Background: an optimization exercise with open tools, aiming at small area. Do not read the settings as production practice. The RTL was checked by simulation tests, not by an equivalence proof against the original design. Some runs may be left out. An edit can pass the tests and still lose a function that they never use. The clock port is modelled as an ideal driver; clocking choices that lean on that would not hold on a real chip.

$ cat flow/design.v
module clock_divider #(parameter n=25)(
    input clk,
    input rst,
    output clk_div,
    output clk_rise
);
    reg [n-1:0] num;
    wire [n-1:0] next_num;
    always @(posedge clk, posedge rst) begin
        if (rst)
            num <= 0;
        else
            num <= next_num;
    end
    assign next_num = num+1;
    assign clk_div = num[n-1];
    assign clk_rise = (num[n-2:0] == {(n-1){1'b1}}) & ~num[n-1];
endmodule
module debounce(pb_debounced, pb ,clk, rst);
    output pb_debounced;
    input pb;
    input clk;
    input rst;
    reg [6:0] shift_reg;
    always @(posedge clk, posedge rst) begin
        if (rst) begin
            shift_reg <= 7'b0;
        end else begin
            shift_reg[6:1] <= shift_reg[5:0];
            shift_reg[0] <= pb;
        end
    end
    assign pb_debounced = shift_reg == 7'b111_1111 ? 1'b1 : 1'b0;
endmodule
module onepulse(signal, clk, rst, op);
    input signal, clk, rst;
    output reg op;
    reg delay;
    always @(posedge clk, posedge rst) begin
        if (rst) begin
            op <= 0;
            delay <= 0;
        end else begin
            if((signal == 1) & (delay == 0)) op <= 1;
            else op <= 0; 
            delay <= signal;
        end
    end
endmodule
module LFSR (
    input clk,
    input rst,
    input [3:0] seed,
    output reg [3:0] random
);
always @(posedge clk, posedge rst) begin
    if (rst)
        random <= seed;
    else begin
        random[2:0] <= random[3:1];
        random[3] <= random[1] ^ random[0]; 
    end
end
endmodule
module KeyboardCtrl#(
   parameter SYSCLK_FREQUENCY_HZ = 100000000
)(
    output reg [7:0] key_in,
    output reg is_extend,
    output reg is_break,
	output reg valid,
    output err,
    input [7:0] rx_data,
    input rx_valid,
    input rst,
    input clk
);
    parameter RESET          = 3'd0;
	parameter SEND_CMD       = 3'd1;
	parameter WAIT_ACK       = 3'd2;
    parameter WAIT_KEYIN     = 3'd3;
	parameter GET_BREAK      = 3'd4;
	parameter GET_EXTEND     = 3'd5;
	parameter RESET_WAIT_BAT = 3'd6;
    parameter CMD_RESET           = 8'hFF; 
    parameter CMD_SET_STATUS_LEDS = 8'hED;
	parameter RSP_ACK             = 8'hFA;
	parameter RSP_BAT_PASS        = 8'hAA;
    parameter BREAK_CODE  = 8'hF0;
    parameter EXTEND_CODE = 8'hE0;
    parameter CAPS_LOCK   = 8'h58;
    parameter NUM_LOCK    = 8'h77;
    parameter SCR_LOCK    = 8'h7E;
	wire busy = 1'b0;
	assign err = 1'b0;
	reg [7:0] tx_data;
	reg tx_valid;
	reg [2:0] state;
	reg [2:0] lock_status;
	always @ (posedge clk, posedge rst)
	  if(rst)
	    key_in <= 0;
	  else if(rx_valid)
	    key_in <= rx_data;
	  else
	    key_in <= key_in;
	always @ (posedge clk, posedge rst)begin
	  if(rst)begin
	    state <= RESET;
        is_extend <= 1'b0;
        is_break <= 1'b1;
		valid <= 1'b0;
		lock_status <= 3'b0;
		tx_data <= 8'h00;
		tx_valid <= 1'b0;
	  end else begin
	    is_extend <= 1'b0;
	    is_break <= 1'b0;
	    valid <= 1'b0;
	    lock_status <= lock_status;
	    tx_data <= tx_data;
	    tx_valid <= 1'b0;
	    case(state)
	      RESET:begin
	          is_extend <= 1'b0;
              is_break <= 1'b1;
		      valid <= 1'b0;
		      lock_status <= 3'b0;
		      tx_data <= CMD_RESET;
		      tx_valid <= 1'b0;
			  state <= SEND_CMD;
	        end
		  SEND_CMD:begin
		      if(busy == 1'b0)begin
			    tx_valid <= 1'b1;
				state <= WAIT_ACK;
			  end else begin
			    tx_valid <= 1'b0;
				state <= SEND_CMD;
		      end
		    end
		  WAIT_ACK:begin
		      if(rx_valid == 1'b1)begin
			    if(rx_data == RSP_ACK && tx_data == CMD_RESET)begin
				  state <= RESET_WAIT_BAT;
				end else if(rx_data == RSP_ACK && tx_data == CMD_SET_STATUS_LEDS)begin
				  tx_data <= {5'b00000, lock_status};
				  state <= SEND_CMD;
				end else begin
				  state <= WAIT_KEYIN;
				end
			  end else if(err == 1'b1)begin
			    state <= RESET;
			  end else begin
			    state <= WAIT_ACK;
			  end
		    end
		  WAIT_KEYIN:begin
		      if(rx_valid == 1'b1 && rx_data == BREAK_CODE)begin
			    state <= GET_BREAK;
			  end else if(rx_valid == 1'b1 && rx_data == EXTEND_CODE)begin
			    state <= GET_EXTEND;
			  end else if(rx_valid == 1'b1)begin
			    state <= WAIT_KEYIN;
				valid <= 1'b1;
			  end else if(err == 1'b1)begin
			    state <= RESET;
			  end else begin
			    state <= WAIT_KEYIN;
			  end
		    end
		  GET_BREAK:begin
		      is_extend <= is_extend;
		      if(rx_valid == 1'b1)begin
			    state <= WAIT_KEYIN;
                valid <= 1'b1;
				is_break <= 1'b1;
			  end else if(err == 1'b1)begin
			    state <= RESET;
			  end else begin
			    state <= GET_BREAK;
			  end
		    end
		  GET_EXTEND:begin
		      if(rx_valid == 1'b1 && rx_data == BREAK_CODE)begin
		        state <= GET_BREAK;
		        is_extend <= 1'b1;
		      end else if(rx_valid == 1'b1)begin
		        state <= WAIT_KEYIN;
                valid <= 1'b1;
		        is_extend <= 1'b1;
			  end else if(err == 1'b1)begin
			    state <= RESET;
		      end else begin
		        state <= GET_EXTEND;
		      end
		    end
		  RESET_WAIT_BAT:begin
		      if(rx_valid == 1'b1 && rx_data == RSP_BAT_PASS)begin
			    state <= WAIT_KEYIN;
			  end else if(rx_valid == 1'b1)begin
			    state <= RESET;
			  end else if(err == 1'b1)begin
			    state <= RESET;
			  end else begin
			    state <= RESET_WAIT_BAT;
			  end
		    end
		  default:begin
		      state <= RESET;
		      valid <= 1'b0;
		    end
		endcase
	  end
	end
endmodule
module KeyboardDecoder(
	input wire rst,
	input wire clk,
	input wire [7:0] kb_data,
	input wire kb_data_valid,
	output reg [511:0] key_down,
	output wire [8:0] last_change,
	output reg key_valid
    );
    parameter [1:0] INIT			= 2'b00;
    parameter [1:0] WAIT_FOR_SIGNAL = 2'b01;
    parameter [1:0] GET_SIGNAL_DOWN = 2'b10;
    parameter [1:0] WAIT_RELEASE    = 2'b11;
	parameter [7:0] IS_INIT			= 8'hAA;
    parameter [7:0] IS_EXTEND		= 8'hE0;
    parameter [7:0] IS_BREAK		= 8'hF0;
    reg [9:0] key;		 
    reg [1:0] state;
    reg been_ready, been_extend, been_break;
    wire [7:0] key_in;
    wire is_extend;
    wire is_break;
    wire valid;
    wire err;
    wire pulse_been_ready;
    wire [511:0] key_decode = 1 << last_change;
    assign last_change = {key[9], key[7:0]};
    KeyboardCtrl inst (
		.key_in(key_in),
		.is_extend(is_extend),
		.is_break(is_break),
		.valid(valid),
		.err(err),
		.rx_data(kb_data),
		.rx_valid(kb_data_valid),
		.rst(rst),
		.clk(clk)
	);
	onepulse op (
		.signal(been_ready),
		.clk(clk),
		.rst(rst),
		.op(pulse_been_ready)
	);
    always @ (posedge clk, posedge rst) begin
    	if (rst) begin
    		state <= INIT;
    		been_ready  <= 1'b0;
    		been_extend <= 1'b0;
    		been_break  <= 1'b0;
    		key <= 10'b0_0_0000_0000;
    	end else begin
    		state <= state;
			been_ready  <= been_ready;
			been_extend <= (is_extend) ? 1'b1 : been_extend;
			been_break  <= (is_break ) ? 1'b1 : been_break;
			key <= key;
    		case (state)
    			INIT : begin
    					if (key_in == IS_INIT) begin
    						state <= WAIT_FOR_SIGNAL;
    						been_ready  <= 1'b0;
							been_extend <= 1'b0;
							been_break  <= 1'b0;
							key <= 10'b0_0_0000_0000;
    					end else begin
    						state <= INIT;
    					end
    				end
    			WAIT_FOR_SIGNAL : begin
    					if (valid == 0) begin
    						state <= WAIT_FOR_SIGNAL;
    						been_ready <= 1'b0;
    					end else begin
    						state <= GET_SIGNAL_DOWN;
    					end
    				end
    			GET_SIGNAL_DOWN : begin
						state <= WAIT_RELEASE;
						key <= {been_extend, been_break, key_in};
						been_ready  <= 1'b1;
    				end
    			WAIT_RELEASE : begin
    					if (valid == 1) begin
    						state <= WAIT_RELEASE;
    					end else begin
    						state <= WAIT_FOR_SIGNAL;
    						been_extend <= 1'b0;
    						been_break  <= 1'b0;
    					end
    				end
    			default : begin
    					state <= INIT;
						been_ready  <= 1'b0;
						been_extend <= 1'b0;
						been_break  <= 1'b0;
						key <= 10'b0_0_0000_0000;
    				end
    		endcase
    	end
    end
    always @ (posedge clk, posedge rst) begin
    	if (rst) begin
    		key_valid <= 1'b0;
    		key_down <= 511'b0;
    	end else if (key_decode[last_change] && pulse_been_ready) begin
    		key_valid <= 1'b1;
    		if (key[8] == 0) begin
    			key_down <= key_down | key_decode;
    		end else begin
    			key_down <= key_down & (~key_decode);
    		end
    	end else begin
    		key_valid <= 1'b0;
			key_down <= key_down;
    	end
    end
endmodule
module play_pause_controller(
    input clk,
    input rst,
    input play_1p,
    output reg play_or_pause
);
    reg play_pause_next;
    always @(posedge clk, posedge rst) begin
        if(rst) begin
            play_or_pause <= 0;
        end else begin
            play_or_pause <= play_pause_next;
        end
    end
    always @(*) begin
        play_pause_next = play_or_pause;
        if(play_1p) begin
            play_pause_next = ~play_or_pause;
        end
    end
endmodule
module speed_controller(
    input clk,
    input rst,
    input [511:0] key_down,
    input [8:0] last_change,
    input key_valid,
    output reg play_en,
    output reg [1:0] speed
);
    parameter [8:0] KEY_CODES_0 = 9'b0_0001_1010;	 
    parameter [8:0] KEY_CODES_1 = 9'b0_0010_0010;	 
    reg [1:0] key_num;
	always @ (*) begin
        case(last_change)
            KEY_CODES_0 : key_num = 2'b00;    
            KEY_CODES_1 : key_num = 2'b01;    
            default : key_num = 2'b11;
        endcase
    end
    parameter N_FAST = 11;
    parameter N_NORMAL = 12;
    wire clkDiv21, clkDiv22, riseDiv21, riseDiv22;
    clock_divider #(.n(N_FAST)) clock_21(.clk(clk), .rst(rst), .clk_div(clkDiv21), .clk_rise(riseDiv21));     
    clock_divider #(.n(N_NORMAL)) clock_22(.clk(clk), .rst(rst), .clk_div(clkDiv22), .clk_rise(riseDiv22));     
    reg [1:0] speed_next;     
    always @(posedge clk, posedge rst) begin
        if(rst) begin
            speed <= 1;
        end else begin
            speed <= speed_next;
        end
    end
    always @(*) begin
        speed_next = speed;
		if(key_valid && key_down[last_change]) begin
            if(key_num != 2'b11) begin
                if (key_num == 2'b00) begin	 
					speed_next = 1;
				end else if (key_num == 2'b01) begin	 
					speed_next = 2;
				end
			end
		end
	end
    always @(*) begin
        if(speed == 1) begin   
            play_en = riseDiv22;
        end else begin     
            play_en = riseDiv21;
        end
    end
endmodule
module loop_width_controller(
    input clk,
    input rst,
    input [511:0] key_down,
    input [8:0] last_change,
    input key_valid,
    output reg [2:0] loop_width
);
    parameter [8:0] KEY_CODES_0 = 9'b0_0111_0010;	 
    parameter [8:0] KEY_CODES_1 = 9'b0_0111_1010;	 
    parameter [8:0] KEY_CODES_2 = 9'b0_0110_1011;	 
    parameter [8:0] KEY_CODES_3 = 9'b0_0111_0011;	 
    parameter [8:0] KEY_CODES_4 = 9'b0_0111_0100;	 
    reg [2:0] key_num;
	always @ (*) begin
        case(last_change)
            KEY_CODES_0 : key_num = 3'b000;    
            KEY_CODES_1 : key_num = 3'b001;    
            KEY_CODES_2 : key_num = 3'b010;    
            KEY_CODES_3 : key_num = 3'b011;    
            KEY_CODES_4 : key_num = 3'b100;    
            default : key_num = 3'b111;
        endcase
    end
    reg [2:0] loop_width_next;
    always @(posedge clk, posedge rst) begin
		if (rst) begin
			loop_width <= 3;     
		end else begin
			loop_width <= loop_width_next;
		end
	end
    always @(*) begin
		loop_width_next = loop_width;
		if(key_valid && key_down[last_change]) begin
            if(key_num != 3'b111) begin
                if (key_num == 3'b000) begin	 
					loop_width_next = 2;
				end else if (key_num == 3'b001) begin	 
					loop_width_next = 3;
				end else if (key_num == 3'b010) begin	 
					loop_width_next = 4;
				end else if (key_num == 3'b011) begin	 
					loop_width_next = 5;
				end else if (key_num == 3'b100) begin	 
					loop_width_next = 6;
				end
			end
		end
	end
endmodule
module volume_octave_controller(
    input clk,
    input rst,
    input [511:0] key_down,
    input [8:0] last_change,
    input key_valid,
    output reg [2:0] volume,
    output reg [2:0] octave
);
    parameter [8:0] KEY_CODES_0 = 9'b0_0001_1100;	 
    parameter [8:0] KEY_CODES_1 = 9'b0_0010_0011;	 
    parameter [8:0] KEY_CODES_2 = 9'b0_0001_1101;	 
    parameter [8:0] KEY_CODES_3 = 9'b0_0001_1011;	 
    reg [2:0] key_num;
    always @ (*) begin
        case(last_change)
            KEY_CODES_0 : key_num = 3'b000;    
            KEY_CODES_1 : key_num = 3'b001;    
            KEY_CODES_2 : key_num = 3'b010;    
            KEY_CODES_3 : key_num = 3'b011;    
            default : key_num = 3'b111;
        endcase
    end
    reg [2:0] volume_next, octave_next;
    always @(posedge clk, posedge rst) begin
        if(rst) begin
            volume <= 3'd3;
            octave <= 3'd2;
        end else begin
            volume <= volume_next;
            octave <= octave_next;
        end
    end
    always @(*) begin
        volume_next = volume;
        octave_next = octave;
        if(key_valid && key_down[last_change]) begin
            if(key_num!=3'b111) begin
                if(key_num == 3'b000) begin    
                    if(volume==1) begin
                        volume_next = 1;
                    end else begin
                        volume_next = volume-1;
                    end
                end else if(key_num == 3'b001) begin   
                    if(volume==5) begin
                        volume_next = 5;
                    end else begin
                        volume_next = volume+1;
                    end
                end else if(key_num == 3'b010) begin   
                    if(octave==3) begin
                        octave_next = 3;
                    end else begin
                        octave_next = octave+1;
                    end
                end else if(key_num == 3'b011) begin   
                    if(octave==1) begin
                        octave_next = 1;
                    end else begin
                        octave_next = octave-1;
                    end
                end
            end
        end
    end
endmodule
module player_control (
	input clk, 
	input rst,
	input en,
	input play_pause,
	input loop_de,
	input [2:0] loop_width,
	input reverse,
	output reg [11:0] ibeat
);
	parameter LEN = 4095;
    reg [11:0] next_ibeat;
	reg [11:0] bound, bound_next;
	always @(posedge clk, posedge rst) begin
		if (rst) begin
			ibeat <= 0;
			bound <= 0;
		end else if (en) begin
            ibeat <= next_ibeat;
			bound <= bound_next;
		end
	end
    always @* begin
		next_ibeat = ibeat;
		bound_next = bound;
		if(play_pause) begin	 
			if(!loop_de) begin
				if(reverse) begin
					next_ibeat = (ibeat > 0) ? (ibeat - 1) : LEN-1;
					bound_next = (ibeat - 1 > 0) ? (ibeat - (ibeat%4)) : 0;
				end else begin
					next_ibeat = (ibeat + 1 < LEN) ? (ibeat + 1) : 0;
					bound_next = (ibeat + 1 < LEN) ? (ibeat + 3 - (ibeat%4)) : 0;
				end
			end else begin
				if(reverse) begin
					if(ibeat > 63 - 4*(loop_width-1) || ibeat != bound) begin
						next_ibeat = (ibeat > 0) ? (ibeat - 1) : LEN-1;
					end else begin
						next_ibeat = ibeat + (4*loop_width-1);
					end
				end else begin
					if(ibeat < 4*(loop_width-1) || ibeat != bound) begin	 
						next_ibeat = (ibeat + 1 < LEN) ? (ibeat + 1) : 0;
					end else begin	 
						next_ibeat = ibeat - (4*loop_width-1);	 
					end
				end
			end
		end
    end
endmodule
module music_example (
    input clk,
    input rst,
	input [11:0] ibeatNum,
	input en,
    input [15:0] switch,
    input left_button_de,
	output reg [31:0] toneL,
    output reg [31:0] toneR,
    output reg [15:0] led
);
    reg [15:0] led_next;
    always @(posedge clk, posedge rst) begin
        if(rst) begin
            led <= 16'b1000_0000_0000_0000;
        end else begin
            led <= led_next;
        end
    end
    always @* begin
        toneR = 32'd1_0000_0000;
        led_next = led;
        if(en) begin    
            if(0<=ibeatNum && ibeatNum<4) begin
                if(switch[15]) begin
                    toneR = 32'd130;
                end
                led_next = 1<<15;
            end else if(4<=ibeatNum && ibeatNum<8) begin
                if(switch[14] && !left_button_de) begin
                    toneR = 32'd311;
                end
                led_next = 1<<14;
            end else if(8<=ibeatNum && ibeatNum<12) begin
                if(switch[13] && !left_button_de) begin
                    toneR = 32'd330;
                end
                led_next = 1<<13;
            end else if(12<=ibeatNum && ibeatNum<16) begin
                if(switch[12] && !left_button_de) begin
                    toneR = 32'd130;
                end
                led_next = 1<<12;
            end else if(16<=ibeatNum && ibeatNum<20) begin
                if(switch[11] && !left_button_de) begin
                    toneR = 32'd147;
                end
                led_next = 1<<11;
            end else if(20<=ibeatNum && ibeatNum<24) begin
                if(switch[10] && !left_button_de) begin
                    toneR = 32'd247;
                end
                led_next = 1<<10;
            end else if(24<=ibeatNum && ibeatNum<28) begin
                if(switch[9]) begin
                    toneR = 32'd175;
                end
                led_next = 1<<9;
            end else if(28<=ibeatNum && ibeatNum<32) begin
                if(switch[8] && !left_button_de) begin
                    toneR = 32'd262;
                end
                led_next = 1<<8;
            end else if(32<=ibeatNum && ibeatNum<36) begin
                if(switch[7] && !left_button_de) begin
                    toneR = 32'd220;
                end
                led_next = 1<<7;
            end else if(36<=ibeatNum && ibeatNum<40) begin
                if(switch[6] && !left_button_de) begin
                    toneR = 32'd147;
                end
                led_next = 1<<6;
            end else if(40<=ibeatNum && ibeatNum<44) begin
                if(switch[5]) begin
                    toneR = 32'd130;
                end
                led_next = 1<<5;
            end else if(44<=ibeatNum && ibeatNum<48) begin
                if(switch[4] && !left_button_de) begin
                    toneR = 32'd130;
                end
                led_next = 1<<4;
            end else if(48<=ibeatNum && ibeatNum<52) begin
                if(switch[3]) begin
                    toneR = 32'd147;
                end
                led_next = 1<<3;
            end else if(52<=ibeatNum && ibeatNum<56) begin
                if(switch[2] && !left_button_de) begin
                    toneR = 32'd130;
                end
                led_next = 1<<2;
            end else if(56<=ibeatNum && ibeatNum<60) begin
                if(switch[1]) begin
                    toneR = 32'd147;
                end
                led_next = 1<<1;
            end else if(60<=ibeatNum && ibeatNum<64) begin
                if(switch[0] && !left_button_de) begin
                    toneR = 32'd262;
                end
                led_next = 1;
            end else begin
                led_next = 65535;
                toneR = 32'd1_0000_0000;
            end
        end
    end
    always @(*) begin
        toneL = toneR;
    end
endmodule
module noise_decider (
    input [11:0] ibeatNum,
    input right_button_de,
    input left_button_de,
    output reg is_noise
);
always @(*) begin
    is_noise = 0;
    if (ibeatNum < 4) begin  
        is_noise = 0;
        if(left_button_de) begin
            is_noise = 1;
        end
    end else if (ibeatNum < 8) begin
        is_noise = 0;
    end else if (ibeatNum < 12) begin
        is_noise = 0;
    end else if (ibeatNum < 16) begin    
        is_noise = 0;
    end else if (ibeatNum < 20) begin
        is_noise = 1;
    end else if (ibeatNum < 24) begin
        is_noise = 0;
    end else if (ibeatNum < 28) begin
        is_noise = 0;
        if(left_button_de) begin
            is_noise = 1;
        end
    end else if (ibeatNum < 32) begin    
        is_noise = 0;
    end else if (ibeatNum < 36) begin
        is_noise = 0;
    end else if (ibeatNum < 40) begin
        is_noise = 0;
    end else if (ibeatNum < 44) begin
        is_noise = 0;
        if(left_button_de) begin
            is_noise = 1;
        end
    end else if (ibeatNum < 48) begin    
        is_noise = 0;
    end else if (ibeatNum < 52) begin
        is_noise = 1;
        if(left_button_de) begin
            is_noise = 1;
        end
    end else if (ibeatNum < 56) begin
        is_noise = 0;
    end else if (ibeatNum < 60) begin
        is_noise = 0;
        if(right_button_de || left_button_de) begin
            is_noise = 1;
        end
    end else if (ibeatNum < 64) begin    
        is_noise = 0;
    end
end
endmodule
module AM_decider (
    input [11:0] ibeatNum,
    output reg is_AM
);
always @(*) begin
    if (ibeatNum < 4)
        is_AM = 0;
    else if (ibeatNum < 8)
        is_AM = 0;
    else if (ibeatNum < 12)
        is_AM = 0;
    else if (ibeatNum < 16)
        is_AM = 0;
    else if (ibeatNum < 20)
        is_AM = 0;
    else if (ibeatNum < 24)
        is_AM = 0;
    else if (ibeatNum < 28)
        is_AM = 0;
    else if (ibeatNum < 32)
        is_AM = 0;
    else if (ibeatNum < 36)
        is_AM = 0;
    else if (ibeatNum < 40)
        is_AM = 0;
    else if (ibeatNum < 44)
        is_AM = 0;
    else if (ibeatNum < 48)
        is_AM = 1;
    else if (ibeatNum < 52)
        is_AM = 0;
    else if (ibeatNum < 56)
        is_AM = 1;
    else if (ibeatNum < 60)
        is_AM = 0;
    else if (ibeatNum < 64)
        is_AM = 0;
    else
        is_AM = 0;
end
endmodule
module AM_gen (
    input clk,
    input rst,
    input [1:0] speed,
    input [2:0] volume,
    input [21:0] note_div_left,
    output reg [15:0] AM_audio
);
reg [15:0] next_AM_audio, AM_audio_abs;
reg [31:0] cnt, global_cnt;
wire [31:0] cnt_max = ((note_div_left >> 1) >> 9) >> 1;  
reg up;
reg [31:0] vol_step;
always @(posedge clk, posedge rst) begin
    if (rst) begin
        cnt <= 0;
        global_cnt <= 0;
        AM_audio <= 1;
        up <= 1;
    end else begin
        cnt <= cnt + 1;
        global_cnt <= global_cnt + 1;
        if (global_cnt < note_div_left) begin
            if (global_cnt < (note_div_left >> 1)) begin
                up <= 1;
            end else begin
                up <= 0;
            end
            if (cnt == cnt_max) begin
                cnt <= 0;
                AM_audio <= next_AM_audio;
            end
        end else begin
            global_cnt <= 0;
            cnt <= 0;
            AM_audio <= 1;
            up <= 1;
        end
    end
end
always @(*) begin
    if (up == 1) begin
        if (AM_audio[15] == 1) begin
            next_AM_audio = (~AM_audio + 1) + vol_step;
        end else begin
            next_AM_audio = ~AM_audio + 1;
        end
    end else begin
        if (AM_audio[15] == 1) begin
            next_AM_audio = (~AM_audio + 1) - vol_step;
        end else begin
            next_AM_audio = ~AM_audio + 1;
        end
    end
end
always @(*) begin
    case (volume)
    3'd1: vol_step = 80;
    3'd2: vol_step = 120;
    3'd3: vol_step = 150;
    3'd4: vol_step = 200;
    3'd5: vol_step = 250;
    default: vol_step = 87;
    endcase
end
endmodule
module note_gen(
    input clk,  
    input rst,  
    input [2:0] volume, 
    input [21:0] note_div_left,  
    input [21:0] note_div_right,
    input is_noise,
    input is_AM,
    input [1:0] speed,
    input [511:0] key_down,
    input [8:0] last_change,
    input key_valid,
    output reg [15:0] audio_left,
    output [15:0] audio_right
);
    parameter [8:0] KEY_CODES_0 = 9'b0_0100_0100;	 
    parameter [8:0] KEY_CODES_1 = 9'b0_0100_1101;	 
    parameter [8:0] KEY_CODES_2 = 9'b0_0101_0100;	 
    reg [2:0] key_num;
	always @ (*) begin
        case(last_change)
            KEY_CODES_0 : key_num = 3'b000;    
            KEY_CODES_1 : key_num = 3'b001;    
            KEY_CODES_2 : key_num = 3'b010;    
            default : key_num = 3'b111;
        endcase
    end
    reg [9:0] square_duty_cycle;
    reg [9:0] square_duty_cycle_next;
    always @(posedge clk, posedge rst) begin
        if(rst) begin
            square_duty_cycle <= 125;
        end else begin
            square_duty_cycle <= square_duty_cycle_next;
        end
    end
    always @(*) begin
        square_duty_cycle_next = square_duty_cycle;
        if(key_valid && key_down[last_change]) begin
            if(key_num != 3'b111) begin
                if (key_num == 3'b000) begin	 
					square_duty_cycle_next = 125;
				end else if (key_num == 3'b001) begin	 
					square_duty_cycle_next = 250;
				end else if (key_num == 3'b010) begin	 
					square_duty_cycle_next = 500;
				end
			end
		end
    end
    wire [3:0] random3, random2, random1, random0;
    LFSR rng3(.clk(clk), .rst(rst), .seed(4'b1010), .random(random3));
    LFSR rng2(.clk(clk), .rst(rst), .seed(4'b1110), .random(random2));
    LFSR rng1(.clk(clk), .rst(rst), .seed(4'b1111), .random(random1));
    LFSR rng0(.clk(clk), .rst(rst), .seed(4'b1100), .random(random0));
    reg [21:0] note_cnt, noise_cnt;
    reg note_clk, noise_clk;
    localparam [31:0] CLK_HZ = 32'd250_000;
    wire [31:0] noise_cnt_max = CLK_HZ / (random0 << 4);
    wire [31:0] noise_cnt_duty = noise_cnt_max * 125/1000;  
    always @(posedge clk, posedge rst) begin
        noise_cnt <= noise_cnt + 1;
        if (rst) begin
            noise_cnt <= 0;
            noise_clk <= 0;
        end
        else begin
            if (noise_cnt < noise_cnt_max) begin
                if (noise_cnt < noise_cnt_duty)
                    noise_clk <= 1; 
                else
                    noise_clk <= 0; 
            end else
                noise_cnt <= 0;
        end
    end
    wire [31:0] note_cnt_duty = note_div_left * square_duty_cycle/1000;
    always @(posedge clk, posedge rst) begin
        note_cnt <= note_cnt + 1;
        if (rst) begin
            note_cnt <= 0;
            note_clk <= 0;
        end
        else begin
            if (note_cnt < note_div_left) begin
                if (note_cnt < note_cnt_duty)
                    note_clk <= 1; 
                else
                    note_clk <= 0; 
            end else
                note_cnt <= 0;
        end
    end
    wire [15:0] AM_audio; 
    AM_gen AMGenInst(
        .clk(clk),
        .rst(rst),
        .speed(speed),
        .volume(volume),
        .note_div_left(note_div_left),
        .AM_audio(AM_audio)
    );
    always @(*) begin
        if(note_div_left == 22'd1) begin
            audio_left = 16'h0000;
        end else if (is_AM) begin
            audio_left = AM_audio;
        end else if (is_noise) begin
            audio_left = (noise_clk == 1'b0) ? 16'hA000 : 16'h6000;
        end else begin
            if(volume==1) begin
                audio_left = (note_clk == 1'b0) ? 16'hF000 : 16'h1000;
            end else if(volume==2) begin
                audio_left = (note_clk == 1'b0) ? 16'hE000 : 16'h2000;
            end else if(volume==3) begin
                audio_left = (note_clk == 1'b0) ? 16'hC000 : 16'h4000;
            end else if(volume==4) begin
                audio_left = (note_clk == 1'b0) ? 16'hB000 : 16'h5000;
            end else if(volume==5) begin
                audio_left = (note_clk == 1'b0) ? 16'hA000 : 16'h6000;
            end else begin
                audio_left = 16'h0000;
            end
        end
    end
    assign audio_right = audio_left;
endmodule
module seven_segment_controller(
    input clk,
    input rst,
    input display_en,
    input [2:0] volume,
    input [2:0] octave,
    input [2:0] loop_width,
    output reg [3:0] DIGIT,
    output reg [6:0] DISPLAY
);
    reg [3:0] value;
    always @(posedge clk, posedge rst) begin
        if (rst) begin
            value <= 10;
            DIGIT <= 4'b1111;
        end else if (display_en) begin
        case(DIGIT)
            4'b1110: begin
                value <= 10;
                DIGIT <= 4'b1101;
            end
            4'b1101: begin
                value <= volume;
                DIGIT <= 4'b1011;
            end
            4'b1011: begin
                value <= octave;
                DIGIT <= 4'b0111;
            end
            4'b0111: begin
                value <= loop_width;
                DIGIT <= 4'b1110;
            end
            default: begin
                value <= 10;
                DIGIT <= 4'b1110;
            end
        endcase
        end
    end
    always @(*) begin
        case(value)  
            4'd0: DISPLAY = 7'b100_0000;
            4'd1: DISPLAY = 7'b111_1001;
            4'd2: DISPLAY = 7'b010_0100;
            4'd3: DISPLAY = 7'b011_0000;
            4'd4: DISPLAY = 7'b001_1001;
            4'd5: DISPLAY = 7'b001_0010;
            4'd6: DISPLAY = 7'b000_0010;
            4'd7: DISPLAY = 7'b111_1000;
            4'd8: DISPLAY = 7'b000_0000;
            4'd9: DISPLAY = 7'b001_0000;
            4'd10: DISPLAY = 7'b011_1111;    
            default: DISPLAY = 7'b111_1111;
        endcase
    end
endmodule
module speaker_control(
    clk,   
    rst,   
    audio_in_left,  
    audio_in_right,  
    audio_mclk,  
    audio_lrck,  
    audio_sck,  
    audio_sdin  
);
    input clk;   
    input rst;   
    input [15:0] audio_in_left;  
    input [15:0] audio_in_right;  
    output audio_mclk;  
    output audio_lrck;  
    output audio_sck;  
    output audio_sdin;  
    reg audio_sdin;
    wire [8:0] clk_cnt_next;
    reg [8:0] clk_cnt;
    reg [15:0] audio_left, audio_right;
    assign clk_cnt_next = clk_cnt + 1'b1;
    always @(posedge clk or posedge rst)
        if (rst == 1'b1)
            clk_cnt <= 9'd0;
        else
            clk_cnt <= clk_cnt_next;
    assign audio_mclk = clk_cnt[1];
    assign audio_lrck = clk_cnt[8];
    assign audio_sck = 1'b1;  
    wire lrck_rise = (clk_cnt == 9'h0FF);
    always @(posedge clk or posedge rst)
        if (rst == 1'b1)
            begin
                audio_left <= 16'd0;
                audio_right <= 16'd0;
            end
        else if (lrck_rise)
            begin
                audio_left <= audio_in_left;
                audio_right <= audio_in_right;
            end
    always @*
        case (clk_cnt[8:4])
            5'b00000: audio_sdin = audio_right[0];
            5'b00001: audio_sdin = audio_left[15];
            5'b00010: audio_sdin = audio_left[14];
            5'b00011: audio_sdin = audio_left[13];
            5'b00100: audio_sdin = audio_left[12];
            5'b00101: audio_sdin = audio_left[11];
            5'b00110: audio_sdin = audio_left[10];
            5'b00111: audio_sdin = audio_left[9];
            5'b01000: audio_sdin = audio_left[8];
            5'b01001: audio_sdin = audio_left[7];
            5'b01010: audio_sdin = audio_left[6];
            5'b01011: audio_sdin = audio_left[5];
            5'b01100: audio_sdin = audio_left[4];
            5'b01101: audio_sdin = audio_left[3];
            5'b01110: audio_sdin = audio_left[2];
            5'b01111: audio_sdin = audio_left[1];
            5'b10000: audio_sdin = audio_left[0];
            5'b10001: audio_sdin = audio_right[15];
            5'b10010: audio_sdin = audio_right[14];
            5'b10011: audio_sdin = audio_right[13];
            5'b10100: audio_sdin = audio_right[12];
            5'b10101: audio_sdin = audio_right[11];
            5'b10110: audio_sdin = audio_right[10];
            5'b10111: audio_sdin = audio_right[9];
            5'b11000: audio_sdin = audio_right[8];
            5'b11001: audio_sdin = audio_right[7];
            5'b11010: audio_sdin = audio_right[6];
            5'b11011: audio_sdin = audio_right[5];
            5'b11100: audio_sdin = audio_right[4];
            5'b11101: audio_sdin = audio_right[3];
            5'b11110: audio_sdin = audio_right[2];
            5'b11111: audio_sdin = audio_right[1];
            default: audio_sdin = 1'b0;
        endcase
endmodule
module music_top(
    input clk,
    input rst,       
    input play,      
    input right_button,
    input left_button,
    input loop,  
    input [7:0] kb_data,     
    input kb_data_valid,     
    input [15:0] sw,
    output [15:0] led,
    output audio_mclk,  
    output audio_lrck,  
    output audio_sck,   
    output audio_sdin,  
    output [6:0] DISPLAY,
    output [3:0] DIGIT
);
    localparam [31:0] CLK_HZ = 32'd250_000;
    localparam [31:0] SIL_MARK = 32'd1_0000_0000;
    wire [15:0] audio_in_left, audio_in_right;
    wire [11:0] ibeatNum;                
    wire [31:0] freqL, freqR;            
    reg [21:0] freq_outL, freq_outR;     
    wire play_en;      
    wire display_clk, display_en;    
    clock_divider #(.n(13)) display(.clk(clk), .rst(rst), .clk_div(display_clk), .clk_rise(display_en));   
    wire [2:0] volume, octave;
    wire play_pause;
    wire play_debounced, loop_debounced, right_button_debounced, left_button_debounced;     
    wire play_1p;
    debounce play_or_pause_de(.clk(clk), .rst(rst), .pb(play), .pb_debounced(play_debounced));
    debounce loop_de(.clk(clk), .rst(rst), .pb(loop), .pb_debounced(loop_debounced));
    debounce rb_de(.clk(clk), .rst(rst), .pb(right_button), .pb_debounced(right_button_debounced));
    debounce lb_de(.clk(clk), .rst(rst), .pb(left_button), .pb_debounced(left_button_debounced));
    onepulse play_or_pause_op(.clk(clk), .rst(rst), .signal(play_debounced), .op(play_1p));
    wire [511:0] key_down;
    wire [8:0] last_change;
    wire key_valid;
    KeyboardDecoder keydecode1(
        .key_down(key_down),
        .last_change(last_change),
        .key_valid(key_valid),
        .kb_data(kb_data),
        .kb_data_valid(kb_data_valid),
        .rst(rst),
        .clk(clk)
    );
    parameter [8:0] KEY_R = 9'b0_0010_1101;  
    reg reverse, reverse_next;
    reg key_num;
    always @(posedge clk, posedge rst) begin
        if(rst) begin
            reverse <= 0;
        end else begin
            reverse <= reverse_next;
        end
    end
    always @(*) begin
        reverse_next = reverse;
        if(key_valid && key_down[last_change]) begin
            if(key_num!=1) begin
                if(key_num==0) begin
                    reverse_next = ~reverse;
                end
            end
        end
    end
    always @(*) begin
        case(last_change)
            KEY_R: key_num=0;
            default: key_num=1;
        endcase
    end
    play_pause_controller playPauseCtrl(
        .clk(clk),
        .rst(rst),
        .play_1p(play_1p),
        .play_or_pause(play_pause)
    );
    wire [1:0] speed;  
    speed_controller speedCtrl(
        .clk(clk),
        .rst(rst),
        .key_down(key_down),
        .last_change(last_change),
        .key_valid(key_valid),
        .play_en(play_en),
        .speed(speed)
    );
    wire [2:0] loop_width;   
    loop_width_controller lwCtrl(
        .clk(clk),
        .rst(rst),
        .key_down(key_down),
        .last_change(last_change),
        .key_valid(key_valid),
        .loop_width(loop_width)
    );
    player_control #(.LEN(64)) playerCtrl(
        .clk(clk),
        .rst(rst),
        .en(play_en),
        .play_pause(play_pause),
        .loop_de(loop_debounced),
        .loop_width(loop_width),
        .reverse(reverse),
        .ibeat(ibeatNum)
    );
    music_example musicExCtrl(
        .clk(clk),
        .rst(rst),
        .ibeatNum(ibeatNum),
        .en(play_pause),
        .switch(sw),
        .left_button_de(left_button_debounced),
        .toneL(freqL),
        .toneR(freqR),
        .led(led)
    );
    volume_octave_controller volOctCtrl(
        .clk(clk),
        .rst(rst),
        .key_down(key_down),
        .last_change(last_change),
        .key_valid(key_valid),
        .volume(volume),
        .octave(octave)
    );
    always @(*) begin
        freq_outL = CLK_HZ / (freqL == SIL_MARK ? CLK_HZ : freqL);
        if(octave==1) begin
            freq_outL = CLK_HZ / (freqL == SIL_MARK ? CLK_HZ : (freqL/2));
        end else if(octave==2) begin
            freq_outL = CLK_HZ / (freqL == SIL_MARK ? CLK_HZ : freqL);
        end else if(octave==3) begin
            freq_outL = CLK_HZ / (freqL == SIL_MARK ? CLK_HZ : (freqL*2));
        end
    end
    always @(*) begin
        freq_outR = CLK_HZ / (freqR == SIL_MARK ? CLK_HZ : freqR);
        if(octave==1) begin
            freq_outR = CLK_HZ / (freqR == SIL_MARK ? CLK_HZ : (freqR/2));
        end else if(octave==2) begin
            freq_outR = CLK_HZ / (freqR == SIL_MARK ? CLK_HZ : freqR);
        end else if(octave==3) begin
            freq_outR = CLK_HZ / (freqR == SIL_MARK ? CLK_HZ : (freqR*2));
        end
    end
    seven_segment_controller sevenSegCtrl(
        .clk(clk),
        .rst(rst),
        .display_en(display_en),
        .volume(volume),
        .octave(octave),
        .loop_width(loop_width),
        .DIGIT(DIGIT),
        .DISPLAY(DISPLAY)
    );
    wire is_noise;
    noise_decider noiseDeciderInst(
        .ibeatNum(ibeatNum),
        .right_button_de(right_button_debounced),
        .left_button_de(left_button_debounced),
        .is_noise(is_noise)
    );
    wire is_AM;
    AM_decider AMDeciderInst(
        .ibeatNum(ibeatNum),
        .is_AM(is_AM)
    );
    note_gen noteGen(
        .clk(clk), 
        .rst(rst), 
        .volume(volume),
        .note_div_left(freq_outL), 
        .note_div_right(freq_outR),
        .is_noise(is_noise),
        .is_AM(is_AM),
        .speed(speed),
        .key_down(key_down),
        .last_change(last_change),
        .key_valid(key_valid),
        .audio_left(audio_in_left),      
        .audio_right(audio_in_right)     
    );
    speaker_control speakerCtrl(
        .clk(clk), 
        .rst(rst), 
        .audio_in_left(audio_in_left),       
        .audio_in_right(audio_in_right),     
        .audio_mclk(audio_mclk),             
        .audio_lrck(audio_lrck),             
        .audio_sck(audio_sck),               
        .audio_sdin(audio_sdin)              
    );
endmodule
$ cat flow/run.sh
#!/bin/bash
# synth_recipe.tcl (not shown) runs the flow's synth.tcl, then flattens the netlist and writes it again
# the make line also repeats each setting of config.mk as NAME=value (left out here)
make -C /OpenROAD-flow-scripts/flow DESIGN_CONFIG=/design/flow/config.mk WORK_HOME=/design/flow/orfs CLKGATE_MAP_FILE= SYNTH_SCRIPT=/design/flow/synth_recipe.tcl finish
$ cat flow/config.mk
export PLATFORM = sky130hd
export DESIGN_NAME = music_top
export DESIGN_NICKNAME = music_top
export VERILOG_FILES = /design/flow/design.v
export SDC_FILE = /design/flow/constraint.sdc
export NUM_CORES = 4
export LEC_CHECK = 0
export CAP_MARGIN = 20
export CORE_MARGIN = 2
export CORE_UTILIZATION = 40
export SLEW_MARGIN = 20
$ cat flow/constraint.sdc
create_clock -name core_clock -period 150.0 [get_ports {clk}]
set_input_delay 30.0000 -clock core_clock [delete_from_list [all_inputs] [get_ports {clk}]]
set_output_delay 30.0000 -clock core_clock [all_outputs]
set_load 0.01 [all_outputs]
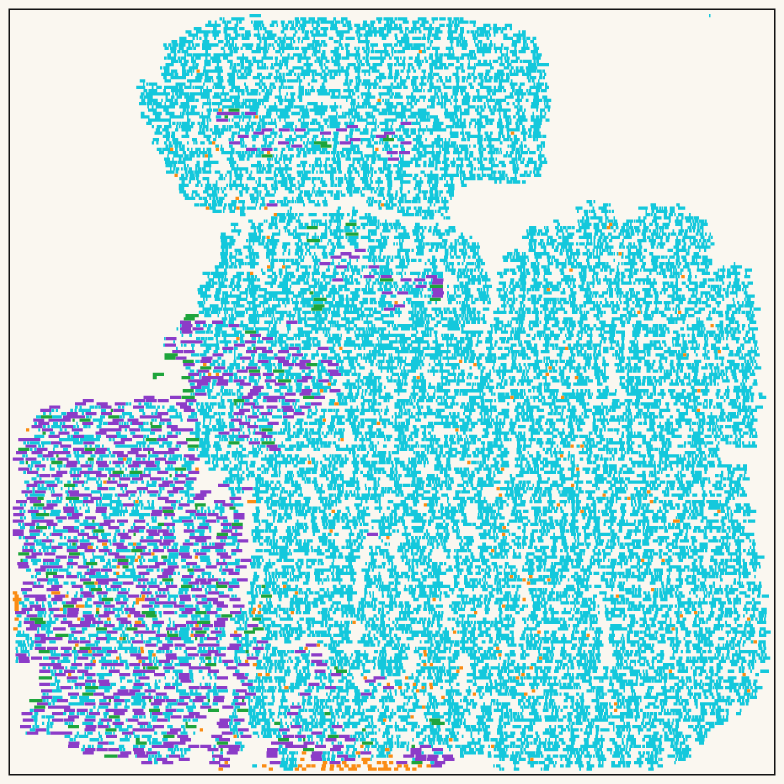
Fig. 1. Placed cells, one colour a class (run 1).
legend:
  green:
    class: clock drivers and dummy loads
    cells: 168
  purple:
    class: flip-flops
    cells: 833
  cyan:
    class: all other logic
    cells: 19450
  orange:
    class: other buffers and delay cells
    cells: 257

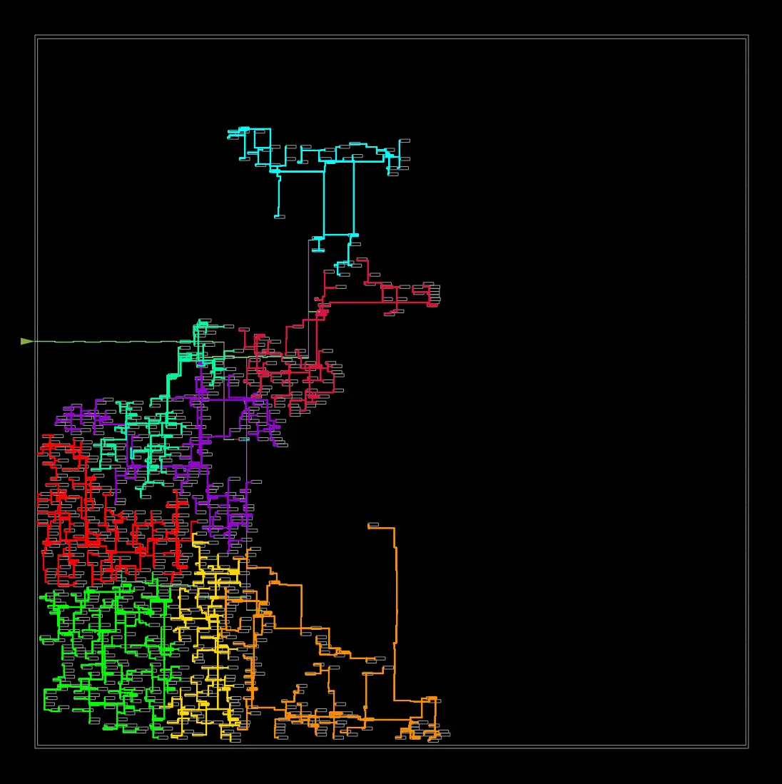
Fig. 2. The clock tree on the layout (run 1).
CTS buffer count: 90
clk root buf: clkbuf_16
flip-flop and latch count: 833
H-tree levels: 3

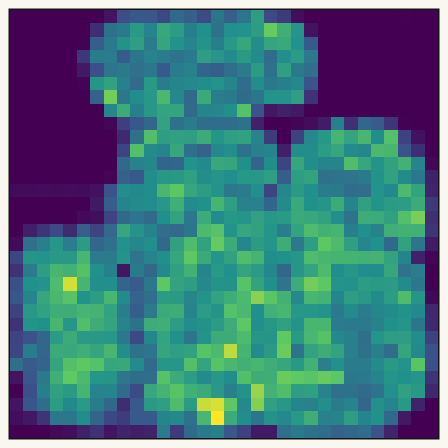
Fig. 3. Routed metal per tile (run 1).
32 x 32 tiles, from dark purple (low) to yellow (high), scaled to the fullest tile. Values are wire area over tile area, all layers added.
tiles over half the peak: 38%
emptiest ninth of the die: north-east
fullest tile: 0.49
mean over tiles: 0.18
nearly empty tiles: 19%
WL final: 476.8 mm
detailed-route via count: 155600

==> reports/qor.txt, run 1 <==
Max incr delay on CP: 0.92 ns
Final ANT Viol Nets: 0
Synth Register Bits: 833
Vias per inst: 5.990
GR Util met2: 37.55%
Yosys warnings: 22
Unique cell type count in the Yosys netlist: 210
Post-synth top area cell: dfrtp_1
Post-Syn Instances: 20810
Share of layout cells above drive strength 1: 8.977%
Worst Tran Pin Value: 1.131 ns
Buffer levels on the longest clock path: 3
Largest net degree at the start of global routing: 223
Clock period minus worst slack: 139.72 ns
Hold WC Path Type: flip-flop to flip-flop
Mapped Area: 160300 µm²
DR WL/cell: 18.35 µm
Clock Pin Slew Worst Setup and Hold Paths: 0.06 ns
First-pass GRT wire length: 779.0 mm
Most common cell after layout, fill and taps aside: nor2_1
Mean Syn Cell Area: 7.705 µm²
Top cells by area, synth: dfrtp_1 13%, ha_1 12%, a21oi_1 5.3%, xnor2_1 5.0%, nor2_1 4.5%
Max-slew headroom: 24.09%
HPWL Detailed: 368.0 mm
Final Util: 42.48%
1st-pass router iterations: 6
Vias in the first global route: 145600
Initial Utilization: 40.17%
GR Util All Layers: 22.50%
GP Congestion: 0.9144
Synth-to-Final Area Change: 5.750%
CTS hold repair buffers: 0
Final Hold Fails: 0
Worst hold slack: 0.3392 ns
Worst path bufs/invs: 27
Drt drc: 0
Port-buffer cells: 60
Final setup vio count: 0
# IOs: 62
Post-synth EDFFs: 0
Initial antenna violation count: 3
Total gr overflow: 0
Clock Skew: 0.09812 ns
Post-CTS Resized: 0
Critical path class: input port to flip-flop
Slew Viols, Final: 0
Busiest grt layer: met2
Run status: finished clean
GRT met1 Usage: 32.22%
Number of max-cap violations: 0
Worst endpoint required time: 150.61 ns
Final instance area: 169600 µm²
Crit share post-route: 93.15%
Clock Sinks: 833
run 1: layer usage:
| layer | share of wire, % | vias up |
|---|---|---|
| li1 | - | 77390 |
| met1 | 48 | 74060 |
| met2 | 46 | 3663 |
| met3 | 4.2 | 507 |
| met4 | 1.7 | 0 |
| met5 | 0 | - |
run 1: cell families after synthesis:
| family | after synthesis | synth area share (%) |
|---|---|---|
| AO/OA/AOI/OAI | 7239 | 30.62 |
| AND/OR/NAND/NOR | 7027 | 22.27 |
| adder cells (fa/ha/maj) | 1799 | 15.15 |
| buffers and inverters | 1724 | 4.829 |
| XOR/XNOR | 1505 | 8.253 |
| flip-flops | 833 | 13.02 |
| multiplexers | 680 | 5.851 |
| other | 2 | 0.004684 |
run 1: cell type report:
type / instances / area (µm²)
Fill cell: 40570 / 229600
Multi-Input combinational cell: 18520 / 133100
Sequential cell: 833 / 20890
Tap cell: 5265 / 6588
Inverter: 930 / 3516
Clock buffer: 115 / 2467
Timing Repair Buffer: 257 / 2137
Clock inverter: 53 / 884.6
Antenna cell: 5 / 12.51
run 1: per-stage QoR:
stage / std cells / setup slack (ns)
floorplan: 21080 / 18.32
detailed placement: 25810 / 10.62
global placement: 25810 / 11.72
finish: 25980 / 10.28
CTS: 25970 / 10.83
global route: 25970 / 0.1785
run 1: final timing paths:
path | startpoint | to | cells after the start
worst max-delay path | sw[3] | noteGen.note_clk | 455
worst min-delay path | play_or_pause_de.shift_reg[4] | play_or_pause_de.shift_reg[5] | 0
worst max register to register | playerCtrl.ibeat[8] | noteGen.note_clk | 451
worst min register to register | play_or_pause_de.shift_reg[4] | play_or_pause_de.shift_reg[5] | 0
max in group asynchronous | rst | noteGen.AMGenInst.global_cnt[17] | 7
min in group asynchronous | rst | display.num[2] | 2
Fig. 4: run 1, zoomed window
The bar under the picture is 5 µm long. Region (468, 149) to (488, 169) µm. Cells in grey, sequential cells in the stronger grey; small squares are vias.
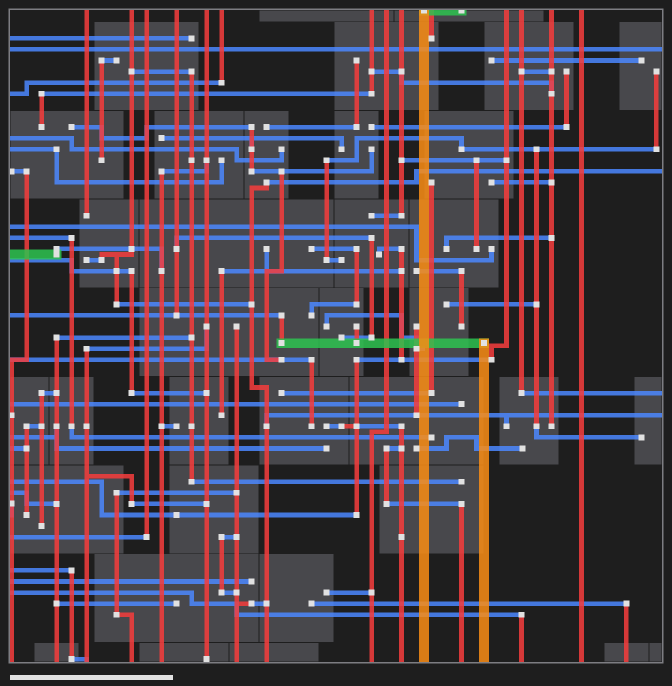

==> run 2: a larger rewrite; changed files in full <==
==> flow/design.v <==
module music_top(
    input clk,
    input rst,       
    input play,      
    input right_button,
    input left_button,
    input loop,  
    input [7:0] kb_data,     
    input kb_data_valid,     
    input [15:0] sw,
    output [15:0] led,
    output audio_mclk,  
    output audio_lrck,  
    output audio_sck,   
    output audio_sdin,  
    output [6:0] DISPLAY,
    output [3:0] DIGIT
);
    reg [12:0] tick;
    always @(posedge clk, posedge rst)
        if (rst) tick <= 13'd0;
        else     tick <= tick + 13'd1;
    wire display_en = (tick[11:0] == 12'hFFF) & ~tick[12];
    wire rise_fast  = (tick[9:0]  == 10'h3FF) & ~tick[10];
    wire rise_norm  = (tick[10:0] == 11'h7FF) & ~tick[11];
    wire frame_en   = (tick[8:0]  == 9'h0FF);
    reg [2:0] loop_c, lb_c, rb_c;
    always @(posedge clk, posedge rst)
        if (rst) begin
            loop_c <= 3'd0; lb_c <= 3'd0; rb_c <= 3'd0;
        end else begin
            loop_c <= loop ? ((&loop_c) ? 3'd7 : loop_c + 3'd1) : 3'd0;
            lb_c   <= left_button ? ((&lb_c) ? 3'd7 : lb_c + 3'd1) : 3'd0;
            rb_c   <= right_button ? ((&rb_c) ? 3'd7 : rb_c + 3'd1) : 3'd0;
        end
    wire loop_de  = &loop_c;
    wire left_de  = &lb_c;
    wire right_de = &rb_c;
    reg [3:0] play_c;
    reg play_1p, play_pause;
    always @(posedge clk, posedge rst)
        if (rst) begin
            play_c <= 4'd0; play_1p <= 1'b0; play_pause <= 1'b0;
        end else begin
            play_c <= play ? (play_c[3] ? 4'd8 : play_c + 4'd1) : 4'd0;
            play_1p <= (play_c == 4'd7);
            play_pause <= play_pause ^ play_1p;
        end
    localparam [2:0] K_ACK = 3'd0, K_BAT = 3'd1, K_INA = 3'd2,
                     K_KEY = 3'd3, K_BRK = 3'd4, K_EXT = 3'd5;
    reg [2:0] ks;
    reg [3:0] fid;
    reg [2:0] ktm;
    reg [3:0] code_id;
    always @(*) begin
        case (kb_data)
            8'h2D: code_id = 4'd1;    
            8'h72: code_id = 4'd2;    
            8'h7A: code_id = 4'd3;    
            8'h6B: code_id = 4'd4;    
            8'h73: code_id = 4'd5;    
            8'h74: code_id = 4'd6;    
            8'h1A: code_id = 4'd7;    
            8'h22: code_id = 4'd8;    
            8'h1C: code_id = 4'd9;    
            8'h23: code_id = 4'd10;   
            8'h1D: code_id = 4'd11;   
            8'h1B: code_id = 4'd12;   
            8'h44: code_id = 4'd13;   
            8'h4D: code_id = 4'd14;   
            8'h54: code_id = 4'd15;   
            default: code_id = 4'd0;
        endcase
    end
    always @(posedge clk, posedge rst)
        if (rst) begin
            ks <= K_ACK;
            ktm <= 3'd0;
        end else begin
            if (ktm != 3'd0) ktm <= ktm - 3'd1;
            if (kb_data_valid) begin
                case (ks)
                    K_ACK: ks <= (kb_data == 8'hAA) ? K_KEY : (kb_data == 8'hFA) ? K_BAT : K_INA;
                    K_BAT: ks <= (kb_data == 8'hAA) ? K_KEY : K_ACK;
                    K_INA: ks <= (kb_data == 8'hAA) ? K_KEY : K_INA;
                    K_KEY: begin
                        if (kb_data == 8'hF0) ks <= K_BRK;
                        else if (kb_data == 8'hE0) ks <= K_EXT;
                        else if (code_id != 4'd0) ktm <= 3'd5;
                    end
                    K_BRK: ks <= K_KEY;
                    K_EXT: ks <= (kb_data == 8'hF0) ? K_BRK : K_KEY;
                    default: ks <= K_ACK;
                endcase
            end
        end
    always @(posedge clk)
        if (kb_data_valid) fid <= code_id;
    wire act = (ktm == 3'd1);
    reg reverse, fast;
    reg [2:0] loop_width, volume;
    reg [1:0] octave, duty;    
    always @(posedge clk, posedge rst)
        if (rst) begin
            reverse <= 1'b0; fast <= 1'b0; loop_width <= 3'd3;
            volume <= 3'd3; octave <= 2'd2; duty <= 2'd0;
        end else if (act) begin
            case (fid)
                4'd1: reverse <= ~reverse;
                4'd2, 4'd3, 4'd4, 4'd5, 4'd6: loop_width <= fid[2:0];
                4'd7: fast <= 1'b0;
                4'd8: fast <= 1'b1;
                4'd9: if (volume != 3'd1) volume <= volume - 3'd1;
                4'd10: if (volume != 3'd5) volume <= volume + 3'd1;
                4'd11: if (octave != 2'd3) octave <= octave + 2'd1;
                4'd12: if (octave != 2'd1) octave <= octave - 2'd1;
                4'd13: duty <= 2'd0;
                4'd14: duty <= 2'd1;
                4'd15: duty <= 2'd2;
                default: ;
            endcase
        end
    reg [11:0] ibeat;
    reg [9:0] bound_hi;
    reg bound_lo;
    wire [11:0] bound = {bound_hi, bound_lo, bound_lo};
    wire play_en = fast ? rise_fast : rise_norm;
    wire [11:0] fwd = (ibeat < 12'd63) ? ibeat + 12'd1 : 12'd0;
    wire [11:0] bwd = (ibeat != 12'd0) ? ibeat - 12'd1 : 12'd63;
    wire [11:0] lw4 = {7'd0, loop_width, 2'b00};    
    wire at_bound = (ibeat == bound);
    reg [11:0] next_ibeat;
    always @(*) begin
        if (!loop_de)
            next_ibeat = reverse ? bwd : fwd;
        else if (reverse)
            next_ibeat = (ibeat > 12'd67 - lw4 || !at_bound) ? bwd : ibeat + lw4 - 12'd1;
        else
            next_ibeat = (ibeat < lw4 - 12'd4 || !at_bound) ? fwd : ibeat - lw4 + 12'd1;
    end
    always @(posedge clk, posedge rst)
        if (rst) begin
            ibeat <= 12'd0; bound_hi <= 10'd0; bound_lo <= 1'b0;
        end else if (play_en && play_pause) begin
            ibeat <= next_ibeat;
            if (!loop_de) begin
                if (reverse) begin
                    bound_hi <= ibeat[11:2]; bound_lo <= 1'b0;
                end else if (ibeat < 12'd63) begin
                    bound_hi <= ibeat[11:2]; bound_lo <= 1'b1;
                end else begin
                    bound_hi <= 10'd0; bound_lo <= 1'b0;
                end
            end
        end
    wire in_song = (ibeat[11:6] == 6'd0);
    wire [3:0] step = ibeat[5:2];
    reg [3:0] led_step;
    reg led_all;
    always @(posedge clk, posedge rst)
        if (rst) begin
            led_step <= 4'd0; led_all <= 1'b0;
        end else if (play_pause) begin
            led_step <= step; led_all <= ~in_song;
        end
    genvar gi;
    generate for (gi = 0; gi < 16; gi = gi + 1) begin : g_led
        assign led[15 - gi] = led_all | (led_step == gi);
    end endgenerate
    reg [2:0] tone;        
    reg gated;             
    always @(*) begin
        gated = 1'b1;
        case (step)
            4'd0:  begin tone = 3'd0; gated = 1'b0; end
            4'd1:  tone = 3'd1;
            4'd2:  tone = 3'd2;
            4'd3:  tone = 3'd0;
            4'd4:  tone = 3'd3;
            4'd5:  tone = 3'd4;
            4'd6:  begin tone = 3'd5; gated = 1'b0; end
            4'd7:  tone = 3'd6;
            4'd8:  tone = 3'd7;
            4'd9:  tone = 3'd3;
            4'd10: begin tone = 3'd0; gated = 1'b0; end
            4'd11: tone = 3'd0;
            4'd12: begin tone = 3'd3; gated = 1'b0; end
            4'd13: tone = 3'd0;
            4'd14: begin tone = 3'd3; gated = 1'b0; end
            default: tone = 3'd6;
        endcase
    end
    wire sounding = play_pause & in_song & sw[~step] & ~(gated & left_de);
    reg [11:0] tdiv;
    always @(*) begin
        case ({octave, tone})
            {2'd1, 3'd0}: tdiv = 12'd3846;
            {2'd1, 3'd1}: tdiv = 12'd1612;
            {2'd1, 3'd2}: tdiv = 12'd1515;
            {2'd1, 3'd3}: tdiv = 12'd3424;
            {2'd1, 3'd4}: tdiv = 12'd2032;
            {2'd1, 3'd5}: tdiv = 12'd2873;
            {2'd1, 3'd6}: tdiv = 12'd1908;
            {2'd1, 3'd7}: tdiv = 12'd2272;
            {2'd3, 3'd0}: tdiv = 12'd961;
            {2'd3, 3'd1}: tdiv = 12'd401;
            {2'd3, 3'd2}: tdiv = 12'd378;
            {2'd3, 3'd3}: tdiv = 12'd850;
            {2'd3, 3'd4}: tdiv = 12'd506;
            {2'd3, 3'd5}: tdiv = 12'd714;
            {2'd3, 3'd6}: tdiv = 12'd477;
            {2'd3, 3'd7}: tdiv = 12'd568;
            {2'd2, 3'd0}: tdiv = 12'd1923;
            {2'd2, 3'd1}: tdiv = 12'd803;
            {2'd2, 3'd2}: tdiv = 12'd757;
            {2'd2, 3'd3}: tdiv = 12'd1700;
            {2'd2, 3'd4}: tdiv = 12'd1012;
            {2'd2, 3'd5}: tdiv = 12'd1428;
            {2'd2, 3'd6}: tdiv = 12'd954;
            {2'd2, 3'd7}: tdiv = 12'd1136;
            default: tdiv = 12'd0;
        endcase
    end
    wire [11:0] nd = sounding ? tdiv : 12'd1;
    reg [11:0] pcnt;
    reg note_clk, up;
    reg [1:0] am_c;            
    reg [15:0] am;
    wire run = pcnt < nd;
    wire [11:0] duty_thr = (duty == 2'd0) ? {3'd0, nd[11:3]} :
                           (duty == 2'd1) ? {2'd0, nd[11:2]} : {1'b0, nd[11:1]};
    wire am_hit = nd[11] ? (am_c == 2'd1) : (am_c == 2'd0);
    reg [15:0] vol_step;
    always @(*) begin
        case (volume)
            3'd1: vol_step = 16'd80;
            3'd2: vol_step = 16'd120;
            3'd3: vol_step = 16'd150;
            3'd4: vol_step = 16'd200;
            default: vol_step = 16'd250;
        endcase
    end
    wire [15:0] am_add = am[15] ? (up ? vol_step : -vol_step) : 16'd0;
    wire [15:0] am_next = ~am + 16'd1 + am_add;
    always @(posedge clk, posedge rst)
        if (rst) begin
            pcnt <= 12'd0; note_clk <= 1'b0; up <= 1'b1; am_c <= 2'd0; am <= 16'd1;
        end else if (run) begin
            pcnt <= pcnt + 12'd1;
            note_clk <= pcnt < duty_thr;
            up <= pcnt < {1'b0, nd[11:1]};
            if (am_hit) begin
                am_c <= 2'd0;
                am <= am_next;
            end else
                am_c <= (am_c == 2'd0) ? 2'd1 : 2'd2;
        end else begin
            pcnt <= 12'd0; up <= 1'b1; am_c <= 2'd0; am <= 16'd1;
        end
    reg [3:0] rnd;
    reg [10:0] ncnt;
    reg noise_clk;
    reg [10:0] nduty;
    always @(*) begin
        case (rnd)
            4'd1: nduty = 11'd1953;
            4'd2: nduty = 11'd976;
            4'd3: nduty = 11'd651;
            4'd4: nduty = 11'd488;
            4'd5: nduty = 11'd390;
            4'd6: nduty = 11'd325;
            4'd7: nduty = 11'd279;
            4'd8: nduty = 11'd244;
            4'd9: nduty = 11'd217;
            4'd10: nduty = 11'd195;
            4'd11: nduty = 11'd177;
            4'd12: nduty = 11'd162;
            4'd13: nduty = 11'd150;
            4'd14: nduty = 11'd139;
            default: nduty = 11'd130;
        endcase
    end
    always @(posedge clk, posedge rst)
        if (rst) begin
            rnd <= 4'b1100; ncnt <= 11'd0; noise_clk <= 1'b0;
        end else begin
            rnd <= {rnd[1] ^ rnd[0], rnd[3:1]};
            if (rnd == 4'd15 && ncnt >= 11'd1041)
                ncnt <= 11'd0;
            else begin
                ncnt <= ncnt + 11'd1;
                noise_clk <= ncnt < nduty;
            end
        end
    wire is_am = in_song & (step == 4'd11 || step == 4'd13);
    reg is_noise;
    always @(*) begin
        case (step)
            4'd0, 4'd6, 4'd10: is_noise = left_de;
            4'd4, 4'd12: is_noise = 1'b1;
            4'd14: is_noise = left_de | right_de;
            default: is_noise = 1'b0;
        endcase
    end
    reg [15:0] sample;
    always @(*) begin
        if (!sounding)
            sample = 16'h0000;
        else if (is_am)
            sample = am;
        else if (is_noise)
            sample = noise_clk ? 16'h6000 : 16'hA000;
        else case (volume)
            3'd1: sample = note_clk ? 16'h1000 : 16'hF000;
            3'd2: sample = note_clk ? 16'h2000 : 16'hE000;
            3'd3: sample = note_clk ? 16'h4000 : 16'hC000;
            3'd4: sample = note_clk ? 16'h5000 : 16'hB000;
            default: sample = note_clk ? 16'h6000 : 16'hA000;
        endcase
    end
    reg [15:0] audio;
    always @(posedge clk, posedge rst)
        if (rst) audio <= 16'd0;
        else if (frame_en) audio <= sample;
    assign audio_mclk = tick[1];
    assign audio_lrck = tick[8];
    assign audio_sck = 1'b1;
    assign audio_sdin = audio[4'd0 - tick[7:4]];
    reg [3:0] digit_r;
    reg [2:0] value;
    always @(posedge clk, posedge rst)
        if (rst) begin
            value <= 3'd0; digit_r <= 4'b1111;
        end else if (display_en) begin
            case (digit_r)
                4'b1110: begin value <= 3'd0; digit_r <= 4'b1101; end
                4'b1101: begin value <= volume; digit_r <= 4'b1011; end
                4'b1011: begin value <= {1'b0, octave}; digit_r <= 4'b0111; end
                4'b0111: begin value <= loop_width; digit_r <= 4'b1110; end
                default: begin value <= 3'd0; digit_r <= 4'b1110; end
            endcase
        end
    assign DIGIT = digit_r;
    reg [6:0] seg;
    always @(*) begin
        case (value)
            3'd1: seg = 7'b111_1001;
            3'd2: seg = 7'b010_0100;
            3'd3: seg = 7'b011_0000;
            3'd4: seg = 7'b001_1001;
            3'd5: seg = 7'b001_0010;
            3'd6: seg = 7'b000_0010;
            3'd7: seg = 7'b111_1000;
            default: seg = 7'b011_1111;
        endcase
    end
    assign DISPLAY = seg;
endmodule
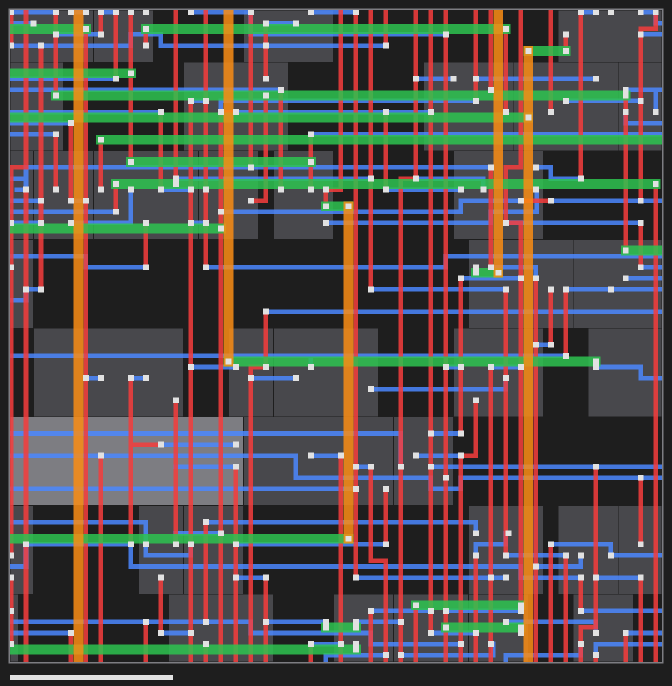
Fig. 5. Zoomed window (run 2).
The bar under the picture is 5 µm long. Region (129, 36) to (149, 56) µm. Cells in grey, sequential cells in the stronger grey; small squares are vias.
legend:
  blue:
    layer: met1
  orange:
    layer: met4
  green:
    layer: met3
  red:
    layer: met2
most frequent: xnor2_1 (6), o21ai_0 (4)
netlist names of flops here include: ibeat (1)
sequential cells in the window: 1
cells with their middle in the window: 33

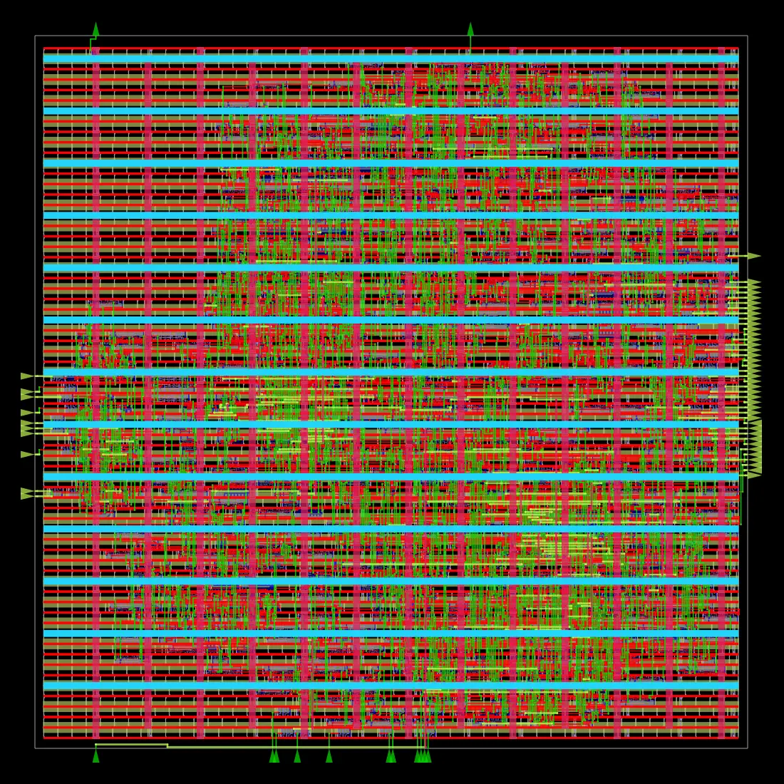
Fig. 6. Top view of the die (run 2).
cell row count: 66
Die Width: 185.5 µm

==> run 2 against run 1 <==
Worst setup slack better by 110 ns. Non-clock buffer count is 185 lower. Via count is 93% lower. Clock-buffer cell count is 96 lower. Sequential share of layout area is 13 points higher. Synthesized area is 92% lower. Register-to-register slack better by 110 ns. Critical endpoint is now am[13].
==> reports/qor.txt, run 2 <==
Fillers: 3182 (was 40570)
Worst setup endpoint: am[13] (was noteGen.note_clk)
R2R depth: 15 (was 451)
Post-CTS Resized: 0 (unchanged)
Mean Syn Cell Area: 8.598 µm² (was 7.705 µm²)
GR Util All Layers: 20.42% (was 22.50%)
CTS buffer count: 17 (was 90)
Busiest grt layer: met2 (unchanged)
# IOs: 62 (unchanged)
DR WL/cell: 16.99 µm (was 18.35 µm)
GR Util met2: 33.96% (was 37.55%)
1st-pass router iterations: 5 (was 6)
Slew Viols, Final: 0 (unchanged)
Vias per inst: 5.678 (was 5.990)
Synth-to-Final Area Change: 11.44% (was 5.750%)
Post-synth EDFFs: 4 (was 0)
Max-slew headroom: 31.65% (was 24.09%)
Initial Utilization: 40.61% (was 40.17%)
Run status: finished clean (unchanged)
Final Hold Fails: 0 (unchanged)
Synth Register Bits: 149 (was 833)
Worst Setup SP: sw[12] (was sw[3])
R2r startpoint: ibeat[5] (was playerCtrl.ibeat[8])
Worst endpoint required time: 150.29 ns (was 150.61 ns)
Drt drc: 0 (unchanged)
Post-synth top area cell: dfrtp_1 (unchanged)
Unique cell type count in the Yosys netlist: 87 (was 210)
Fin cells: 1999 (was 25980)
Most common cell after layout, fill and taps aside: ha_1 (was nor2_1)
Met2 wire len: 15.79 mm (was 217.4 mm)
Crit share post-route: 22.39% (was 93.15%)
CTS hold repair buffers: 0 (unchanged)
Clk root buf: clkbuf_16 (unchanged)
Detailed-route via count: 11350 (was 155600)
WL final: 33.96 mm (was 476.8 mm)
Worst path depth: 14 (was 455)
Share of layout cells above drive strength 1: 6.555% (was 8.977%)
Yosys warnings: 1 (was 22)
Placed insts: 1966 (was 25810)
Number of max-cap violations: 0 (unchanged)
Clock Pin Slew Worst Setup and Hold Paths: 0.07 ns (was 0.06 ns)
Final instance area: 14690 µm² (was 169600 µm²)
GRT met1 Usage: 27.26% (was 32.22%)
H-tree levels: 4 (was 3)
Max incr delay on CP: 0.84 ns (was 0.92 ns)
Largest net degree at the start of global routing: 82 (was 223)
Vias in the first global route: 10900 (was 145600)
-- run 2: cell types whose count changed in the layout (fill, tap and decap cells not counted), moves of 464 or more --
cell | previous run | this run
a21o_1 | 632 | 23
nand3_1 | 505 | 41
xor2_1 | 579 | 30
a21oi_1 | 1706 | 86
o21ai_0 | 1310 | 91
a31oi_1 | 547 | 14
nand2_1 | 1685 | 115
dfrtp_1 | 807 | 132
ha_1 | 1539 | 147
xnor2_1 | 920 | 67
nor3_1 | 533 | 32
inv_1 | 893 | 99
nor2_1 | 1880 | 110
-- run 2: logic make-up after synthesis --
kind of cell	after synthesis	synth area share (%)
buffers and inverters	186	5.829
AO/OA/AOI/OAI	420	21.51
other	2	0.05698
flip-flops	149	28.56
multiplexers	45	4.386
adder cells (fa/ha/maj)	149	14.26
XOR/XNOR	97	6.446
AND/OR/NAND/NOR	485	18.95
-- run 2: how the worst min path moves through the flow --
| stage | cells after the start | to | slack [ns] | start |
|---|---|---|---|---|
| 2_1_floorplan | 0 | rnd[2] | 0.35 | rnd[3] |
| 3_3_place_gp | 0 | rnd[0] | 0.43 | rnd[1] |
| 3_5_place_dp | 0 | rnd[0] | 0.42 | rnd[1] |
| 4_1_cts | 0 | rnd[0] | 0.43 | rnd[1] |
| 5_1_grt | 0 | rnd[0] | 0.46 | rnd[1] |
| 6_report | 0 | rnd[0] | 0.43 | rnd[1] |
-- run 2: area by class of cell --
cell class	count	area, µm²	area share, %
diodes	1	2.502	0.01704
clock buffers	19	442.9	3.016
clock inverters	13	167.7	1.141
inverters	105	399.1	2.717
multi-input cells	1198	8663	58.98
flip-flops and latches	149	3765	25.63
well taps	442	553.0	3.765
repair buffers	72	694.4	4.728
-- run 2: stage by stage --
stage / hold slack (ns) / util (%) / setup WS, ns
final: 0.4313 / 45.26 / 116.42
after global routing: 0.4594 / 45.25 / 116.21
after CTS: 0.4341 / 45.22 / 116.45
after detailed placement: 0.4194 / 43.34 / 115.98
after global placement: 0.4262 / 43.34 / 115.99
after floorplan: 0.3533 / - / 116.13
Fig. 7: run 2, routed metal per tile
37 x 37 tiles, from dark purple (low) to yellow (high), scaled to the fullest tile. Values are wire area over tile area, all layers added.
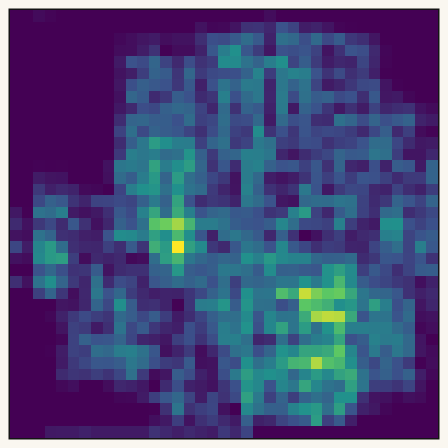

## Run 3: files that changed since run 2, shown whole
==> flow/design.v <==
module music_top(
    input clk,
    input rst,       
    input play,      
    input right_button,
    input left_button,
    input loop,  
    input [7:0] kb_data,     
    input kb_data_valid,     
    input [15:0] sw,
    output [15:0] led,
    output audio_mclk,  
    output audio_lrck,  
    output audio_sck,   
    output audio_sdin,  
    output [6:0] DISPLAY,
    output [3:0] DIGIT
);
    wire [12:0] tick;
    wire display_en, rise_fast, rise_norm, frame_en;
    timebase u_tb(.clk(clk), .rst(rst), .tick(tick), .display_en(display_en),
        .rise_fast(rise_fast), .rise_norm(rise_norm), .frame_en(frame_en));
    wire loop_de, left_de, right_de, play_pause;
    buttons u_btn(.clk(clk), .rst(rst), .play(play), .loop(loop), .left_button(left_button),
        .right_button(right_button), .loop_de(loop_de), .left_de(left_de), .right_de(right_de),
        .play_pause(play_pause));
    wire reverse, fast;
    wire [2:0] loop_width, volume;
    wire [1:0] octave, duty;
    keys u_keys(.clk(clk), .rst(rst), .kb_data(kb_data), .kb_data_valid(kb_data_valid),
        .reverse(reverse), .fast(fast), .loop_width(loop_width), .volume(volume),
        .octave(octave), .duty(duty));
    wire [11:0] ibeat;
    player u_player(.clk(clk), .rst(rst), .en(fast ? rise_fast : rise_norm), .play_pause(play_pause),
        .loop_de(loop_de), .reverse(reverse), .loop_width(loop_width), .ibeat(ibeat));
    leds u_leds(.clk(clk), .rst(rst), .play_pause(play_pause), .ibeat(ibeat), .led(led));
    wire sounding, is_am, is_noise;
    wire [11:0] nd;
    tone_sel u_tone(.ibeat(ibeat), .play_pause(play_pause), .sw(sw), .left_de(left_de),
        .right_de(right_de), .octave(octave), .sounding(sounding), .is_am(is_am),
        .is_noise(is_noise), .nd(nd));
    wire note_clk;
    wire [15:0] am;
    wave u_wave(.clk(clk), .rst(rst), .nd(nd), .duty(duty), .volume(volume),
        .note_clk(note_clk), .am(am));
    wire noise_clk;
    noise u_noise(.clk(clk), .rst(rst), .noise_clk(noise_clk));
    audio_out u_audio(.clk(clk), .rst(rst), .tick(tick), .frame_en(frame_en), .sounding(sounding),
        .is_am(is_am), .is_noise(is_noise), .am(am), .noise_clk(noise_clk), .note_clk(note_clk),
        .volume(volume), .audio_mclk(audio_mclk), .audio_lrck(audio_lrck), .audio_sck(audio_sck),
        .audio_sdin(audio_sdin));
    display u_disp(.clk(clk), .rst(rst), .display_en(display_en), .volume(volume),
        .octave(octave), .loop_width(loop_width), .DIGIT(DIGIT), .DISPLAY(DISPLAY));
endmodule
module timebase(input clk, input rst, output reg [12:0] tick, output display_en,
                output rise_fast, output rise_norm, output frame_en);
    integer i;
    reg [12:0] nxt;
    reg c;
    always @(*) begin
        c = 1'b1;
        for (i = 0; i < 13; i = i + 1) begin
            nxt[i] = tick[i] ^ c;
            c = c & tick[i];
        end
    end
    always @(posedge clk, posedge rst)
        if (rst) tick <= 13'd0;
        else     tick <= nxt;
    assign display_en = (tick[11:0] == 12'hFFF) & ~tick[12];
    assign rise_fast  = (tick[9:0]  == 10'h3FF) & ~tick[10];
    assign rise_norm  = (tick[10:0] == 11'h7FF) & ~tick[11];
    assign frame_en   = (tick[8:0]  == 9'h0FF);
endmodule
module buttons(input clk, input rst, input play, input loop, input left_button,
               input right_button, output loop_de, output left_de, output right_de,
               output reg play_pause);
    reg [2:0] loop_c, lb_c, rb_c;
    reg [3:0] play_c;
    reg play_1p;
    always @(posedge clk, posedge rst)
        if (rst) begin
            loop_c <= 3'd0; lb_c <= 3'd0; rb_c <= 3'd0;
            play_c <= 4'd0; play_1p <= 1'b0; play_pause <= 1'b0;
        end else begin
            loop_c <= loop ? {loop_c[1] & loop_c[0] | loop_c[2], loop_c[1] ^ loop_c[0] | (&loop_c), ~loop_c[0] | (&loop_c)} : 3'd0;
            lb_c <= left_button ? {lb_c[1] & lb_c[0] | lb_c[2], lb_c[1] ^ lb_c[0] | (&lb_c), ~lb_c[0] | (&lb_c)} : 3'd0;
            rb_c <= right_button ? {rb_c[1] & rb_c[0] | rb_c[2], rb_c[1] ^ rb_c[0] | (&rb_c), ~rb_c[0] | (&rb_c)} : 3'd0;
            play_c <= play ? (play_c[3] ? 4'd8 : {&play_c[2:0], play_c[2] ^ (&play_c[1:0]), play_c[1] ^ play_c[0], ~play_c[0]}) : 4'd0;
            play_1p <= (play_c == 4'd7);
            play_pause <= play_pause ^ play_1p;
        end
    assign loop_de  = &loop_c;
    assign left_de  = &lb_c;
    assign right_de = &rb_c;
endmodule
module keys(input clk, input rst, input [7:0] kb_data, input kb_data_valid,
            output reg reverse, output reg fast, output reg [2:0] loop_width,
            output reg [2:0] volume, output reg [1:0] octave, output reg [1:0] duty);
    localparam [2:0] K_ACK = 3'd0, K_BAT = 3'd1, K_INA = 3'd2,
                     K_KEY = 3'd3, K_BRK = 3'd4, K_EXT = 3'd5;
    reg [2:0] ks;
    reg [3:0] fid;
    reg [2:0] ktm;
    reg [3:0] code_id;
    always @(*) begin
        case (kb_data)
            8'h2D: code_id = 4'd1;    
            8'h72: code_id = 4'd2;    
            8'h7A: code_id = 4'd3;    
            8'h6B: code_id = 4'd4;    
            8'h73: code_id = 4'd5;    
            8'h74: code_id = 4'd6;    
            8'h1A: code_id = 4'd7;    
            8'h22: code_id = 4'd8;    
            8'h1C: code_id = 4'd9;    
            8'h23: code_id = 4'd10;   
            8'h1D: code_id = 4'd11;   
            8'h1B: code_id = 4'd12;   
            8'h44: code_id = 4'd13;   
            8'h4D: code_id = 4'd14;   
            8'h54: code_id = 4'd15;   
            default: code_id = 4'd0;
        endcase
    end
    always @(posedge clk, posedge rst)
        if (rst) begin
            ks <= K_ACK;
            ktm <= 3'd0;
        end else begin
            case (ktm)
                3'd5: ktm <= 3'd4;
                3'd4: ktm <= 3'd3;
                3'd3: ktm <= 3'd2;
                3'd2: ktm <= 3'd1;
                default: ktm <= 3'd0;
            endcase
            if (kb_data_valid) begin
                case (ks)
                    K_ACK: ks <= (kb_data == 8'hAA) ? K_KEY : (kb_data == 8'hFA) ? K_BAT : K_INA;
                    K_BAT: ks <= (kb_data == 8'hAA) ? K_KEY : K_ACK;
                    K_INA: ks <= (kb_data == 8'hAA) ? K_KEY : K_INA;
                    K_KEY: begin
                        if (kb_data == 8'hF0) ks <= K_BRK;
                        else if (kb_data == 8'hE0) ks <= K_EXT;
                        else if (code_id != 4'd0) ktm <= 3'd5;
                    end
                    K_BRK: ks <= K_KEY;
                    K_EXT: ks <= (kb_data == 8'hF0) ? K_BRK : K_KEY;
                    default: ks <= K_ACK;
                endcase
            end
        end
    always @(posedge clk)
        if (kb_data_valid) fid <= code_id;
    wire act = (ktm == 3'd1);
    always @(posedge clk, posedge rst)
        if (rst) begin
            reverse <= 1'b0; fast <= 1'b0; loop_width <= 3'd3;
            volume <= 3'd3; octave <= 2'd2; duty <= 2'd0;
        end else if (act) begin
            case (fid)
                4'd1: reverse <= ~reverse;
                4'd2, 4'd3, 4'd4, 4'd5, 4'd6: loop_width <= fid[2:0];
                4'd7: fast <= 1'b0;
                4'd8: fast <= 1'b1;
                4'd9: case (volume)
                    3'd5: volume <= 3'd4;
                    3'd4: volume <= 3'd3;
                    3'd3: volume <= 3'd2;
                    default: volume <= 3'd1;
                endcase
                4'd10: case (volume)
                    3'd1: volume <= 3'd2;
                    3'd2: volume <= 3'd3;
                    3'd3: volume <= 3'd4;
                    default: volume <= 3'd5;
                endcase
                4'd11: octave <= (octave == 2'd1) ? 2'd2 : 2'd3;
                4'd12: octave <= (octave == 2'd3) ? 2'd2 : 2'd1;
                4'd13: duty <= 2'd0;
                4'd14: duty <= 2'd1;
                4'd15: duty <= 2'd2;
                default: ;
            endcase
        end
endmodule
module player(input clk, input rst, input en, input play_pause, input loop_de,
              input reverse, input [2:0] loop_width, output reg [11:0] ibeat);
    reg [9:0] bound_hi;
    reg bound_lo;
    wire [11:0] bound = {bound_hi, bound_lo, bound_lo};
    reg [4:0] jump;        
    reg [11:0] rlim;       
    reg [11:0] flim;       
    always @(*) begin
        case (loop_width)
            3'd2: begin jump = 5'd7;  rlim = 12'd59; flim = 12'd4;  end
            3'd3: begin jump = 5'd11; rlim = 12'd55; flim = 12'd8;  end
            3'd4: begin jump = 5'd15; rlim = 12'd51; flim = 12'd12; end
            3'd5: begin jump = 5'd19; rlim = 12'd47; flim = 12'd16; end
            default: begin jump = 5'd23; rlim = 12'd43; flim = 12'd20; end
        endcase
    end
    integer i;
    reg r_gt, f_lt;        
    always @(*) begin
        r_gt = 1'b0; f_lt = 1'b0;
        for (i = 0; i < 12; i = i + 1) begin
            r_gt = (ibeat[i] & ~rlim[i]) | (ibeat[i] & r_gt) | (~rlim[i] & r_gt);
            f_lt = (~ibeat[i] & flim[i]) | (~ibeat[i] & f_lt) | (flim[i] & f_lt);
        end
    end
    wire at_bound = (ibeat == bound);
    wire do_jump = loop_de & at_bound & (reverse ? ~r_gt : ~f_lt);
    wire [11:0] delta = reverse ? (do_jump ? {7'd0, jump} : 12'hFFF)
                                : (do_jump ? ~{7'd0, jump} : 12'd1);
    reg [11:0] moved;
    reg c;
    always @(*) begin
        c = ~reverse & do_jump;
        for (i = 0; i < 12; i = i + 1) begin
            moved[i] = ibeat[i] ^ delta[i] ^ c;
            c = (ibeat[i] & delta[i]) | (c & (ibeat[i] ^ delta[i]));
        end
    end
    wire beat_hi = (ibeat[11:6] != 6'd0) | (&ibeat[5:0]);    
    wire beat_zero = (ibeat == 12'd0);
    wire [11:0] next_ibeat = do_jump ? moved :
                             reverse ? (beat_zero ? 12'd63 : moved) :
                                       (beat_hi ? 12'd0 : moved);
    always @(posedge clk, posedge rst)
        if (rst) begin
            ibeat <= 12'd0; bound_hi <= 10'd0; bound_lo <= 1'b0;
        end else if (en && play_pause) begin
            ibeat <= next_ibeat;
            if (!loop_de) begin
                if (reverse) begin
                    bound_hi <= ibeat[11:2]; bound_lo <= 1'b0;
                end else if (!beat_hi) begin
                    bound_hi <= ibeat[11:2]; bound_lo <= 1'b1;
                end else begin
                    bound_hi <= 10'd0; bound_lo <= 1'b0;
                end
            end
        end
endmodule
module leds(input clk, input rst, input play_pause, input [11:0] ibeat, output [15:0] led);
    reg [3:0] led_step;
    reg led_all;
    always @(posedge clk, posedge rst)
        if (rst) begin
            led_step <= 4'd0; led_all <= 1'b0;
        end else if (play_pause) begin
            led_step <= ibeat[5:2]; led_all <= (ibeat[11:6] != 6'd0);
        end
    genvar gi;
    generate for (gi = 0; gi < 16; gi = gi + 1) begin : g_led
        assign led[15 - gi] = led_all | (led_step == gi);
    end endgenerate
endmodule
module tone_sel(input [11:0] ibeat, input play_pause, input [15:0] sw, input left_de,
                input right_de, input [1:0] octave, output sounding, output is_am,
                output reg is_noise, output [11:0] nd);
    wire [3:0] step = ibeat[5:2];
    wire in_song = (ibeat[11:6] == 6'd0);
    reg [2:0] tone;        
    reg gated;             
    always @(*) begin
        gated = 1'b1;
        case (step)
            4'd0:  begin tone = 3'd0; gated = 1'b0; end
            4'd1:  tone = 3'd1;
            4'd2:  tone = 3'd2;
            4'd3:  tone = 3'd0;
            4'd4:  tone = 3'd3;
            4'd5:  tone = 3'd4;
            4'd6:  begin tone = 3'd5; gated = 1'b0; end
            4'd7:  tone = 3'd6;
            4'd8:  tone = 3'd7;
            4'd9:  tone = 3'd3;
            4'd10: begin tone = 3'd0; gated = 1'b0; end
            4'd11: tone = 3'd0;
            4'd12: begin tone = 3'd3; gated = 1'b0; end
            4'd13: tone = 3'd0;
            4'd14: begin tone = 3'd3; gated = 1'b0; end
            default: tone = 3'd6;
        endcase
    end
    assign sounding = play_pause & in_song & sw[~step] & ~(gated & left_de);
    reg [11:0] tdiv;
    always @(*) begin
        case ({octave, tone})
            {2'd1, 3'd0}: tdiv = 12'd3846;
            {2'd1, 3'd1}: tdiv = 12'd1612;
            {2'd1, 3'd2}: tdiv = 12'd1515;
            {2'd1, 3'd3}: tdiv = 12'd3424;
            {2'd1, 3'd4}: tdiv = 12'd2032;
            {2'd1, 3'd5}: tdiv = 12'd2873;
            {2'd1, 3'd6}: tdiv = 12'd1908;
            {2'd1, 3'd7}: tdiv = 12'd2272;
            {2'd3, 3'd0}: tdiv = 12'd961;
            {2'd3, 3'd1}: tdiv = 12'd401;
            {2'd3, 3'd2}: tdiv = 12'd378;
            {2'd3, 3'd3}: tdiv = 12'd850;
            {2'd3, 3'd4}: tdiv = 12'd506;
            {2'd3, 3'd5}: tdiv = 12'd714;
            {2'd3, 3'd6}: tdiv = 12'd477;
            {2'd3, 3'd7}: tdiv = 12'd568;
            {2'd2, 3'd0}: tdiv = 12'd1923;
            {2'd2, 3'd1}: tdiv = 12'd803;
            {2'd2, 3'd2}: tdiv = 12'd757;
            {2'd2, 3'd3}: tdiv = 12'd1700;
            {2'd2, 3'd4}: tdiv = 12'd1012;
            {2'd2, 3'd5}: tdiv = 12'd1428;
            {2'd2, 3'd6}: tdiv = 12'd954;
            {2'd2, 3'd7}: tdiv = 12'd1136;
            default: tdiv = 12'd0;
        endcase
    end
    assign nd = sounding ? tdiv : 12'd1;
    assign is_am = (step == 4'd11) | (step == 4'd13);
    always @(*) begin
        case (step)
            4'd0, 4'd6, 4'd10: is_noise = left_de;
            4'd4, 4'd12: is_noise = 1'b1;
            4'd14: is_noise = left_de | right_de;
            default: is_noise = 1'b0;
        endcase
    end
endmodule
module wave(input clk, input rst, input [11:0] nd, input [1:0] duty, input [2:0] volume,
            output reg note_clk, output reg [15:0] am);
    reg [11:0] pcnt;
    reg up;
    reg [1:0] am_c;            
    wire [11:0] duty_thr = (duty == 2'd0) ? {3'd0, nd[11:3]} :
                           (duty == 2'd1) ? {2'd0, nd[11:2]} : {1'b0, nd[11:1]};
    wire [11:0] half = {1'b0, nd[11:1]};
    integer i;
    reg run, lt_duty, lt_half, c;
    reg [11:0] pinc;
    always @(*) begin
        run = 1'b0; lt_duty = 1'b0; lt_half = 1'b0; c = 1'b1;
        for (i = 0; i < 12; i = i + 1) begin
            run = (~pcnt[i] & nd[i]) | (~pcnt[i] & run) | (nd[i] & run);
            lt_duty = (~pcnt[i] & duty_thr[i]) | (~pcnt[i] & lt_duty) | (duty_thr[i] & lt_duty);
            lt_half = (~pcnt[i] & half[i]) | (~pcnt[i] & lt_half) | (half[i] & lt_half);
            pinc[i] = pcnt[i] ^ c;
            c = c & pcnt[i];
        end
    end
    wire am_hit = nd[11] ? (am_c == 2'd1) : (am_c == 2'd0);
    reg [15:0] vol_step;
    always @(*) begin
        case (volume)
            3'd1: vol_step = 16'd80;
            3'd2: vol_step = 16'd120;
            3'd3: vol_step = 16'd150;
            3'd4: vol_step = 16'd200;
            default: vol_step = 16'd250;
        endcase
    end
    reg [15:0] vol_neg;
    always @(*) begin
        case (volume)
            3'd1: vol_neg = 16'hFFB0;
            3'd2: vol_neg = 16'hFF88;
            3'd3: vol_neg = 16'hFF6A;
            3'd4: vol_neg = 16'hFF38;
            default: vol_neg = 16'hFF06;
        endcase
    end
    wire [15:0] am_add = am[15] ? (up ? vol_step : vol_neg) : 16'd0;
    reg [15:0] am_next;
    reg ac;
    always @(*) begin
        ac = 1'b1;
        for (i = 0; i < 16; i = i + 1) begin
            am_next[i] = ~am[i] ^ am_add[i] ^ ac;
            ac = (~am[i] & am_add[i]) | (ac & (~am[i] ^ am_add[i]));
        end
    end
    always @(posedge clk, posedge rst)
        if (rst) begin
            pcnt <= 12'd0; note_clk <= 1'b0; up <= 1'b1; am_c <= 2'd0; am <= 16'd1;
        end else if (run) begin
            pcnt <= pinc;
            note_clk <= lt_duty;
            up <= lt_half;
            if (am_hit) begin
                am_c <= 2'd0;
                am <= am_next;
            end else
                am_c <= (am_c == 2'd0) ? 2'd1 : 2'd2;
        end else begin
            pcnt <= 12'd0; up <= 1'b1; am_c <= 2'd0; am <= 16'd1;
        end
endmodule
module noise(input clk, input rst, output reg noise_clk);
    reg [3:0] rnd;
    reg [6:0] nq;
    reg nfirst;
    reg [6:0] nthr;       
    always @(*) begin
        case (rnd)
            4'd1: nthr = 7'd127;
            4'd2: nthr = nfirst ? 7'd66 : 7'd65;
            4'd3: nthr = 7'd44;
            4'd4: nthr = 7'd33;
            4'd5: nthr = 7'd26;
            4'd6: nthr = 7'd22;
            4'd7: nthr = nfirst ? 7'd20 : 7'd19;
            4'd8: nthr = 7'd17;
            4'd9: nthr = 7'd15;
            4'd10: nthr = 7'd13;
            4'd11: nthr = 7'd12;
            4'd12: nthr = 7'd11;
            4'd13: nthr = 7'd10;
            4'd14: nthr = 7'd9;
            default: nthr = nfirst ? 7'd9 : 7'd8;
        endcase
    end
    integer i;
    reg lt, c;
    reg [6:0] qinc;
    always @(*) begin
        lt = 1'b0; c = 1'b1;
        for (i = 0; i < 7; i = i + 1) begin
            lt = (~nq[i] & nthr[i]) | (~nq[i] & lt) | (nthr[i] & lt);
            qinc[i] = nq[i] ^ c;
            c = c & nq[i];
        end
    end
    wire rnd15 = &rnd;
    always @(posedge clk, posedge rst)
        if (rst) begin
            rnd <= 4'b1100; nq <= 7'd0; nfirst <= 1'b1; noise_clk <= 1'b0;
        end else begin
            rnd <= {rnd[1] ^ rnd[0], rnd[3:1]};
            if (rnd15 && nq == 7'd69) begin
                nq <= 7'd0; nfirst <= 1'b0;
            end else begin
                if (rnd15) nq <= qinc;
                noise_clk <= lt;
            end
        end
endmodule
module audio_out(input clk, input rst, input [12:0] tick, input frame_en, input sounding,
                 input is_am, input is_noise, input [15:0] am, input noise_clk, input note_clk,
                 input [2:0] volume, output audio_mclk, output audio_lrck, output audio_sck,
                 output audio_sdin);
    reg [15:0] sample;
    always @(*) begin
        if (!sounding)
            sample = 16'h0000;
        else if (is_am)
            sample = am;
        else if (is_noise)
            sample = noise_clk ? 16'h6000 : 16'hA000;
        else case (volume)
            3'd1: sample = note_clk ? 16'h1000 : 16'hF000;
            3'd2: sample = note_clk ? 16'h2000 : 16'hE000;
            3'd3: sample = note_clk ? 16'h4000 : 16'hC000;
            3'd4: sample = note_clk ? 16'h5000 : 16'hB000;
            default: sample = note_clk ? 16'h6000 : 16'hA000;
        endcase
    end
    reg [15:0] audio;
    always @(posedge clk, posedge rst)
        if (rst) audio <= 16'd0;
        else if (frame_en) audio <= sample;
    assign audio_mclk = tick[1];
    assign audio_lrck = tick[8];
    assign audio_sck = 1'b1;
    wire [15:0] audio_rev = {audio[1], audio[2], audio[3], audio[4], audio[5], audio[6],
                             audio[7], audio[8], audio[9], audio[10], audio[11], audio[12],
                             audio[13], audio[14], audio[15], audio[0]};
    assign audio_sdin = audio_rev[tick[7:4]];
endmodule
module display(input clk, input rst, input display_en, input [2:0] volume, input [1:0] octave,
               input [2:0] loop_width, output reg [3:0] DIGIT, output reg [6:0] DISPLAY);
    reg [2:0] value;
    always @(posedge clk, posedge rst)
        if (rst) begin
            value <= 3'd0; DIGIT <= 4'b1111;
        end else if (display_en) begin
            case (DIGIT)
                4'b1110: begin value <= 3'd0; DIGIT <= 4'b1101; end
                4'b1101: begin value <= volume; DIGIT <= 4'b1011; end
                4'b1011: begin value <= {1'b0, octave}; DIGIT <= 4'b0111; end
                4'b0111: begin value <= loop_width; DIGIT <= 4'b1110; end
                default: begin value <= 3'd0; DIGIT <= 4'b1110; end
            endcase
        end
    always @(*) begin
        case (value)
            3'd1: DISPLAY = 7'b111_1001;
            3'd2: DISPLAY = 7'b010_0100;
            3'd3: DISPLAY = 7'b011_0000;
            3'd4: DISPLAY = 7'b001_1001;
            3'd5: DISPLAY = 7'b001_0010;
            3'd6: DISPLAY = 7'b000_0010;
            3'd7: DISPLAY = 7'b111_1000;
            default: DISPLAY = 7'b011_1111;
        endcase
    end
endmodule
==> flow/config.mk <==
export PLATFORM = sky130hd
export DESIGN_NAME = music_top
export DESIGN_NICKNAME = music_top
export VERILOG_FILES = /design/flow/design.v
export SDC_FILE = /design/flow/constraint.sdc
export NUM_CORES = 4
export LEC_CHECK = 0
export ABC_AREA = 1
export CAP_MARGIN = 20
export CORE_MARGIN = 2
export CORE_UTILIZATION = 40
export SLEW_MARGIN = 20
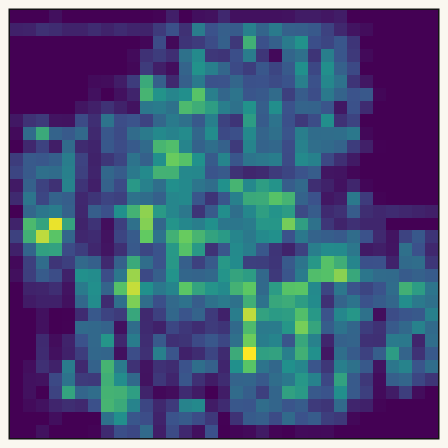
Fig. 8. Routed metal per tile (run 3).
33 x 33 tiles, from dark purple (low) to yellow (high), scaled to the fullest tile. Values are wire area over tile area, all layers added.
detailed-route via count: 8867
WL final: 24.39 mm
DR WL/cell: 13.84 µm
GR Util All Layers: 19.22%

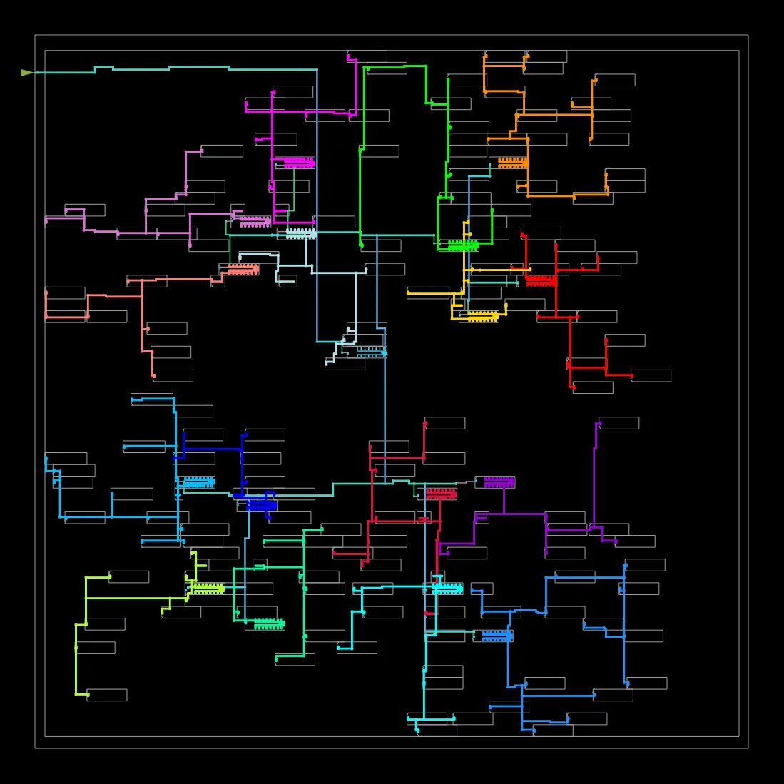
Fig. 9. The clock tree on the layout (run 3).
H-tree levels: 4
CTS buffer count: 17

==> run 3 against run 2 <==
Still clean on timing, DRC and antenna. Clock-buffer cell count shrank 1. First-iteration DRC count is 31% lower. Critical path depth is 4 higher. Synthesized cell count is 11% lower. Critical path type unchanged. Largest cell class unchanged.
==> reports/qor.txt, run 3 <==
Yosys warnings: 10 (was 1)
GP Congestion: 0.8750 (was 0.9254)
Clock Pin Slew Worst Setup and Hold Paths: 0.06 ns (was 0.07 ns)
Initial Utilization: 40.69% (was 40.61%)
Max-slew headroom: 34.11% (was 31.65%)
Unique cell type count in the Yosys netlist: 62 (was 87)
Buffer levels on the longest clock path: 2 (unchanged)
1st-pass router iterations: 9 (was 5)
Fillers: 2527 (was 3182)
HPWL Detailed: 18.29 mm (was 25.01 mm)
Final setup vio count: 0 (unchanged)
Final setup margin: 117.51 ns (was 116.42 ns)
First-pass GRT wire length: 41.77 mm (was 56.21 mm)
Clock period minus worst slack: 32.49 ns (was 33.58 ns)
Initial antenna violation count: 0 (was 1)
Met2 wire len: 11.11 mm (was 15.79 mm)
Port-buffer cells: 60 (unchanged)
Post-place setup slack: 117.08 ns (was 115.98 ns)
Clk root buf: clkbuf_16 (unchanged)
# IOs: 62 (unchanged)
Worst hold slack: 0.3923 ns (was 0.4313 ns)
Clock Sinks: 146 (was 149)
Die Width: 164.1 µm (was 185.5 µm)
Run status: finished clean (unchanged)
Crit share post-route: 21.66% (was 22.39%)
Sequential Area: 3691 µm² (was 3765 µm²)
GRT met1 Usage: 26.31% (was 27.26%)
Uppermost layer routed: met4 (unchanged)
Post-Syn Instances: 1366 (was 1533)
Worst Tran Pin Value: 0.9808 ns (was 1.011 ns)
Synth-to-Final Area Change: 13.82% (was 11.44%)
Clock Skew: 0.01141 ns (was 0.01142 ns)
Number of max-cap violations: 0 (unchanged)
Vias in the first global route: 8747 (was 10900)
CTS hold repair buffers: 0 (unchanged)
Synth Register Bits: 146 (was 149)
Mapped Area: 10250 µm² (was 13180 µm²)
M1 wire length: 11.95 mm (was 15.96 mm)
Busiest grt layer: met2 (unchanged)
Vias per inst: 5.032 (was 5.678)
Worst endpoint required time: 150.31 ns (was 150.29 ns)
Largest net degree at the start of global routing: 86 (was 82)
Final ANT Viol Nets: 0 (unchanged)
Hold WC Path Type: flip-flop to flip-flop (unchanged)
Post-synth top area cell: dfrtp_1 (unchanged)
Post-CTS Resized: 0 (unchanged)
Met3 wire len: 1.010 mm (was 1.654 mm)
Slew Viols, Final: 0 (unchanged)
==> run 3: changes by cell type after synthesis, sizes merged, moves of 42 or more <==
cell,previous run,this run
a21oi,86,44
nand2,115,317
clkbuf,57,13
inv,103,242
xnor2,67,3
ha,147,54
==> run 3: path summary, 6_finish.rpt <==
check,from,end,slack (ns),cells after the start
min reg2reg,u_noise.rnd[3],u_noise.rnd[2],0.39,0
max in group asynchronous,rst,u_tb.tick[8],118.62,3
max reg2reg,u_keys.volume[0],u_wave.am[15],143.30,29
min in group asynchronous,rst,u_keys.ks[1],30.08,2
min,u_noise.rnd[3],u_noise.rnd[2],0.39,0
max,sw[12],u_wave.am[14],117.51,18
==> run 3: critical path, stage by stage <==
cell             delay (ns)
clkdlybuf4s50_1        0.45
inv_1                  0.04
nand2_1                0.05
nand3_1                0.09
nand2_1                0.08
nand2_1                0.05
nand2_1                0.11
nor2_2                 0.07
nor2_4                 0.33
inv_1                  0.16
nor3_4                 0.25
inv_2                  0.12
nand2_1                0.07
nand2_1                0.18
inv_1                  0.47
nand2_1                0.10
o21ai_0                0.10
nor2_1                 0.07
==> run 3: per-stage QoR <==
step	utilization (%)	area, µm²
5_1_grt	46.32	11660
3_5_place_dp	44.08	11100
4_1_cts	46.29	11660
3_3_place_gp	44.08	11100
2_1_floorplan	-	10250
6_report	46.32	11660
==> run 3: layout make-up <==
type                            count  share of cell area (%)
Clock buffer                       18                   3.765
Clock inverter                     14                   1.019
Inverter                          243                   7.885
Multi-Input combinational cell    949                   46.87
Sequential cell                   146                   31.65
Tap cell                          330                   3.540
Timing Repair Buffer               62                   5.278
==> run 3: cell families after synthesis <==
family | after synthesis | synth area share, %
AO/OA/AOI/OAI | 252 | 14.36
XOR/XNOR | 15 | 1.282
adder cells (fa/ha/maj) | 78 | 11.28
buffers and inverters | 271 | 10.70
flip-flops | 146 | 36.02
multiplexers | 2 | 0.2076
other | 1 | 0.03659
AND/OR/NAND/NOR | 601 | 26.12
Fig. 10: run 3, gate families picked out
The bar under the picture is 50 µm long.
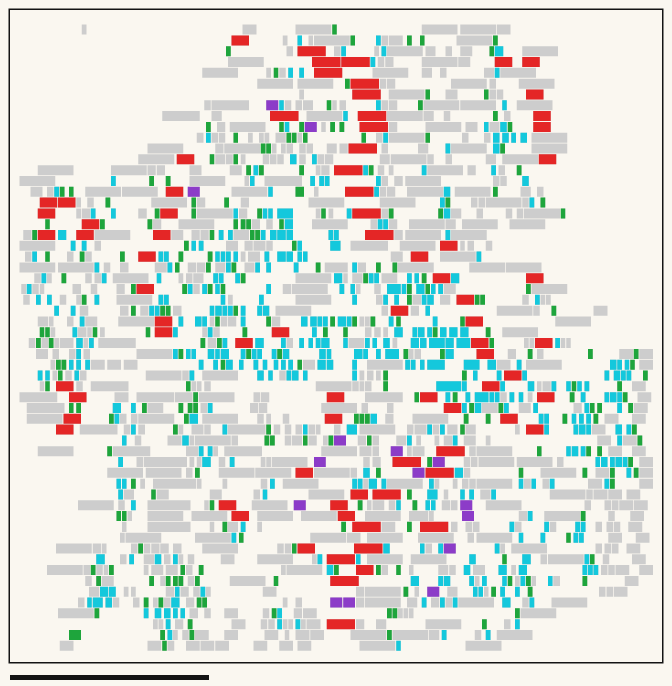

--- run 4 (diff from run 3) ---
--- a/flow/design.v
+++ b/flow/design.v
@@ -98,9 +98,9 @@
             output reg reverse, output reg fast, output reg [2:0] loop_width,
             output reg [2:0] volume, output reg [1:0] octave, output reg [1:0] duty);
-    localparam [2:0] K_ACK = 3'd0, K_BAT = 3'd1, K_INA = 3'd2,
-                     K_KEY = 3'd3, K_BRK = 3'd4, K_EXT = 3'd5;
-    reg [2:0] ks;
+    localparam [3:0] K_ACK = 4'd0, K_BAT = 4'd1, K_INA = 4'd2,
+                     K_KEY = 4'd3, K_BRK = 4'd4, K_EXT = 4'd5,
+                     K_T5 = 4'd6, K_T4 = 4'd7, K_T3 = 4'd8, K_T2 = 4'd9, K_T1 = 4'd10;
+    reg [3:0] ks;
     reg [3:0] fid;
-    reg [2:0] ktm;
     reg [3:0] code_id;
     always @(*) begin
@@ -125,34 +125,26 @@
     end
     always @(posedge clk, posedge rst)
-        if (rst) begin
-            ks <= K_ACK;
-            ktm <= 3'd0;
-        end else begin
-            case (ktm)
-                3'd5: ktm <= 3'd4;
-                3'd4: ktm <= 3'd3;
-                3'd3: ktm <= 3'd2;
-                3'd2: ktm <= 3'd1;
-                default: ktm <= 3'd0;
-            endcase
-            if (kb_data_valid) begin
-                case (ks)
-                    K_ACK: ks <= (kb_data == 8'hAA) ? K_KEY : (kb_data == 8'hFA) ? K_BAT : K_INA;
-                    K_BAT: ks <= (kb_data == 8'hAA) ? K_KEY : K_ACK;
-                    K_INA: ks <= (kb_data == 8'hAA) ? K_KEY : K_INA;
-                    K_KEY: begin
-                        if (kb_data == 8'hF0) ks <= K_BRK;
-                        else if (kb_data == 8'hE0) ks <= K_EXT;
-                        else if (code_id != 4'd0) ktm <= 3'd5;
-                    end
-                    K_BRK: ks <= K_KEY;
-                    K_EXT: ks <= (kb_data == 8'hF0) ? K_BRK : K_KEY;
-                    default: ks <= K_ACK;
-                endcase
+        if (rst) ks <= K_ACK;
+        else case (ks)
+            K_ACK: if (kb_data_valid) ks <= (kb_data == 8'hAA) ? K_KEY : (kb_data == 8'hFA) ? K_BAT : K_INA;
+            K_BAT: if (kb_data_valid) ks <= (kb_data == 8'hAA) ? K_KEY : K_ACK;
+            K_INA: if (kb_data_valid && kb_data == 8'hAA) ks <= K_KEY;
+            K_KEY: if (kb_data_valid) begin
+                if (kb_data == 8'hF0) ks <= K_BRK;
+                else if (kb_data == 8'hE0) ks <= K_EXT;
+                else if (code_id != 4'd0) ks <= K_T5;
             end
-        end
+            K_BRK: if (kb_data_valid) ks <= K_KEY;
+            K_EXT: if (kb_data_valid) ks <= (kb_data == 8'hF0) ? K_BRK : K_KEY;
+            K_T5: ks <= K_T4;
+            K_T4: ks <= K_T3;
+            K_T3: ks <= K_T2;
+            K_T2: ks <= K_T1;
+            K_T1: ks <= K_KEY;
+            default: ks <= K_ACK;
+        endcase
     always @(posedge clk)
         if (kb_data_valid) fid <= code_id;
-    wire act = (ktm == 3'd1);
+    wire act = (ks == K_T1);
     always @(posedge clk, posedge rst)
         if (rst) begin
@@ -382,11 +374,15 @@
         end
     end
+    always @(posedge clk)
+        if (run) begin
+            note_clk <= lt_duty;
+            up <= lt_half;
+        end else
+            up <= 1'b1;
     always @(posedge clk, posedge rst)
         if (rst) begin
-            pcnt <= 12'd0; note_clk <= 1'b0; up <= 1'b1; am_c <= 2'd0; am <= 16'd1;
+            pcnt <= 12'd0; am_c <= 2'd0; am <= 16'd1;
         end else if (run) begin
             pcnt <= pinc;
-            note_clk <= lt_duty;
-            up <= lt_half;
             if (am_hit) begin
                 am_c <= 2'd0;
@@ -395,5 +391,5 @@
                 am_c <= (am_c == 2'd0) ? 2'd1 : 2'd2;
         end else begin
-            pcnt <= 12'd0; up <= 1'b1; am_c <= 2'd0; am <= 16'd1;
+            pcnt <= 12'd0; am_c <= 2'd0; am <= 16'd1;
         end
 endmodule
@@ -436,14 +432,14 @@
     always @(posedge clk, posedge rst)
         if (rst) begin
-            rnd <= 4'b1100; nq <= 7'd0; nfirst <= 1'b1; noise_clk <= 1'b0;
+            rnd <= 4'b1100; nq <= 7'd0; nfirst <= 1'b1;
         end else begin
             rnd <= {rnd[1] ^ rnd[0], rnd[3:1]};
             if (rnd15 && nq == 7'd69) begin
                 nq <= 7'd0; nfirst <= 1'b0;
-            end else begin
-                if (rnd15) nq <= qinc;
-                noise_clk <= lt;
-            end
+            end else if (rnd15)
+                nq <= qinc;
         end
+    always @(posedge clk)
+        if (!(rnd15 && nq == 7'd69)) noise_clk <= lt;
 endmodule
 module audio_out(input clk, input rst, input [12:0] tick, input frame_en, input sounding,
@@ -468,7 +464,10 @@
     end
     reg [15:0] audio;
+    reg audio_ok;
+    always @(posedge clk)
+        if (frame_en) audio <= sample;
     always @(posedge clk, posedge rst)
-        if (rst) audio <= 16'd0;
-        else if (frame_en) audio <= sample;
+        if (rst) audio_ok <= 1'b0;
+        else if (frame_en) audio_ok <= 1'b1;
     assign audio_mclk = tick[1];
     assign audio_lrck = tick[8];
@@ -477,5 +476,5 @@
                              audio[7], audio[8], audio[9], audio[10], audio[11], audio[12],
                              audio[13], audio[14], audio[15], audio[0]};
-    assign audio_sdin = audio_rev[tick[7:4]];
+    assign audio_sdin = audio_ok & audio_rev[tick[7:4]];
 endmodule
 module display(input clk, input rst, input display_en, input [2:0] volume, input [1:0] octave,
==> flow/flow/run.sh (new file) <==
#!/bin/bash
# Own layout flow: the standard ORFS flow (standard.sh) with
#  - a different ABC mapping script for the area-oriented synthesis
#    (flow/abc_area.script: repeated &dch/&nf area mapping),
#  - port buffers made with the smallest buffer cell (buf_1),
#  - clock tree built from clkbuf_4 cells, without dummy loads.
# Registers, floorplan, power grid, tap cells, placement, routing and
# finishing are the standard flow's.  Every tool's output is kept in
# orfs/logs (ORFS's per-step logs) and in flow_make.log here.
set -euo pipefail
W=$(pwd)
S="$W/scripts_mod"
rm -rf "$S"
mkdir -p "$S"
cp -r "$FLOW_HOME/scripts/." "$S/"
cp "$W/flow/abc_area.script" "$S/abc_area.script"
bash "$W/standard.sh" \
  "SCRIPTS_DIR=$S" \
  "BUFFER_PORTS_ARGS=-buffer_cell sky130_fd_sc_hd__buf_1" \
  "CTS_ARGS=$(cat "$W/flow/cts_args")" \
  finish > "$W/flow_make.log" 2>&1
==> flow/flow/abc_area.script (new file) <==
&get -n
&st
&dch -f
&nf -R 1000 -p
&st
&dch -f
&nf -R 1000 -p
&st
&dch -f
&nf -R 1000 -p
&put
==> flow/flow/cts_args (new file) <==
-sink_clustering_enable -repair_clock_nets -dont_use_dummy_load -buf_list sky130_fd_sc_hd__clkbuf_8
==> flow/standard.sh (new file) <==
#!/bin/bash
# synth_recipe.tcl (not shown) runs the flow's synth.tcl, then flattens the netlist and writes it again
# the make line also repeats each setting of config.mk as NAME=value (left out here)
make -C /OpenROAD-flow-scripts/flow DESIGN_CONFIG=/design/flow/config.mk WORK_HOME=/design/flow/orfs CLKGATE_MAP_FILE= SYNTH_SCRIPT=/design/flow/synth_recipe.tcl "${@:-finish}"
removed: flow/run.sh
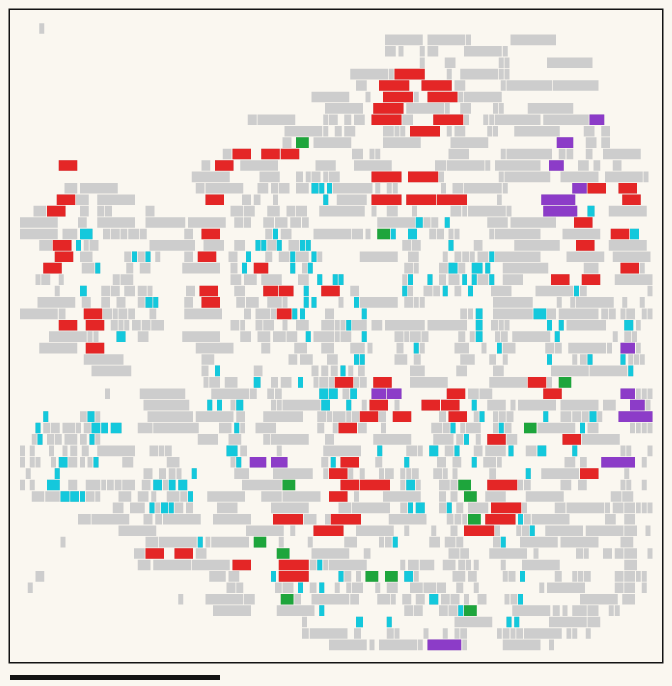
Fig. 11. Gate families picked out (run 4).
The bar under the picture is 50 µm long.
legend:
  cyan:
    family: NAND gates
    cells: 154
  purple:
    family: multiplexers
    cells: 16
  red:
    family: adder and majority cells
    cells: 79
  green:
    family: XOR/XNOR gates
    cells: 14
fin cells: 1350
multi-input combinational area share: 51.82%

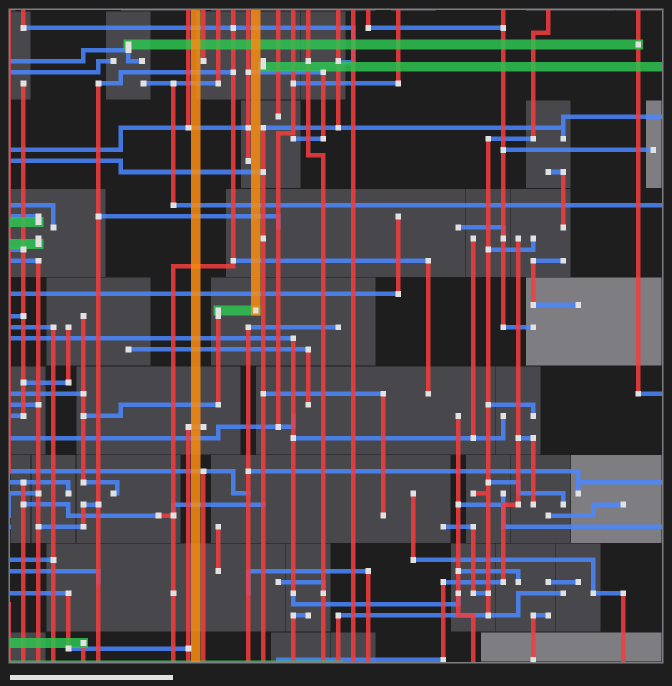
Fig. 12. Zoomed window (run 4).
The bar under the picture is 5 µm long. Region (107, 29) to (127, 49) µm. Cells in grey, sequential cells in the stronger grey; small squares are vias.
legend:
  blue:
    layer: met1
  green:
    layer: met3
  orange:
    layer: met4
  red:
    layer: met2
cells with their middle in the window: 25
most frequent: nor2_1 (6), nand2_1 (4), fa_1 (4)
sequential cells in the window: 0

==> run 4 against run 3 <==
Cell count is 23% lower. Global-route usage is 1.3 points lower. Maximum frequency is 3.8% lower. Synthesized cell count is 28% lower. Non-clock buffer count is 7 higher. Sequential cell count is 1 lower. Routed wire length is 16% lower. Highest routed layer unchanged.
==> reports/qor.txt, run 4 <==
Run status: finished clean (unchanged)
Yosys warnings: 10 (unchanged)
Mean Syn Cell Area: 9.351 µm² (was 7.502 µm²)
Clock Pin Slew Worst Setup and Hold Paths: 0.07 ns (was 0.06 ns)
1st-pass router iterations: 5 (was 9)
Port-buffer cells: 60 (unchanged)
GR Util All Layers: 17.89% (was 19.22%)
Post-synth top area cell: dfrtp_1 (unchanged)
Detailed-route via count: 7491 (was 8867)
Cell mode on critical path: maj3_1 (was nand2_1)
Vias per inst: 5.549 (was 5.032)
First-pass GRT wire length: 35.29 mm (was 41.77 mm)
Final setup vio count: 0 (unchanged)
Worst Tran Pin Value: 0.7790 ns (was 0.9808 ns)
Final Hold Fails: 0 (unchanged)
Hold WC Path Type: flip-flop to flip-flop (unchanged)
Total gr overflow: 0 (unchanged)
HPWL Detailed: 14.99 mm (was 18.29 mm)
Fillers: 2246 (was 2527)
Max incr delay on CP: 0.47 ns (about the same)
Final setup margin: 116.22 ns (was 117.51 ns)
Worst hold start: u_noise.rnd[3] (unchanged)
Slew Viols, Final: 0 (unchanged)
Clock Skew: 0.03677 ns (was 0.01141 ns)
Post-place setup slack: 115.80 ns (was 117.08 ns)
CTS buffer count: 17 (unchanged)
Share of layout cells above drive strength 1: 4.507% (was 7.961%)
WL final: 20.47 mm (was 24.39 mm)
Clock period minus worst slack: 33.78 ns (was 32.49 ns)
Initial antenna violation count: 0 (unchanged)
H-tree levels: 4 (unchanged)
Worst hold stages: 0 (unchanged)
CTS hold repair buffers: 0 (unchanged)
Final ANT Viol Nets: 0 (unchanged)
Drt drc: 0 (unchanged)
Slowest cell on crit path: or3b_1 (was inv_1)
Worst hold slack: 0.4228 ns (was 0.3923 ns)
Mapped Area: 9164 µm² (was 10250 µm²)
Top cells by area, synth: dfrtp_1 30%, edfxtp_1 7.2%, ha_1 7.0%, nor2_1 5.6%, fa_1 5.2% (was dfrtp_1 31%, nand2_1 11%, inv_1 8.4%, ha_1 6.6%, o21ai_0 5.8%)
-- run 4: cells by family (layout without fill, tap and decap cells) --
logic type | after synthesis | in the layout | share of synthesized area, %
and+or+nand+nor | 389 | 389 | 19.93
xor gates and xnor gates | 14 | 14 | 1.338
AOI/OAI and AO/OA | 280 | 280 | 20.32
DFF | 145 | 145 | 40.92
adders and majority gates | 79 | 79 | 12.64
other | 1 | 1 | 0.04092
muxes | 16 | 16 | 2.471
buffers and inverters | 56 | 141 | 2.335
-- run 4: routing by layer --
metal  vias to the layer above  GRT usage, %  wire length, µm
met3                        21         2.702              787
met4                         0         5.024              244
li1                       3755             -                -
met1                      3551         26.16            10430
met2                       164         27.64             9003
met5                         -             0                0
-- run 4: through the flow --
stage / cells / instance area (µm²) / utilization, %
after global routing: 1350 / 10060 / 44.56
after global placement: 1333 / 9821 / 43.51
after floorplan: 980 / 9164 / -
after CTS: 1350 / 10050 / 44.55
after detailed placement: 1333 / 9821 / 43.51
final: 1350 / 10060 / 44.56
-- run 4: worst reg2reg max path, cell delays in order, from the launching register on --
cell and delay (ns):
dfstp_2 0.63, nor2_1 0.10, nor2_1 0.17, nand2_1 0.16
and3_1 0.22, fa_1 0.40, fa_1 0.39, fa_1 0.40
fa_1 0.40, fa_1 0.40, fa_1 0.39, fa_1 0.39
fa_1 0.38, fa_1 0.39, fa_1 0.39, fa_1 0.39
fa_1 0.38, clkinv_1 0.07, fa_1 0.16, clkinv_1 0.07
fa_1 0.38, xnor2_1 0.14, a211oi_1 0.22
-- run 4: final cells by class --
| type | count | area [µm²] | area share (%) |
|---|---|---|---|
| multi-input cells | 779 | 5213 | 51.82 |
| flip-flops and latches | 145 | 3750 | 37.28 |
| well taps | 285 | 356.6 | 3.545 |
| repair buffers | 69 | 296.5 | 2.948 |
| clock buffers | 17 | 234.0 | 2.326 |
| inverters | 55 | 209.0 | 2.077 |
-- run 4: how the worst max path moves through the flow --
stage / end / depth (start not counted)
after global placement: u_wave.note_clk / 18
after global routing: u_wave.note_clk / 18
final: u_wave.note_clk / 18
after floorplan: u_wave.note_clk / 17
after detailed placement: u_wave.note_clk / 18
after CTS: u_wave.note_clk / 18
Fig. 13: run 4, routed metal per tile
31 x 31 tiles, from dark purple (low) to yellow (high), scaled to the fullest tile. Values are wire area over tile area, all layers added.
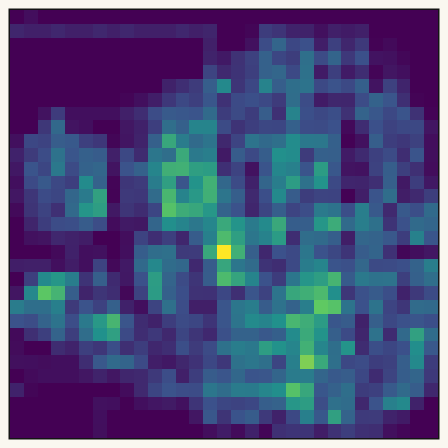

--- run 5 (diff from run 4) ---
--- a/flow/flow/run.sh
+++ b/flow/flow/run.sh
@@ -17,4 +17,5 @@
 bash "$W/standard.sh" \
   "SCRIPTS_DIR=$S" \
+  "ADDER_MAP_FILE=" \
   "BUFFER_PORTS_ARGS=-buffer_cell sky130_fd_sc_hd__buf_1" \
   "CTS_ARGS=$(cat "$W/flow/cts_args")" \
==> flow/flow/abc_area.script (replaced) <==
&get -n
&st
&deepsyn -T 30
&dch -f
&nf -R 1000 -p
&st
&dch -f
&nf -R 1000 -p
&put
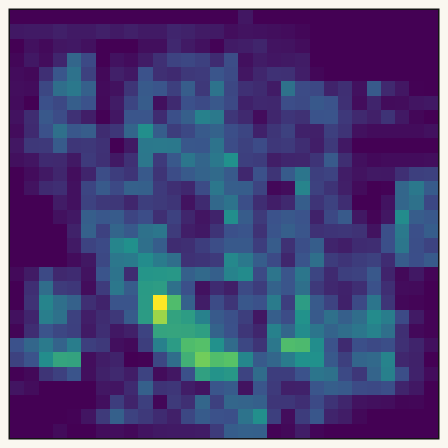
Fig. 14. Routed metal per tile (run 5).
30 x 30 tiles, from dark purple (low) to yellow (high), scaled to the fullest tile. Values are wire area over tile area, all layers added.
emptiest ninth of the die: north-east
densest ninth of the die: south
mean over tiles: 0.14

==> run 5 against run 4 <==
Sequential cell count is the same. Critical path type unchanged. Critical path depth grew 5. Sequential share of layout area grew 3.5 points. Worst setup slack gained 0.27 ns. Cell count shrank 4.0%. Core utilization grew 0.63 points. Non-clock buffer count shrank 4.
==> reports/qor.txt, run 5 <==
Worst endpoint required time: 150.31 ns (was 150.26 ns)
Placed insts: 1279 (was 1333)
H-tree levels: 4 (unchanged)
Mean Syn Cell Area: 8.862 µm² (was 9.351 µm²)
Run status: finished clean (unchanged)
Synth-to-Final Area Change: 9.906% (was 9.762%)
Number of max-cap violations: 0 (unchanged)
Clk root buf: clkbuf_8 (unchanged)
Total gr overflow: 0 (unchanged)
Clock Sinks: 145 (unchanged)
GR Util All Layers: 18.35% (was 17.89%)
HPWL Detailed: 14.14 mm (was 14.99 mm)
Mapped Area: 8374 µm² (was 9164 µm²)
First-pass GRT wire length: 33.02 mm (was 35.29 mm)
Drt drc: 0 (unchanged)
Max incr delay on CP: 0.73 ns (was 0.47 ns)
DR WL/cell: 15.04 µm (was 15.16 µm)
ANT cells: 0 (unchanged)
Yosys warnings: 10 (unchanged)
Slew Viols, Final: 0 (unchanged)
Post-CTS Resized: 0 (unchanged)
Critical path class: input port to flip-flop (unchanged)
WL final: 19.49 mm (was 20.47 mm)
Die Width: 148.7 µm (was 155.4 µm)
# IOs: 62 (unchanged)
Clock Skew: 0.03305 ns (was 0.03677 ns)
Max-slew headroom: 38.28% (was 48.07%)
Largest net degree at the start of global routing: 63 (was 80)
Routing usage on met3: 3.650% (was 2.702%)
Hold WC Path Type: flip-flop to flip-flop (unchanged)
Final setup vio count: 0 (unchanged)
Worst Tran Pin Value: 0.9258 ns (was 0.7790 ns)
Post-Syn Instances: 945 (was 980)
Share of layout cells above drive strength 1: 3.704% (was 4.507%)
1st-pass router iterations: 6 (was 5)
Slowest cell on crit path: a21o_1 (was or3b_1)
Vias per inst: 5.698 (was 5.549)
CTS hold repair buffers: 0 (unchanged)
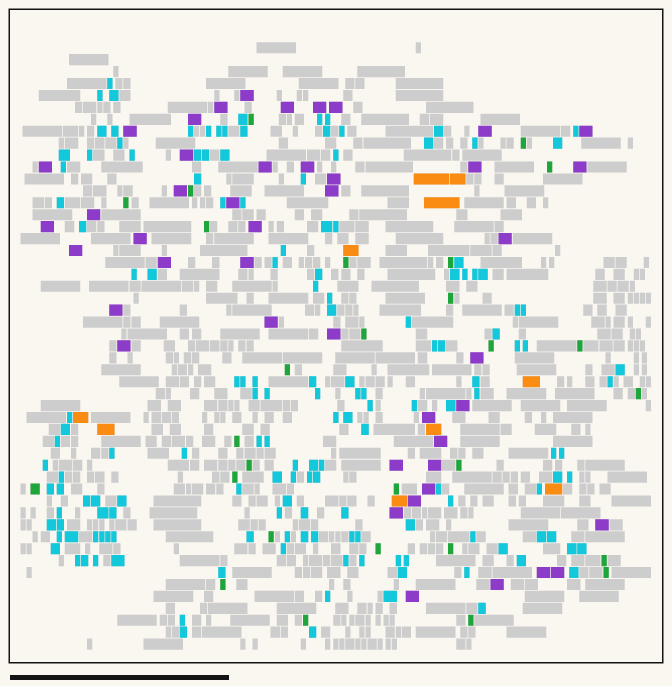
Fig. 15. Gate families picked out (run 5).
The bar under the picture is 50 µm long.
fin cells: 1296
multi-input combinational area share: 49.02%
most common cell after layout, fill and taps aside: nor2_1

run 5: cell count changes in the layout (fill, tap and decap cells not counted), moves of 10 or more:
cell / before / now
nand2b_1: 13 / 23
clkinv_1: 54 / 27
ha_1: 51 / 0
nand3_1: 17 / 30
fa_1: 24 / 0
xor2_1: 5 / 22
a211oi_1: 21 / 5
o22ai_1: 18 / 28
xnor2_1: 9 / 23
nand2_1: 111 / 86
nor3_1: 15 / 33
a21oi_1: 60 / 76
run 5: metal layers:
layer / routed length, µm / vias to the layer above / share of wire [%]
met5: 0 / - / 0
met4: 299 / 0 / 1.5
met3: 810 / 27 / 4.2
met2: 8927 / 168 / 46
met1: 9449 / 3515 / 48
li1: - / 3675 / -
run 5: worst paths after layout:
check                                        from             end  slack [ns]  cells after the start
max in group asynchronous                     rst  u_wave.pcnt[2]      119.00                      3
worst min-delay path              u_btn.play_c[3]   u_btn.play_1p        0.44                      1
worst max-delay path                       sw[15]   u_wave.am[11]      116.49                     23
worst min register to register    u_btn.play_c[3]   u_btn.play_1p        0.44                      1
worst max register to register  u_player.ibeat[3]   u_wave.am[11]      144.25                     25
min in group asynchronous                     rst   u_noise.nq[6]       29.70                      2
run 5: kinds of logic after synthesis:
| logic type | Yosys count | synth area share [%] |
|---|---|---|
| xor gates and xnor gates | 45 | 4.706 |
| muxes | 10 | 1.539 |
| DFF | 145 | 44.78 |
| and+or+nand+nor | 414 | 24.22 |
| AOI/OAI and AO/OA | 299 | 23.13 |
| adders and majority gates | 2 | 0.2391 |
| other | 1 | 0.04478 |
| buffers and inverters | 29 | 1.345 |
run 5: final cells by class:
class | count | area (µm²)
inverter | 28 | 107.6
sequential | 145 | 3750
fill | 2012 | 11160
multi-input combinational | 771 | 4512
clock buffer | 17 | 234.0
tap | 270 | 337.8
timing repair buffer | 65 | 262.8
run 5: stage by stage:
stage / area, µm² / worst slack (ns)
3_5_place_dp: 8970 / 116.06
4_1_cts: 9204 / 116.49
5_1_grt: 9204 / 115.94
3_3_place_gp: 8970 / 116.09
6_report: 9204 / 116.49
2_1_floorplan: 8374 / 116.53
--- run 6 (diff from run 5) ---
==> flow/flow/cts_args (replaced) <==
-sink_clustering_enable -repair_clock_nets -dont_use_dummy_load -buf_list {sky130_fd_sc_hd__clkbuf_4 sky130_fd_sc_hd__clkbuf_8}
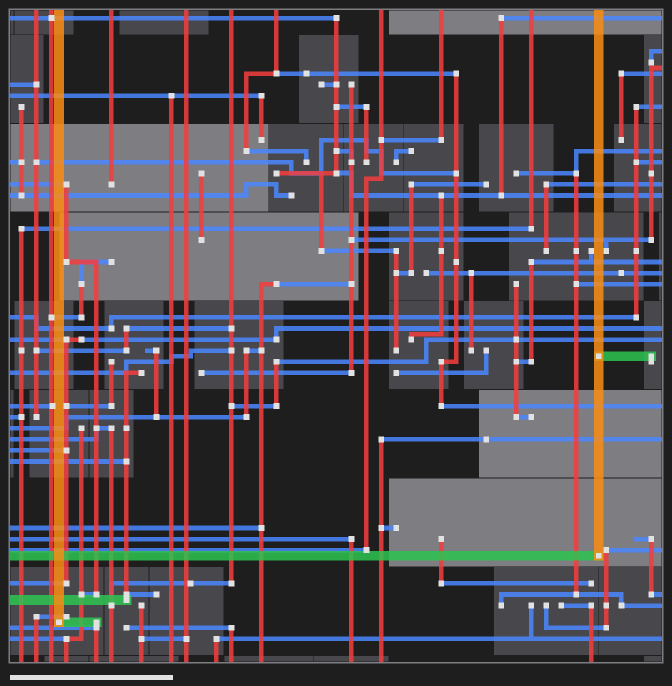
Fig. 16. Zoomed window (run 6).
The bar under the picture is 5 µm long. Region (102, 27) to (122, 47) µm. Cells in grey, sequential cells in the stronger grey; small squares are vias.
legend:
  red:
    layer: met2
  green:
    layer: met3
  orange:
    layer: met4
  blue:
    layer: met1
netlist names of flops here include: u_player.ibeat (3), u_player.bound_hi (1)
most frequent: o21ai_0 (4), dfrtp_1 (4), a21oi_1 (3)
cells with their middle in the window: 25
sequential cells in the window: 4

==> run 6 against run 5 <==
Hold slack is the same. Core utilization stayed put. Die area unchanged. Sequential cell count unchanged. Cell count unchanged. Clock skew did not move. Critical endpoint unchanged. Largest cell class unchanged. Highest routed layer unchanged.
==> reports/qor.txt, run 6 <==
Run status: finished clean (unchanged)
Post-synth EDFFs: 22 (unchanged)
Initial Utilization: 41.12% (unchanged)
XOR/XNOR share of the synthesized area: 4.706% (unchanged)
Detailed-route via count: 7385 (unchanged)
Unique cell type count in the Yosys netlist: 61 (unchanged)
Hold WC Path Type: flip-flop to flip-flop (unchanged)
GP Congestion: 0.8341 (unchanged)
WL final: 19.49 mm (unchanged)
Largest family of logic cells by synthesized area: simple AND/OR/NAND/NOR gates (unchanged)
# IOs: 62 (unchanged)
Post-CTS Resized: 0 (unchanged)
Clk root buf: clkbuf_8 (unchanged)
Synth Register Bits: 145 (unchanged)
R2r startpoint: u_player.ibeat[3] (unchanged)
Final Util: 45.20% (unchanged)
Buffer levels on the longest clock path: 2 (unchanged)
Worst hold start: u_btn.play_c[3] (unchanged)
Crit share post-route: 22.34% (unchanged)
Busiest grt layer: met2 (unchanged)
Worst Setup SP: sw[15] (unchanged)
1st-pass router iterations: 6 (unchanged)
Post-synth top area cell: dfrtp_1 (unchanged)
Max-slew headroom: 38.28% (unchanged)
Total gr overflow: 0 (unchanged)
H-tree levels: 4 (unchanged)
Post-synthesis compound-gate area fraction: 23.13% (unchanged)
Worst endpoint required time: 150.31 ns (about the same)
Mapped Area: 8374 µm² (unchanged)
GRT met1 Usage: 25.49% (unchanged)
Worst Tran Pin Value: 0.9258 ns (unchanged)
Synth-to-Final Area Change: 9.906% (unchanged)
Initial antenna violation count: 0 (unchanged)
Port-buffer cells: 60 (unchanged)
Final setup vio count: 0 (unchanged)
Largest net degree at the start of global routing: 63 (unchanged)
Clock Skew: 0.03305 ns (unchanged)
CTS hold repair buffers: 0 (unchanged)
Final Hold Fails: 0 (unchanged)
GR Util All Layers: 18.35% (unchanged)
Vias per inst: 5.698 (unchanged)
Drt drc: 0 (unchanged)
Final ANT Viol Nets: 0 (unchanged)
Clock period minus worst slack: 33.51 ns (unchanged)
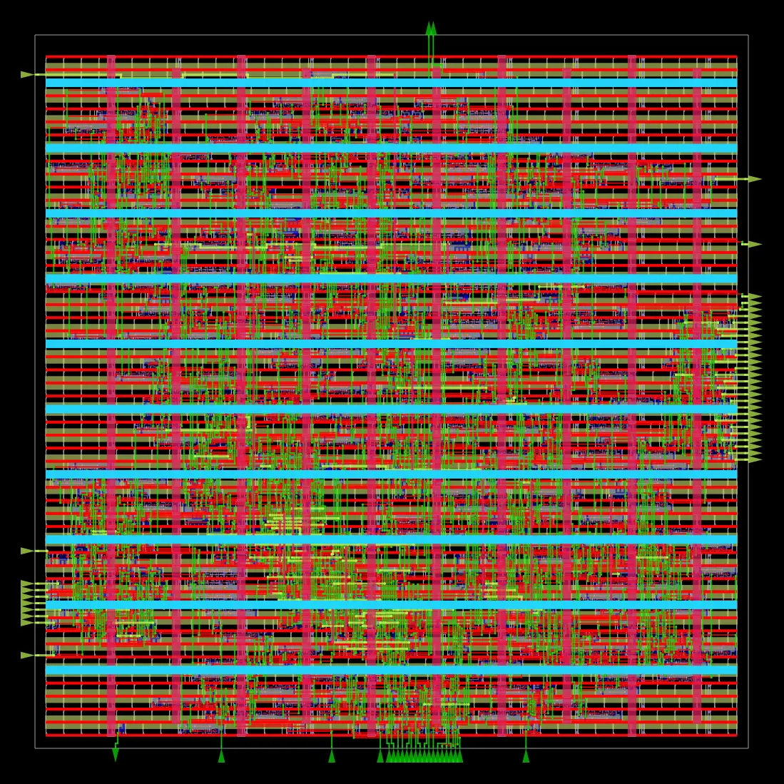
Fig. 17. Top view of the die (run 6).
Die Width: 148.7 µm
die footprint: 22110 µm²
cell row count: 52
final instance area: 9204 µm²

==> run 6: layer usage <==
layer | wire length, µm | vias up
met5 | 0 | -
met4 | 299 | 0
met3 | 810 | 27
met2 | 8927 | 168
met1 | 9449 | 3515
li1 | - | 3675
==> run 6: area by class of cell <==
class	count	area, µm²
tap	270	337.8
multi-input combinational	771	4512
fill	2012	11160
timing repair buffer	65	262.8
sequential	145	3750
inverter	28	107.6
clock buffer	17	234.0
==> run 6: worst max-delay path, stage by stage <==
cell,delay (ns)
buf_1,0.07
o22ai_1,0.16
o21ai_0,0.11
nand4b_1,0.11
nor2_1,0.05
o21ai_0,0.07
buf_4,0.21
nor2_1,0.12
a31oi_1,0.45
o22ai_1,0.16
a21oi_1,0.14
a221oi_1,0.06
o21ai_0,0.16
o21ai_0,0.11
a21oi_1,0.15
a221oi_1,0.06
nor2_1,0.13
a221oi_1,0.06
nor3_1,0.28
a21o_1,0.73
clkinv_1,0.23
o21ai_0,0.13
a21oi_1,0.06
==> run 6: logic make-up (layout without fill, tap and decap cells) <==
family	count (synthesis)	in the layout
AOI/OAI and AO/OA	299	299
xor gates and xnor gates	45	45
adders and majority gates	2	2
buffers and inverters	29	110
DFF	145	145
muxes	10	10
other	1	1
and+or+nand+nor	414	414
==> run 6: stage by stage <==
step / cells / cell area [µm²] / hold WS (ns) / setup WS (ns)
floorplan: 945 / 8374 / 0.4032 / 116.53
global placement: 1279 / 8970 / 0.4209 / 116.09
detailed placement: 1279 / 8970 / 0.4141 / 116.06
CTS: 1296 / 9204 / 0.4338 / 116.49
global route: 1296 / 9204 / 0.4513 / 115.94
finish: 1296 / 9204 / 0.4357 / 116.49
==> run 6: worst paths after layout <==
| check | to | slack (ns) | cells past startpoint |
|---|---|---|---|
| max | u_wave.am[11] | 116.49 | 23 |
| min | u_btn.play_1p | 0.44 | 1 |
| min reg2reg | u_btn.play_1p | 0.44 | 1 |
| max in group asynchronous | u_wave.pcnt[2] | 119.00 | 3 |
| min in group asynchronous | u_noise.nq[6] | 29.70 | 2 |
| max reg2reg | u_wave.am[11] | 144.25 | 25 |
Fig. 18: run 6, sequential cells grouped by signal name
The bar under the picture is 50 µm long.
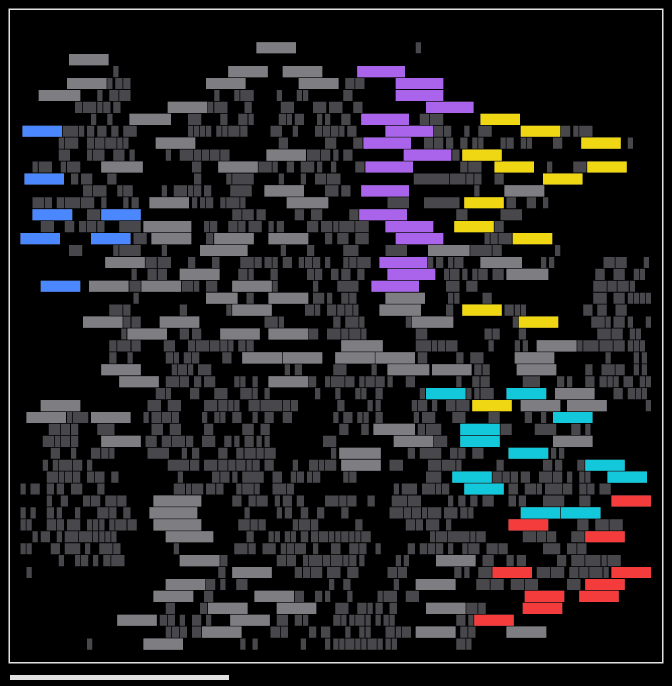

--- run 7 (diff from run 6) ---
--- a/flow/design.v
+++ b/flow/design.v
@@ -98,40 +98,24 @@
             output reg reverse, output reg fast, output reg [2:0] loop_width,
             output reg [2:0] volume, output reg [1:0] octave, output reg [1:0] duty);
-    localparam [3:0] K_ACK = 4'd0, K_BAT = 4'd1, K_INA = 4'd2,
-                     K_KEY = 4'd3, K_BRK = 4'd4, K_EXT = 4'd5,
-                     K_T5 = 4'd6, K_T4 = 4'd7, K_T3 = 4'd8, K_T2 = 4'd9, K_T1 = 4'd10;
+    localparam [3:0] K_PRE = 4'd0, K_KEY = 4'd1, K_BRK = 4'd2, K_EXT = 4'd3,
+                     K_T1 = 4'd9, K_T2 = 4'd10, K_T3 = 4'd11, K_T4 = 4'd12, K_T5 = 4'd13;
     reg [3:0] ks;
-    reg [3:0] fid;
-    reg [3:0] code_id;
+    reg [4:0] fid;
+    reg is_fkey;
     always @(*) begin
         case (kb_data)
-            8'h2D: code_id = 4'd1;    
-            8'h72: code_id = 4'd2;    
-            8'h7A: code_id = 4'd3;    
-            8'h6B: code_id = 4'd4;    
-            8'h73: code_id = 4'd5;    
-            8'h74: code_id = 4'd6;    
-            8'h1A: code_id = 4'd7;    
-            8'h22: code_id = 4'd8;    
-            8'h1C: code_id = 4'd9;    
-            8'h23: code_id = 4'd10;   
-            8'h1D: code_id = 4'd11;   
-            8'h1B: code_id = 4'd12;   
-            8'h44: code_id = 4'd13;   
-            8'h4D: code_id = 4'd14;   
-            8'h54: code_id = 4'd15;   
-            default: code_id = 4'd0;
+            8'h2D, 8'h72, 8'h7A, 8'h6B, 8'h73, 8'h74, 8'h1A, 8'h22,
+            8'h1C, 8'h23, 8'h1D, 8'h1B, 8'h44, 8'h4D, 8'h54: is_fkey = 1'b1;
+            default: is_fkey = 1'b0;
         endcase
     end
     always @(posedge clk, posedge rst)
-        if (rst) ks <= K_ACK;
+        if (rst) ks <= K_PRE;
         else case (ks)
-            K_ACK: if (kb_data_valid) ks <= (kb_data == 8'hAA) ? K_KEY : (kb_data == 8'hFA) ? K_BAT : K_INA;
-            K_BAT: if (kb_data_valid) ks <= (kb_data == 8'hAA) ? K_KEY : K_ACK;
-            K_INA: if (kb_data_valid && kb_data == 8'hAA) ks <= K_KEY;
+            K_PRE: if (kb_data_valid && kb_data == 8'hAA) ks <= K_KEY;
             K_KEY: if (kb_data_valid) begin
                 if (kb_data == 8'hF0) ks <= K_BRK;
                 else if (kb_data == 8'hE0) ks <= K_EXT;
-                else if (code_id != 4'd0) ks <= K_T5;
+                else if (is_fkey) ks <= K_T5;
             end
             K_BRK: if (kb_data_valid) ks <= K_KEY;
@@ -142,9 +126,24 @@
             K_T2: ks <= K_T1;
             K_T1: ks <= K_KEY;
-            default: ks <= K_ACK;
+            default: ks <= K_PRE;
         endcase
     always @(posedge clk)
-        if (kb_data_valid) fid <= code_id;
+        if (kb_data_valid) fid <= {kb_data[5:3], kb_data[1:0]};
     wire act = (ks == K_T1);
+    wire kR = fid[4] & ~fid[3] & ~fid[1];
+    wire k2 = fid[3] & ~fid[2] & fid[1] & ~fid[0];
+    wire k3 = fid[4] & fid[3] & fid[2];
+    wire k4 = ~fid[3] & fid[2] & fid[1];
+    wire k5 = fid[4] & fid[3] & fid[0];
+    wire k6 = fid[4] & fid[3] & ~fid[1];
+    wire kZ = ~fid[4] & fid[1] & ~fid[0];
+    wire kX = fid[4] & ~fid[3] & ~fid[0];
+    wire kA = fid[2] & ~fid[1] & ~fid[0];
+    wire kD = ~fid[3] & ~fid[2] & fid[0];
+    wire kW = fid[3] & ~fid[1] & fid[0];
+    wire kS = ~fid[4] & fid[1] & fid[0];
+    wire kO = ~fid[4] & ~fid[3] & ~fid[2];
+    wire kP = ~fid[4] & ~fid[3] & fid[2];
+    wire kB = ~fid[4] & fid[3] & ~fid[2];
     always @(posedge clk, posedge rst)
         if (rst) begin
@@ -152,28 +151,29 @@
             volume <= 3'd3; octave <= 2'd2; duty <= 2'd0;
         end else if (act) begin
-            case (fid)
-                4'd1: reverse <= ~reverse;
-                4'd2, 4'd3, 4'd4, 4'd5, 4'd6: loop_width <= fid[2:0];
-                4'd7: fast <= 1'b0;
-                4'd8: fast <= 1'b1;
-                4'd9: case (volume)
-                    3'd5: volume <= 3'd4;
-                    3'd4: volume <= 3'd3;
-                    3'd3: volume <= 3'd2;
-                    default: volume <= 3'd1;
-                endcase
-                4'd10: case (volume)
-                    3'd1: volume <= 3'd2;
-                    3'd2: volume <= 3'd3;
-                    3'd3: volume <= 3'd4;
-                    default: volume <= 3'd5;
-                endcase
-                4'd11: octave <= (octave == 2'd1) ? 2'd2 : 2'd3;
-                4'd12: octave <= (octave == 2'd3) ? 2'd2 : 2'd1;
-                4'd13: duty <= 2'd0;
-                4'd14: duty <= 2'd1;
-                4'd15: duty <= 2'd2;
-                default: ;
+            if (kR) reverse <= ~reverse;
+            if (k2) loop_width <= 3'd2;
+            if (k3) loop_width <= 3'd3;
+            if (k4) loop_width <= 3'd4;
+            if (k5) loop_width <= 3'd5;
+            if (k6) loop_width <= 3'd6;
+            if (kZ) fast <= 1'b0;
+            if (kX) fast <= 1'b1;
+            if (kA) case (volume)
+                3'd5: volume <= 3'd4;
+                3'd4: volume <= 3'd3;
+                3'd3: volume <= 3'd2;
+                default: volume <= 3'd1;
             endcase
+            if (kD) case (volume)
+                3'd1: volume <= 3'd2;
+                3'd2: volume <= 3'd3;
+                3'd3: volume <= 3'd4;
+                default: volume <= 3'd5;
+            endcase
+            if (kW) octave <= (octave == 2'd1) ? 2'd2 : 2'd3;
+            if (kS) octave <= (octave == 2'd3) ? 2'd2 : 2'd1;
+            if (kO) duty <= 2'd0;
+            if (kP) duty <= 2'd1;
+            if (kB) duty <= 2'd2;
         end
 endmodule
--- a/flow/flow/run.sh
+++ b/flow/flow/run.sh
@@ -2,7 +2,9 @@
 # Own layout flow: the standard ORFS flow (standard.sh) with
 #  - a different ABC mapping script for the area-oriented synthesis
-#    (flow/abc_area.script: repeated &dch/&nf area mapping),
+#    (flow/abc_area.script: &deepsyn, then repeated &dch/&nf area mapping),
+#    and arithmetic left to ABC (no separate half/full adder mapping),
 #  - port buffers made with the smallest buffer cell (buf_1),
-#  - clock tree built from clkbuf_4 cells, without dummy loads.
+#  - a clock tree of small buffers, without dummy loads, whose buffers are
+#    then sized up where the flip-flop clock slew needs it (flow/cts_post.tcl).
 # Registers, floorplan, power grid, tap cells, placement, routing and
 # finishing are the standard flow's.  Every tool's output is kept in
@@ -20,3 +22,4 @@
   "BUFFER_PORTS_ARGS=-buffer_cell sky130_fd_sc_hd__buf_1" \
   "CTS_ARGS=$(cat "$W/flow/cts_args")" \
+  "POST_CTS_TCL=$W/flow/cts_post.tcl" \
   finish > "$W/flow_make.log" 2>&1
==> flow/flow/cts_args (replaced) <==
-sink_clustering_enable -repair_clock_nets -dont_use_dummy_load -root_buf sky130_fd_sc_hd__clkbuf_4 -buf_list sky130_fd_sc_hd__clkbuf_2
==> flow/flow/cts_post.tcl (new file) <==
set clk_sizes {sky130_fd_sc_hd__clkbuf_1 sky130_fd_sc_hd__clkbuf_2 sky130_fd_sc_hd__clkbuf_4 sky130_fd_sc_hd__clkbuf_8 sky130_fd_sc_hd__clkbuf_16}
set clk_slew_lim 0.115
estimate_parasitics -placement
for {set iter 0} {$iter < 8} {incr iter} {
  set changed 0
  foreach inst [[ord::get_db_block] getInsts] {
    set idx [lsearch $clk_sizes [[$inst getMaster] getName]]
    if {$idx < 0 || $idx == [expr {[llength $clk_sizes] - 1}]} continue
    set net [[$inst findITerm X] getNet]
    if {$net == "NULL"} continue
    set w 0
    foreach it [$net getITerms] {
      if {[$it isInputSignal] || [[$it getMTerm] getName] == "CLK"} {
        set s [get_property [get_pins "[[$it getInst] getName]/[[$it getMTerm] getName]"] slew_max]
        if {$s > $w} {set w $s}
      }
    }
    if {$w > $clk_slew_lim} {
      replace_cell [$inst getName] [lindex $clk_sizes [expr {$idx + 1}]]
      incr changed
    }
  }
  estimate_parasitics -placement
  puts "clock buffer sizing pass $iter: $changed resized"
  if {$changed == 0} break
}
detailed_placement
check_placement -verbose
estimate_parasitics -placement
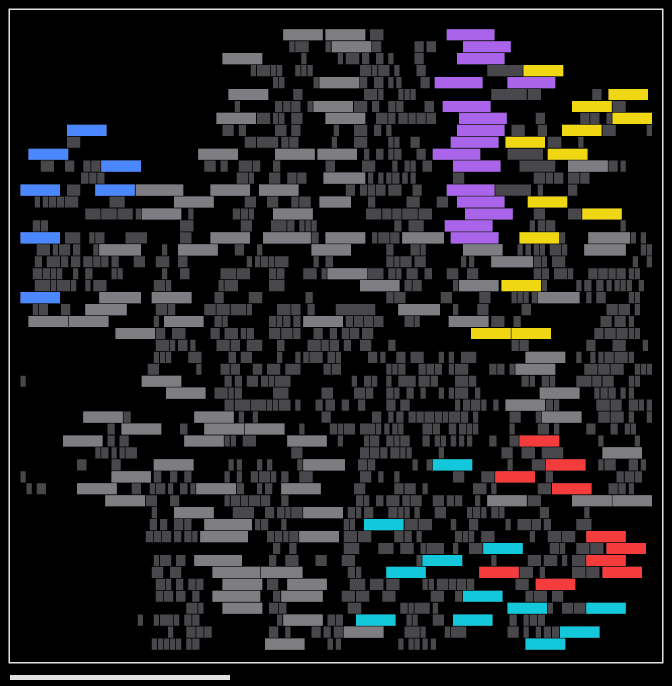
Fig. 19. Sequential cells grouped by signal name (run 7).
The bar under the picture is 50 µm long.
legend:
  purple:
    netlist_name: u_audio.audio
    flops: 16
  yellow:
    netlist_name: u_tb.tick
    flops: 13
    where: north-east
  blue:
    netlist_name: u_noise.nq
    flops: 7
    where: north-west
  red:
    netlist_name: u_player.bound_hi
    flops: 10
    where: south-east
  cyan:
    netlist_name: u_player.ibeat
    flops: 12
not coloured: 88
Sequential Area: 3780 µm²
register share of the cell area: 41.57%
Final Util: 44.65%

==> run 7 against run 6 <==
Critical path type unchanged. Via count down 2.0%. Worst setup slack worse by 0.84 ns. Sequential cell count up 1. Routed wire length down 0.13%. Non-clock buffer count down 2. Clock skew up 0.0041 ns. Hold slack worse by 0.025 ns.
==> reports/qor.txt, run 7 <==
First-pass GRT wire length: 33.23 mm (was 33.02 mm)
Unique cell type count in the Yosys netlist: 63 (was 61)
Critical path class: input port to flip-flop (unchanged)
GR Util All Layers: 18.51% (was 18.35%)
1st-pass router iterations: 7 (was 6)
Share of layout cells above drive strength 1: 3.877% (was 3.704%)
Worst hold start: u_noise.rnd[3] (was u_btn.play_c[3])
Mean Syn Cell Area: 9.003 µm² (was 8.862 µm²)
Post-Syn Instances: 927 (was 945)
Final setup margin: 115.65 ns (was 116.49 ns)
Worst endpoint required time: 150.30 ns (was 150.31 ns)
Final ANT Viol Nets: 0 (unchanged)
Total gr overflow: 0 (unchanged)
Worst Setup SP: sw[9] (was sw[15])
Worst setup endpoint: u_wave.am[14] (was u_wave.am[11])
Worst hold slack: 0.4103 ns (was 0.4357 ns)
Run status: finished clean (unchanged)
Final Hold Fails: 0 (unchanged)
Crit share post-route: 22.90% (was 22.34%)
R2r endpoint: u_wave.am[14] (was u_wave.am[11])
Post-place setup slack: 115.32 ns (was 116.06 ns)
Vias in the first global route: 6761 (was 6714)
Largest family of logic cells by synthesized area: simple AND/OR/NAND/NOR gates (unchanged)
R2r startpoint: u_player.ibeat[5] (was u_player.ibeat[3])
Most common cell after layout, fill and taps aside: nor2_1 (unchanged)
Mapped Area: 8346 µm² (was 8374 µm²)
Initial Utilization: 40.98% (was 41.12%)
Max-slew headroom: 36.84% (was 38.28%)
Post-synth top area cell: dfrtp_1 (unchanged)
Post-synthesis compound-gate area fraction: 22.35% (was 23.13%)
Synth Register Bits: 146 (was 145)
Mux cell area share after synthesis: 1.724% (was 1.539%)
Post-synthesis adder-cell area fraction: 1.079% (was 0.2391%)
Final setup vio count: 0 (unchanged)
Vias per inst: 5.669 (was 5.698)
Hold WC Path Type: flip-flop to flip-flop (unchanged)
Clock Sinks: 146 (was 145)
Die Width: 148.4 µm (was 148.7 µm)
R2R depth: 24 (was 25)
Slew Viols, Final: 0 (unchanged)
Initial antenna violation count: 0 (unchanged)
Post-synth EDFFs: 23 (was 22)
# IOs: 62 (unchanged)
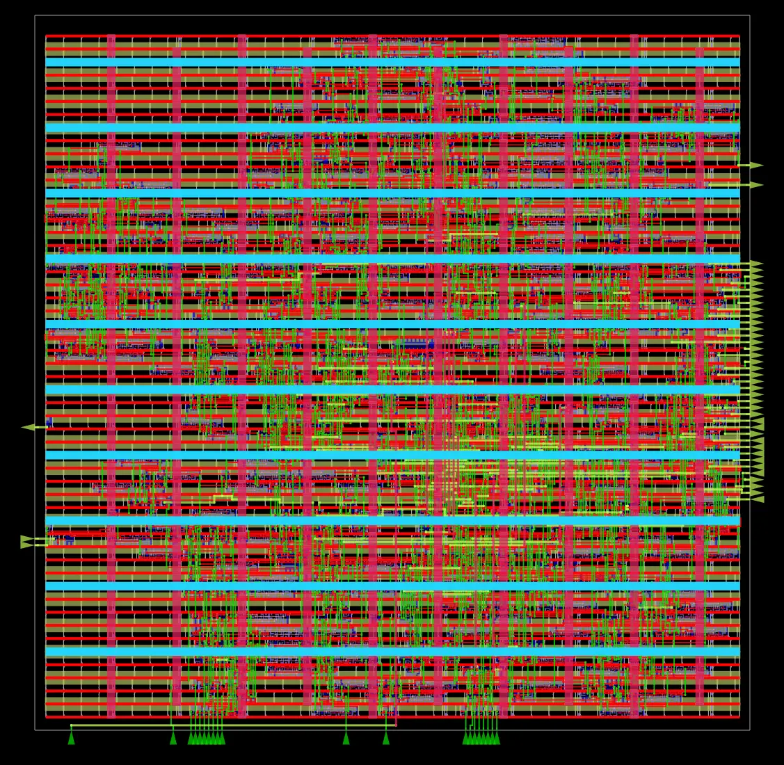
Fig. 20. Top view of the die (run 7).
fin cells: 1276
height of the die: 148.4 µm

-- run 7: per-layer routing --
layer,global-route usage (%),up-vias,part of all wire [%]
met3,4.693,29,6.2
met4,6.857,0,2.6
met1,26.28,3414,48
met5,0,-,0
li1,-,3607,-
met2,27.31,184,43
-- run 7: layout make-up --
class,count,area [µm²]
clock buffers,17,167.7
flip-flops and latches,146,3780
repair buffers,63,247.7
multi-input cells,742,4415
fillers,2040,11270
well taps,270,337.8
inverters,38,145.1
-- run 7: how the worst min path moves through the flow --
stage	endpoint	slack (ns)	cells after the start
2_1_floorplan	u_noise.rnd[2]	0.38	0
3_3_place_gp	u_noise.rnd[2]	0.40	0
3_5_place_dp	u_noise.rnd[2]	0.40	0
5_1_grt	u_noise.rnd[2]	0.43	0
6_report	u_noise.rnd[2]	0.41	0
-- run 7: metrics by stage --
stage / instances / instance area [µm²]
2_1_floorplan: 927 / 8346
3_3_place_gp: 1259 / 8926
3_5_place_dp: 1259 / 8926
5_1_grt: 1276 / 9094
6_report: 1276 / 9094
-- run 7: worst max-delay path, stage by stage --
cell and delay [ns]:
buf_1 0.08, o21ai_0 0.09, o31ai_1 0.46, a31oi_1 0.14, or3_1 0.61, nor2_1 0.36
clkinv_1 0.18, o22ai_1 0.18, o2bb2ai_1 0.09, maj3_1 0.35, a21oi_1 0.11, nor2_1 0.06
a221oi_1 0.22, a2bb2oi_1 0.20, nor2_1 0.06, a221o_1 0.25, o221ai_1 0.08, nand2_1 0.59
clkinv_1 0.27, o21ai_0 0.12, a21oi_1 0.12
Fig. 21: run 7, routed metal per tile
30 x 30 tiles, from dark purple (low) to yellow (high), scaled to the fullest tile. Values are wire area over tile area, all layers added.
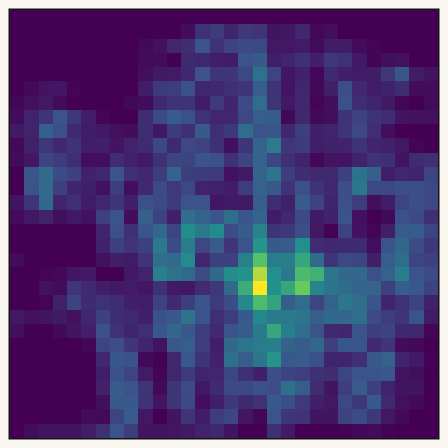

--- run 8 (diff from run 7) ---
--- a/flow/design.v
+++ b/flow/design.v
@@ -77,17 +77,24 @@
                output reg play_pause);
     reg [2:0] loop_c, lb_c, rb_c;
+    localparam [3:0] P8 = 4'b1000, P0 = 4'b1001, C8 = 4'b1111;
     reg [3:0] play_c;
-    reg play_1p;
     always @(posedge clk, posedge rst)
         if (rst) begin
             loop_c <= 3'd0; lb_c <= 3'd0; rb_c <= 3'd0;
-            play_c <= 4'd0; play_1p <= 1'b0; play_pause <= 1'b0;
+            play_c <= 4'd0; play_pause <= 1'b0;
         end else begin
             loop_c <= loop ? {loop_c[1] & loop_c[0] | loop_c[2], loop_c[1] ^ loop_c[0] | (&loop_c), ~loop_c[0] | (&loop_c)} : 3'd0;
             lb_c <= left_button ? {lb_c[1] & lb_c[0] | lb_c[2], lb_c[1] ^ lb_c[0] | (&lb_c), ~lb_c[0] | (&lb_c)} : 3'd0;
             rb_c <= right_button ? {rb_c[1] & rb_c[0] | rb_c[2], rb_c[1] ^ rb_c[0] | (&rb_c), ~rb_c[0] | (&rb_c)} : 3'd0;
-            play_c <= play ? (play_c[3] ? 4'd8 : {&play_c[2:0], play_c[2] ^ (&play_c[1:0]), play_c[1] ^ play_c[0], ~play_c[0]}) : 4'd0;
-            play_1p <= (play_c == 4'd7);
-            play_pause <= play_pause ^ play_1p;
+            if (play) begin
+                if (!play_c[3])
+                    play_c <= {&play_c[2:0], play_c[2] ^ (&play_c[1:0]), play_c[1] ^ play_c[0], ~play_c[0]};
+                else if (play_c == P0)
+                    play_c <= 4'd1;
+                else
+                    play_c <= C8;
+            end else
+                play_c <= (play_c == 4'd7) ? P0 : 4'd0;
+            play_pause <= play_pause ^ (play_c[3] & ~play_c[2]);
         end
     assign loop_de  = &loop_c;
@@ -447,27 +454,28 @@
                  input [2:0] volume, output audio_mclk, output audio_lrck, output audio_sck,
                  output audio_sdin);
-    reg [15:0] sample;
+    reg [3:0] top;
     always @(*) begin
-        if (!sounding)
-            sample = 16'h0000;
-        else if (is_am)
-            sample = am;
+        if (is_am)
+            top = am[15:12];
         else if (is_noise)
-            sample = noise_clk ? 16'h6000 : 16'hA000;
+            top = noise_clk ? 4'h6 : 4'hA;
         else case (volume)
-            3'd1: sample = note_clk ? 16'h1000 : 16'hF000;
-            3'd2: sample = note_clk ? 16'h2000 : 16'hE000;
-            3'd3: sample = note_clk ? 16'h4000 : 16'hC000;
-            3'd4: sample = note_clk ? 16'h5000 : 16'hB000;
-            default: sample = note_clk ? 16'h6000 : 16'hA000;
+            3'd1: top = note_clk ? 4'h1 : 4'hF;
+            3'd2: top = note_clk ? 4'h2 : 4'hE;
+            3'd3: top = note_clk ? 4'h4 : 4'hC;
+            3'd4: top = note_clk ? 4'h5 : 4'hB;
+            default: top = note_clk ? 4'h6 : 4'hA;
         endcase
     end
     reg [15:0] audio;
-    reg audio_ok;
+    reg am_cap, snd_cap;
     always @(posedge clk)
-        if (frame_en) audio <= sample;
+        if (frame_en) audio <= {top, am[11:0]};
     always @(posedge clk, posedge rst)
-        if (rst) audio_ok <= 1'b0;
-        else if (frame_en) audio_ok <= 1'b1;
+        if (rst) begin
+            am_cap <= 1'b0; snd_cap <= 1'b0;
+        end else if (frame_en) begin
+            am_cap <= sounding & is_am; snd_cap <= sounding;
+        end
     assign audio_mclk = tick[1];
     assign audio_lrck = tick[8];
@@ -476,5 +484,6 @@
                              audio[7], audio[8], audio[9], audio[10], audio[11], audio[12],
                              audio[13], audio[14], audio[15], audio[0]};
-    assign audio_sdin = audio_ok & audio_rev[tick[7:4]];
+    wire low_bit = ~(tick[6] | tick[5] | tick[4]) | tick[7] | (tick[6] & (tick[5] | tick[4]));    
+    assign audio_sdin = (low_bit ? am_cap : snd_cap) & audio_rev[tick[7:4]];
 endmodule
 module display(input clk, input rst, input display_en, input [2:0] volume, input [1:0] octave,
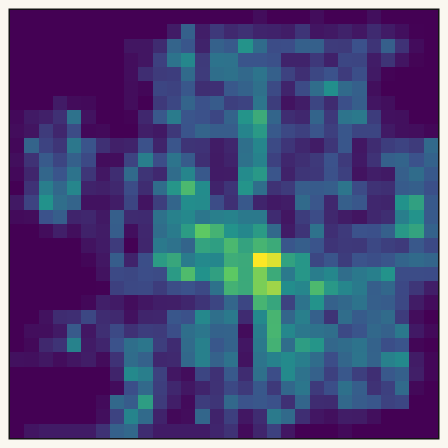
Fig. 22. Routed metal per tile (run 8).
30 x 30 tiles, from dark purple (low) to yellow (high), scaled to the fullest tile. Values are wire area over tile area, all layers added.
GR Util All Layers: 19.33%
DR WL/cell: 15.77 µm
detailed-route via count: 7363

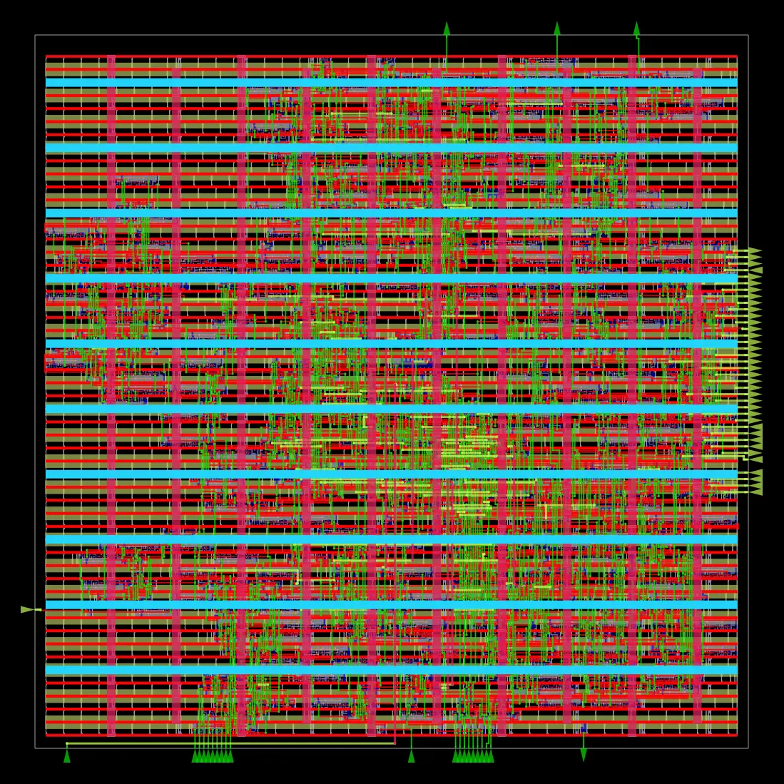
Fig. 23. Top view of the die (run 8).
die footprint: 22090 µm²
Final Util: 44.79%
height of the die: 148.6 µm
final instance area: 9121 µm²

==> run 8 against run 7 <==
Synthesized cell count up 1.8%. First-iteration DRC count increased by 26%. Design area up 0.30%. Sequential cell count unchanged. Synthesized area increased by 0.25%. Register-to-register slack about the same.
==> reports/qor.txt, run 8 <==
Share of layout cells above drive strength 1: 3.610% (was 3.877%)
Number of max-cap violations: 0 (unchanged)
Run status: finished clean (unchanged)
Max-slew headroom: 39.34% (was 36.84%)
DP Area: 8962 µm² (was 8926 µm²)
Hold WC Path Type: flip-flop to flip-flop (unchanged)
R2r startpoint: u_player.ibeat[3] (was u_player.ibeat[5])
First-pass GRT wire length: 34.66 mm (was 33.23 mm)
Critical path class: input port to flip-flop (unchanged)
Port-buffer cells: 60 (unchanged)
Worst endpoint required time: 150.24 ns (was 150.30 ns)
# IOs: 62 (unchanged)
HPWL Detailed: 14.75 mm (was 14.03 mm)
Final setup vio count: 0 (unchanged)
Initial antenna violation count: 0 (unchanged)
Post-synth top area cell: dfrtp_1 (unchanged)
GP Congestion: 0.9583 (was 0.9152)
Mean Syn Cell Area: 8.863 µm² (was 9.003 µm²)
Clock Latency Late Sink: 0.38 ns (was 0.37 ns)
Core area: 20360 µm² (unchanged)
ANT cells: 0 (unchanged)
Yosys warnings: 10 (unchanged)
Post-Syn Instances: 944 (was 927)
Slew Viols, Final: 0 (unchanged)
R2r endpoint: u_wave.am[5] (was u_wave.am[14])
Vias per inst: 5.686 (was 5.669)
Synth-to-Final Area Change: 9.018% (was 8.965%)
Crit share post-route: 22.66% (was 22.90%)
Worst Hold End: u_wave.am_c[0] (was u_noise.rnd[2])
Final Hold Fails: 0 (unchanged)
Worst hold stages: 1 (was 0)
Mapped Area: 8367 µm² (was 8346 µm²)
Most common cell after layout, fill and taps aside: nor2_1 (unchanged)
Vias in the first global route: 6883 (was 6761)
Clock period minus worst slack: 33.99 ns (was 34.35 ns)
WL final: 20.42 mm (was 19.46 mm)
Largest net degree at the start of global routing: 73 (was 66)
Final ANT Viol Nets: 0 (unchanged)
Total gr overflow: 0 (unchanged)
Iter 0 DRT Violations: 505 (was 402)
Worst hold start: u_wave.am_c[1] (was u_noise.rnd[3])
Synth Register Bits: 146 (unchanged)
Clock Skew: 0.05327 ns (was 0.03715 ns)
Cell row count: 52 (unchanged)
Worst Tran Pin Value: 0.9098 ns (was 0.9451 ns)
Clock Pin Slew Worst Setup and Hold Paths: 0.09 ns (was 0.10 ns)
Top cells by area, synth: dfrtp_1 33%, edfxtp_1 8.3%, nor2_1 5.2%, nand2_1 5.0%, dfstp_2 4.1% (was dfrtp_1 33%, edfxtp_1 8.3%, nor2_1 5.4%, a21oi_1 4.7%, dfstp_2 4.1%)
R2R depth: 20 (was 24)
R2r setup slk: 143.67 ns (about the same)
Unique cell type count in the Yosys netlist: 64 (was 63)
Drt drc: 0 (unchanged)
-- run 8: critical path: stages --
cell	delay, ns
buf_1	0.07
a222oi_1	0.07
and4b_1	0.30
nor4_1	0.29
buf_4	0.23
o21ai_0	0.20
a2111o_1	0.49
a221oi_1	0.27
nor2_1	0.08
a221oi_1	0.23
o21ai_0	0.13
a21oi_1	0.13
nor2_1	0.06
a221oi_1	0.21
nor2_1	0.09
a21o_1	0.45
o21ai_1	0.70
nand2_1	0.13
o41ai_1	0.09
-- run 8: cells by family (layout without fill, tap and decap cells) --
logic type,count (synthesis),count (layout),share of synthesized area (%)
mux,6,6,0.9122
simple gates,417,417,23.99
fa+ha+maj,4,4,0.4786
compound gates,287,287,22.94
flops,146,146,45.18
buf+inv,38,119,1.750
other cells,1,1,0.04482
xor+xnor,45,45,4.711
-- run 8: how the worst max path moves through the flow --
stage,slack (ns),from,end
2_1_floorplan,115.81,sw[6],u_wave.am[1]
3_3_place_gp,115.41,sw[6],u_wave.am[1]
3_5_place_dp,115.35,sw[4],u_wave.am[5]
5_1_grt,115.54,sw[6],u_wave.am[5]
6_report,116.01,sw[5],u_wave.am[5]
-- run 8: layer usage --
layer	global-route usage [%]	wire length, µm
met5	0	0
met4	6.190	368
met3	3.558	1074
met2	30.12	9093
met1	27.36	9880
-- run 8: area by class of cell --
| cell class | instances | area (µm²) |
|---|---|---|
| well taps | 270 | 337.8 |
| inverters | 37 | 141.4 |
| multi-input cells | 760 | 4441 |
| flip-flops and latches | 146 | 3780 |
| fillers | 2006 | 11240 |
| clock buffers | 17 | 158.9 |
| repair buffers | 65 | 262.8 |
-- run 8: metrics by stage --
| step | worst slack [ns] | cells | hold WS [ns] | util [%] |
|---|---|---|---|---|
| floorplan | 115.81 | 944 | 0.4019 | - |
| detailed placement | 115.35 | 1278 | 0.4238 | 44.01 |
| global placement | 115.41 | 1278 | 0.4167 | 44.01 |
| finish | 116.01 | 1295 | 0.4203 | 44.79 |
| global route | 115.54 | 1295 | 0.4495 | 44.79 |
Fig. 24: run 8, zoomed window
The bar under the picture is 5 µm long. Region (101, 27) to (121, 47) µm. Cells in grey, sequential cells in the stronger grey; small squares are vias.
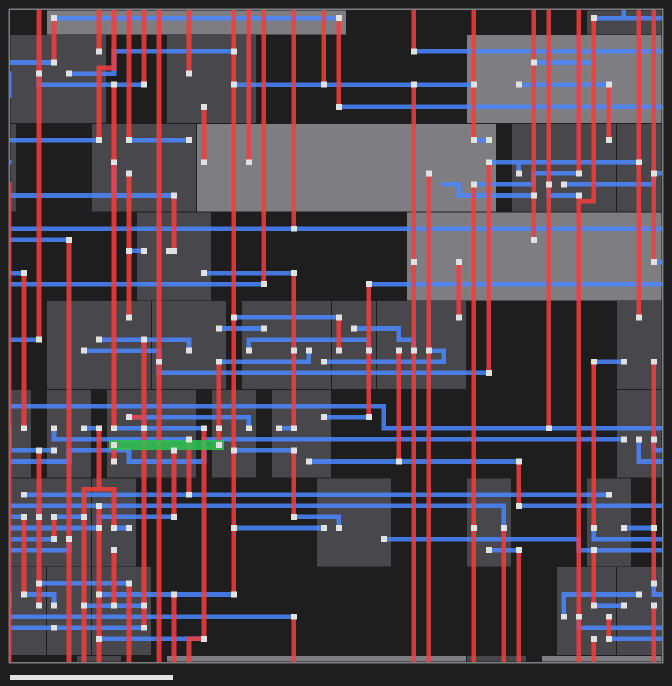

--- run 9 (diff from run 8) ---
--- a/flow/config.mk
+++ b/flow/config.mk
@@ -11,2 +11,3 @@
 export CORE_UTILIZATION = 40
 export SLEW_MARGIN = 20
+export SYNTH_HIERARCHICAL = 1
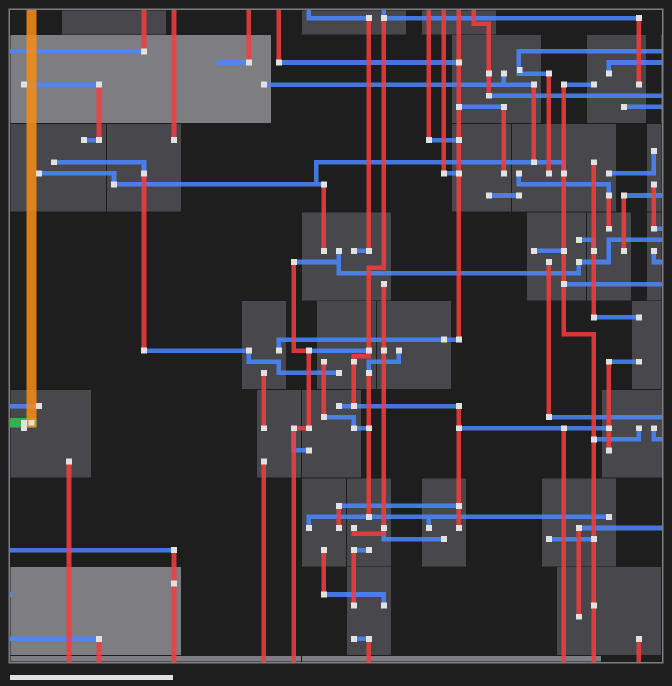
Fig. 25. Zoomed window (run 9).
The bar under the picture is 5 µm long. Region (101, 27) to (121, 47) µm. Cells in grey, sequential cells in the stronger grey; small squares are vias.

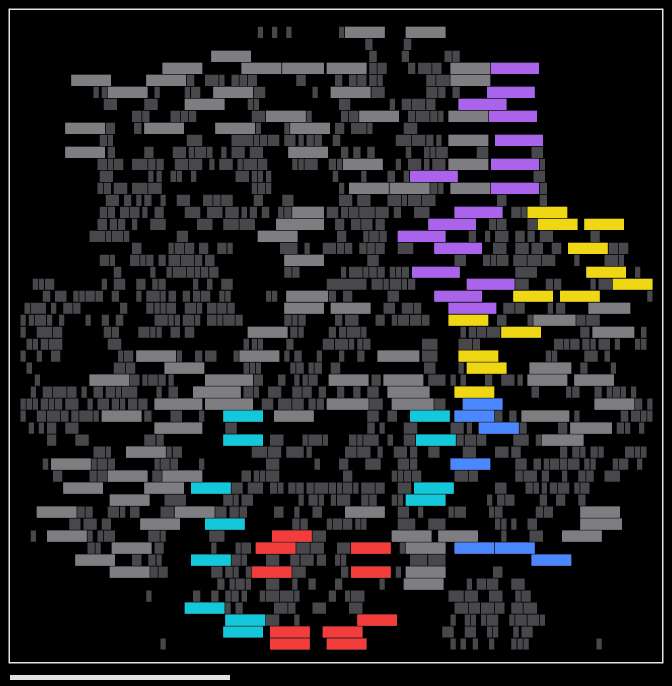
Fig. 26. Sequential cells grouped by signal name (run 9).
The bar under the picture is 50 µm long.
legend:
  purple:
    netlist_name: u_audio.audio
    flops: 16
  cyan:
    netlist_name: u_player.ibeat
    flops: 12
  blue:
    netlist_name: u_noise.nq
    flops: 7
  yellow:
    netlist_name: u_tb.tick
    flops: 13
    where: east
  red:
    netlist_name: u_player.bound_hi
    flops: 10
    where: south
not coloured: 88
register share of the cell area: 41.86%
Final Util: 44.48%

==> run 9 against run 8 <==
Synthesized area shrank 1.0%. Hold slack gained 0.0063 ns. Synthesized cell count shrank 2.9%. Core utilization shrank 0.31 points. Critical path type unchanged. Maximum frequency shrank 0.38%. Die area shrank 0.99%. Non-clock buffer count grew 1. Clock-buffer cell count is the same. Critical path depth grew 5. Clock skew shrank 0.025 ns.
==> reports/qor.txt, run 9 <==
GR Util met2: 27.30% (was 30.12%)
First-pass GRT wire length: 32.10 mm (was 34.66 mm)
Cell mode on critical path: o221ai_1
Synth-to-Final Area Change: 9.035% (was 9.018%)
Placed insts: 1250 (was 1278)
GP Congestion: 0.8724 (was 0.9583)
Final Hold Fails: 0 (unchanged)
Uppermost layer routed: met4 (unchanged)
Clock Pin Slew Worst Setup and Hold Paths: 0.10 ns (was 0.09 ns)
M1 wire length: 9.541 mm (was 9.880 mm)
Final instance area: 9030 µm² (was 9121 µm²)
Worst hold start: u_noise.rnd[3] (was u_wave.am_c[1])
Worst-path cell chain: buf_1 > nand3_1 > a31oi_1 > a21oi_1 > nand2_1 > and3_1 > nand2_1 > o21a_1 > nor3_1 > clkinv_1 > maj3_1 > a21oi_1 > o22ai_1 > a21oi_1 > o221ai_1 > o221ai_1 > o221ai_1 > o221ai_1 > o221ai_1 > o221ai_1 > o21ai_1 > buf_4 > o21ai_0 > a22o_1 (was buf_1 > a222oi_1 > and4b_1 > nor4_1 > buf_4 > o21ai_0 > a2111o_1 > a221oi_1 > nor2_1 > a221oi_1 > o21ai_0 > a21oi_1 > nor2_1 > a221oi_1 > nor2_1 > a21o_1 > o21ai_1 > nand2_1 > o41ai_1)
Run status: finished clean (unchanged)
# IOs: 62 (unchanged)
R2r startpoint: u_player.ibeat[5] (was u_player.ibeat[3])
Iter 0 DRT Violations: 428 (was 505)
Initial Utilization: 40.80% (was 41.09%)
DR WL/cell: 14.91 µm (was 15.77 µm)
Busiest grt layer: met2 (unchanged)
HPWL Detailed: 14.07 mm (was 14.75 mm)
Slowest cell on crit path: o21ai_0 (was o21ai_1)
Met3 wire len: 883 µm (was 1.074 mm)
Crit share post-route: 22.75% (was 22.66%)
Critical path class: input port to flip-flop (unchanged)
Post-Syn Instances: 917 (was 944)
Core area: 20300 µm² (was 20360 µm²)
Cell row count: 52 (unchanged)
Worst path bufs/invs: 3 (was 2)
Top cells by area, synth: dfrtp_1 33%, edfxtp_1 8.3%, o21ai_0 4.4%, a21oi_1 4.2%, dfstp_2 4.1% (was dfrtp_1 33%, edfxtp_1 8.3%, nor2_1 5.2%, nand2_1 5.0%, dfstp_2 4.1%)
Mean Syn Cell Area: 9.031 µm² (was 8.863 µm²)
Height of the die: 147.9 µm (was 148.6 µm)
Worst hold slack: 0.4266 ns (was 0.4203 ns)
Post-synth top area cell: dfrtp_1 (unchanged)
GR Util All Layers: 18.00% (was 19.33%)
ANT cells: 0 (unchanged)
Unique cell type count in the Yosys netlist: 58 (was 64)
Max incr delay on CP: 0.72 ns (was 0.70 ns)
Fin cells: 1267 (was 1295)
Delay-heaviest family, CP: compound AO/OA/AOI/OAI gates (unchanged)
Initial antenna violation count: 0 (unchanged)
Final setup margin: 115.88 ns (was 116.01 ns)
Clock Sinks: 146 (unchanged)
GRT met1 Usage: 26.51% (was 27.36%)
## run 9: final timing paths
kind / end / slack, ns / cells past startpoint
min in group asynchronous: u_audio.am_cap / 29.84 / 2
max in group asynchronous: u_player.ibeat[6] / 119.44 / 2
worst max register to register: u_wave.am[6] / 144.13 / 25
worst max-delay path: u_wave.am[6] / 115.88 / 24
worst min-delay path: u_noise.rnd[2] / 0.43 / 0
worst min register to register: u_noise.rnd[2] / 0.43 / 0
## run 9: modules after synthesis (local to each module, per instance), excerpt
module     flops+latches  cell area [µm²]  times used
display                7            366.6           1
buttons               14            568.0           1
music_top              0            11.26           1
noise                 13            658.1           1
audio_out             18            829.5           1
wave                  32             2053           1
tone_sel               0            539.3           1
leds                   5            359.1           1
timebase              13            509.2           1
keys                  21             1076           1
## run 9: logic make-up after synthesis
family	count (synthesis)	share of synthesized area (%)
and+or+nand+nor	343	20.37
AOI/OAI and AO/OA	294	23.15
DFF	146	45.64
buffers and inverters	64	3.037
xor gates and xnor gates	45	4.759
muxes	19	2.402
adders and majority gates	5	0.6043
other	1	0.04528
## run 9: cell type report
| cell class | count | area (µm²) |
|---|---|---|
| multi-input combinational | 707 | 4250 |
| tap | 270 | 337.8 |
| fill | 2034 | 11270 |
| sequential | 146 | 3780 |
| clock buffer | 17 | 161.4 |
| timing repair buffer | 66 | 270.3 |
| inverter | 61 | 230.2 |
## run 9: worst reg2reg max path, stage by stage, from the launching register on
cell	delay (ns)
dfrtp_1	0.85
nand2b_1	0.26
or3_1	0.18
nand2_1	0.11
a21oi_1	0.35
a21oi_1	0.07
o21ai_0	0.18
and3_1	0.37
nand2_1	0.18
o21a_1	0.22
nor3_1	0.28
clkinv_1	0.11
maj3_1	0.34
a21oi_1	0.13
o22ai_1	0.09
a21oi_1	0.12
o221ai_1	0.13
o221ai_1	0.08
o221ai_1	0.13
o221ai_1	0.09
o221ai_1	0.14
o221ai_1	0.12
o21ai_1	0.10
buf_4	0.21
o21ai_0	0.72
a22o_1	0.25
Fig. 27: run 9, gate families picked out
The bar under the picture is 50 µm long.
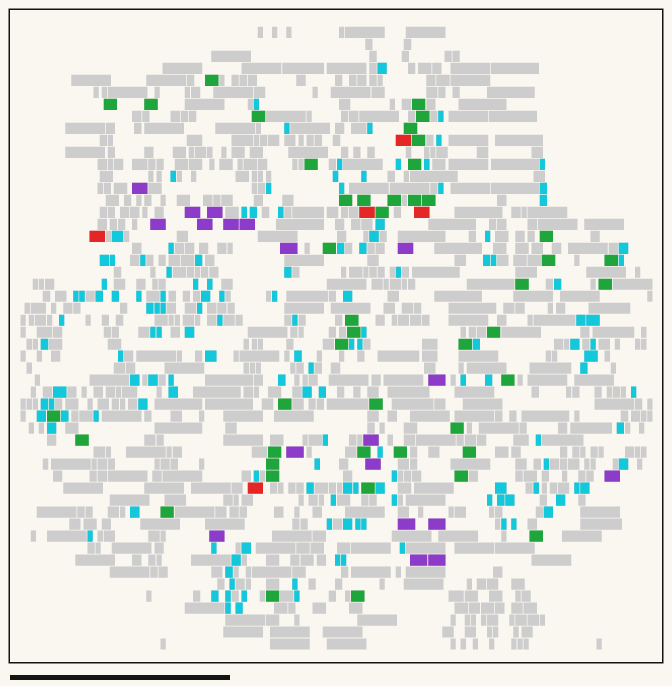

--- run 10 (diff from run 9) ---
--- a/flow/design.v
+++ b/flow/design.v
@@ -105,6 +105,6 @@
             output reg reverse, output reg fast, output reg [2:0] loop_width,
             output reg [2:0] volume, output reg [1:0] octave, output reg [1:0] duty);
-    localparam [3:0] K_PRE = 4'd0, K_KEY = 4'd1, K_BRK = 4'd2, K_EXT = 4'd3,
-                     K_T1 = 4'd9, K_T2 = 4'd10, K_T3 = 4'd11, K_T4 = 4'd12, K_T5 = 4'd13;
+    localparam [3:0] K_PRE = 4'b0000, K_KEY = 4'b0011, K_BRK = 4'b0001, K_EXT = 4'b0010,
+                     K_T5 = 4'b1000, K_T4 = 4'b1100, K_T3 = 4'b1110, K_T2 = 4'b1111, K_T1 = 4'b0111;
     reg [3:0] ks;
     reg [4:0] fid;
@@ -488,18 +488,26 @@
 endmodule
 module display(input clk, input rst, input display_en, input [2:0] volume, input [1:0] octave,
-               input [2:0] loop_width, output reg [3:0] DIGIT, output reg [6:0] DISPLAY);
+               input [2:0] loop_width, output [3:0] DIGIT, output reg [6:0] DISPLAY);
     reg [2:0] value;
+    reg [1:0] idx;
+    reg started;
     always @(posedge clk, posedge rst)
         if (rst) begin
-            value <= 3'd0; DIGIT <= 4'b1111;
+            value <= 3'd0; idx <= 2'd0; started <= 1'b0;
         end else if (display_en) begin
-            case (DIGIT)
-                4'b1110: begin value <= 3'd0; DIGIT <= 4'b1101; end
-                4'b1101: begin value <= volume; DIGIT <= 4'b1011; end
-                4'b1011: begin value <= {1'b0, octave}; DIGIT <= 4'b0111; end
-                4'b0111: begin value <= loop_width; DIGIT <= 4'b1110; end
-                default: begin value <= 3'd0; DIGIT <= 4'b1110; end
-            endcase
+            started <= 1'b1;
+            if (started) begin
+                idx <= idx + 2'd1;
+                case (idx)
+                    2'd0: value <= 3'd0;
+                    2'd1: value <= volume;
+                    2'd2: value <= {1'b0, octave};
+                    default: value <= loop_width;
+                endcase
+            end else
+                value <= 3'd0;
         end
+    assign DIGIT = {~(started & (idx == 2'd3)), ~(started & (idx == 2'd2)),
+                    ~(started & (idx == 2'd1)), ~(started & (idx == 2'd0))};
     always @(*) begin
         case (value)
@@ -510,5 +518,5 @@
             3'd5: DISPLAY = 7'b001_0010;
             3'd6: DISPLAY = 7'b000_0010;
-            3'd7: DISPLAY = 7'b111_1000;
+            3'd7: DISPLAY = 7'b001_0010;    
             default: DISPLAY = 7'b011_1111;
         endcase
--- a/flow/config.mk
+++ b/flow/config.mk
@@ -10,4 +10,5 @@
 export CORE_MARGIN = 2
 export CORE_UTILIZATION = 40
+export GPL_TIMING_DRIVEN = 0
 export SLEW_MARGIN = 20
 export SYNTH_HIERARCHICAL = 1
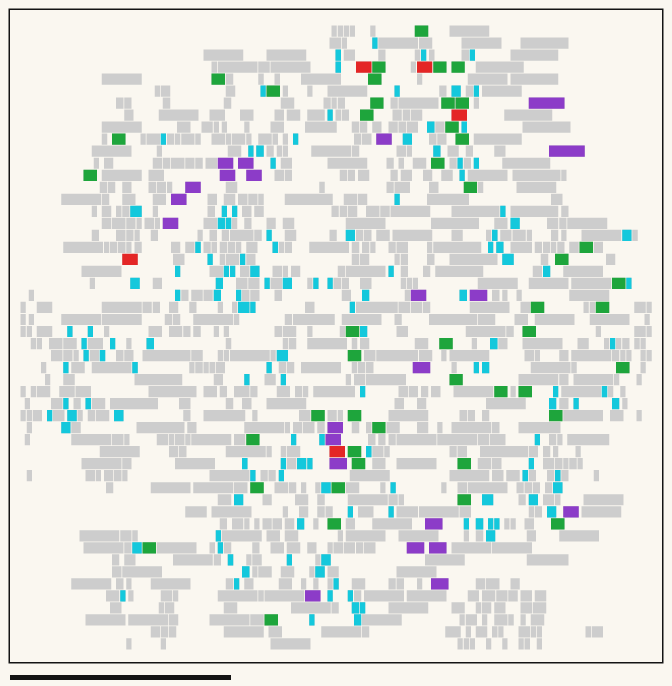
Fig. 28. Gate families picked out (run 10).
The bar under the picture is 50 µm long.
legend:
  cyan:
    family: NAND gates
    cells: 137
    where: all over the die
  green:
    family: XOR/XNOR gates
    cells: 45
  purple:
    family: multiplexers
    cells: 22
  red:
    family: adder and majority cells
    cells: 5
fin cells: 1258
most common cell after layout, fill and taps aside: dfrtp_1
multi-input combinational area share: 46.99%

==> run 10 against run 9 <==
Maximum frequency decreased by 0.54%. Sequential share of layout area decreased by 0.23 points. Core utilization about the same. Register-to-register slack got worse by 0.31 ns. Design area decreased by 0.25%. Still clean. Via count decreased by 2.0%.
==> reports/qor.txt, run 10 <==
Largest net degree at the start of global routing: 31 (unchanged)
Share of layout cells above drive strength 1: 3.846% (was 3.711%)
Die Width: 147.6 µm (was 147.9 µm)
Slew Viols, Final: 0 (unchanged)
Post-Syn Instances: 909 (was 917)
Final instance area: 9007 µm² (was 9030 µm²)
Max incr delay on CP: 0.56 ns (was 0.72 ns)
Port-buffer cells: 60 (unchanged)
Final setup vio count: 0 (unchanged)
Post-synth EDFFs: 23 (unchanged)
Cell mode on critical path: o221ai_1 (unchanged)
Height of the die: 147.6 µm (was 147.9 µm)
Initial Utilization: 40.74% (was 40.80%)
Run status: finished clean (unchanged)
Fillers: 2005 (was 2034)
Slowest cell on crit path: o21ai_1 (was o21ai_0)
Final Hold Fails: 0 (unchanged)
Drt drc: 0 (unchanged)
Worst Tran Pin Value: 0.9168 ns (was 0.9120 ns)
Hold WC Path Type: flip-flop to flip-flop (unchanged)
Number of max-cap violations: 0 (unchanged)
Clock Pin Slew Worst Setup and Hold Paths: 0.10 ns (about the same)
Synth-to-Final Area Change: 9.258% (was 9.035%)
Delay-heaviest family, CP: compound AO/OA/AOI/OAI gates (unchanged)
Yosys warnings: 16 (unchanged)
First-pass GRT wire length: 31.97 mm (was 32.10 mm)
Worst endpoint required time: 150.28 ns (was 150.30 ns)
GR Util All Layers: 17.97% (was 18.00%)
1st-pass router iterations: 5 (was 7)
Synth Register Bits: 145 (was 146)
ANT cells: 0 (unchanged)
Post-synth top area cell: dfrtp_1 (unchanged)
Die footprint: 21780 µm² (was 21870 µm²)
Worst path bufs/invs: 3 (unchanged)
Clock Sinks: 145 (was 146)
DP Area: 8838 µm² (was 8869 µm²)
Vias per inst: 5.538 (was 5.609)
Clock period minus worst slack: 34.31 ns (was 34.12 ns)
GP Congestion: 0.8515 (was 0.8724)
Crit share post-route: 22.87% (was 22.75%)
# IOs: 62 (unchanged)
Mean Syn Cell Area: 9.069 µm² (was 9.031 µm²)
DR WL/cell: 14.87 µm (was 14.91 µm)
Final ANT Viol Nets: 0 (unchanged)
Vias in the first global route: 6430 (was 6466)
Iter 0 DRT Violations: 601 (was 428)
Top cells by area, synth: dfrtp_1 34%, edfxtp_1 8.4%, a21oi_1 4.4%, nand2_1 4.1%, xnor2_1 4.0% (was dfrtp_1 33%, edfxtp_1 8.3%, o21ai_0 4.4%, a21oi_1 4.2%, dfstp_2 4.1%)
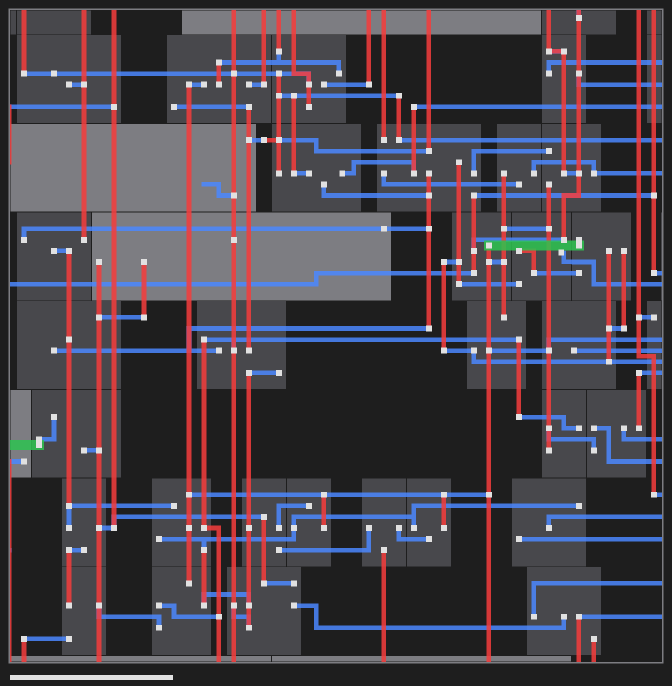
Fig. 29. Zoomed window (run 10).
The bar under the picture is 5 µm long. Region (101, 27) to (121, 47) µm. Cells in grey, sequential cells in the stronger grey; small squares are vias.
legend:
  green:
    layer: met3
  red:
    layer: met2
  blue:
    layer: met1
netlist names of flops here include: u_noise.nq (2)
cells with their middle in the window: 32
sequential cells in the window: 2
most frequent: nand2_1 (5), a21oi_1 (5), nor2_1 (4)

## run 10: cell families after synthesis
logic type / count (synthesis) / share of synthesized area (%)
xor+xnor: 45 / 4.781
mux: 22 / 3.081
other cells: 1 / 0.04549
buf+inv: 69 / 3.324
compound gates: 293 / 23.30
fa+ha+maj: 5 / 0.6071
flops: 145 / 45.48
simple gates: 329 / 19.38
## run 10: through the flow
step	util (%)	setup slack (ns)	hold WS, ns
2_1_floorplan	-	115.97	0.3863
3_3_place_gp	43.53	114.27	0.3989
3_5_place_dp	43.68	115.06	0.3988
5_1_grt	44.52	115.28	0.4296
6_report	44.52	115.69	0.4177
## run 10: layer usage
metal	track usage (%)	wire (µm)	part of all wire [%]	vias to the layer above
met3	3.395	803	4.3	14
met2	27.21	8213	44	147
met5	0	0	0	-
met1	26.63	9474	51	3287
li1	-	-	-	3519
met4	4.471	211	1.1	0
## run 10: path summary, 6_finish.rpt
| kind | startpoint | to | slack [ns] |
|---|---|---|---|
| max | sw[6] | u_wave.am[3] | 115.69 |
| min | u_noise.rnd[3] | u_noise.rnd[2] | 0.42 |
| max reg2reg | u_player.ibeat[4] | u_wave.am[3] | 143.82 |
| min reg2reg | u_noise.rnd[3] | u_noise.rnd[2] | 0.42 |
| max in group asynchronous | rst | u_player.bound_hi[1] | 119.52 |
| min in group asynchronous | rst | u_audio.snd_cap | 29.76 |
## run 10: Yosys stat by module, one instance, submodules excluded, a selection
module | copies in the design | flip-flops and latches | cells inside
audio_out | 1 | 18 | 68
display | 1 | 6 | 37
keys | 1 | 21 | 111
leds | 1 | 5 | 36
music_top | 1 | 0 | 1
noise | 1 | 13 | 72
player | 1 | 23 | 147
timebase | 1 | 13 | 43
tone_sel | 1 | 0 | 99
## run 10: area by class of cell
class	count	area, µm²	share of cell area [%]
multi-input cells	695	4233	46.99
flip-flops and latches	145	3750	41.63
well taps	270	337.8	3.751
repair buffers	62	247.7	2.750
inverters	65	245.2	2.723
clock buffers	17	163.9	1.820
plain buffers	4	30.03	0.3334
Fig. 30: run 10, routed metal per tile
30 x 30 tiles, from dark purple (low) to yellow (high), scaled to the fullest tile. Values are wire area over tile area, all layers added.
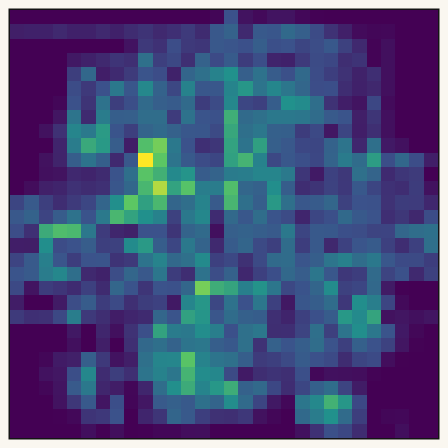

--- run 11 (diff from run 10) ---
--- a/flow/flow/run.sh
+++ b/flow/flow/run.sh
@@ -20,4 +20,5 @@
   "SCRIPTS_DIR=$S" \
   "ADDER_MAP_FILE=" \
+  "SYNTH_INSBUF=0" \
   "BUFFER_PORTS_ARGS=-buffer_cell sky130_fd_sc_hd__buf_1" \
   "CTS_ARGS=$(cat "$W/flow/cts_args")" \
--- a/flow/config.mk
+++ b/flow/config.mk
@@ -7,8 +7,8 @@
 export LEC_CHECK = 0
 export ABC_AREA = 1
-export CAP_MARGIN = 20
+export CAP_MARGIN = 5
 export CORE_MARGIN = 2
 export CORE_UTILIZATION = 40
 export GPL_TIMING_DRIVEN = 0
-export SLEW_MARGIN = 20
+export SLEW_MARGIN = 5
 export SYNTH_HIERARCHICAL = 1
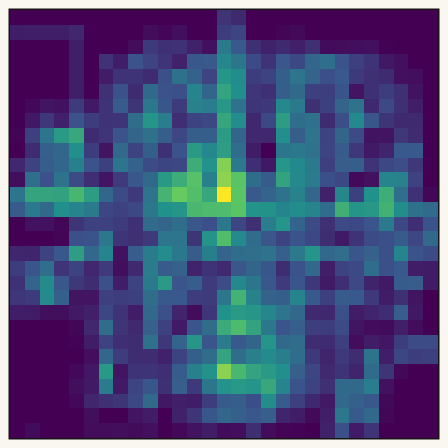
Fig. 31. Routed metal per tile (run 11).
29 x 29 tiles, from dark purple (low) to yellow (high), scaled to the fullest tile. Values are wire area over tile area, all layers added.
fullest tile: 0.65
mean over tiles: 0.14
tiles over half the peak: 8.4%
nearly empty tiles: 19%
densest ninth of the die: centre
emptiest ninth of the die: south-west

==> run 11 against run 10 <==
Still clean on timing, DRC and antenna. Maximum frequency is 6.8% lower. Critical path depth is 2 higher. First-iteration DRC count is 24% lower. Core utilization is 0.15 points lower. Synthesized area hardly changed. Critical path type unchanged.
==> reports/qor.txt, run 11 <==
Routing usage on met3: 4.753% (was 3.395%)
Clock Pin Slew Worst Setup and Hold Paths: 0.11 ns (was 0.10 ns)
Worst Setup SP: sw[13] (was sw[6])
Post-synthesis adder-cell area fraction: 1.215% (was 0.6071%)
Die footprint: 21750 µm² (was 21780 µm²)
Max-slew headroom: 29.72% (was 38.88%)
Final setup margin: 113.21 ns (was 115.69 ns)
Run status: finished clean (unchanged)
Most common cell after layout, fill and taps aside: dfrtp_1 (unchanged)
Area share of and/or/nand/nor cells after synthesis: 19.88% (was 19.38%)
GP Congestion: 0.8411 (was 0.8515)
GRT met1 Usage: 25.53% (was 26.63%)
Placed insts: 1242 (was 1241)
Slew Viols, Final: 0 (unchanged)
Met2 wire len: 8.219 mm (was 8.213 mm)
Mean Syn Cell Area: 9.041 µm² (was 9.069 µm²)
Clock Sinks: 145 (unchanged)
Final setup vio count: 0 (unchanged)
Mapped Area: 8237 µm² (was 8244 µm²)
Post-synthesis compound-gate area fraction: 23.12% (was 23.30%)
Drt drc: 0 (unchanged)
Final ANT Viol Nets: 0 (unchanged)
# IOs: 62 (unchanged)
Synth Register Bits: 145 (unchanged)
Final Hold Fails: 0 (unchanged)
Cell row count: 52 (unchanged)
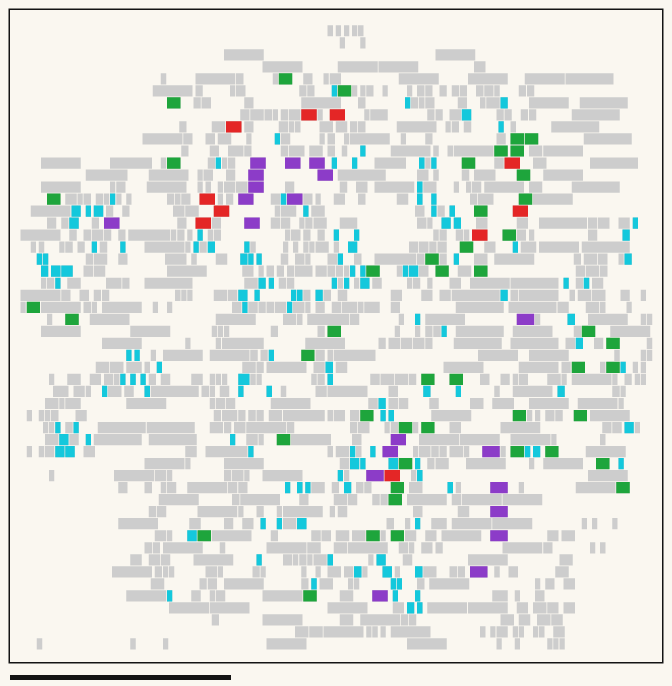
Fig. 32. Gate families picked out (run 11).
The bar under the picture is 50 µm long.
legend:
  cyan:
    family: NAND gates
    cells: 138
  green:
    family: XOR/XNOR gates
    cells: 46
  red:
    family: adder and majority cells
    cells: 10
  purple:
    family: multiplexers
    cells: 20

==> run 11: changes by cell type after synthesis, moves of 5 or more <==
cell      change
a21oi_1       -9
o221ai_1      -9
and2_0        +8
nor2_1        +8
maj3_1        +5
nand2_1       +5
==> run 11: worst min path at each step <==
stage	cells after the start	from	end	slack [ns]
5_1_grt	0	u_noise.rnd[3]	u_noise.rnd[2]	0.43
2_1_floorplan	0	u_noise.rnd[3]	u_noise.rnd[2]	0.39
6_report	1	u_wave.am_c[1]	u_wave.am_c[0]	0.43
3_3_place_gp	0	u_noise.rnd[3]	u_noise.rnd[2]	0.40
3_5_place_dp	0	u_noise.rnd[3]	u_noise.rnd[2]	0.40
==> run 11: cells by family after synthesis <==
kind of cell    count (synthesis)
flops                         145
fa+ha+maj                      10
other cells                     1
xor+xnor                       46
mux                            20
simple gates                  341
compound gates                287
buf+inv                        61
==> run 11: area by class of cell <==
cell class / count / share of cell area (%)
inverters: 61 / 2.551
clock buffers: 17 / 1.826
multi-input cells: 705 / 47.46
flip-flops and latches: 145 / 41.77
well taps: 270 / 3.763
repair buffers: 61 / 2.634
==> run 11: per-module statistics from Yosys, one instance, submodules excluded <==
| module | flops+latches | cell area, µm² | times used |
|---|---|---|---|
| wave | 32 | 2051 | 1 |
| music_top | 0 | 11.26 | 1 |
| display | 6 | 321.6 | 1 |
| leds | 5 | 359.1 | 1 |
| timebase | 13 | 509.2 | 1 |
| noise | 13 | 658.1 | 1 |
| player | 23 | 1311 | 1 |
| audio_out | 18 | 807.0 | 1 |
| keys | 21 | 1067 | 1 |
| tone_sel | 0 | 573.0 | 1 |
| buttons | 14 | 568.0 | 1 |
==> run 11: per-stage QoR <==
| stage | hold WS, ns | util [%] | area (µm²) |
|---|---|---|---|
| after floorplan | 0.3863 | - | 8237 |
| after global placement | 0.3999 | 43.49 | 8800 |
| after detailed placement | 0.3990 | 43.56 | 8813 |
| after global routing | 0.4293 | 44.37 | 8977 |
| final | 0.4265 | 44.37 | 8977 |
==> run 11: critical path, delay by kind of cell <==
| kind | cells | cell delay [ns] |
|---|---|---|
| compound gates | 14 | 4.02 |
| fa+ha+maj | 4 | 1.08 |
| buf+inv | 1 | 0.17 |
| mux | 1 | 0.45 |
| simple gates | 7 | 1.33 |
Fig. 33: run 11, sequential cells grouped by signal name
The bar under the picture is 50 µm long.
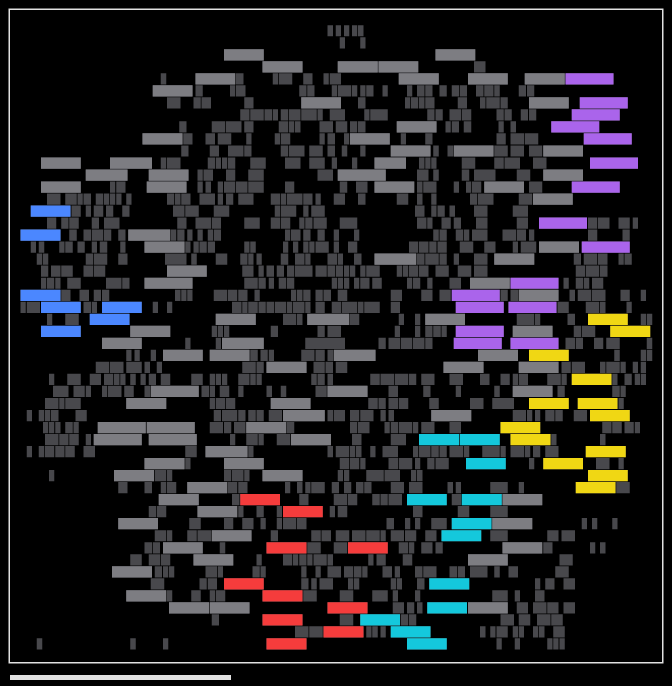

--- run 12 (diff from run 11) ---
--- a/flow/design.v
+++ b/flow/design.v
@@ -81,10 +81,10 @@
     always @(posedge clk, posedge rst)
         if (rst) begin
-            loop_c <= 3'd0; lb_c <= 3'd0; rb_c <= 3'd0;
+            loop_c <= 3'b110; lb_c <= 3'b110; rb_c <= 3'b110;
             play_c <= 4'd0; play_pause <= 1'b0;
         end else begin
-            loop_c <= loop ? {loop_c[1] & loop_c[0] | loop_c[2], loop_c[1] ^ loop_c[0] | (&loop_c), ~loop_c[0] | (&loop_c)} : 3'd0;
-            lb_c <= left_button ? {lb_c[1] & lb_c[0] | lb_c[2], lb_c[1] ^ lb_c[0] | (&lb_c), ~lb_c[0] | (&lb_c)} : 3'd0;
-            rb_c <= right_button ? {rb_c[1] & rb_c[0] | rb_c[2], rb_c[1] ^ rb_c[0] | (&rb_c), ~rb_c[0] | (&rb_c)} : 3'd0;
+            loop_c <= loop ? {loop_c[1:0], loop_c[0] ? (loop_c[1] | loop_c[2]) : ~loop_c[2]} : 3'b110;
+            lb_c <= left_button ? {lb_c[1:0], lb_c[0] ? (lb_c[1] | lb_c[2]) : ~lb_c[2]} : 3'b110;
+            rb_c <= right_button ? {rb_c[1:0], rb_c[0] ? (rb_c[1] | rb_c[2]) : ~rb_c[2]} : 3'b110;
             if (play) begin
                 if (!play_c[3])
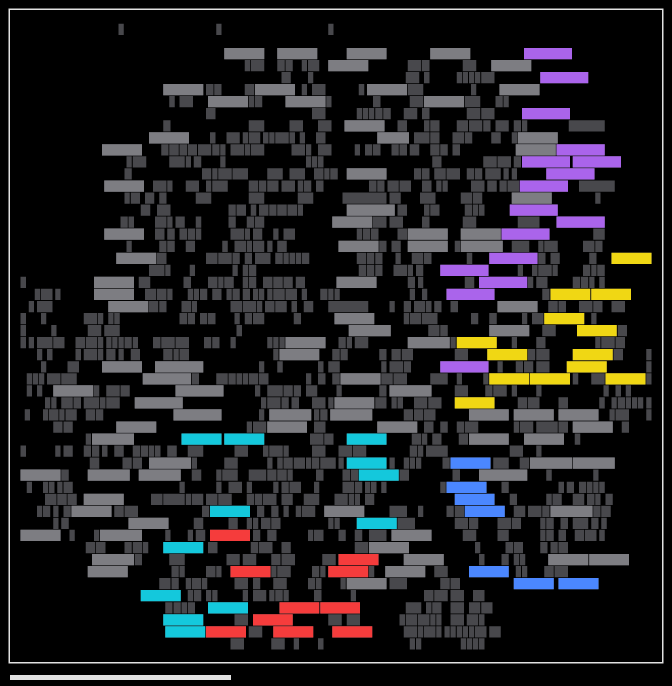
Fig. 34. Sequential cells grouped by signal name (run 12).
The bar under the picture is 50 µm long.
legend:
  blue:
    netlist_name: u_noise.nq
    flops: 7
    where: south-east
  yellow:
    netlist_name: u_tb.tick
    flops: 13
    where: east
  red:
    netlist_name: u_player.bound_hi
    flops: 10
    where: south
  cyan:
    netlist_name: u_player.ibeat
    flops: 12
  purple:
    netlist_name: u_audio.audio
    flops: 16
not coloured: 87
Sequential Area: 3757 µm²
Final Util: 44.45%
register share of the cell area: 41.91%

==> run 12 against run 11 <==
Hold slack got worse by 0.018 ns. Highest routed layer unchanged. Die area is 0.43% lower. Via count is 0.77% higher. Global-route usage shrank 0.53 points. Clock skew increased by 0.0029 ns. Maximum frequency up 6.6%. Still clean. Sequential cell count unchanged. Core utilization rose by 0.087 points. Sequential share of layout area is 0.14 points higher. Critical endpoint is now u_wave.am[6]. Cell count decreased by 0.56%.
==> reports/qor.txt, run 12 <==
Area share of and/or/nand/nor cells after synthesis: 20.08% (was 19.88%)
Slew Viols, Final: 0 (unchanged)
Core area: 20170 µm² (was 20230 µm²)
Initial Utilization: 40.66% (was 40.71%)
Final Hold Fails: 0 (unchanged)
Worst hold start: u_noise.rnd[3] (was u_wave.am_c[1])
# IOs: 62 (unchanged)
Worst hold stages: 0 (was 1)
HPWL Detailed: 13.70 mm (was 14.07 mm)
Cell row count: 52 (unchanged)
Clock Latency Late Sink: 0.37 ns (about the same)
Clock period minus worst slack: 34.51 ns (was 36.79 ns)
Cell mode on critical path: o221ai_1 (was o21ai_0)
Synth-to-Final Area Change: 9.338% (was 8.993%)
Post-place setup slack: 115.07 ns (was 112.88 ns)
Max-slew headroom: 33.22% (was 29.72%)
Number of max-cap violations: 0 (unchanged)
Port-buffer cells: 60 (unchanged)
Unique cell type count in the Yosys netlist: 60 (was 64)
Largest family of logic cells by synthesized area: compound AO/OA/AOI/OAI gates (unchanged)
R2R depth: 24 (was 28)
Iter 0 DRT Violations: 480 (was 458)
Final instance area: 8966 µm² (was 8977 µm²)
Worst Hold End: u_noise.rnd[2] (was u_wave.am_c[0])
Post-Syn Instances: 904 (was 911)
Mapped Area: 8200 µm² (was 8237 µm²)
Critical path class: input port to flip-flop (unchanged)
Delay-heaviest family, CP: compound AO/OA/AOI/OAI gates (unchanged)
Worst-path cell chain: buf_1 > nand3_1 > a31oi_1 > a21oi_1 > nand2_1 > and3_1 > nand2_1 > o21a_1 > nor3_1 > clkinv_1 > maj3_1 > a21oi_1 > o22ai_1 > a21oi_1 > o221ai_1 > o221ai_1 > o221ai_1 > o221ai_1 > o221ai_1 > o221ai_1 > o21ai_2 > o21ai_0 > a22o_1
Top cells by area, synth: dfrtp_1 32%, edfxtp_1 8.4%, dfstp_2 4.8%, a21oi_1 4.7%, nand2_1 4.3% (was dfrtp_1 34%, edfxtp_1 8.4%, nand2_1 4.3%, nor2_1 4.3%, o21ai_0 4.2%)
1st-pass router iterations: 5 (unchanged)
R2r setup slk: 143.58 ns (was 141.47 ns)
Die footprint: 21660 µm² (was 21750 µm²)
Most common cell after layout, fill and taps aside: dfrtp_1 (unchanged)
Clock Sinks: 145 (unchanged)
Worst endpoint required time: 150.32 ns (was 150.29 ns)
DR WL/cell: 14.97 µm (was 15.09 µm)
Vias per inst: 5.538 (was 5.465)
Run status: finished clean (unchanged)
Clock Skew: 0.03932 ns (was 0.03637 ns)
R2r startpoint: u_player.ibeat[4] (unchanged)
Detailed-route via count: 6933 (was 6880)
Height of the die: 147.2 µm (was 147.5 µm)
Hold WC Path Type: flip-flop to flip-flop (unchanged)
Worst Tran Pin Value: 0.9913 ns (was 1.054 ns)
Post-synthesis adder-cell area fraction: 0.6103% (was 1.215%)
Share of layout cells above drive strength 1: 3.768% (was 2.932%)
ANT cells: 0 (unchanged)
Synth Register Bits: 145 (unchanged)
Mux cell area share after synthesis: 3.097% (was 2.537%)
Fillers: 1968 (was 2018)
Max incr delay on CP: 0.88 ns (about the same)
Total gr overflow: 0 (unchanged)
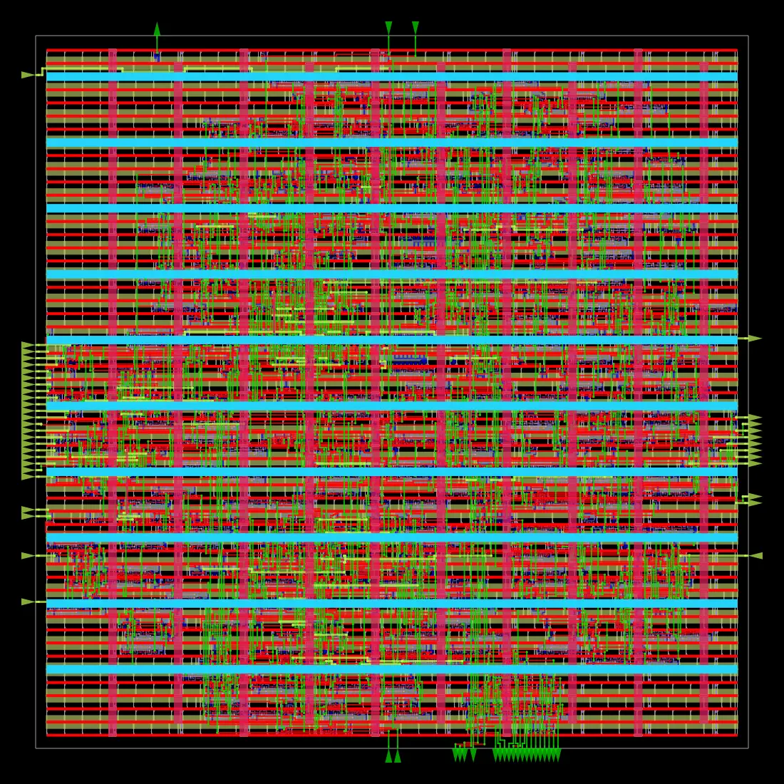
Fig. 35. Top view of the die (run 12).
WL final: 18.74 mm
fin cells: 1252

## run 12: cell types whose count changed after synthesis, moves of 5 or more
cell	previous run	this run
nor2_1	94	88
o221ai_1	6	15
and2_0	13	5
maj3_1	10	5
dfrtp_1	112	106
dfstp_2	9	15
nand2b_1	15	21
o21ai_0	69	62
a21oi_1	63	77
## run 12: final cells by class
cell class              instances  area share, %
inverters                      61          2.554
clock buffers                  17          1.870
flip-flops and latches        145          41.91
repair buffers                 61          2.819
well taps                     270          3.768
multi-input cells             698          47.08
## run 12: worst reg2reg max path: stages, from the launching register on
cell and delay (ns):
dfrtp_1 0.88, clkinv_1 0.25, nand3b_1 0.18, o21ai_0 0.25
a21oi_1 0.45, a21oi_1 0.07, o21ai_0 0.15, and3_1 0.43
nand2_1 0.20, o21a_1 0.23, nor3_1 0.31, clkinv_1 0.12
maj3_1 0.34, a21oi_1 0.12, o22ai_1 0.10, a21oi_1 0.12
o221ai_1 0.13, o221ai_1 0.09, o221ai_1 0.14, o221ai_1 0.11
o221ai_1 0.15, o221ai_1 0.14, o21ai_2 0.32, o21ai_0 0.88
a22o_1 0.26
## run 12: stage by stage
stage | hold slack [ns] | std cells
after floorplan | 0.3863 | 904
after global placement | 0.4019 | 1234
after detailed placement | 0.4017 | 1234
after global routing | 0.4201 | 1252
final | 0.4086 | 1252
## run 12: worst max path at each step
stage	slack (ns)	cells after the start	start	end
after floorplan	115.97	21	sw[10]	u_wave.am[6]
after global placement	114.30	23	sw[6]	u_wave.am[6]
after detailed placement	115.07	23	sw[6]	u_wave.am[6]
after global routing	114.98	24	sw[6]	u_wave.am[7]
final	115.49	23	sw[6]	u_wave.am[6]
## run 12: per-layer routing
metal  wire length (µm)  global-route usage (%)
met5                  0                       0
met2               8366                   27.22
met4                129                   3.413
met1               9424                   26.13
met3                819                   3.696

## Gallery

Sequential cells grouped by signal name.
The bar under the picture is 50 µm long.
image #1
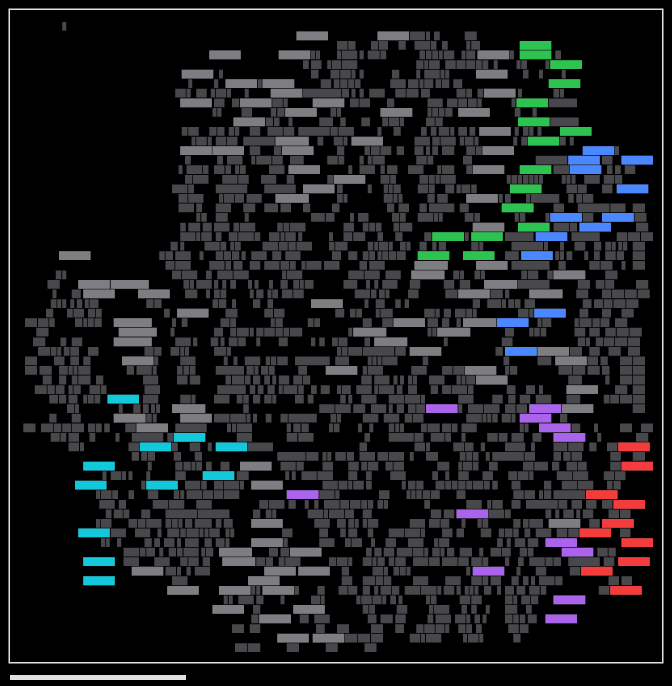
image #2
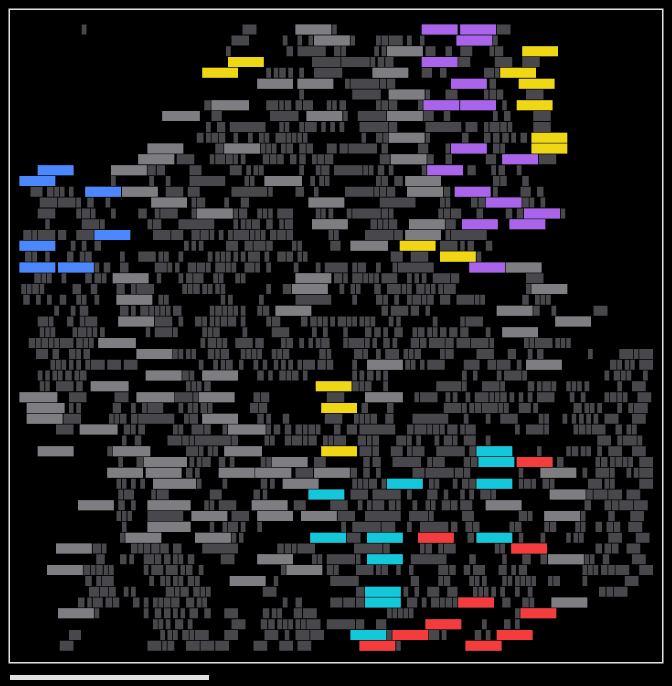
image #3
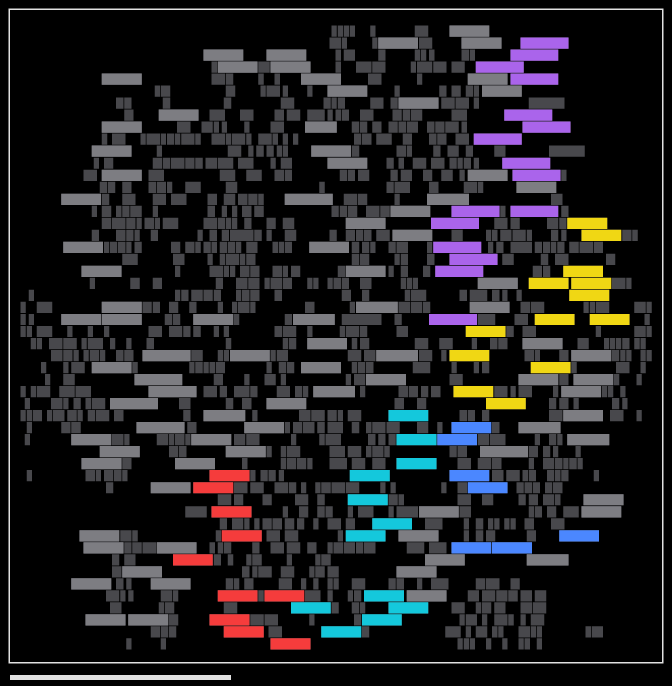
image #4
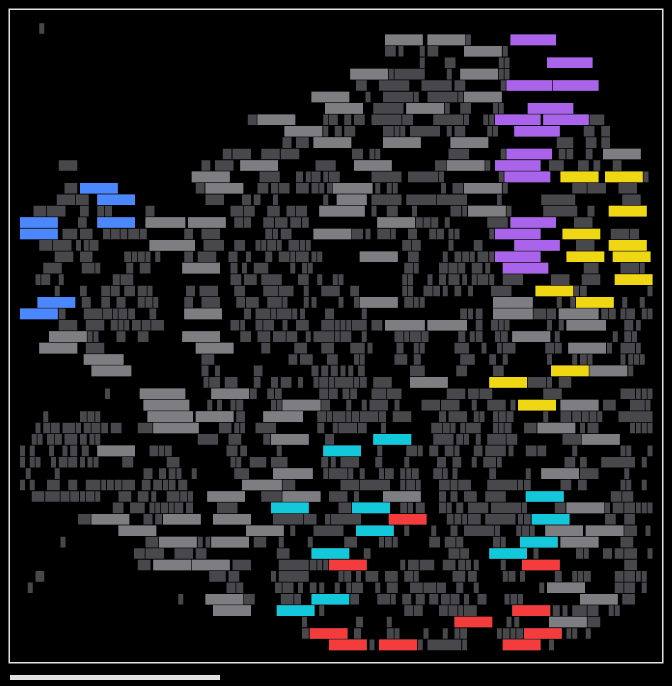
image #5
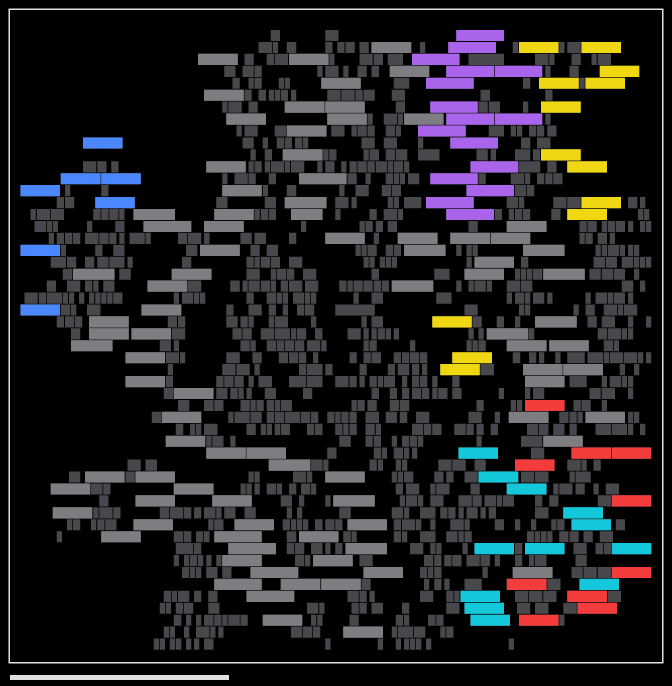
The one with the largest die is image #1.
image #2: run 3
image #3: run 10
image #1: run 2
image #5: run 8
image #4: run 4

Key to image #2:
legend:
  yellow:
    netlist_name: u_tb.tick
    flops: 13
  purple:
    netlist_name: u_audio.audio
    flops: 16
  blue:
    netlist_name: u_noise.nq
    flops: 7
  cyan:
    netlist_name: u_player.ibeat
    flops: 12
    where: south
  red:
    netlist_name: u_player.bound_hi
    flops: 10
    where: south-east

## port drivers added, routing unchanged
How much do the figures lean on ideal ports? The routed layouts below were timed once more, with nothing changed but the port constraints.
Step 1, drivers: a clkbuf_16 drives clk and a buf_2 each remaining input, both assumed.
Step 2 also shifts input and output timing later by t, the mid clock arrival at the registers, as if the neighbouring blocks saw the same clock.
Slacks: ideal / step 1 / step 2; pairs: ideal / step 1.
run	shift t [ns]	slack for setup (ns)	hold slack, ns	worst setup path at the end
run 1	0.752	10.277 / 10.314 / 9.562	0.339 / 0.339 / 0.339	input to register
run 2	0.490	116.416 / 116.443 / 115.953	0.431 / 0.431 / 0.431	input to register
run 3	0.473	117.514 / 117.530 / 117.058	0.392 / 0.392 / 0.392	input to register
run 4	0.473	116.220 / 116.218 / 115.746	0.423 / 0.423 / 0.423	input to register
run 5	0.479	116.488 / 116.503 / 116.025	0.436 / 0.436 / 0.436	input to register
run 6	0.479	116.488 / 116.503 / 116.025	0.436 / 0.436 / 0.436	input to register
run 7	0.400	115.649 / 115.668 / 115.268	0.410 / 0.410 / 0.410	input to register
run 8	0.394	116.010 / 116.031 / 115.637	0.420 / 0.420 / 0.420	input to register
run 9	0.397	115.880 / 115.890 / 115.493	0.427 / 0.427 / 0.427	input to register
run 10	0.402	115.694 / 115.719 / 115.317	0.418 / 0.418 / 0.418	input to register
run 11	0.397	113.209 / 113.225 / 112.828	0.426 / 0.426 / 0.426	input to register
run 12	0.398	115.491 / 115.508 / 115.110	0.409 / 0.409 / 0.409	input to register
After both steps every run listed still meets setup and hold. For run 1, which loses most, drivers alone change the setup slack by +0.037 ns; drivers and shift together by -0.715 ns.
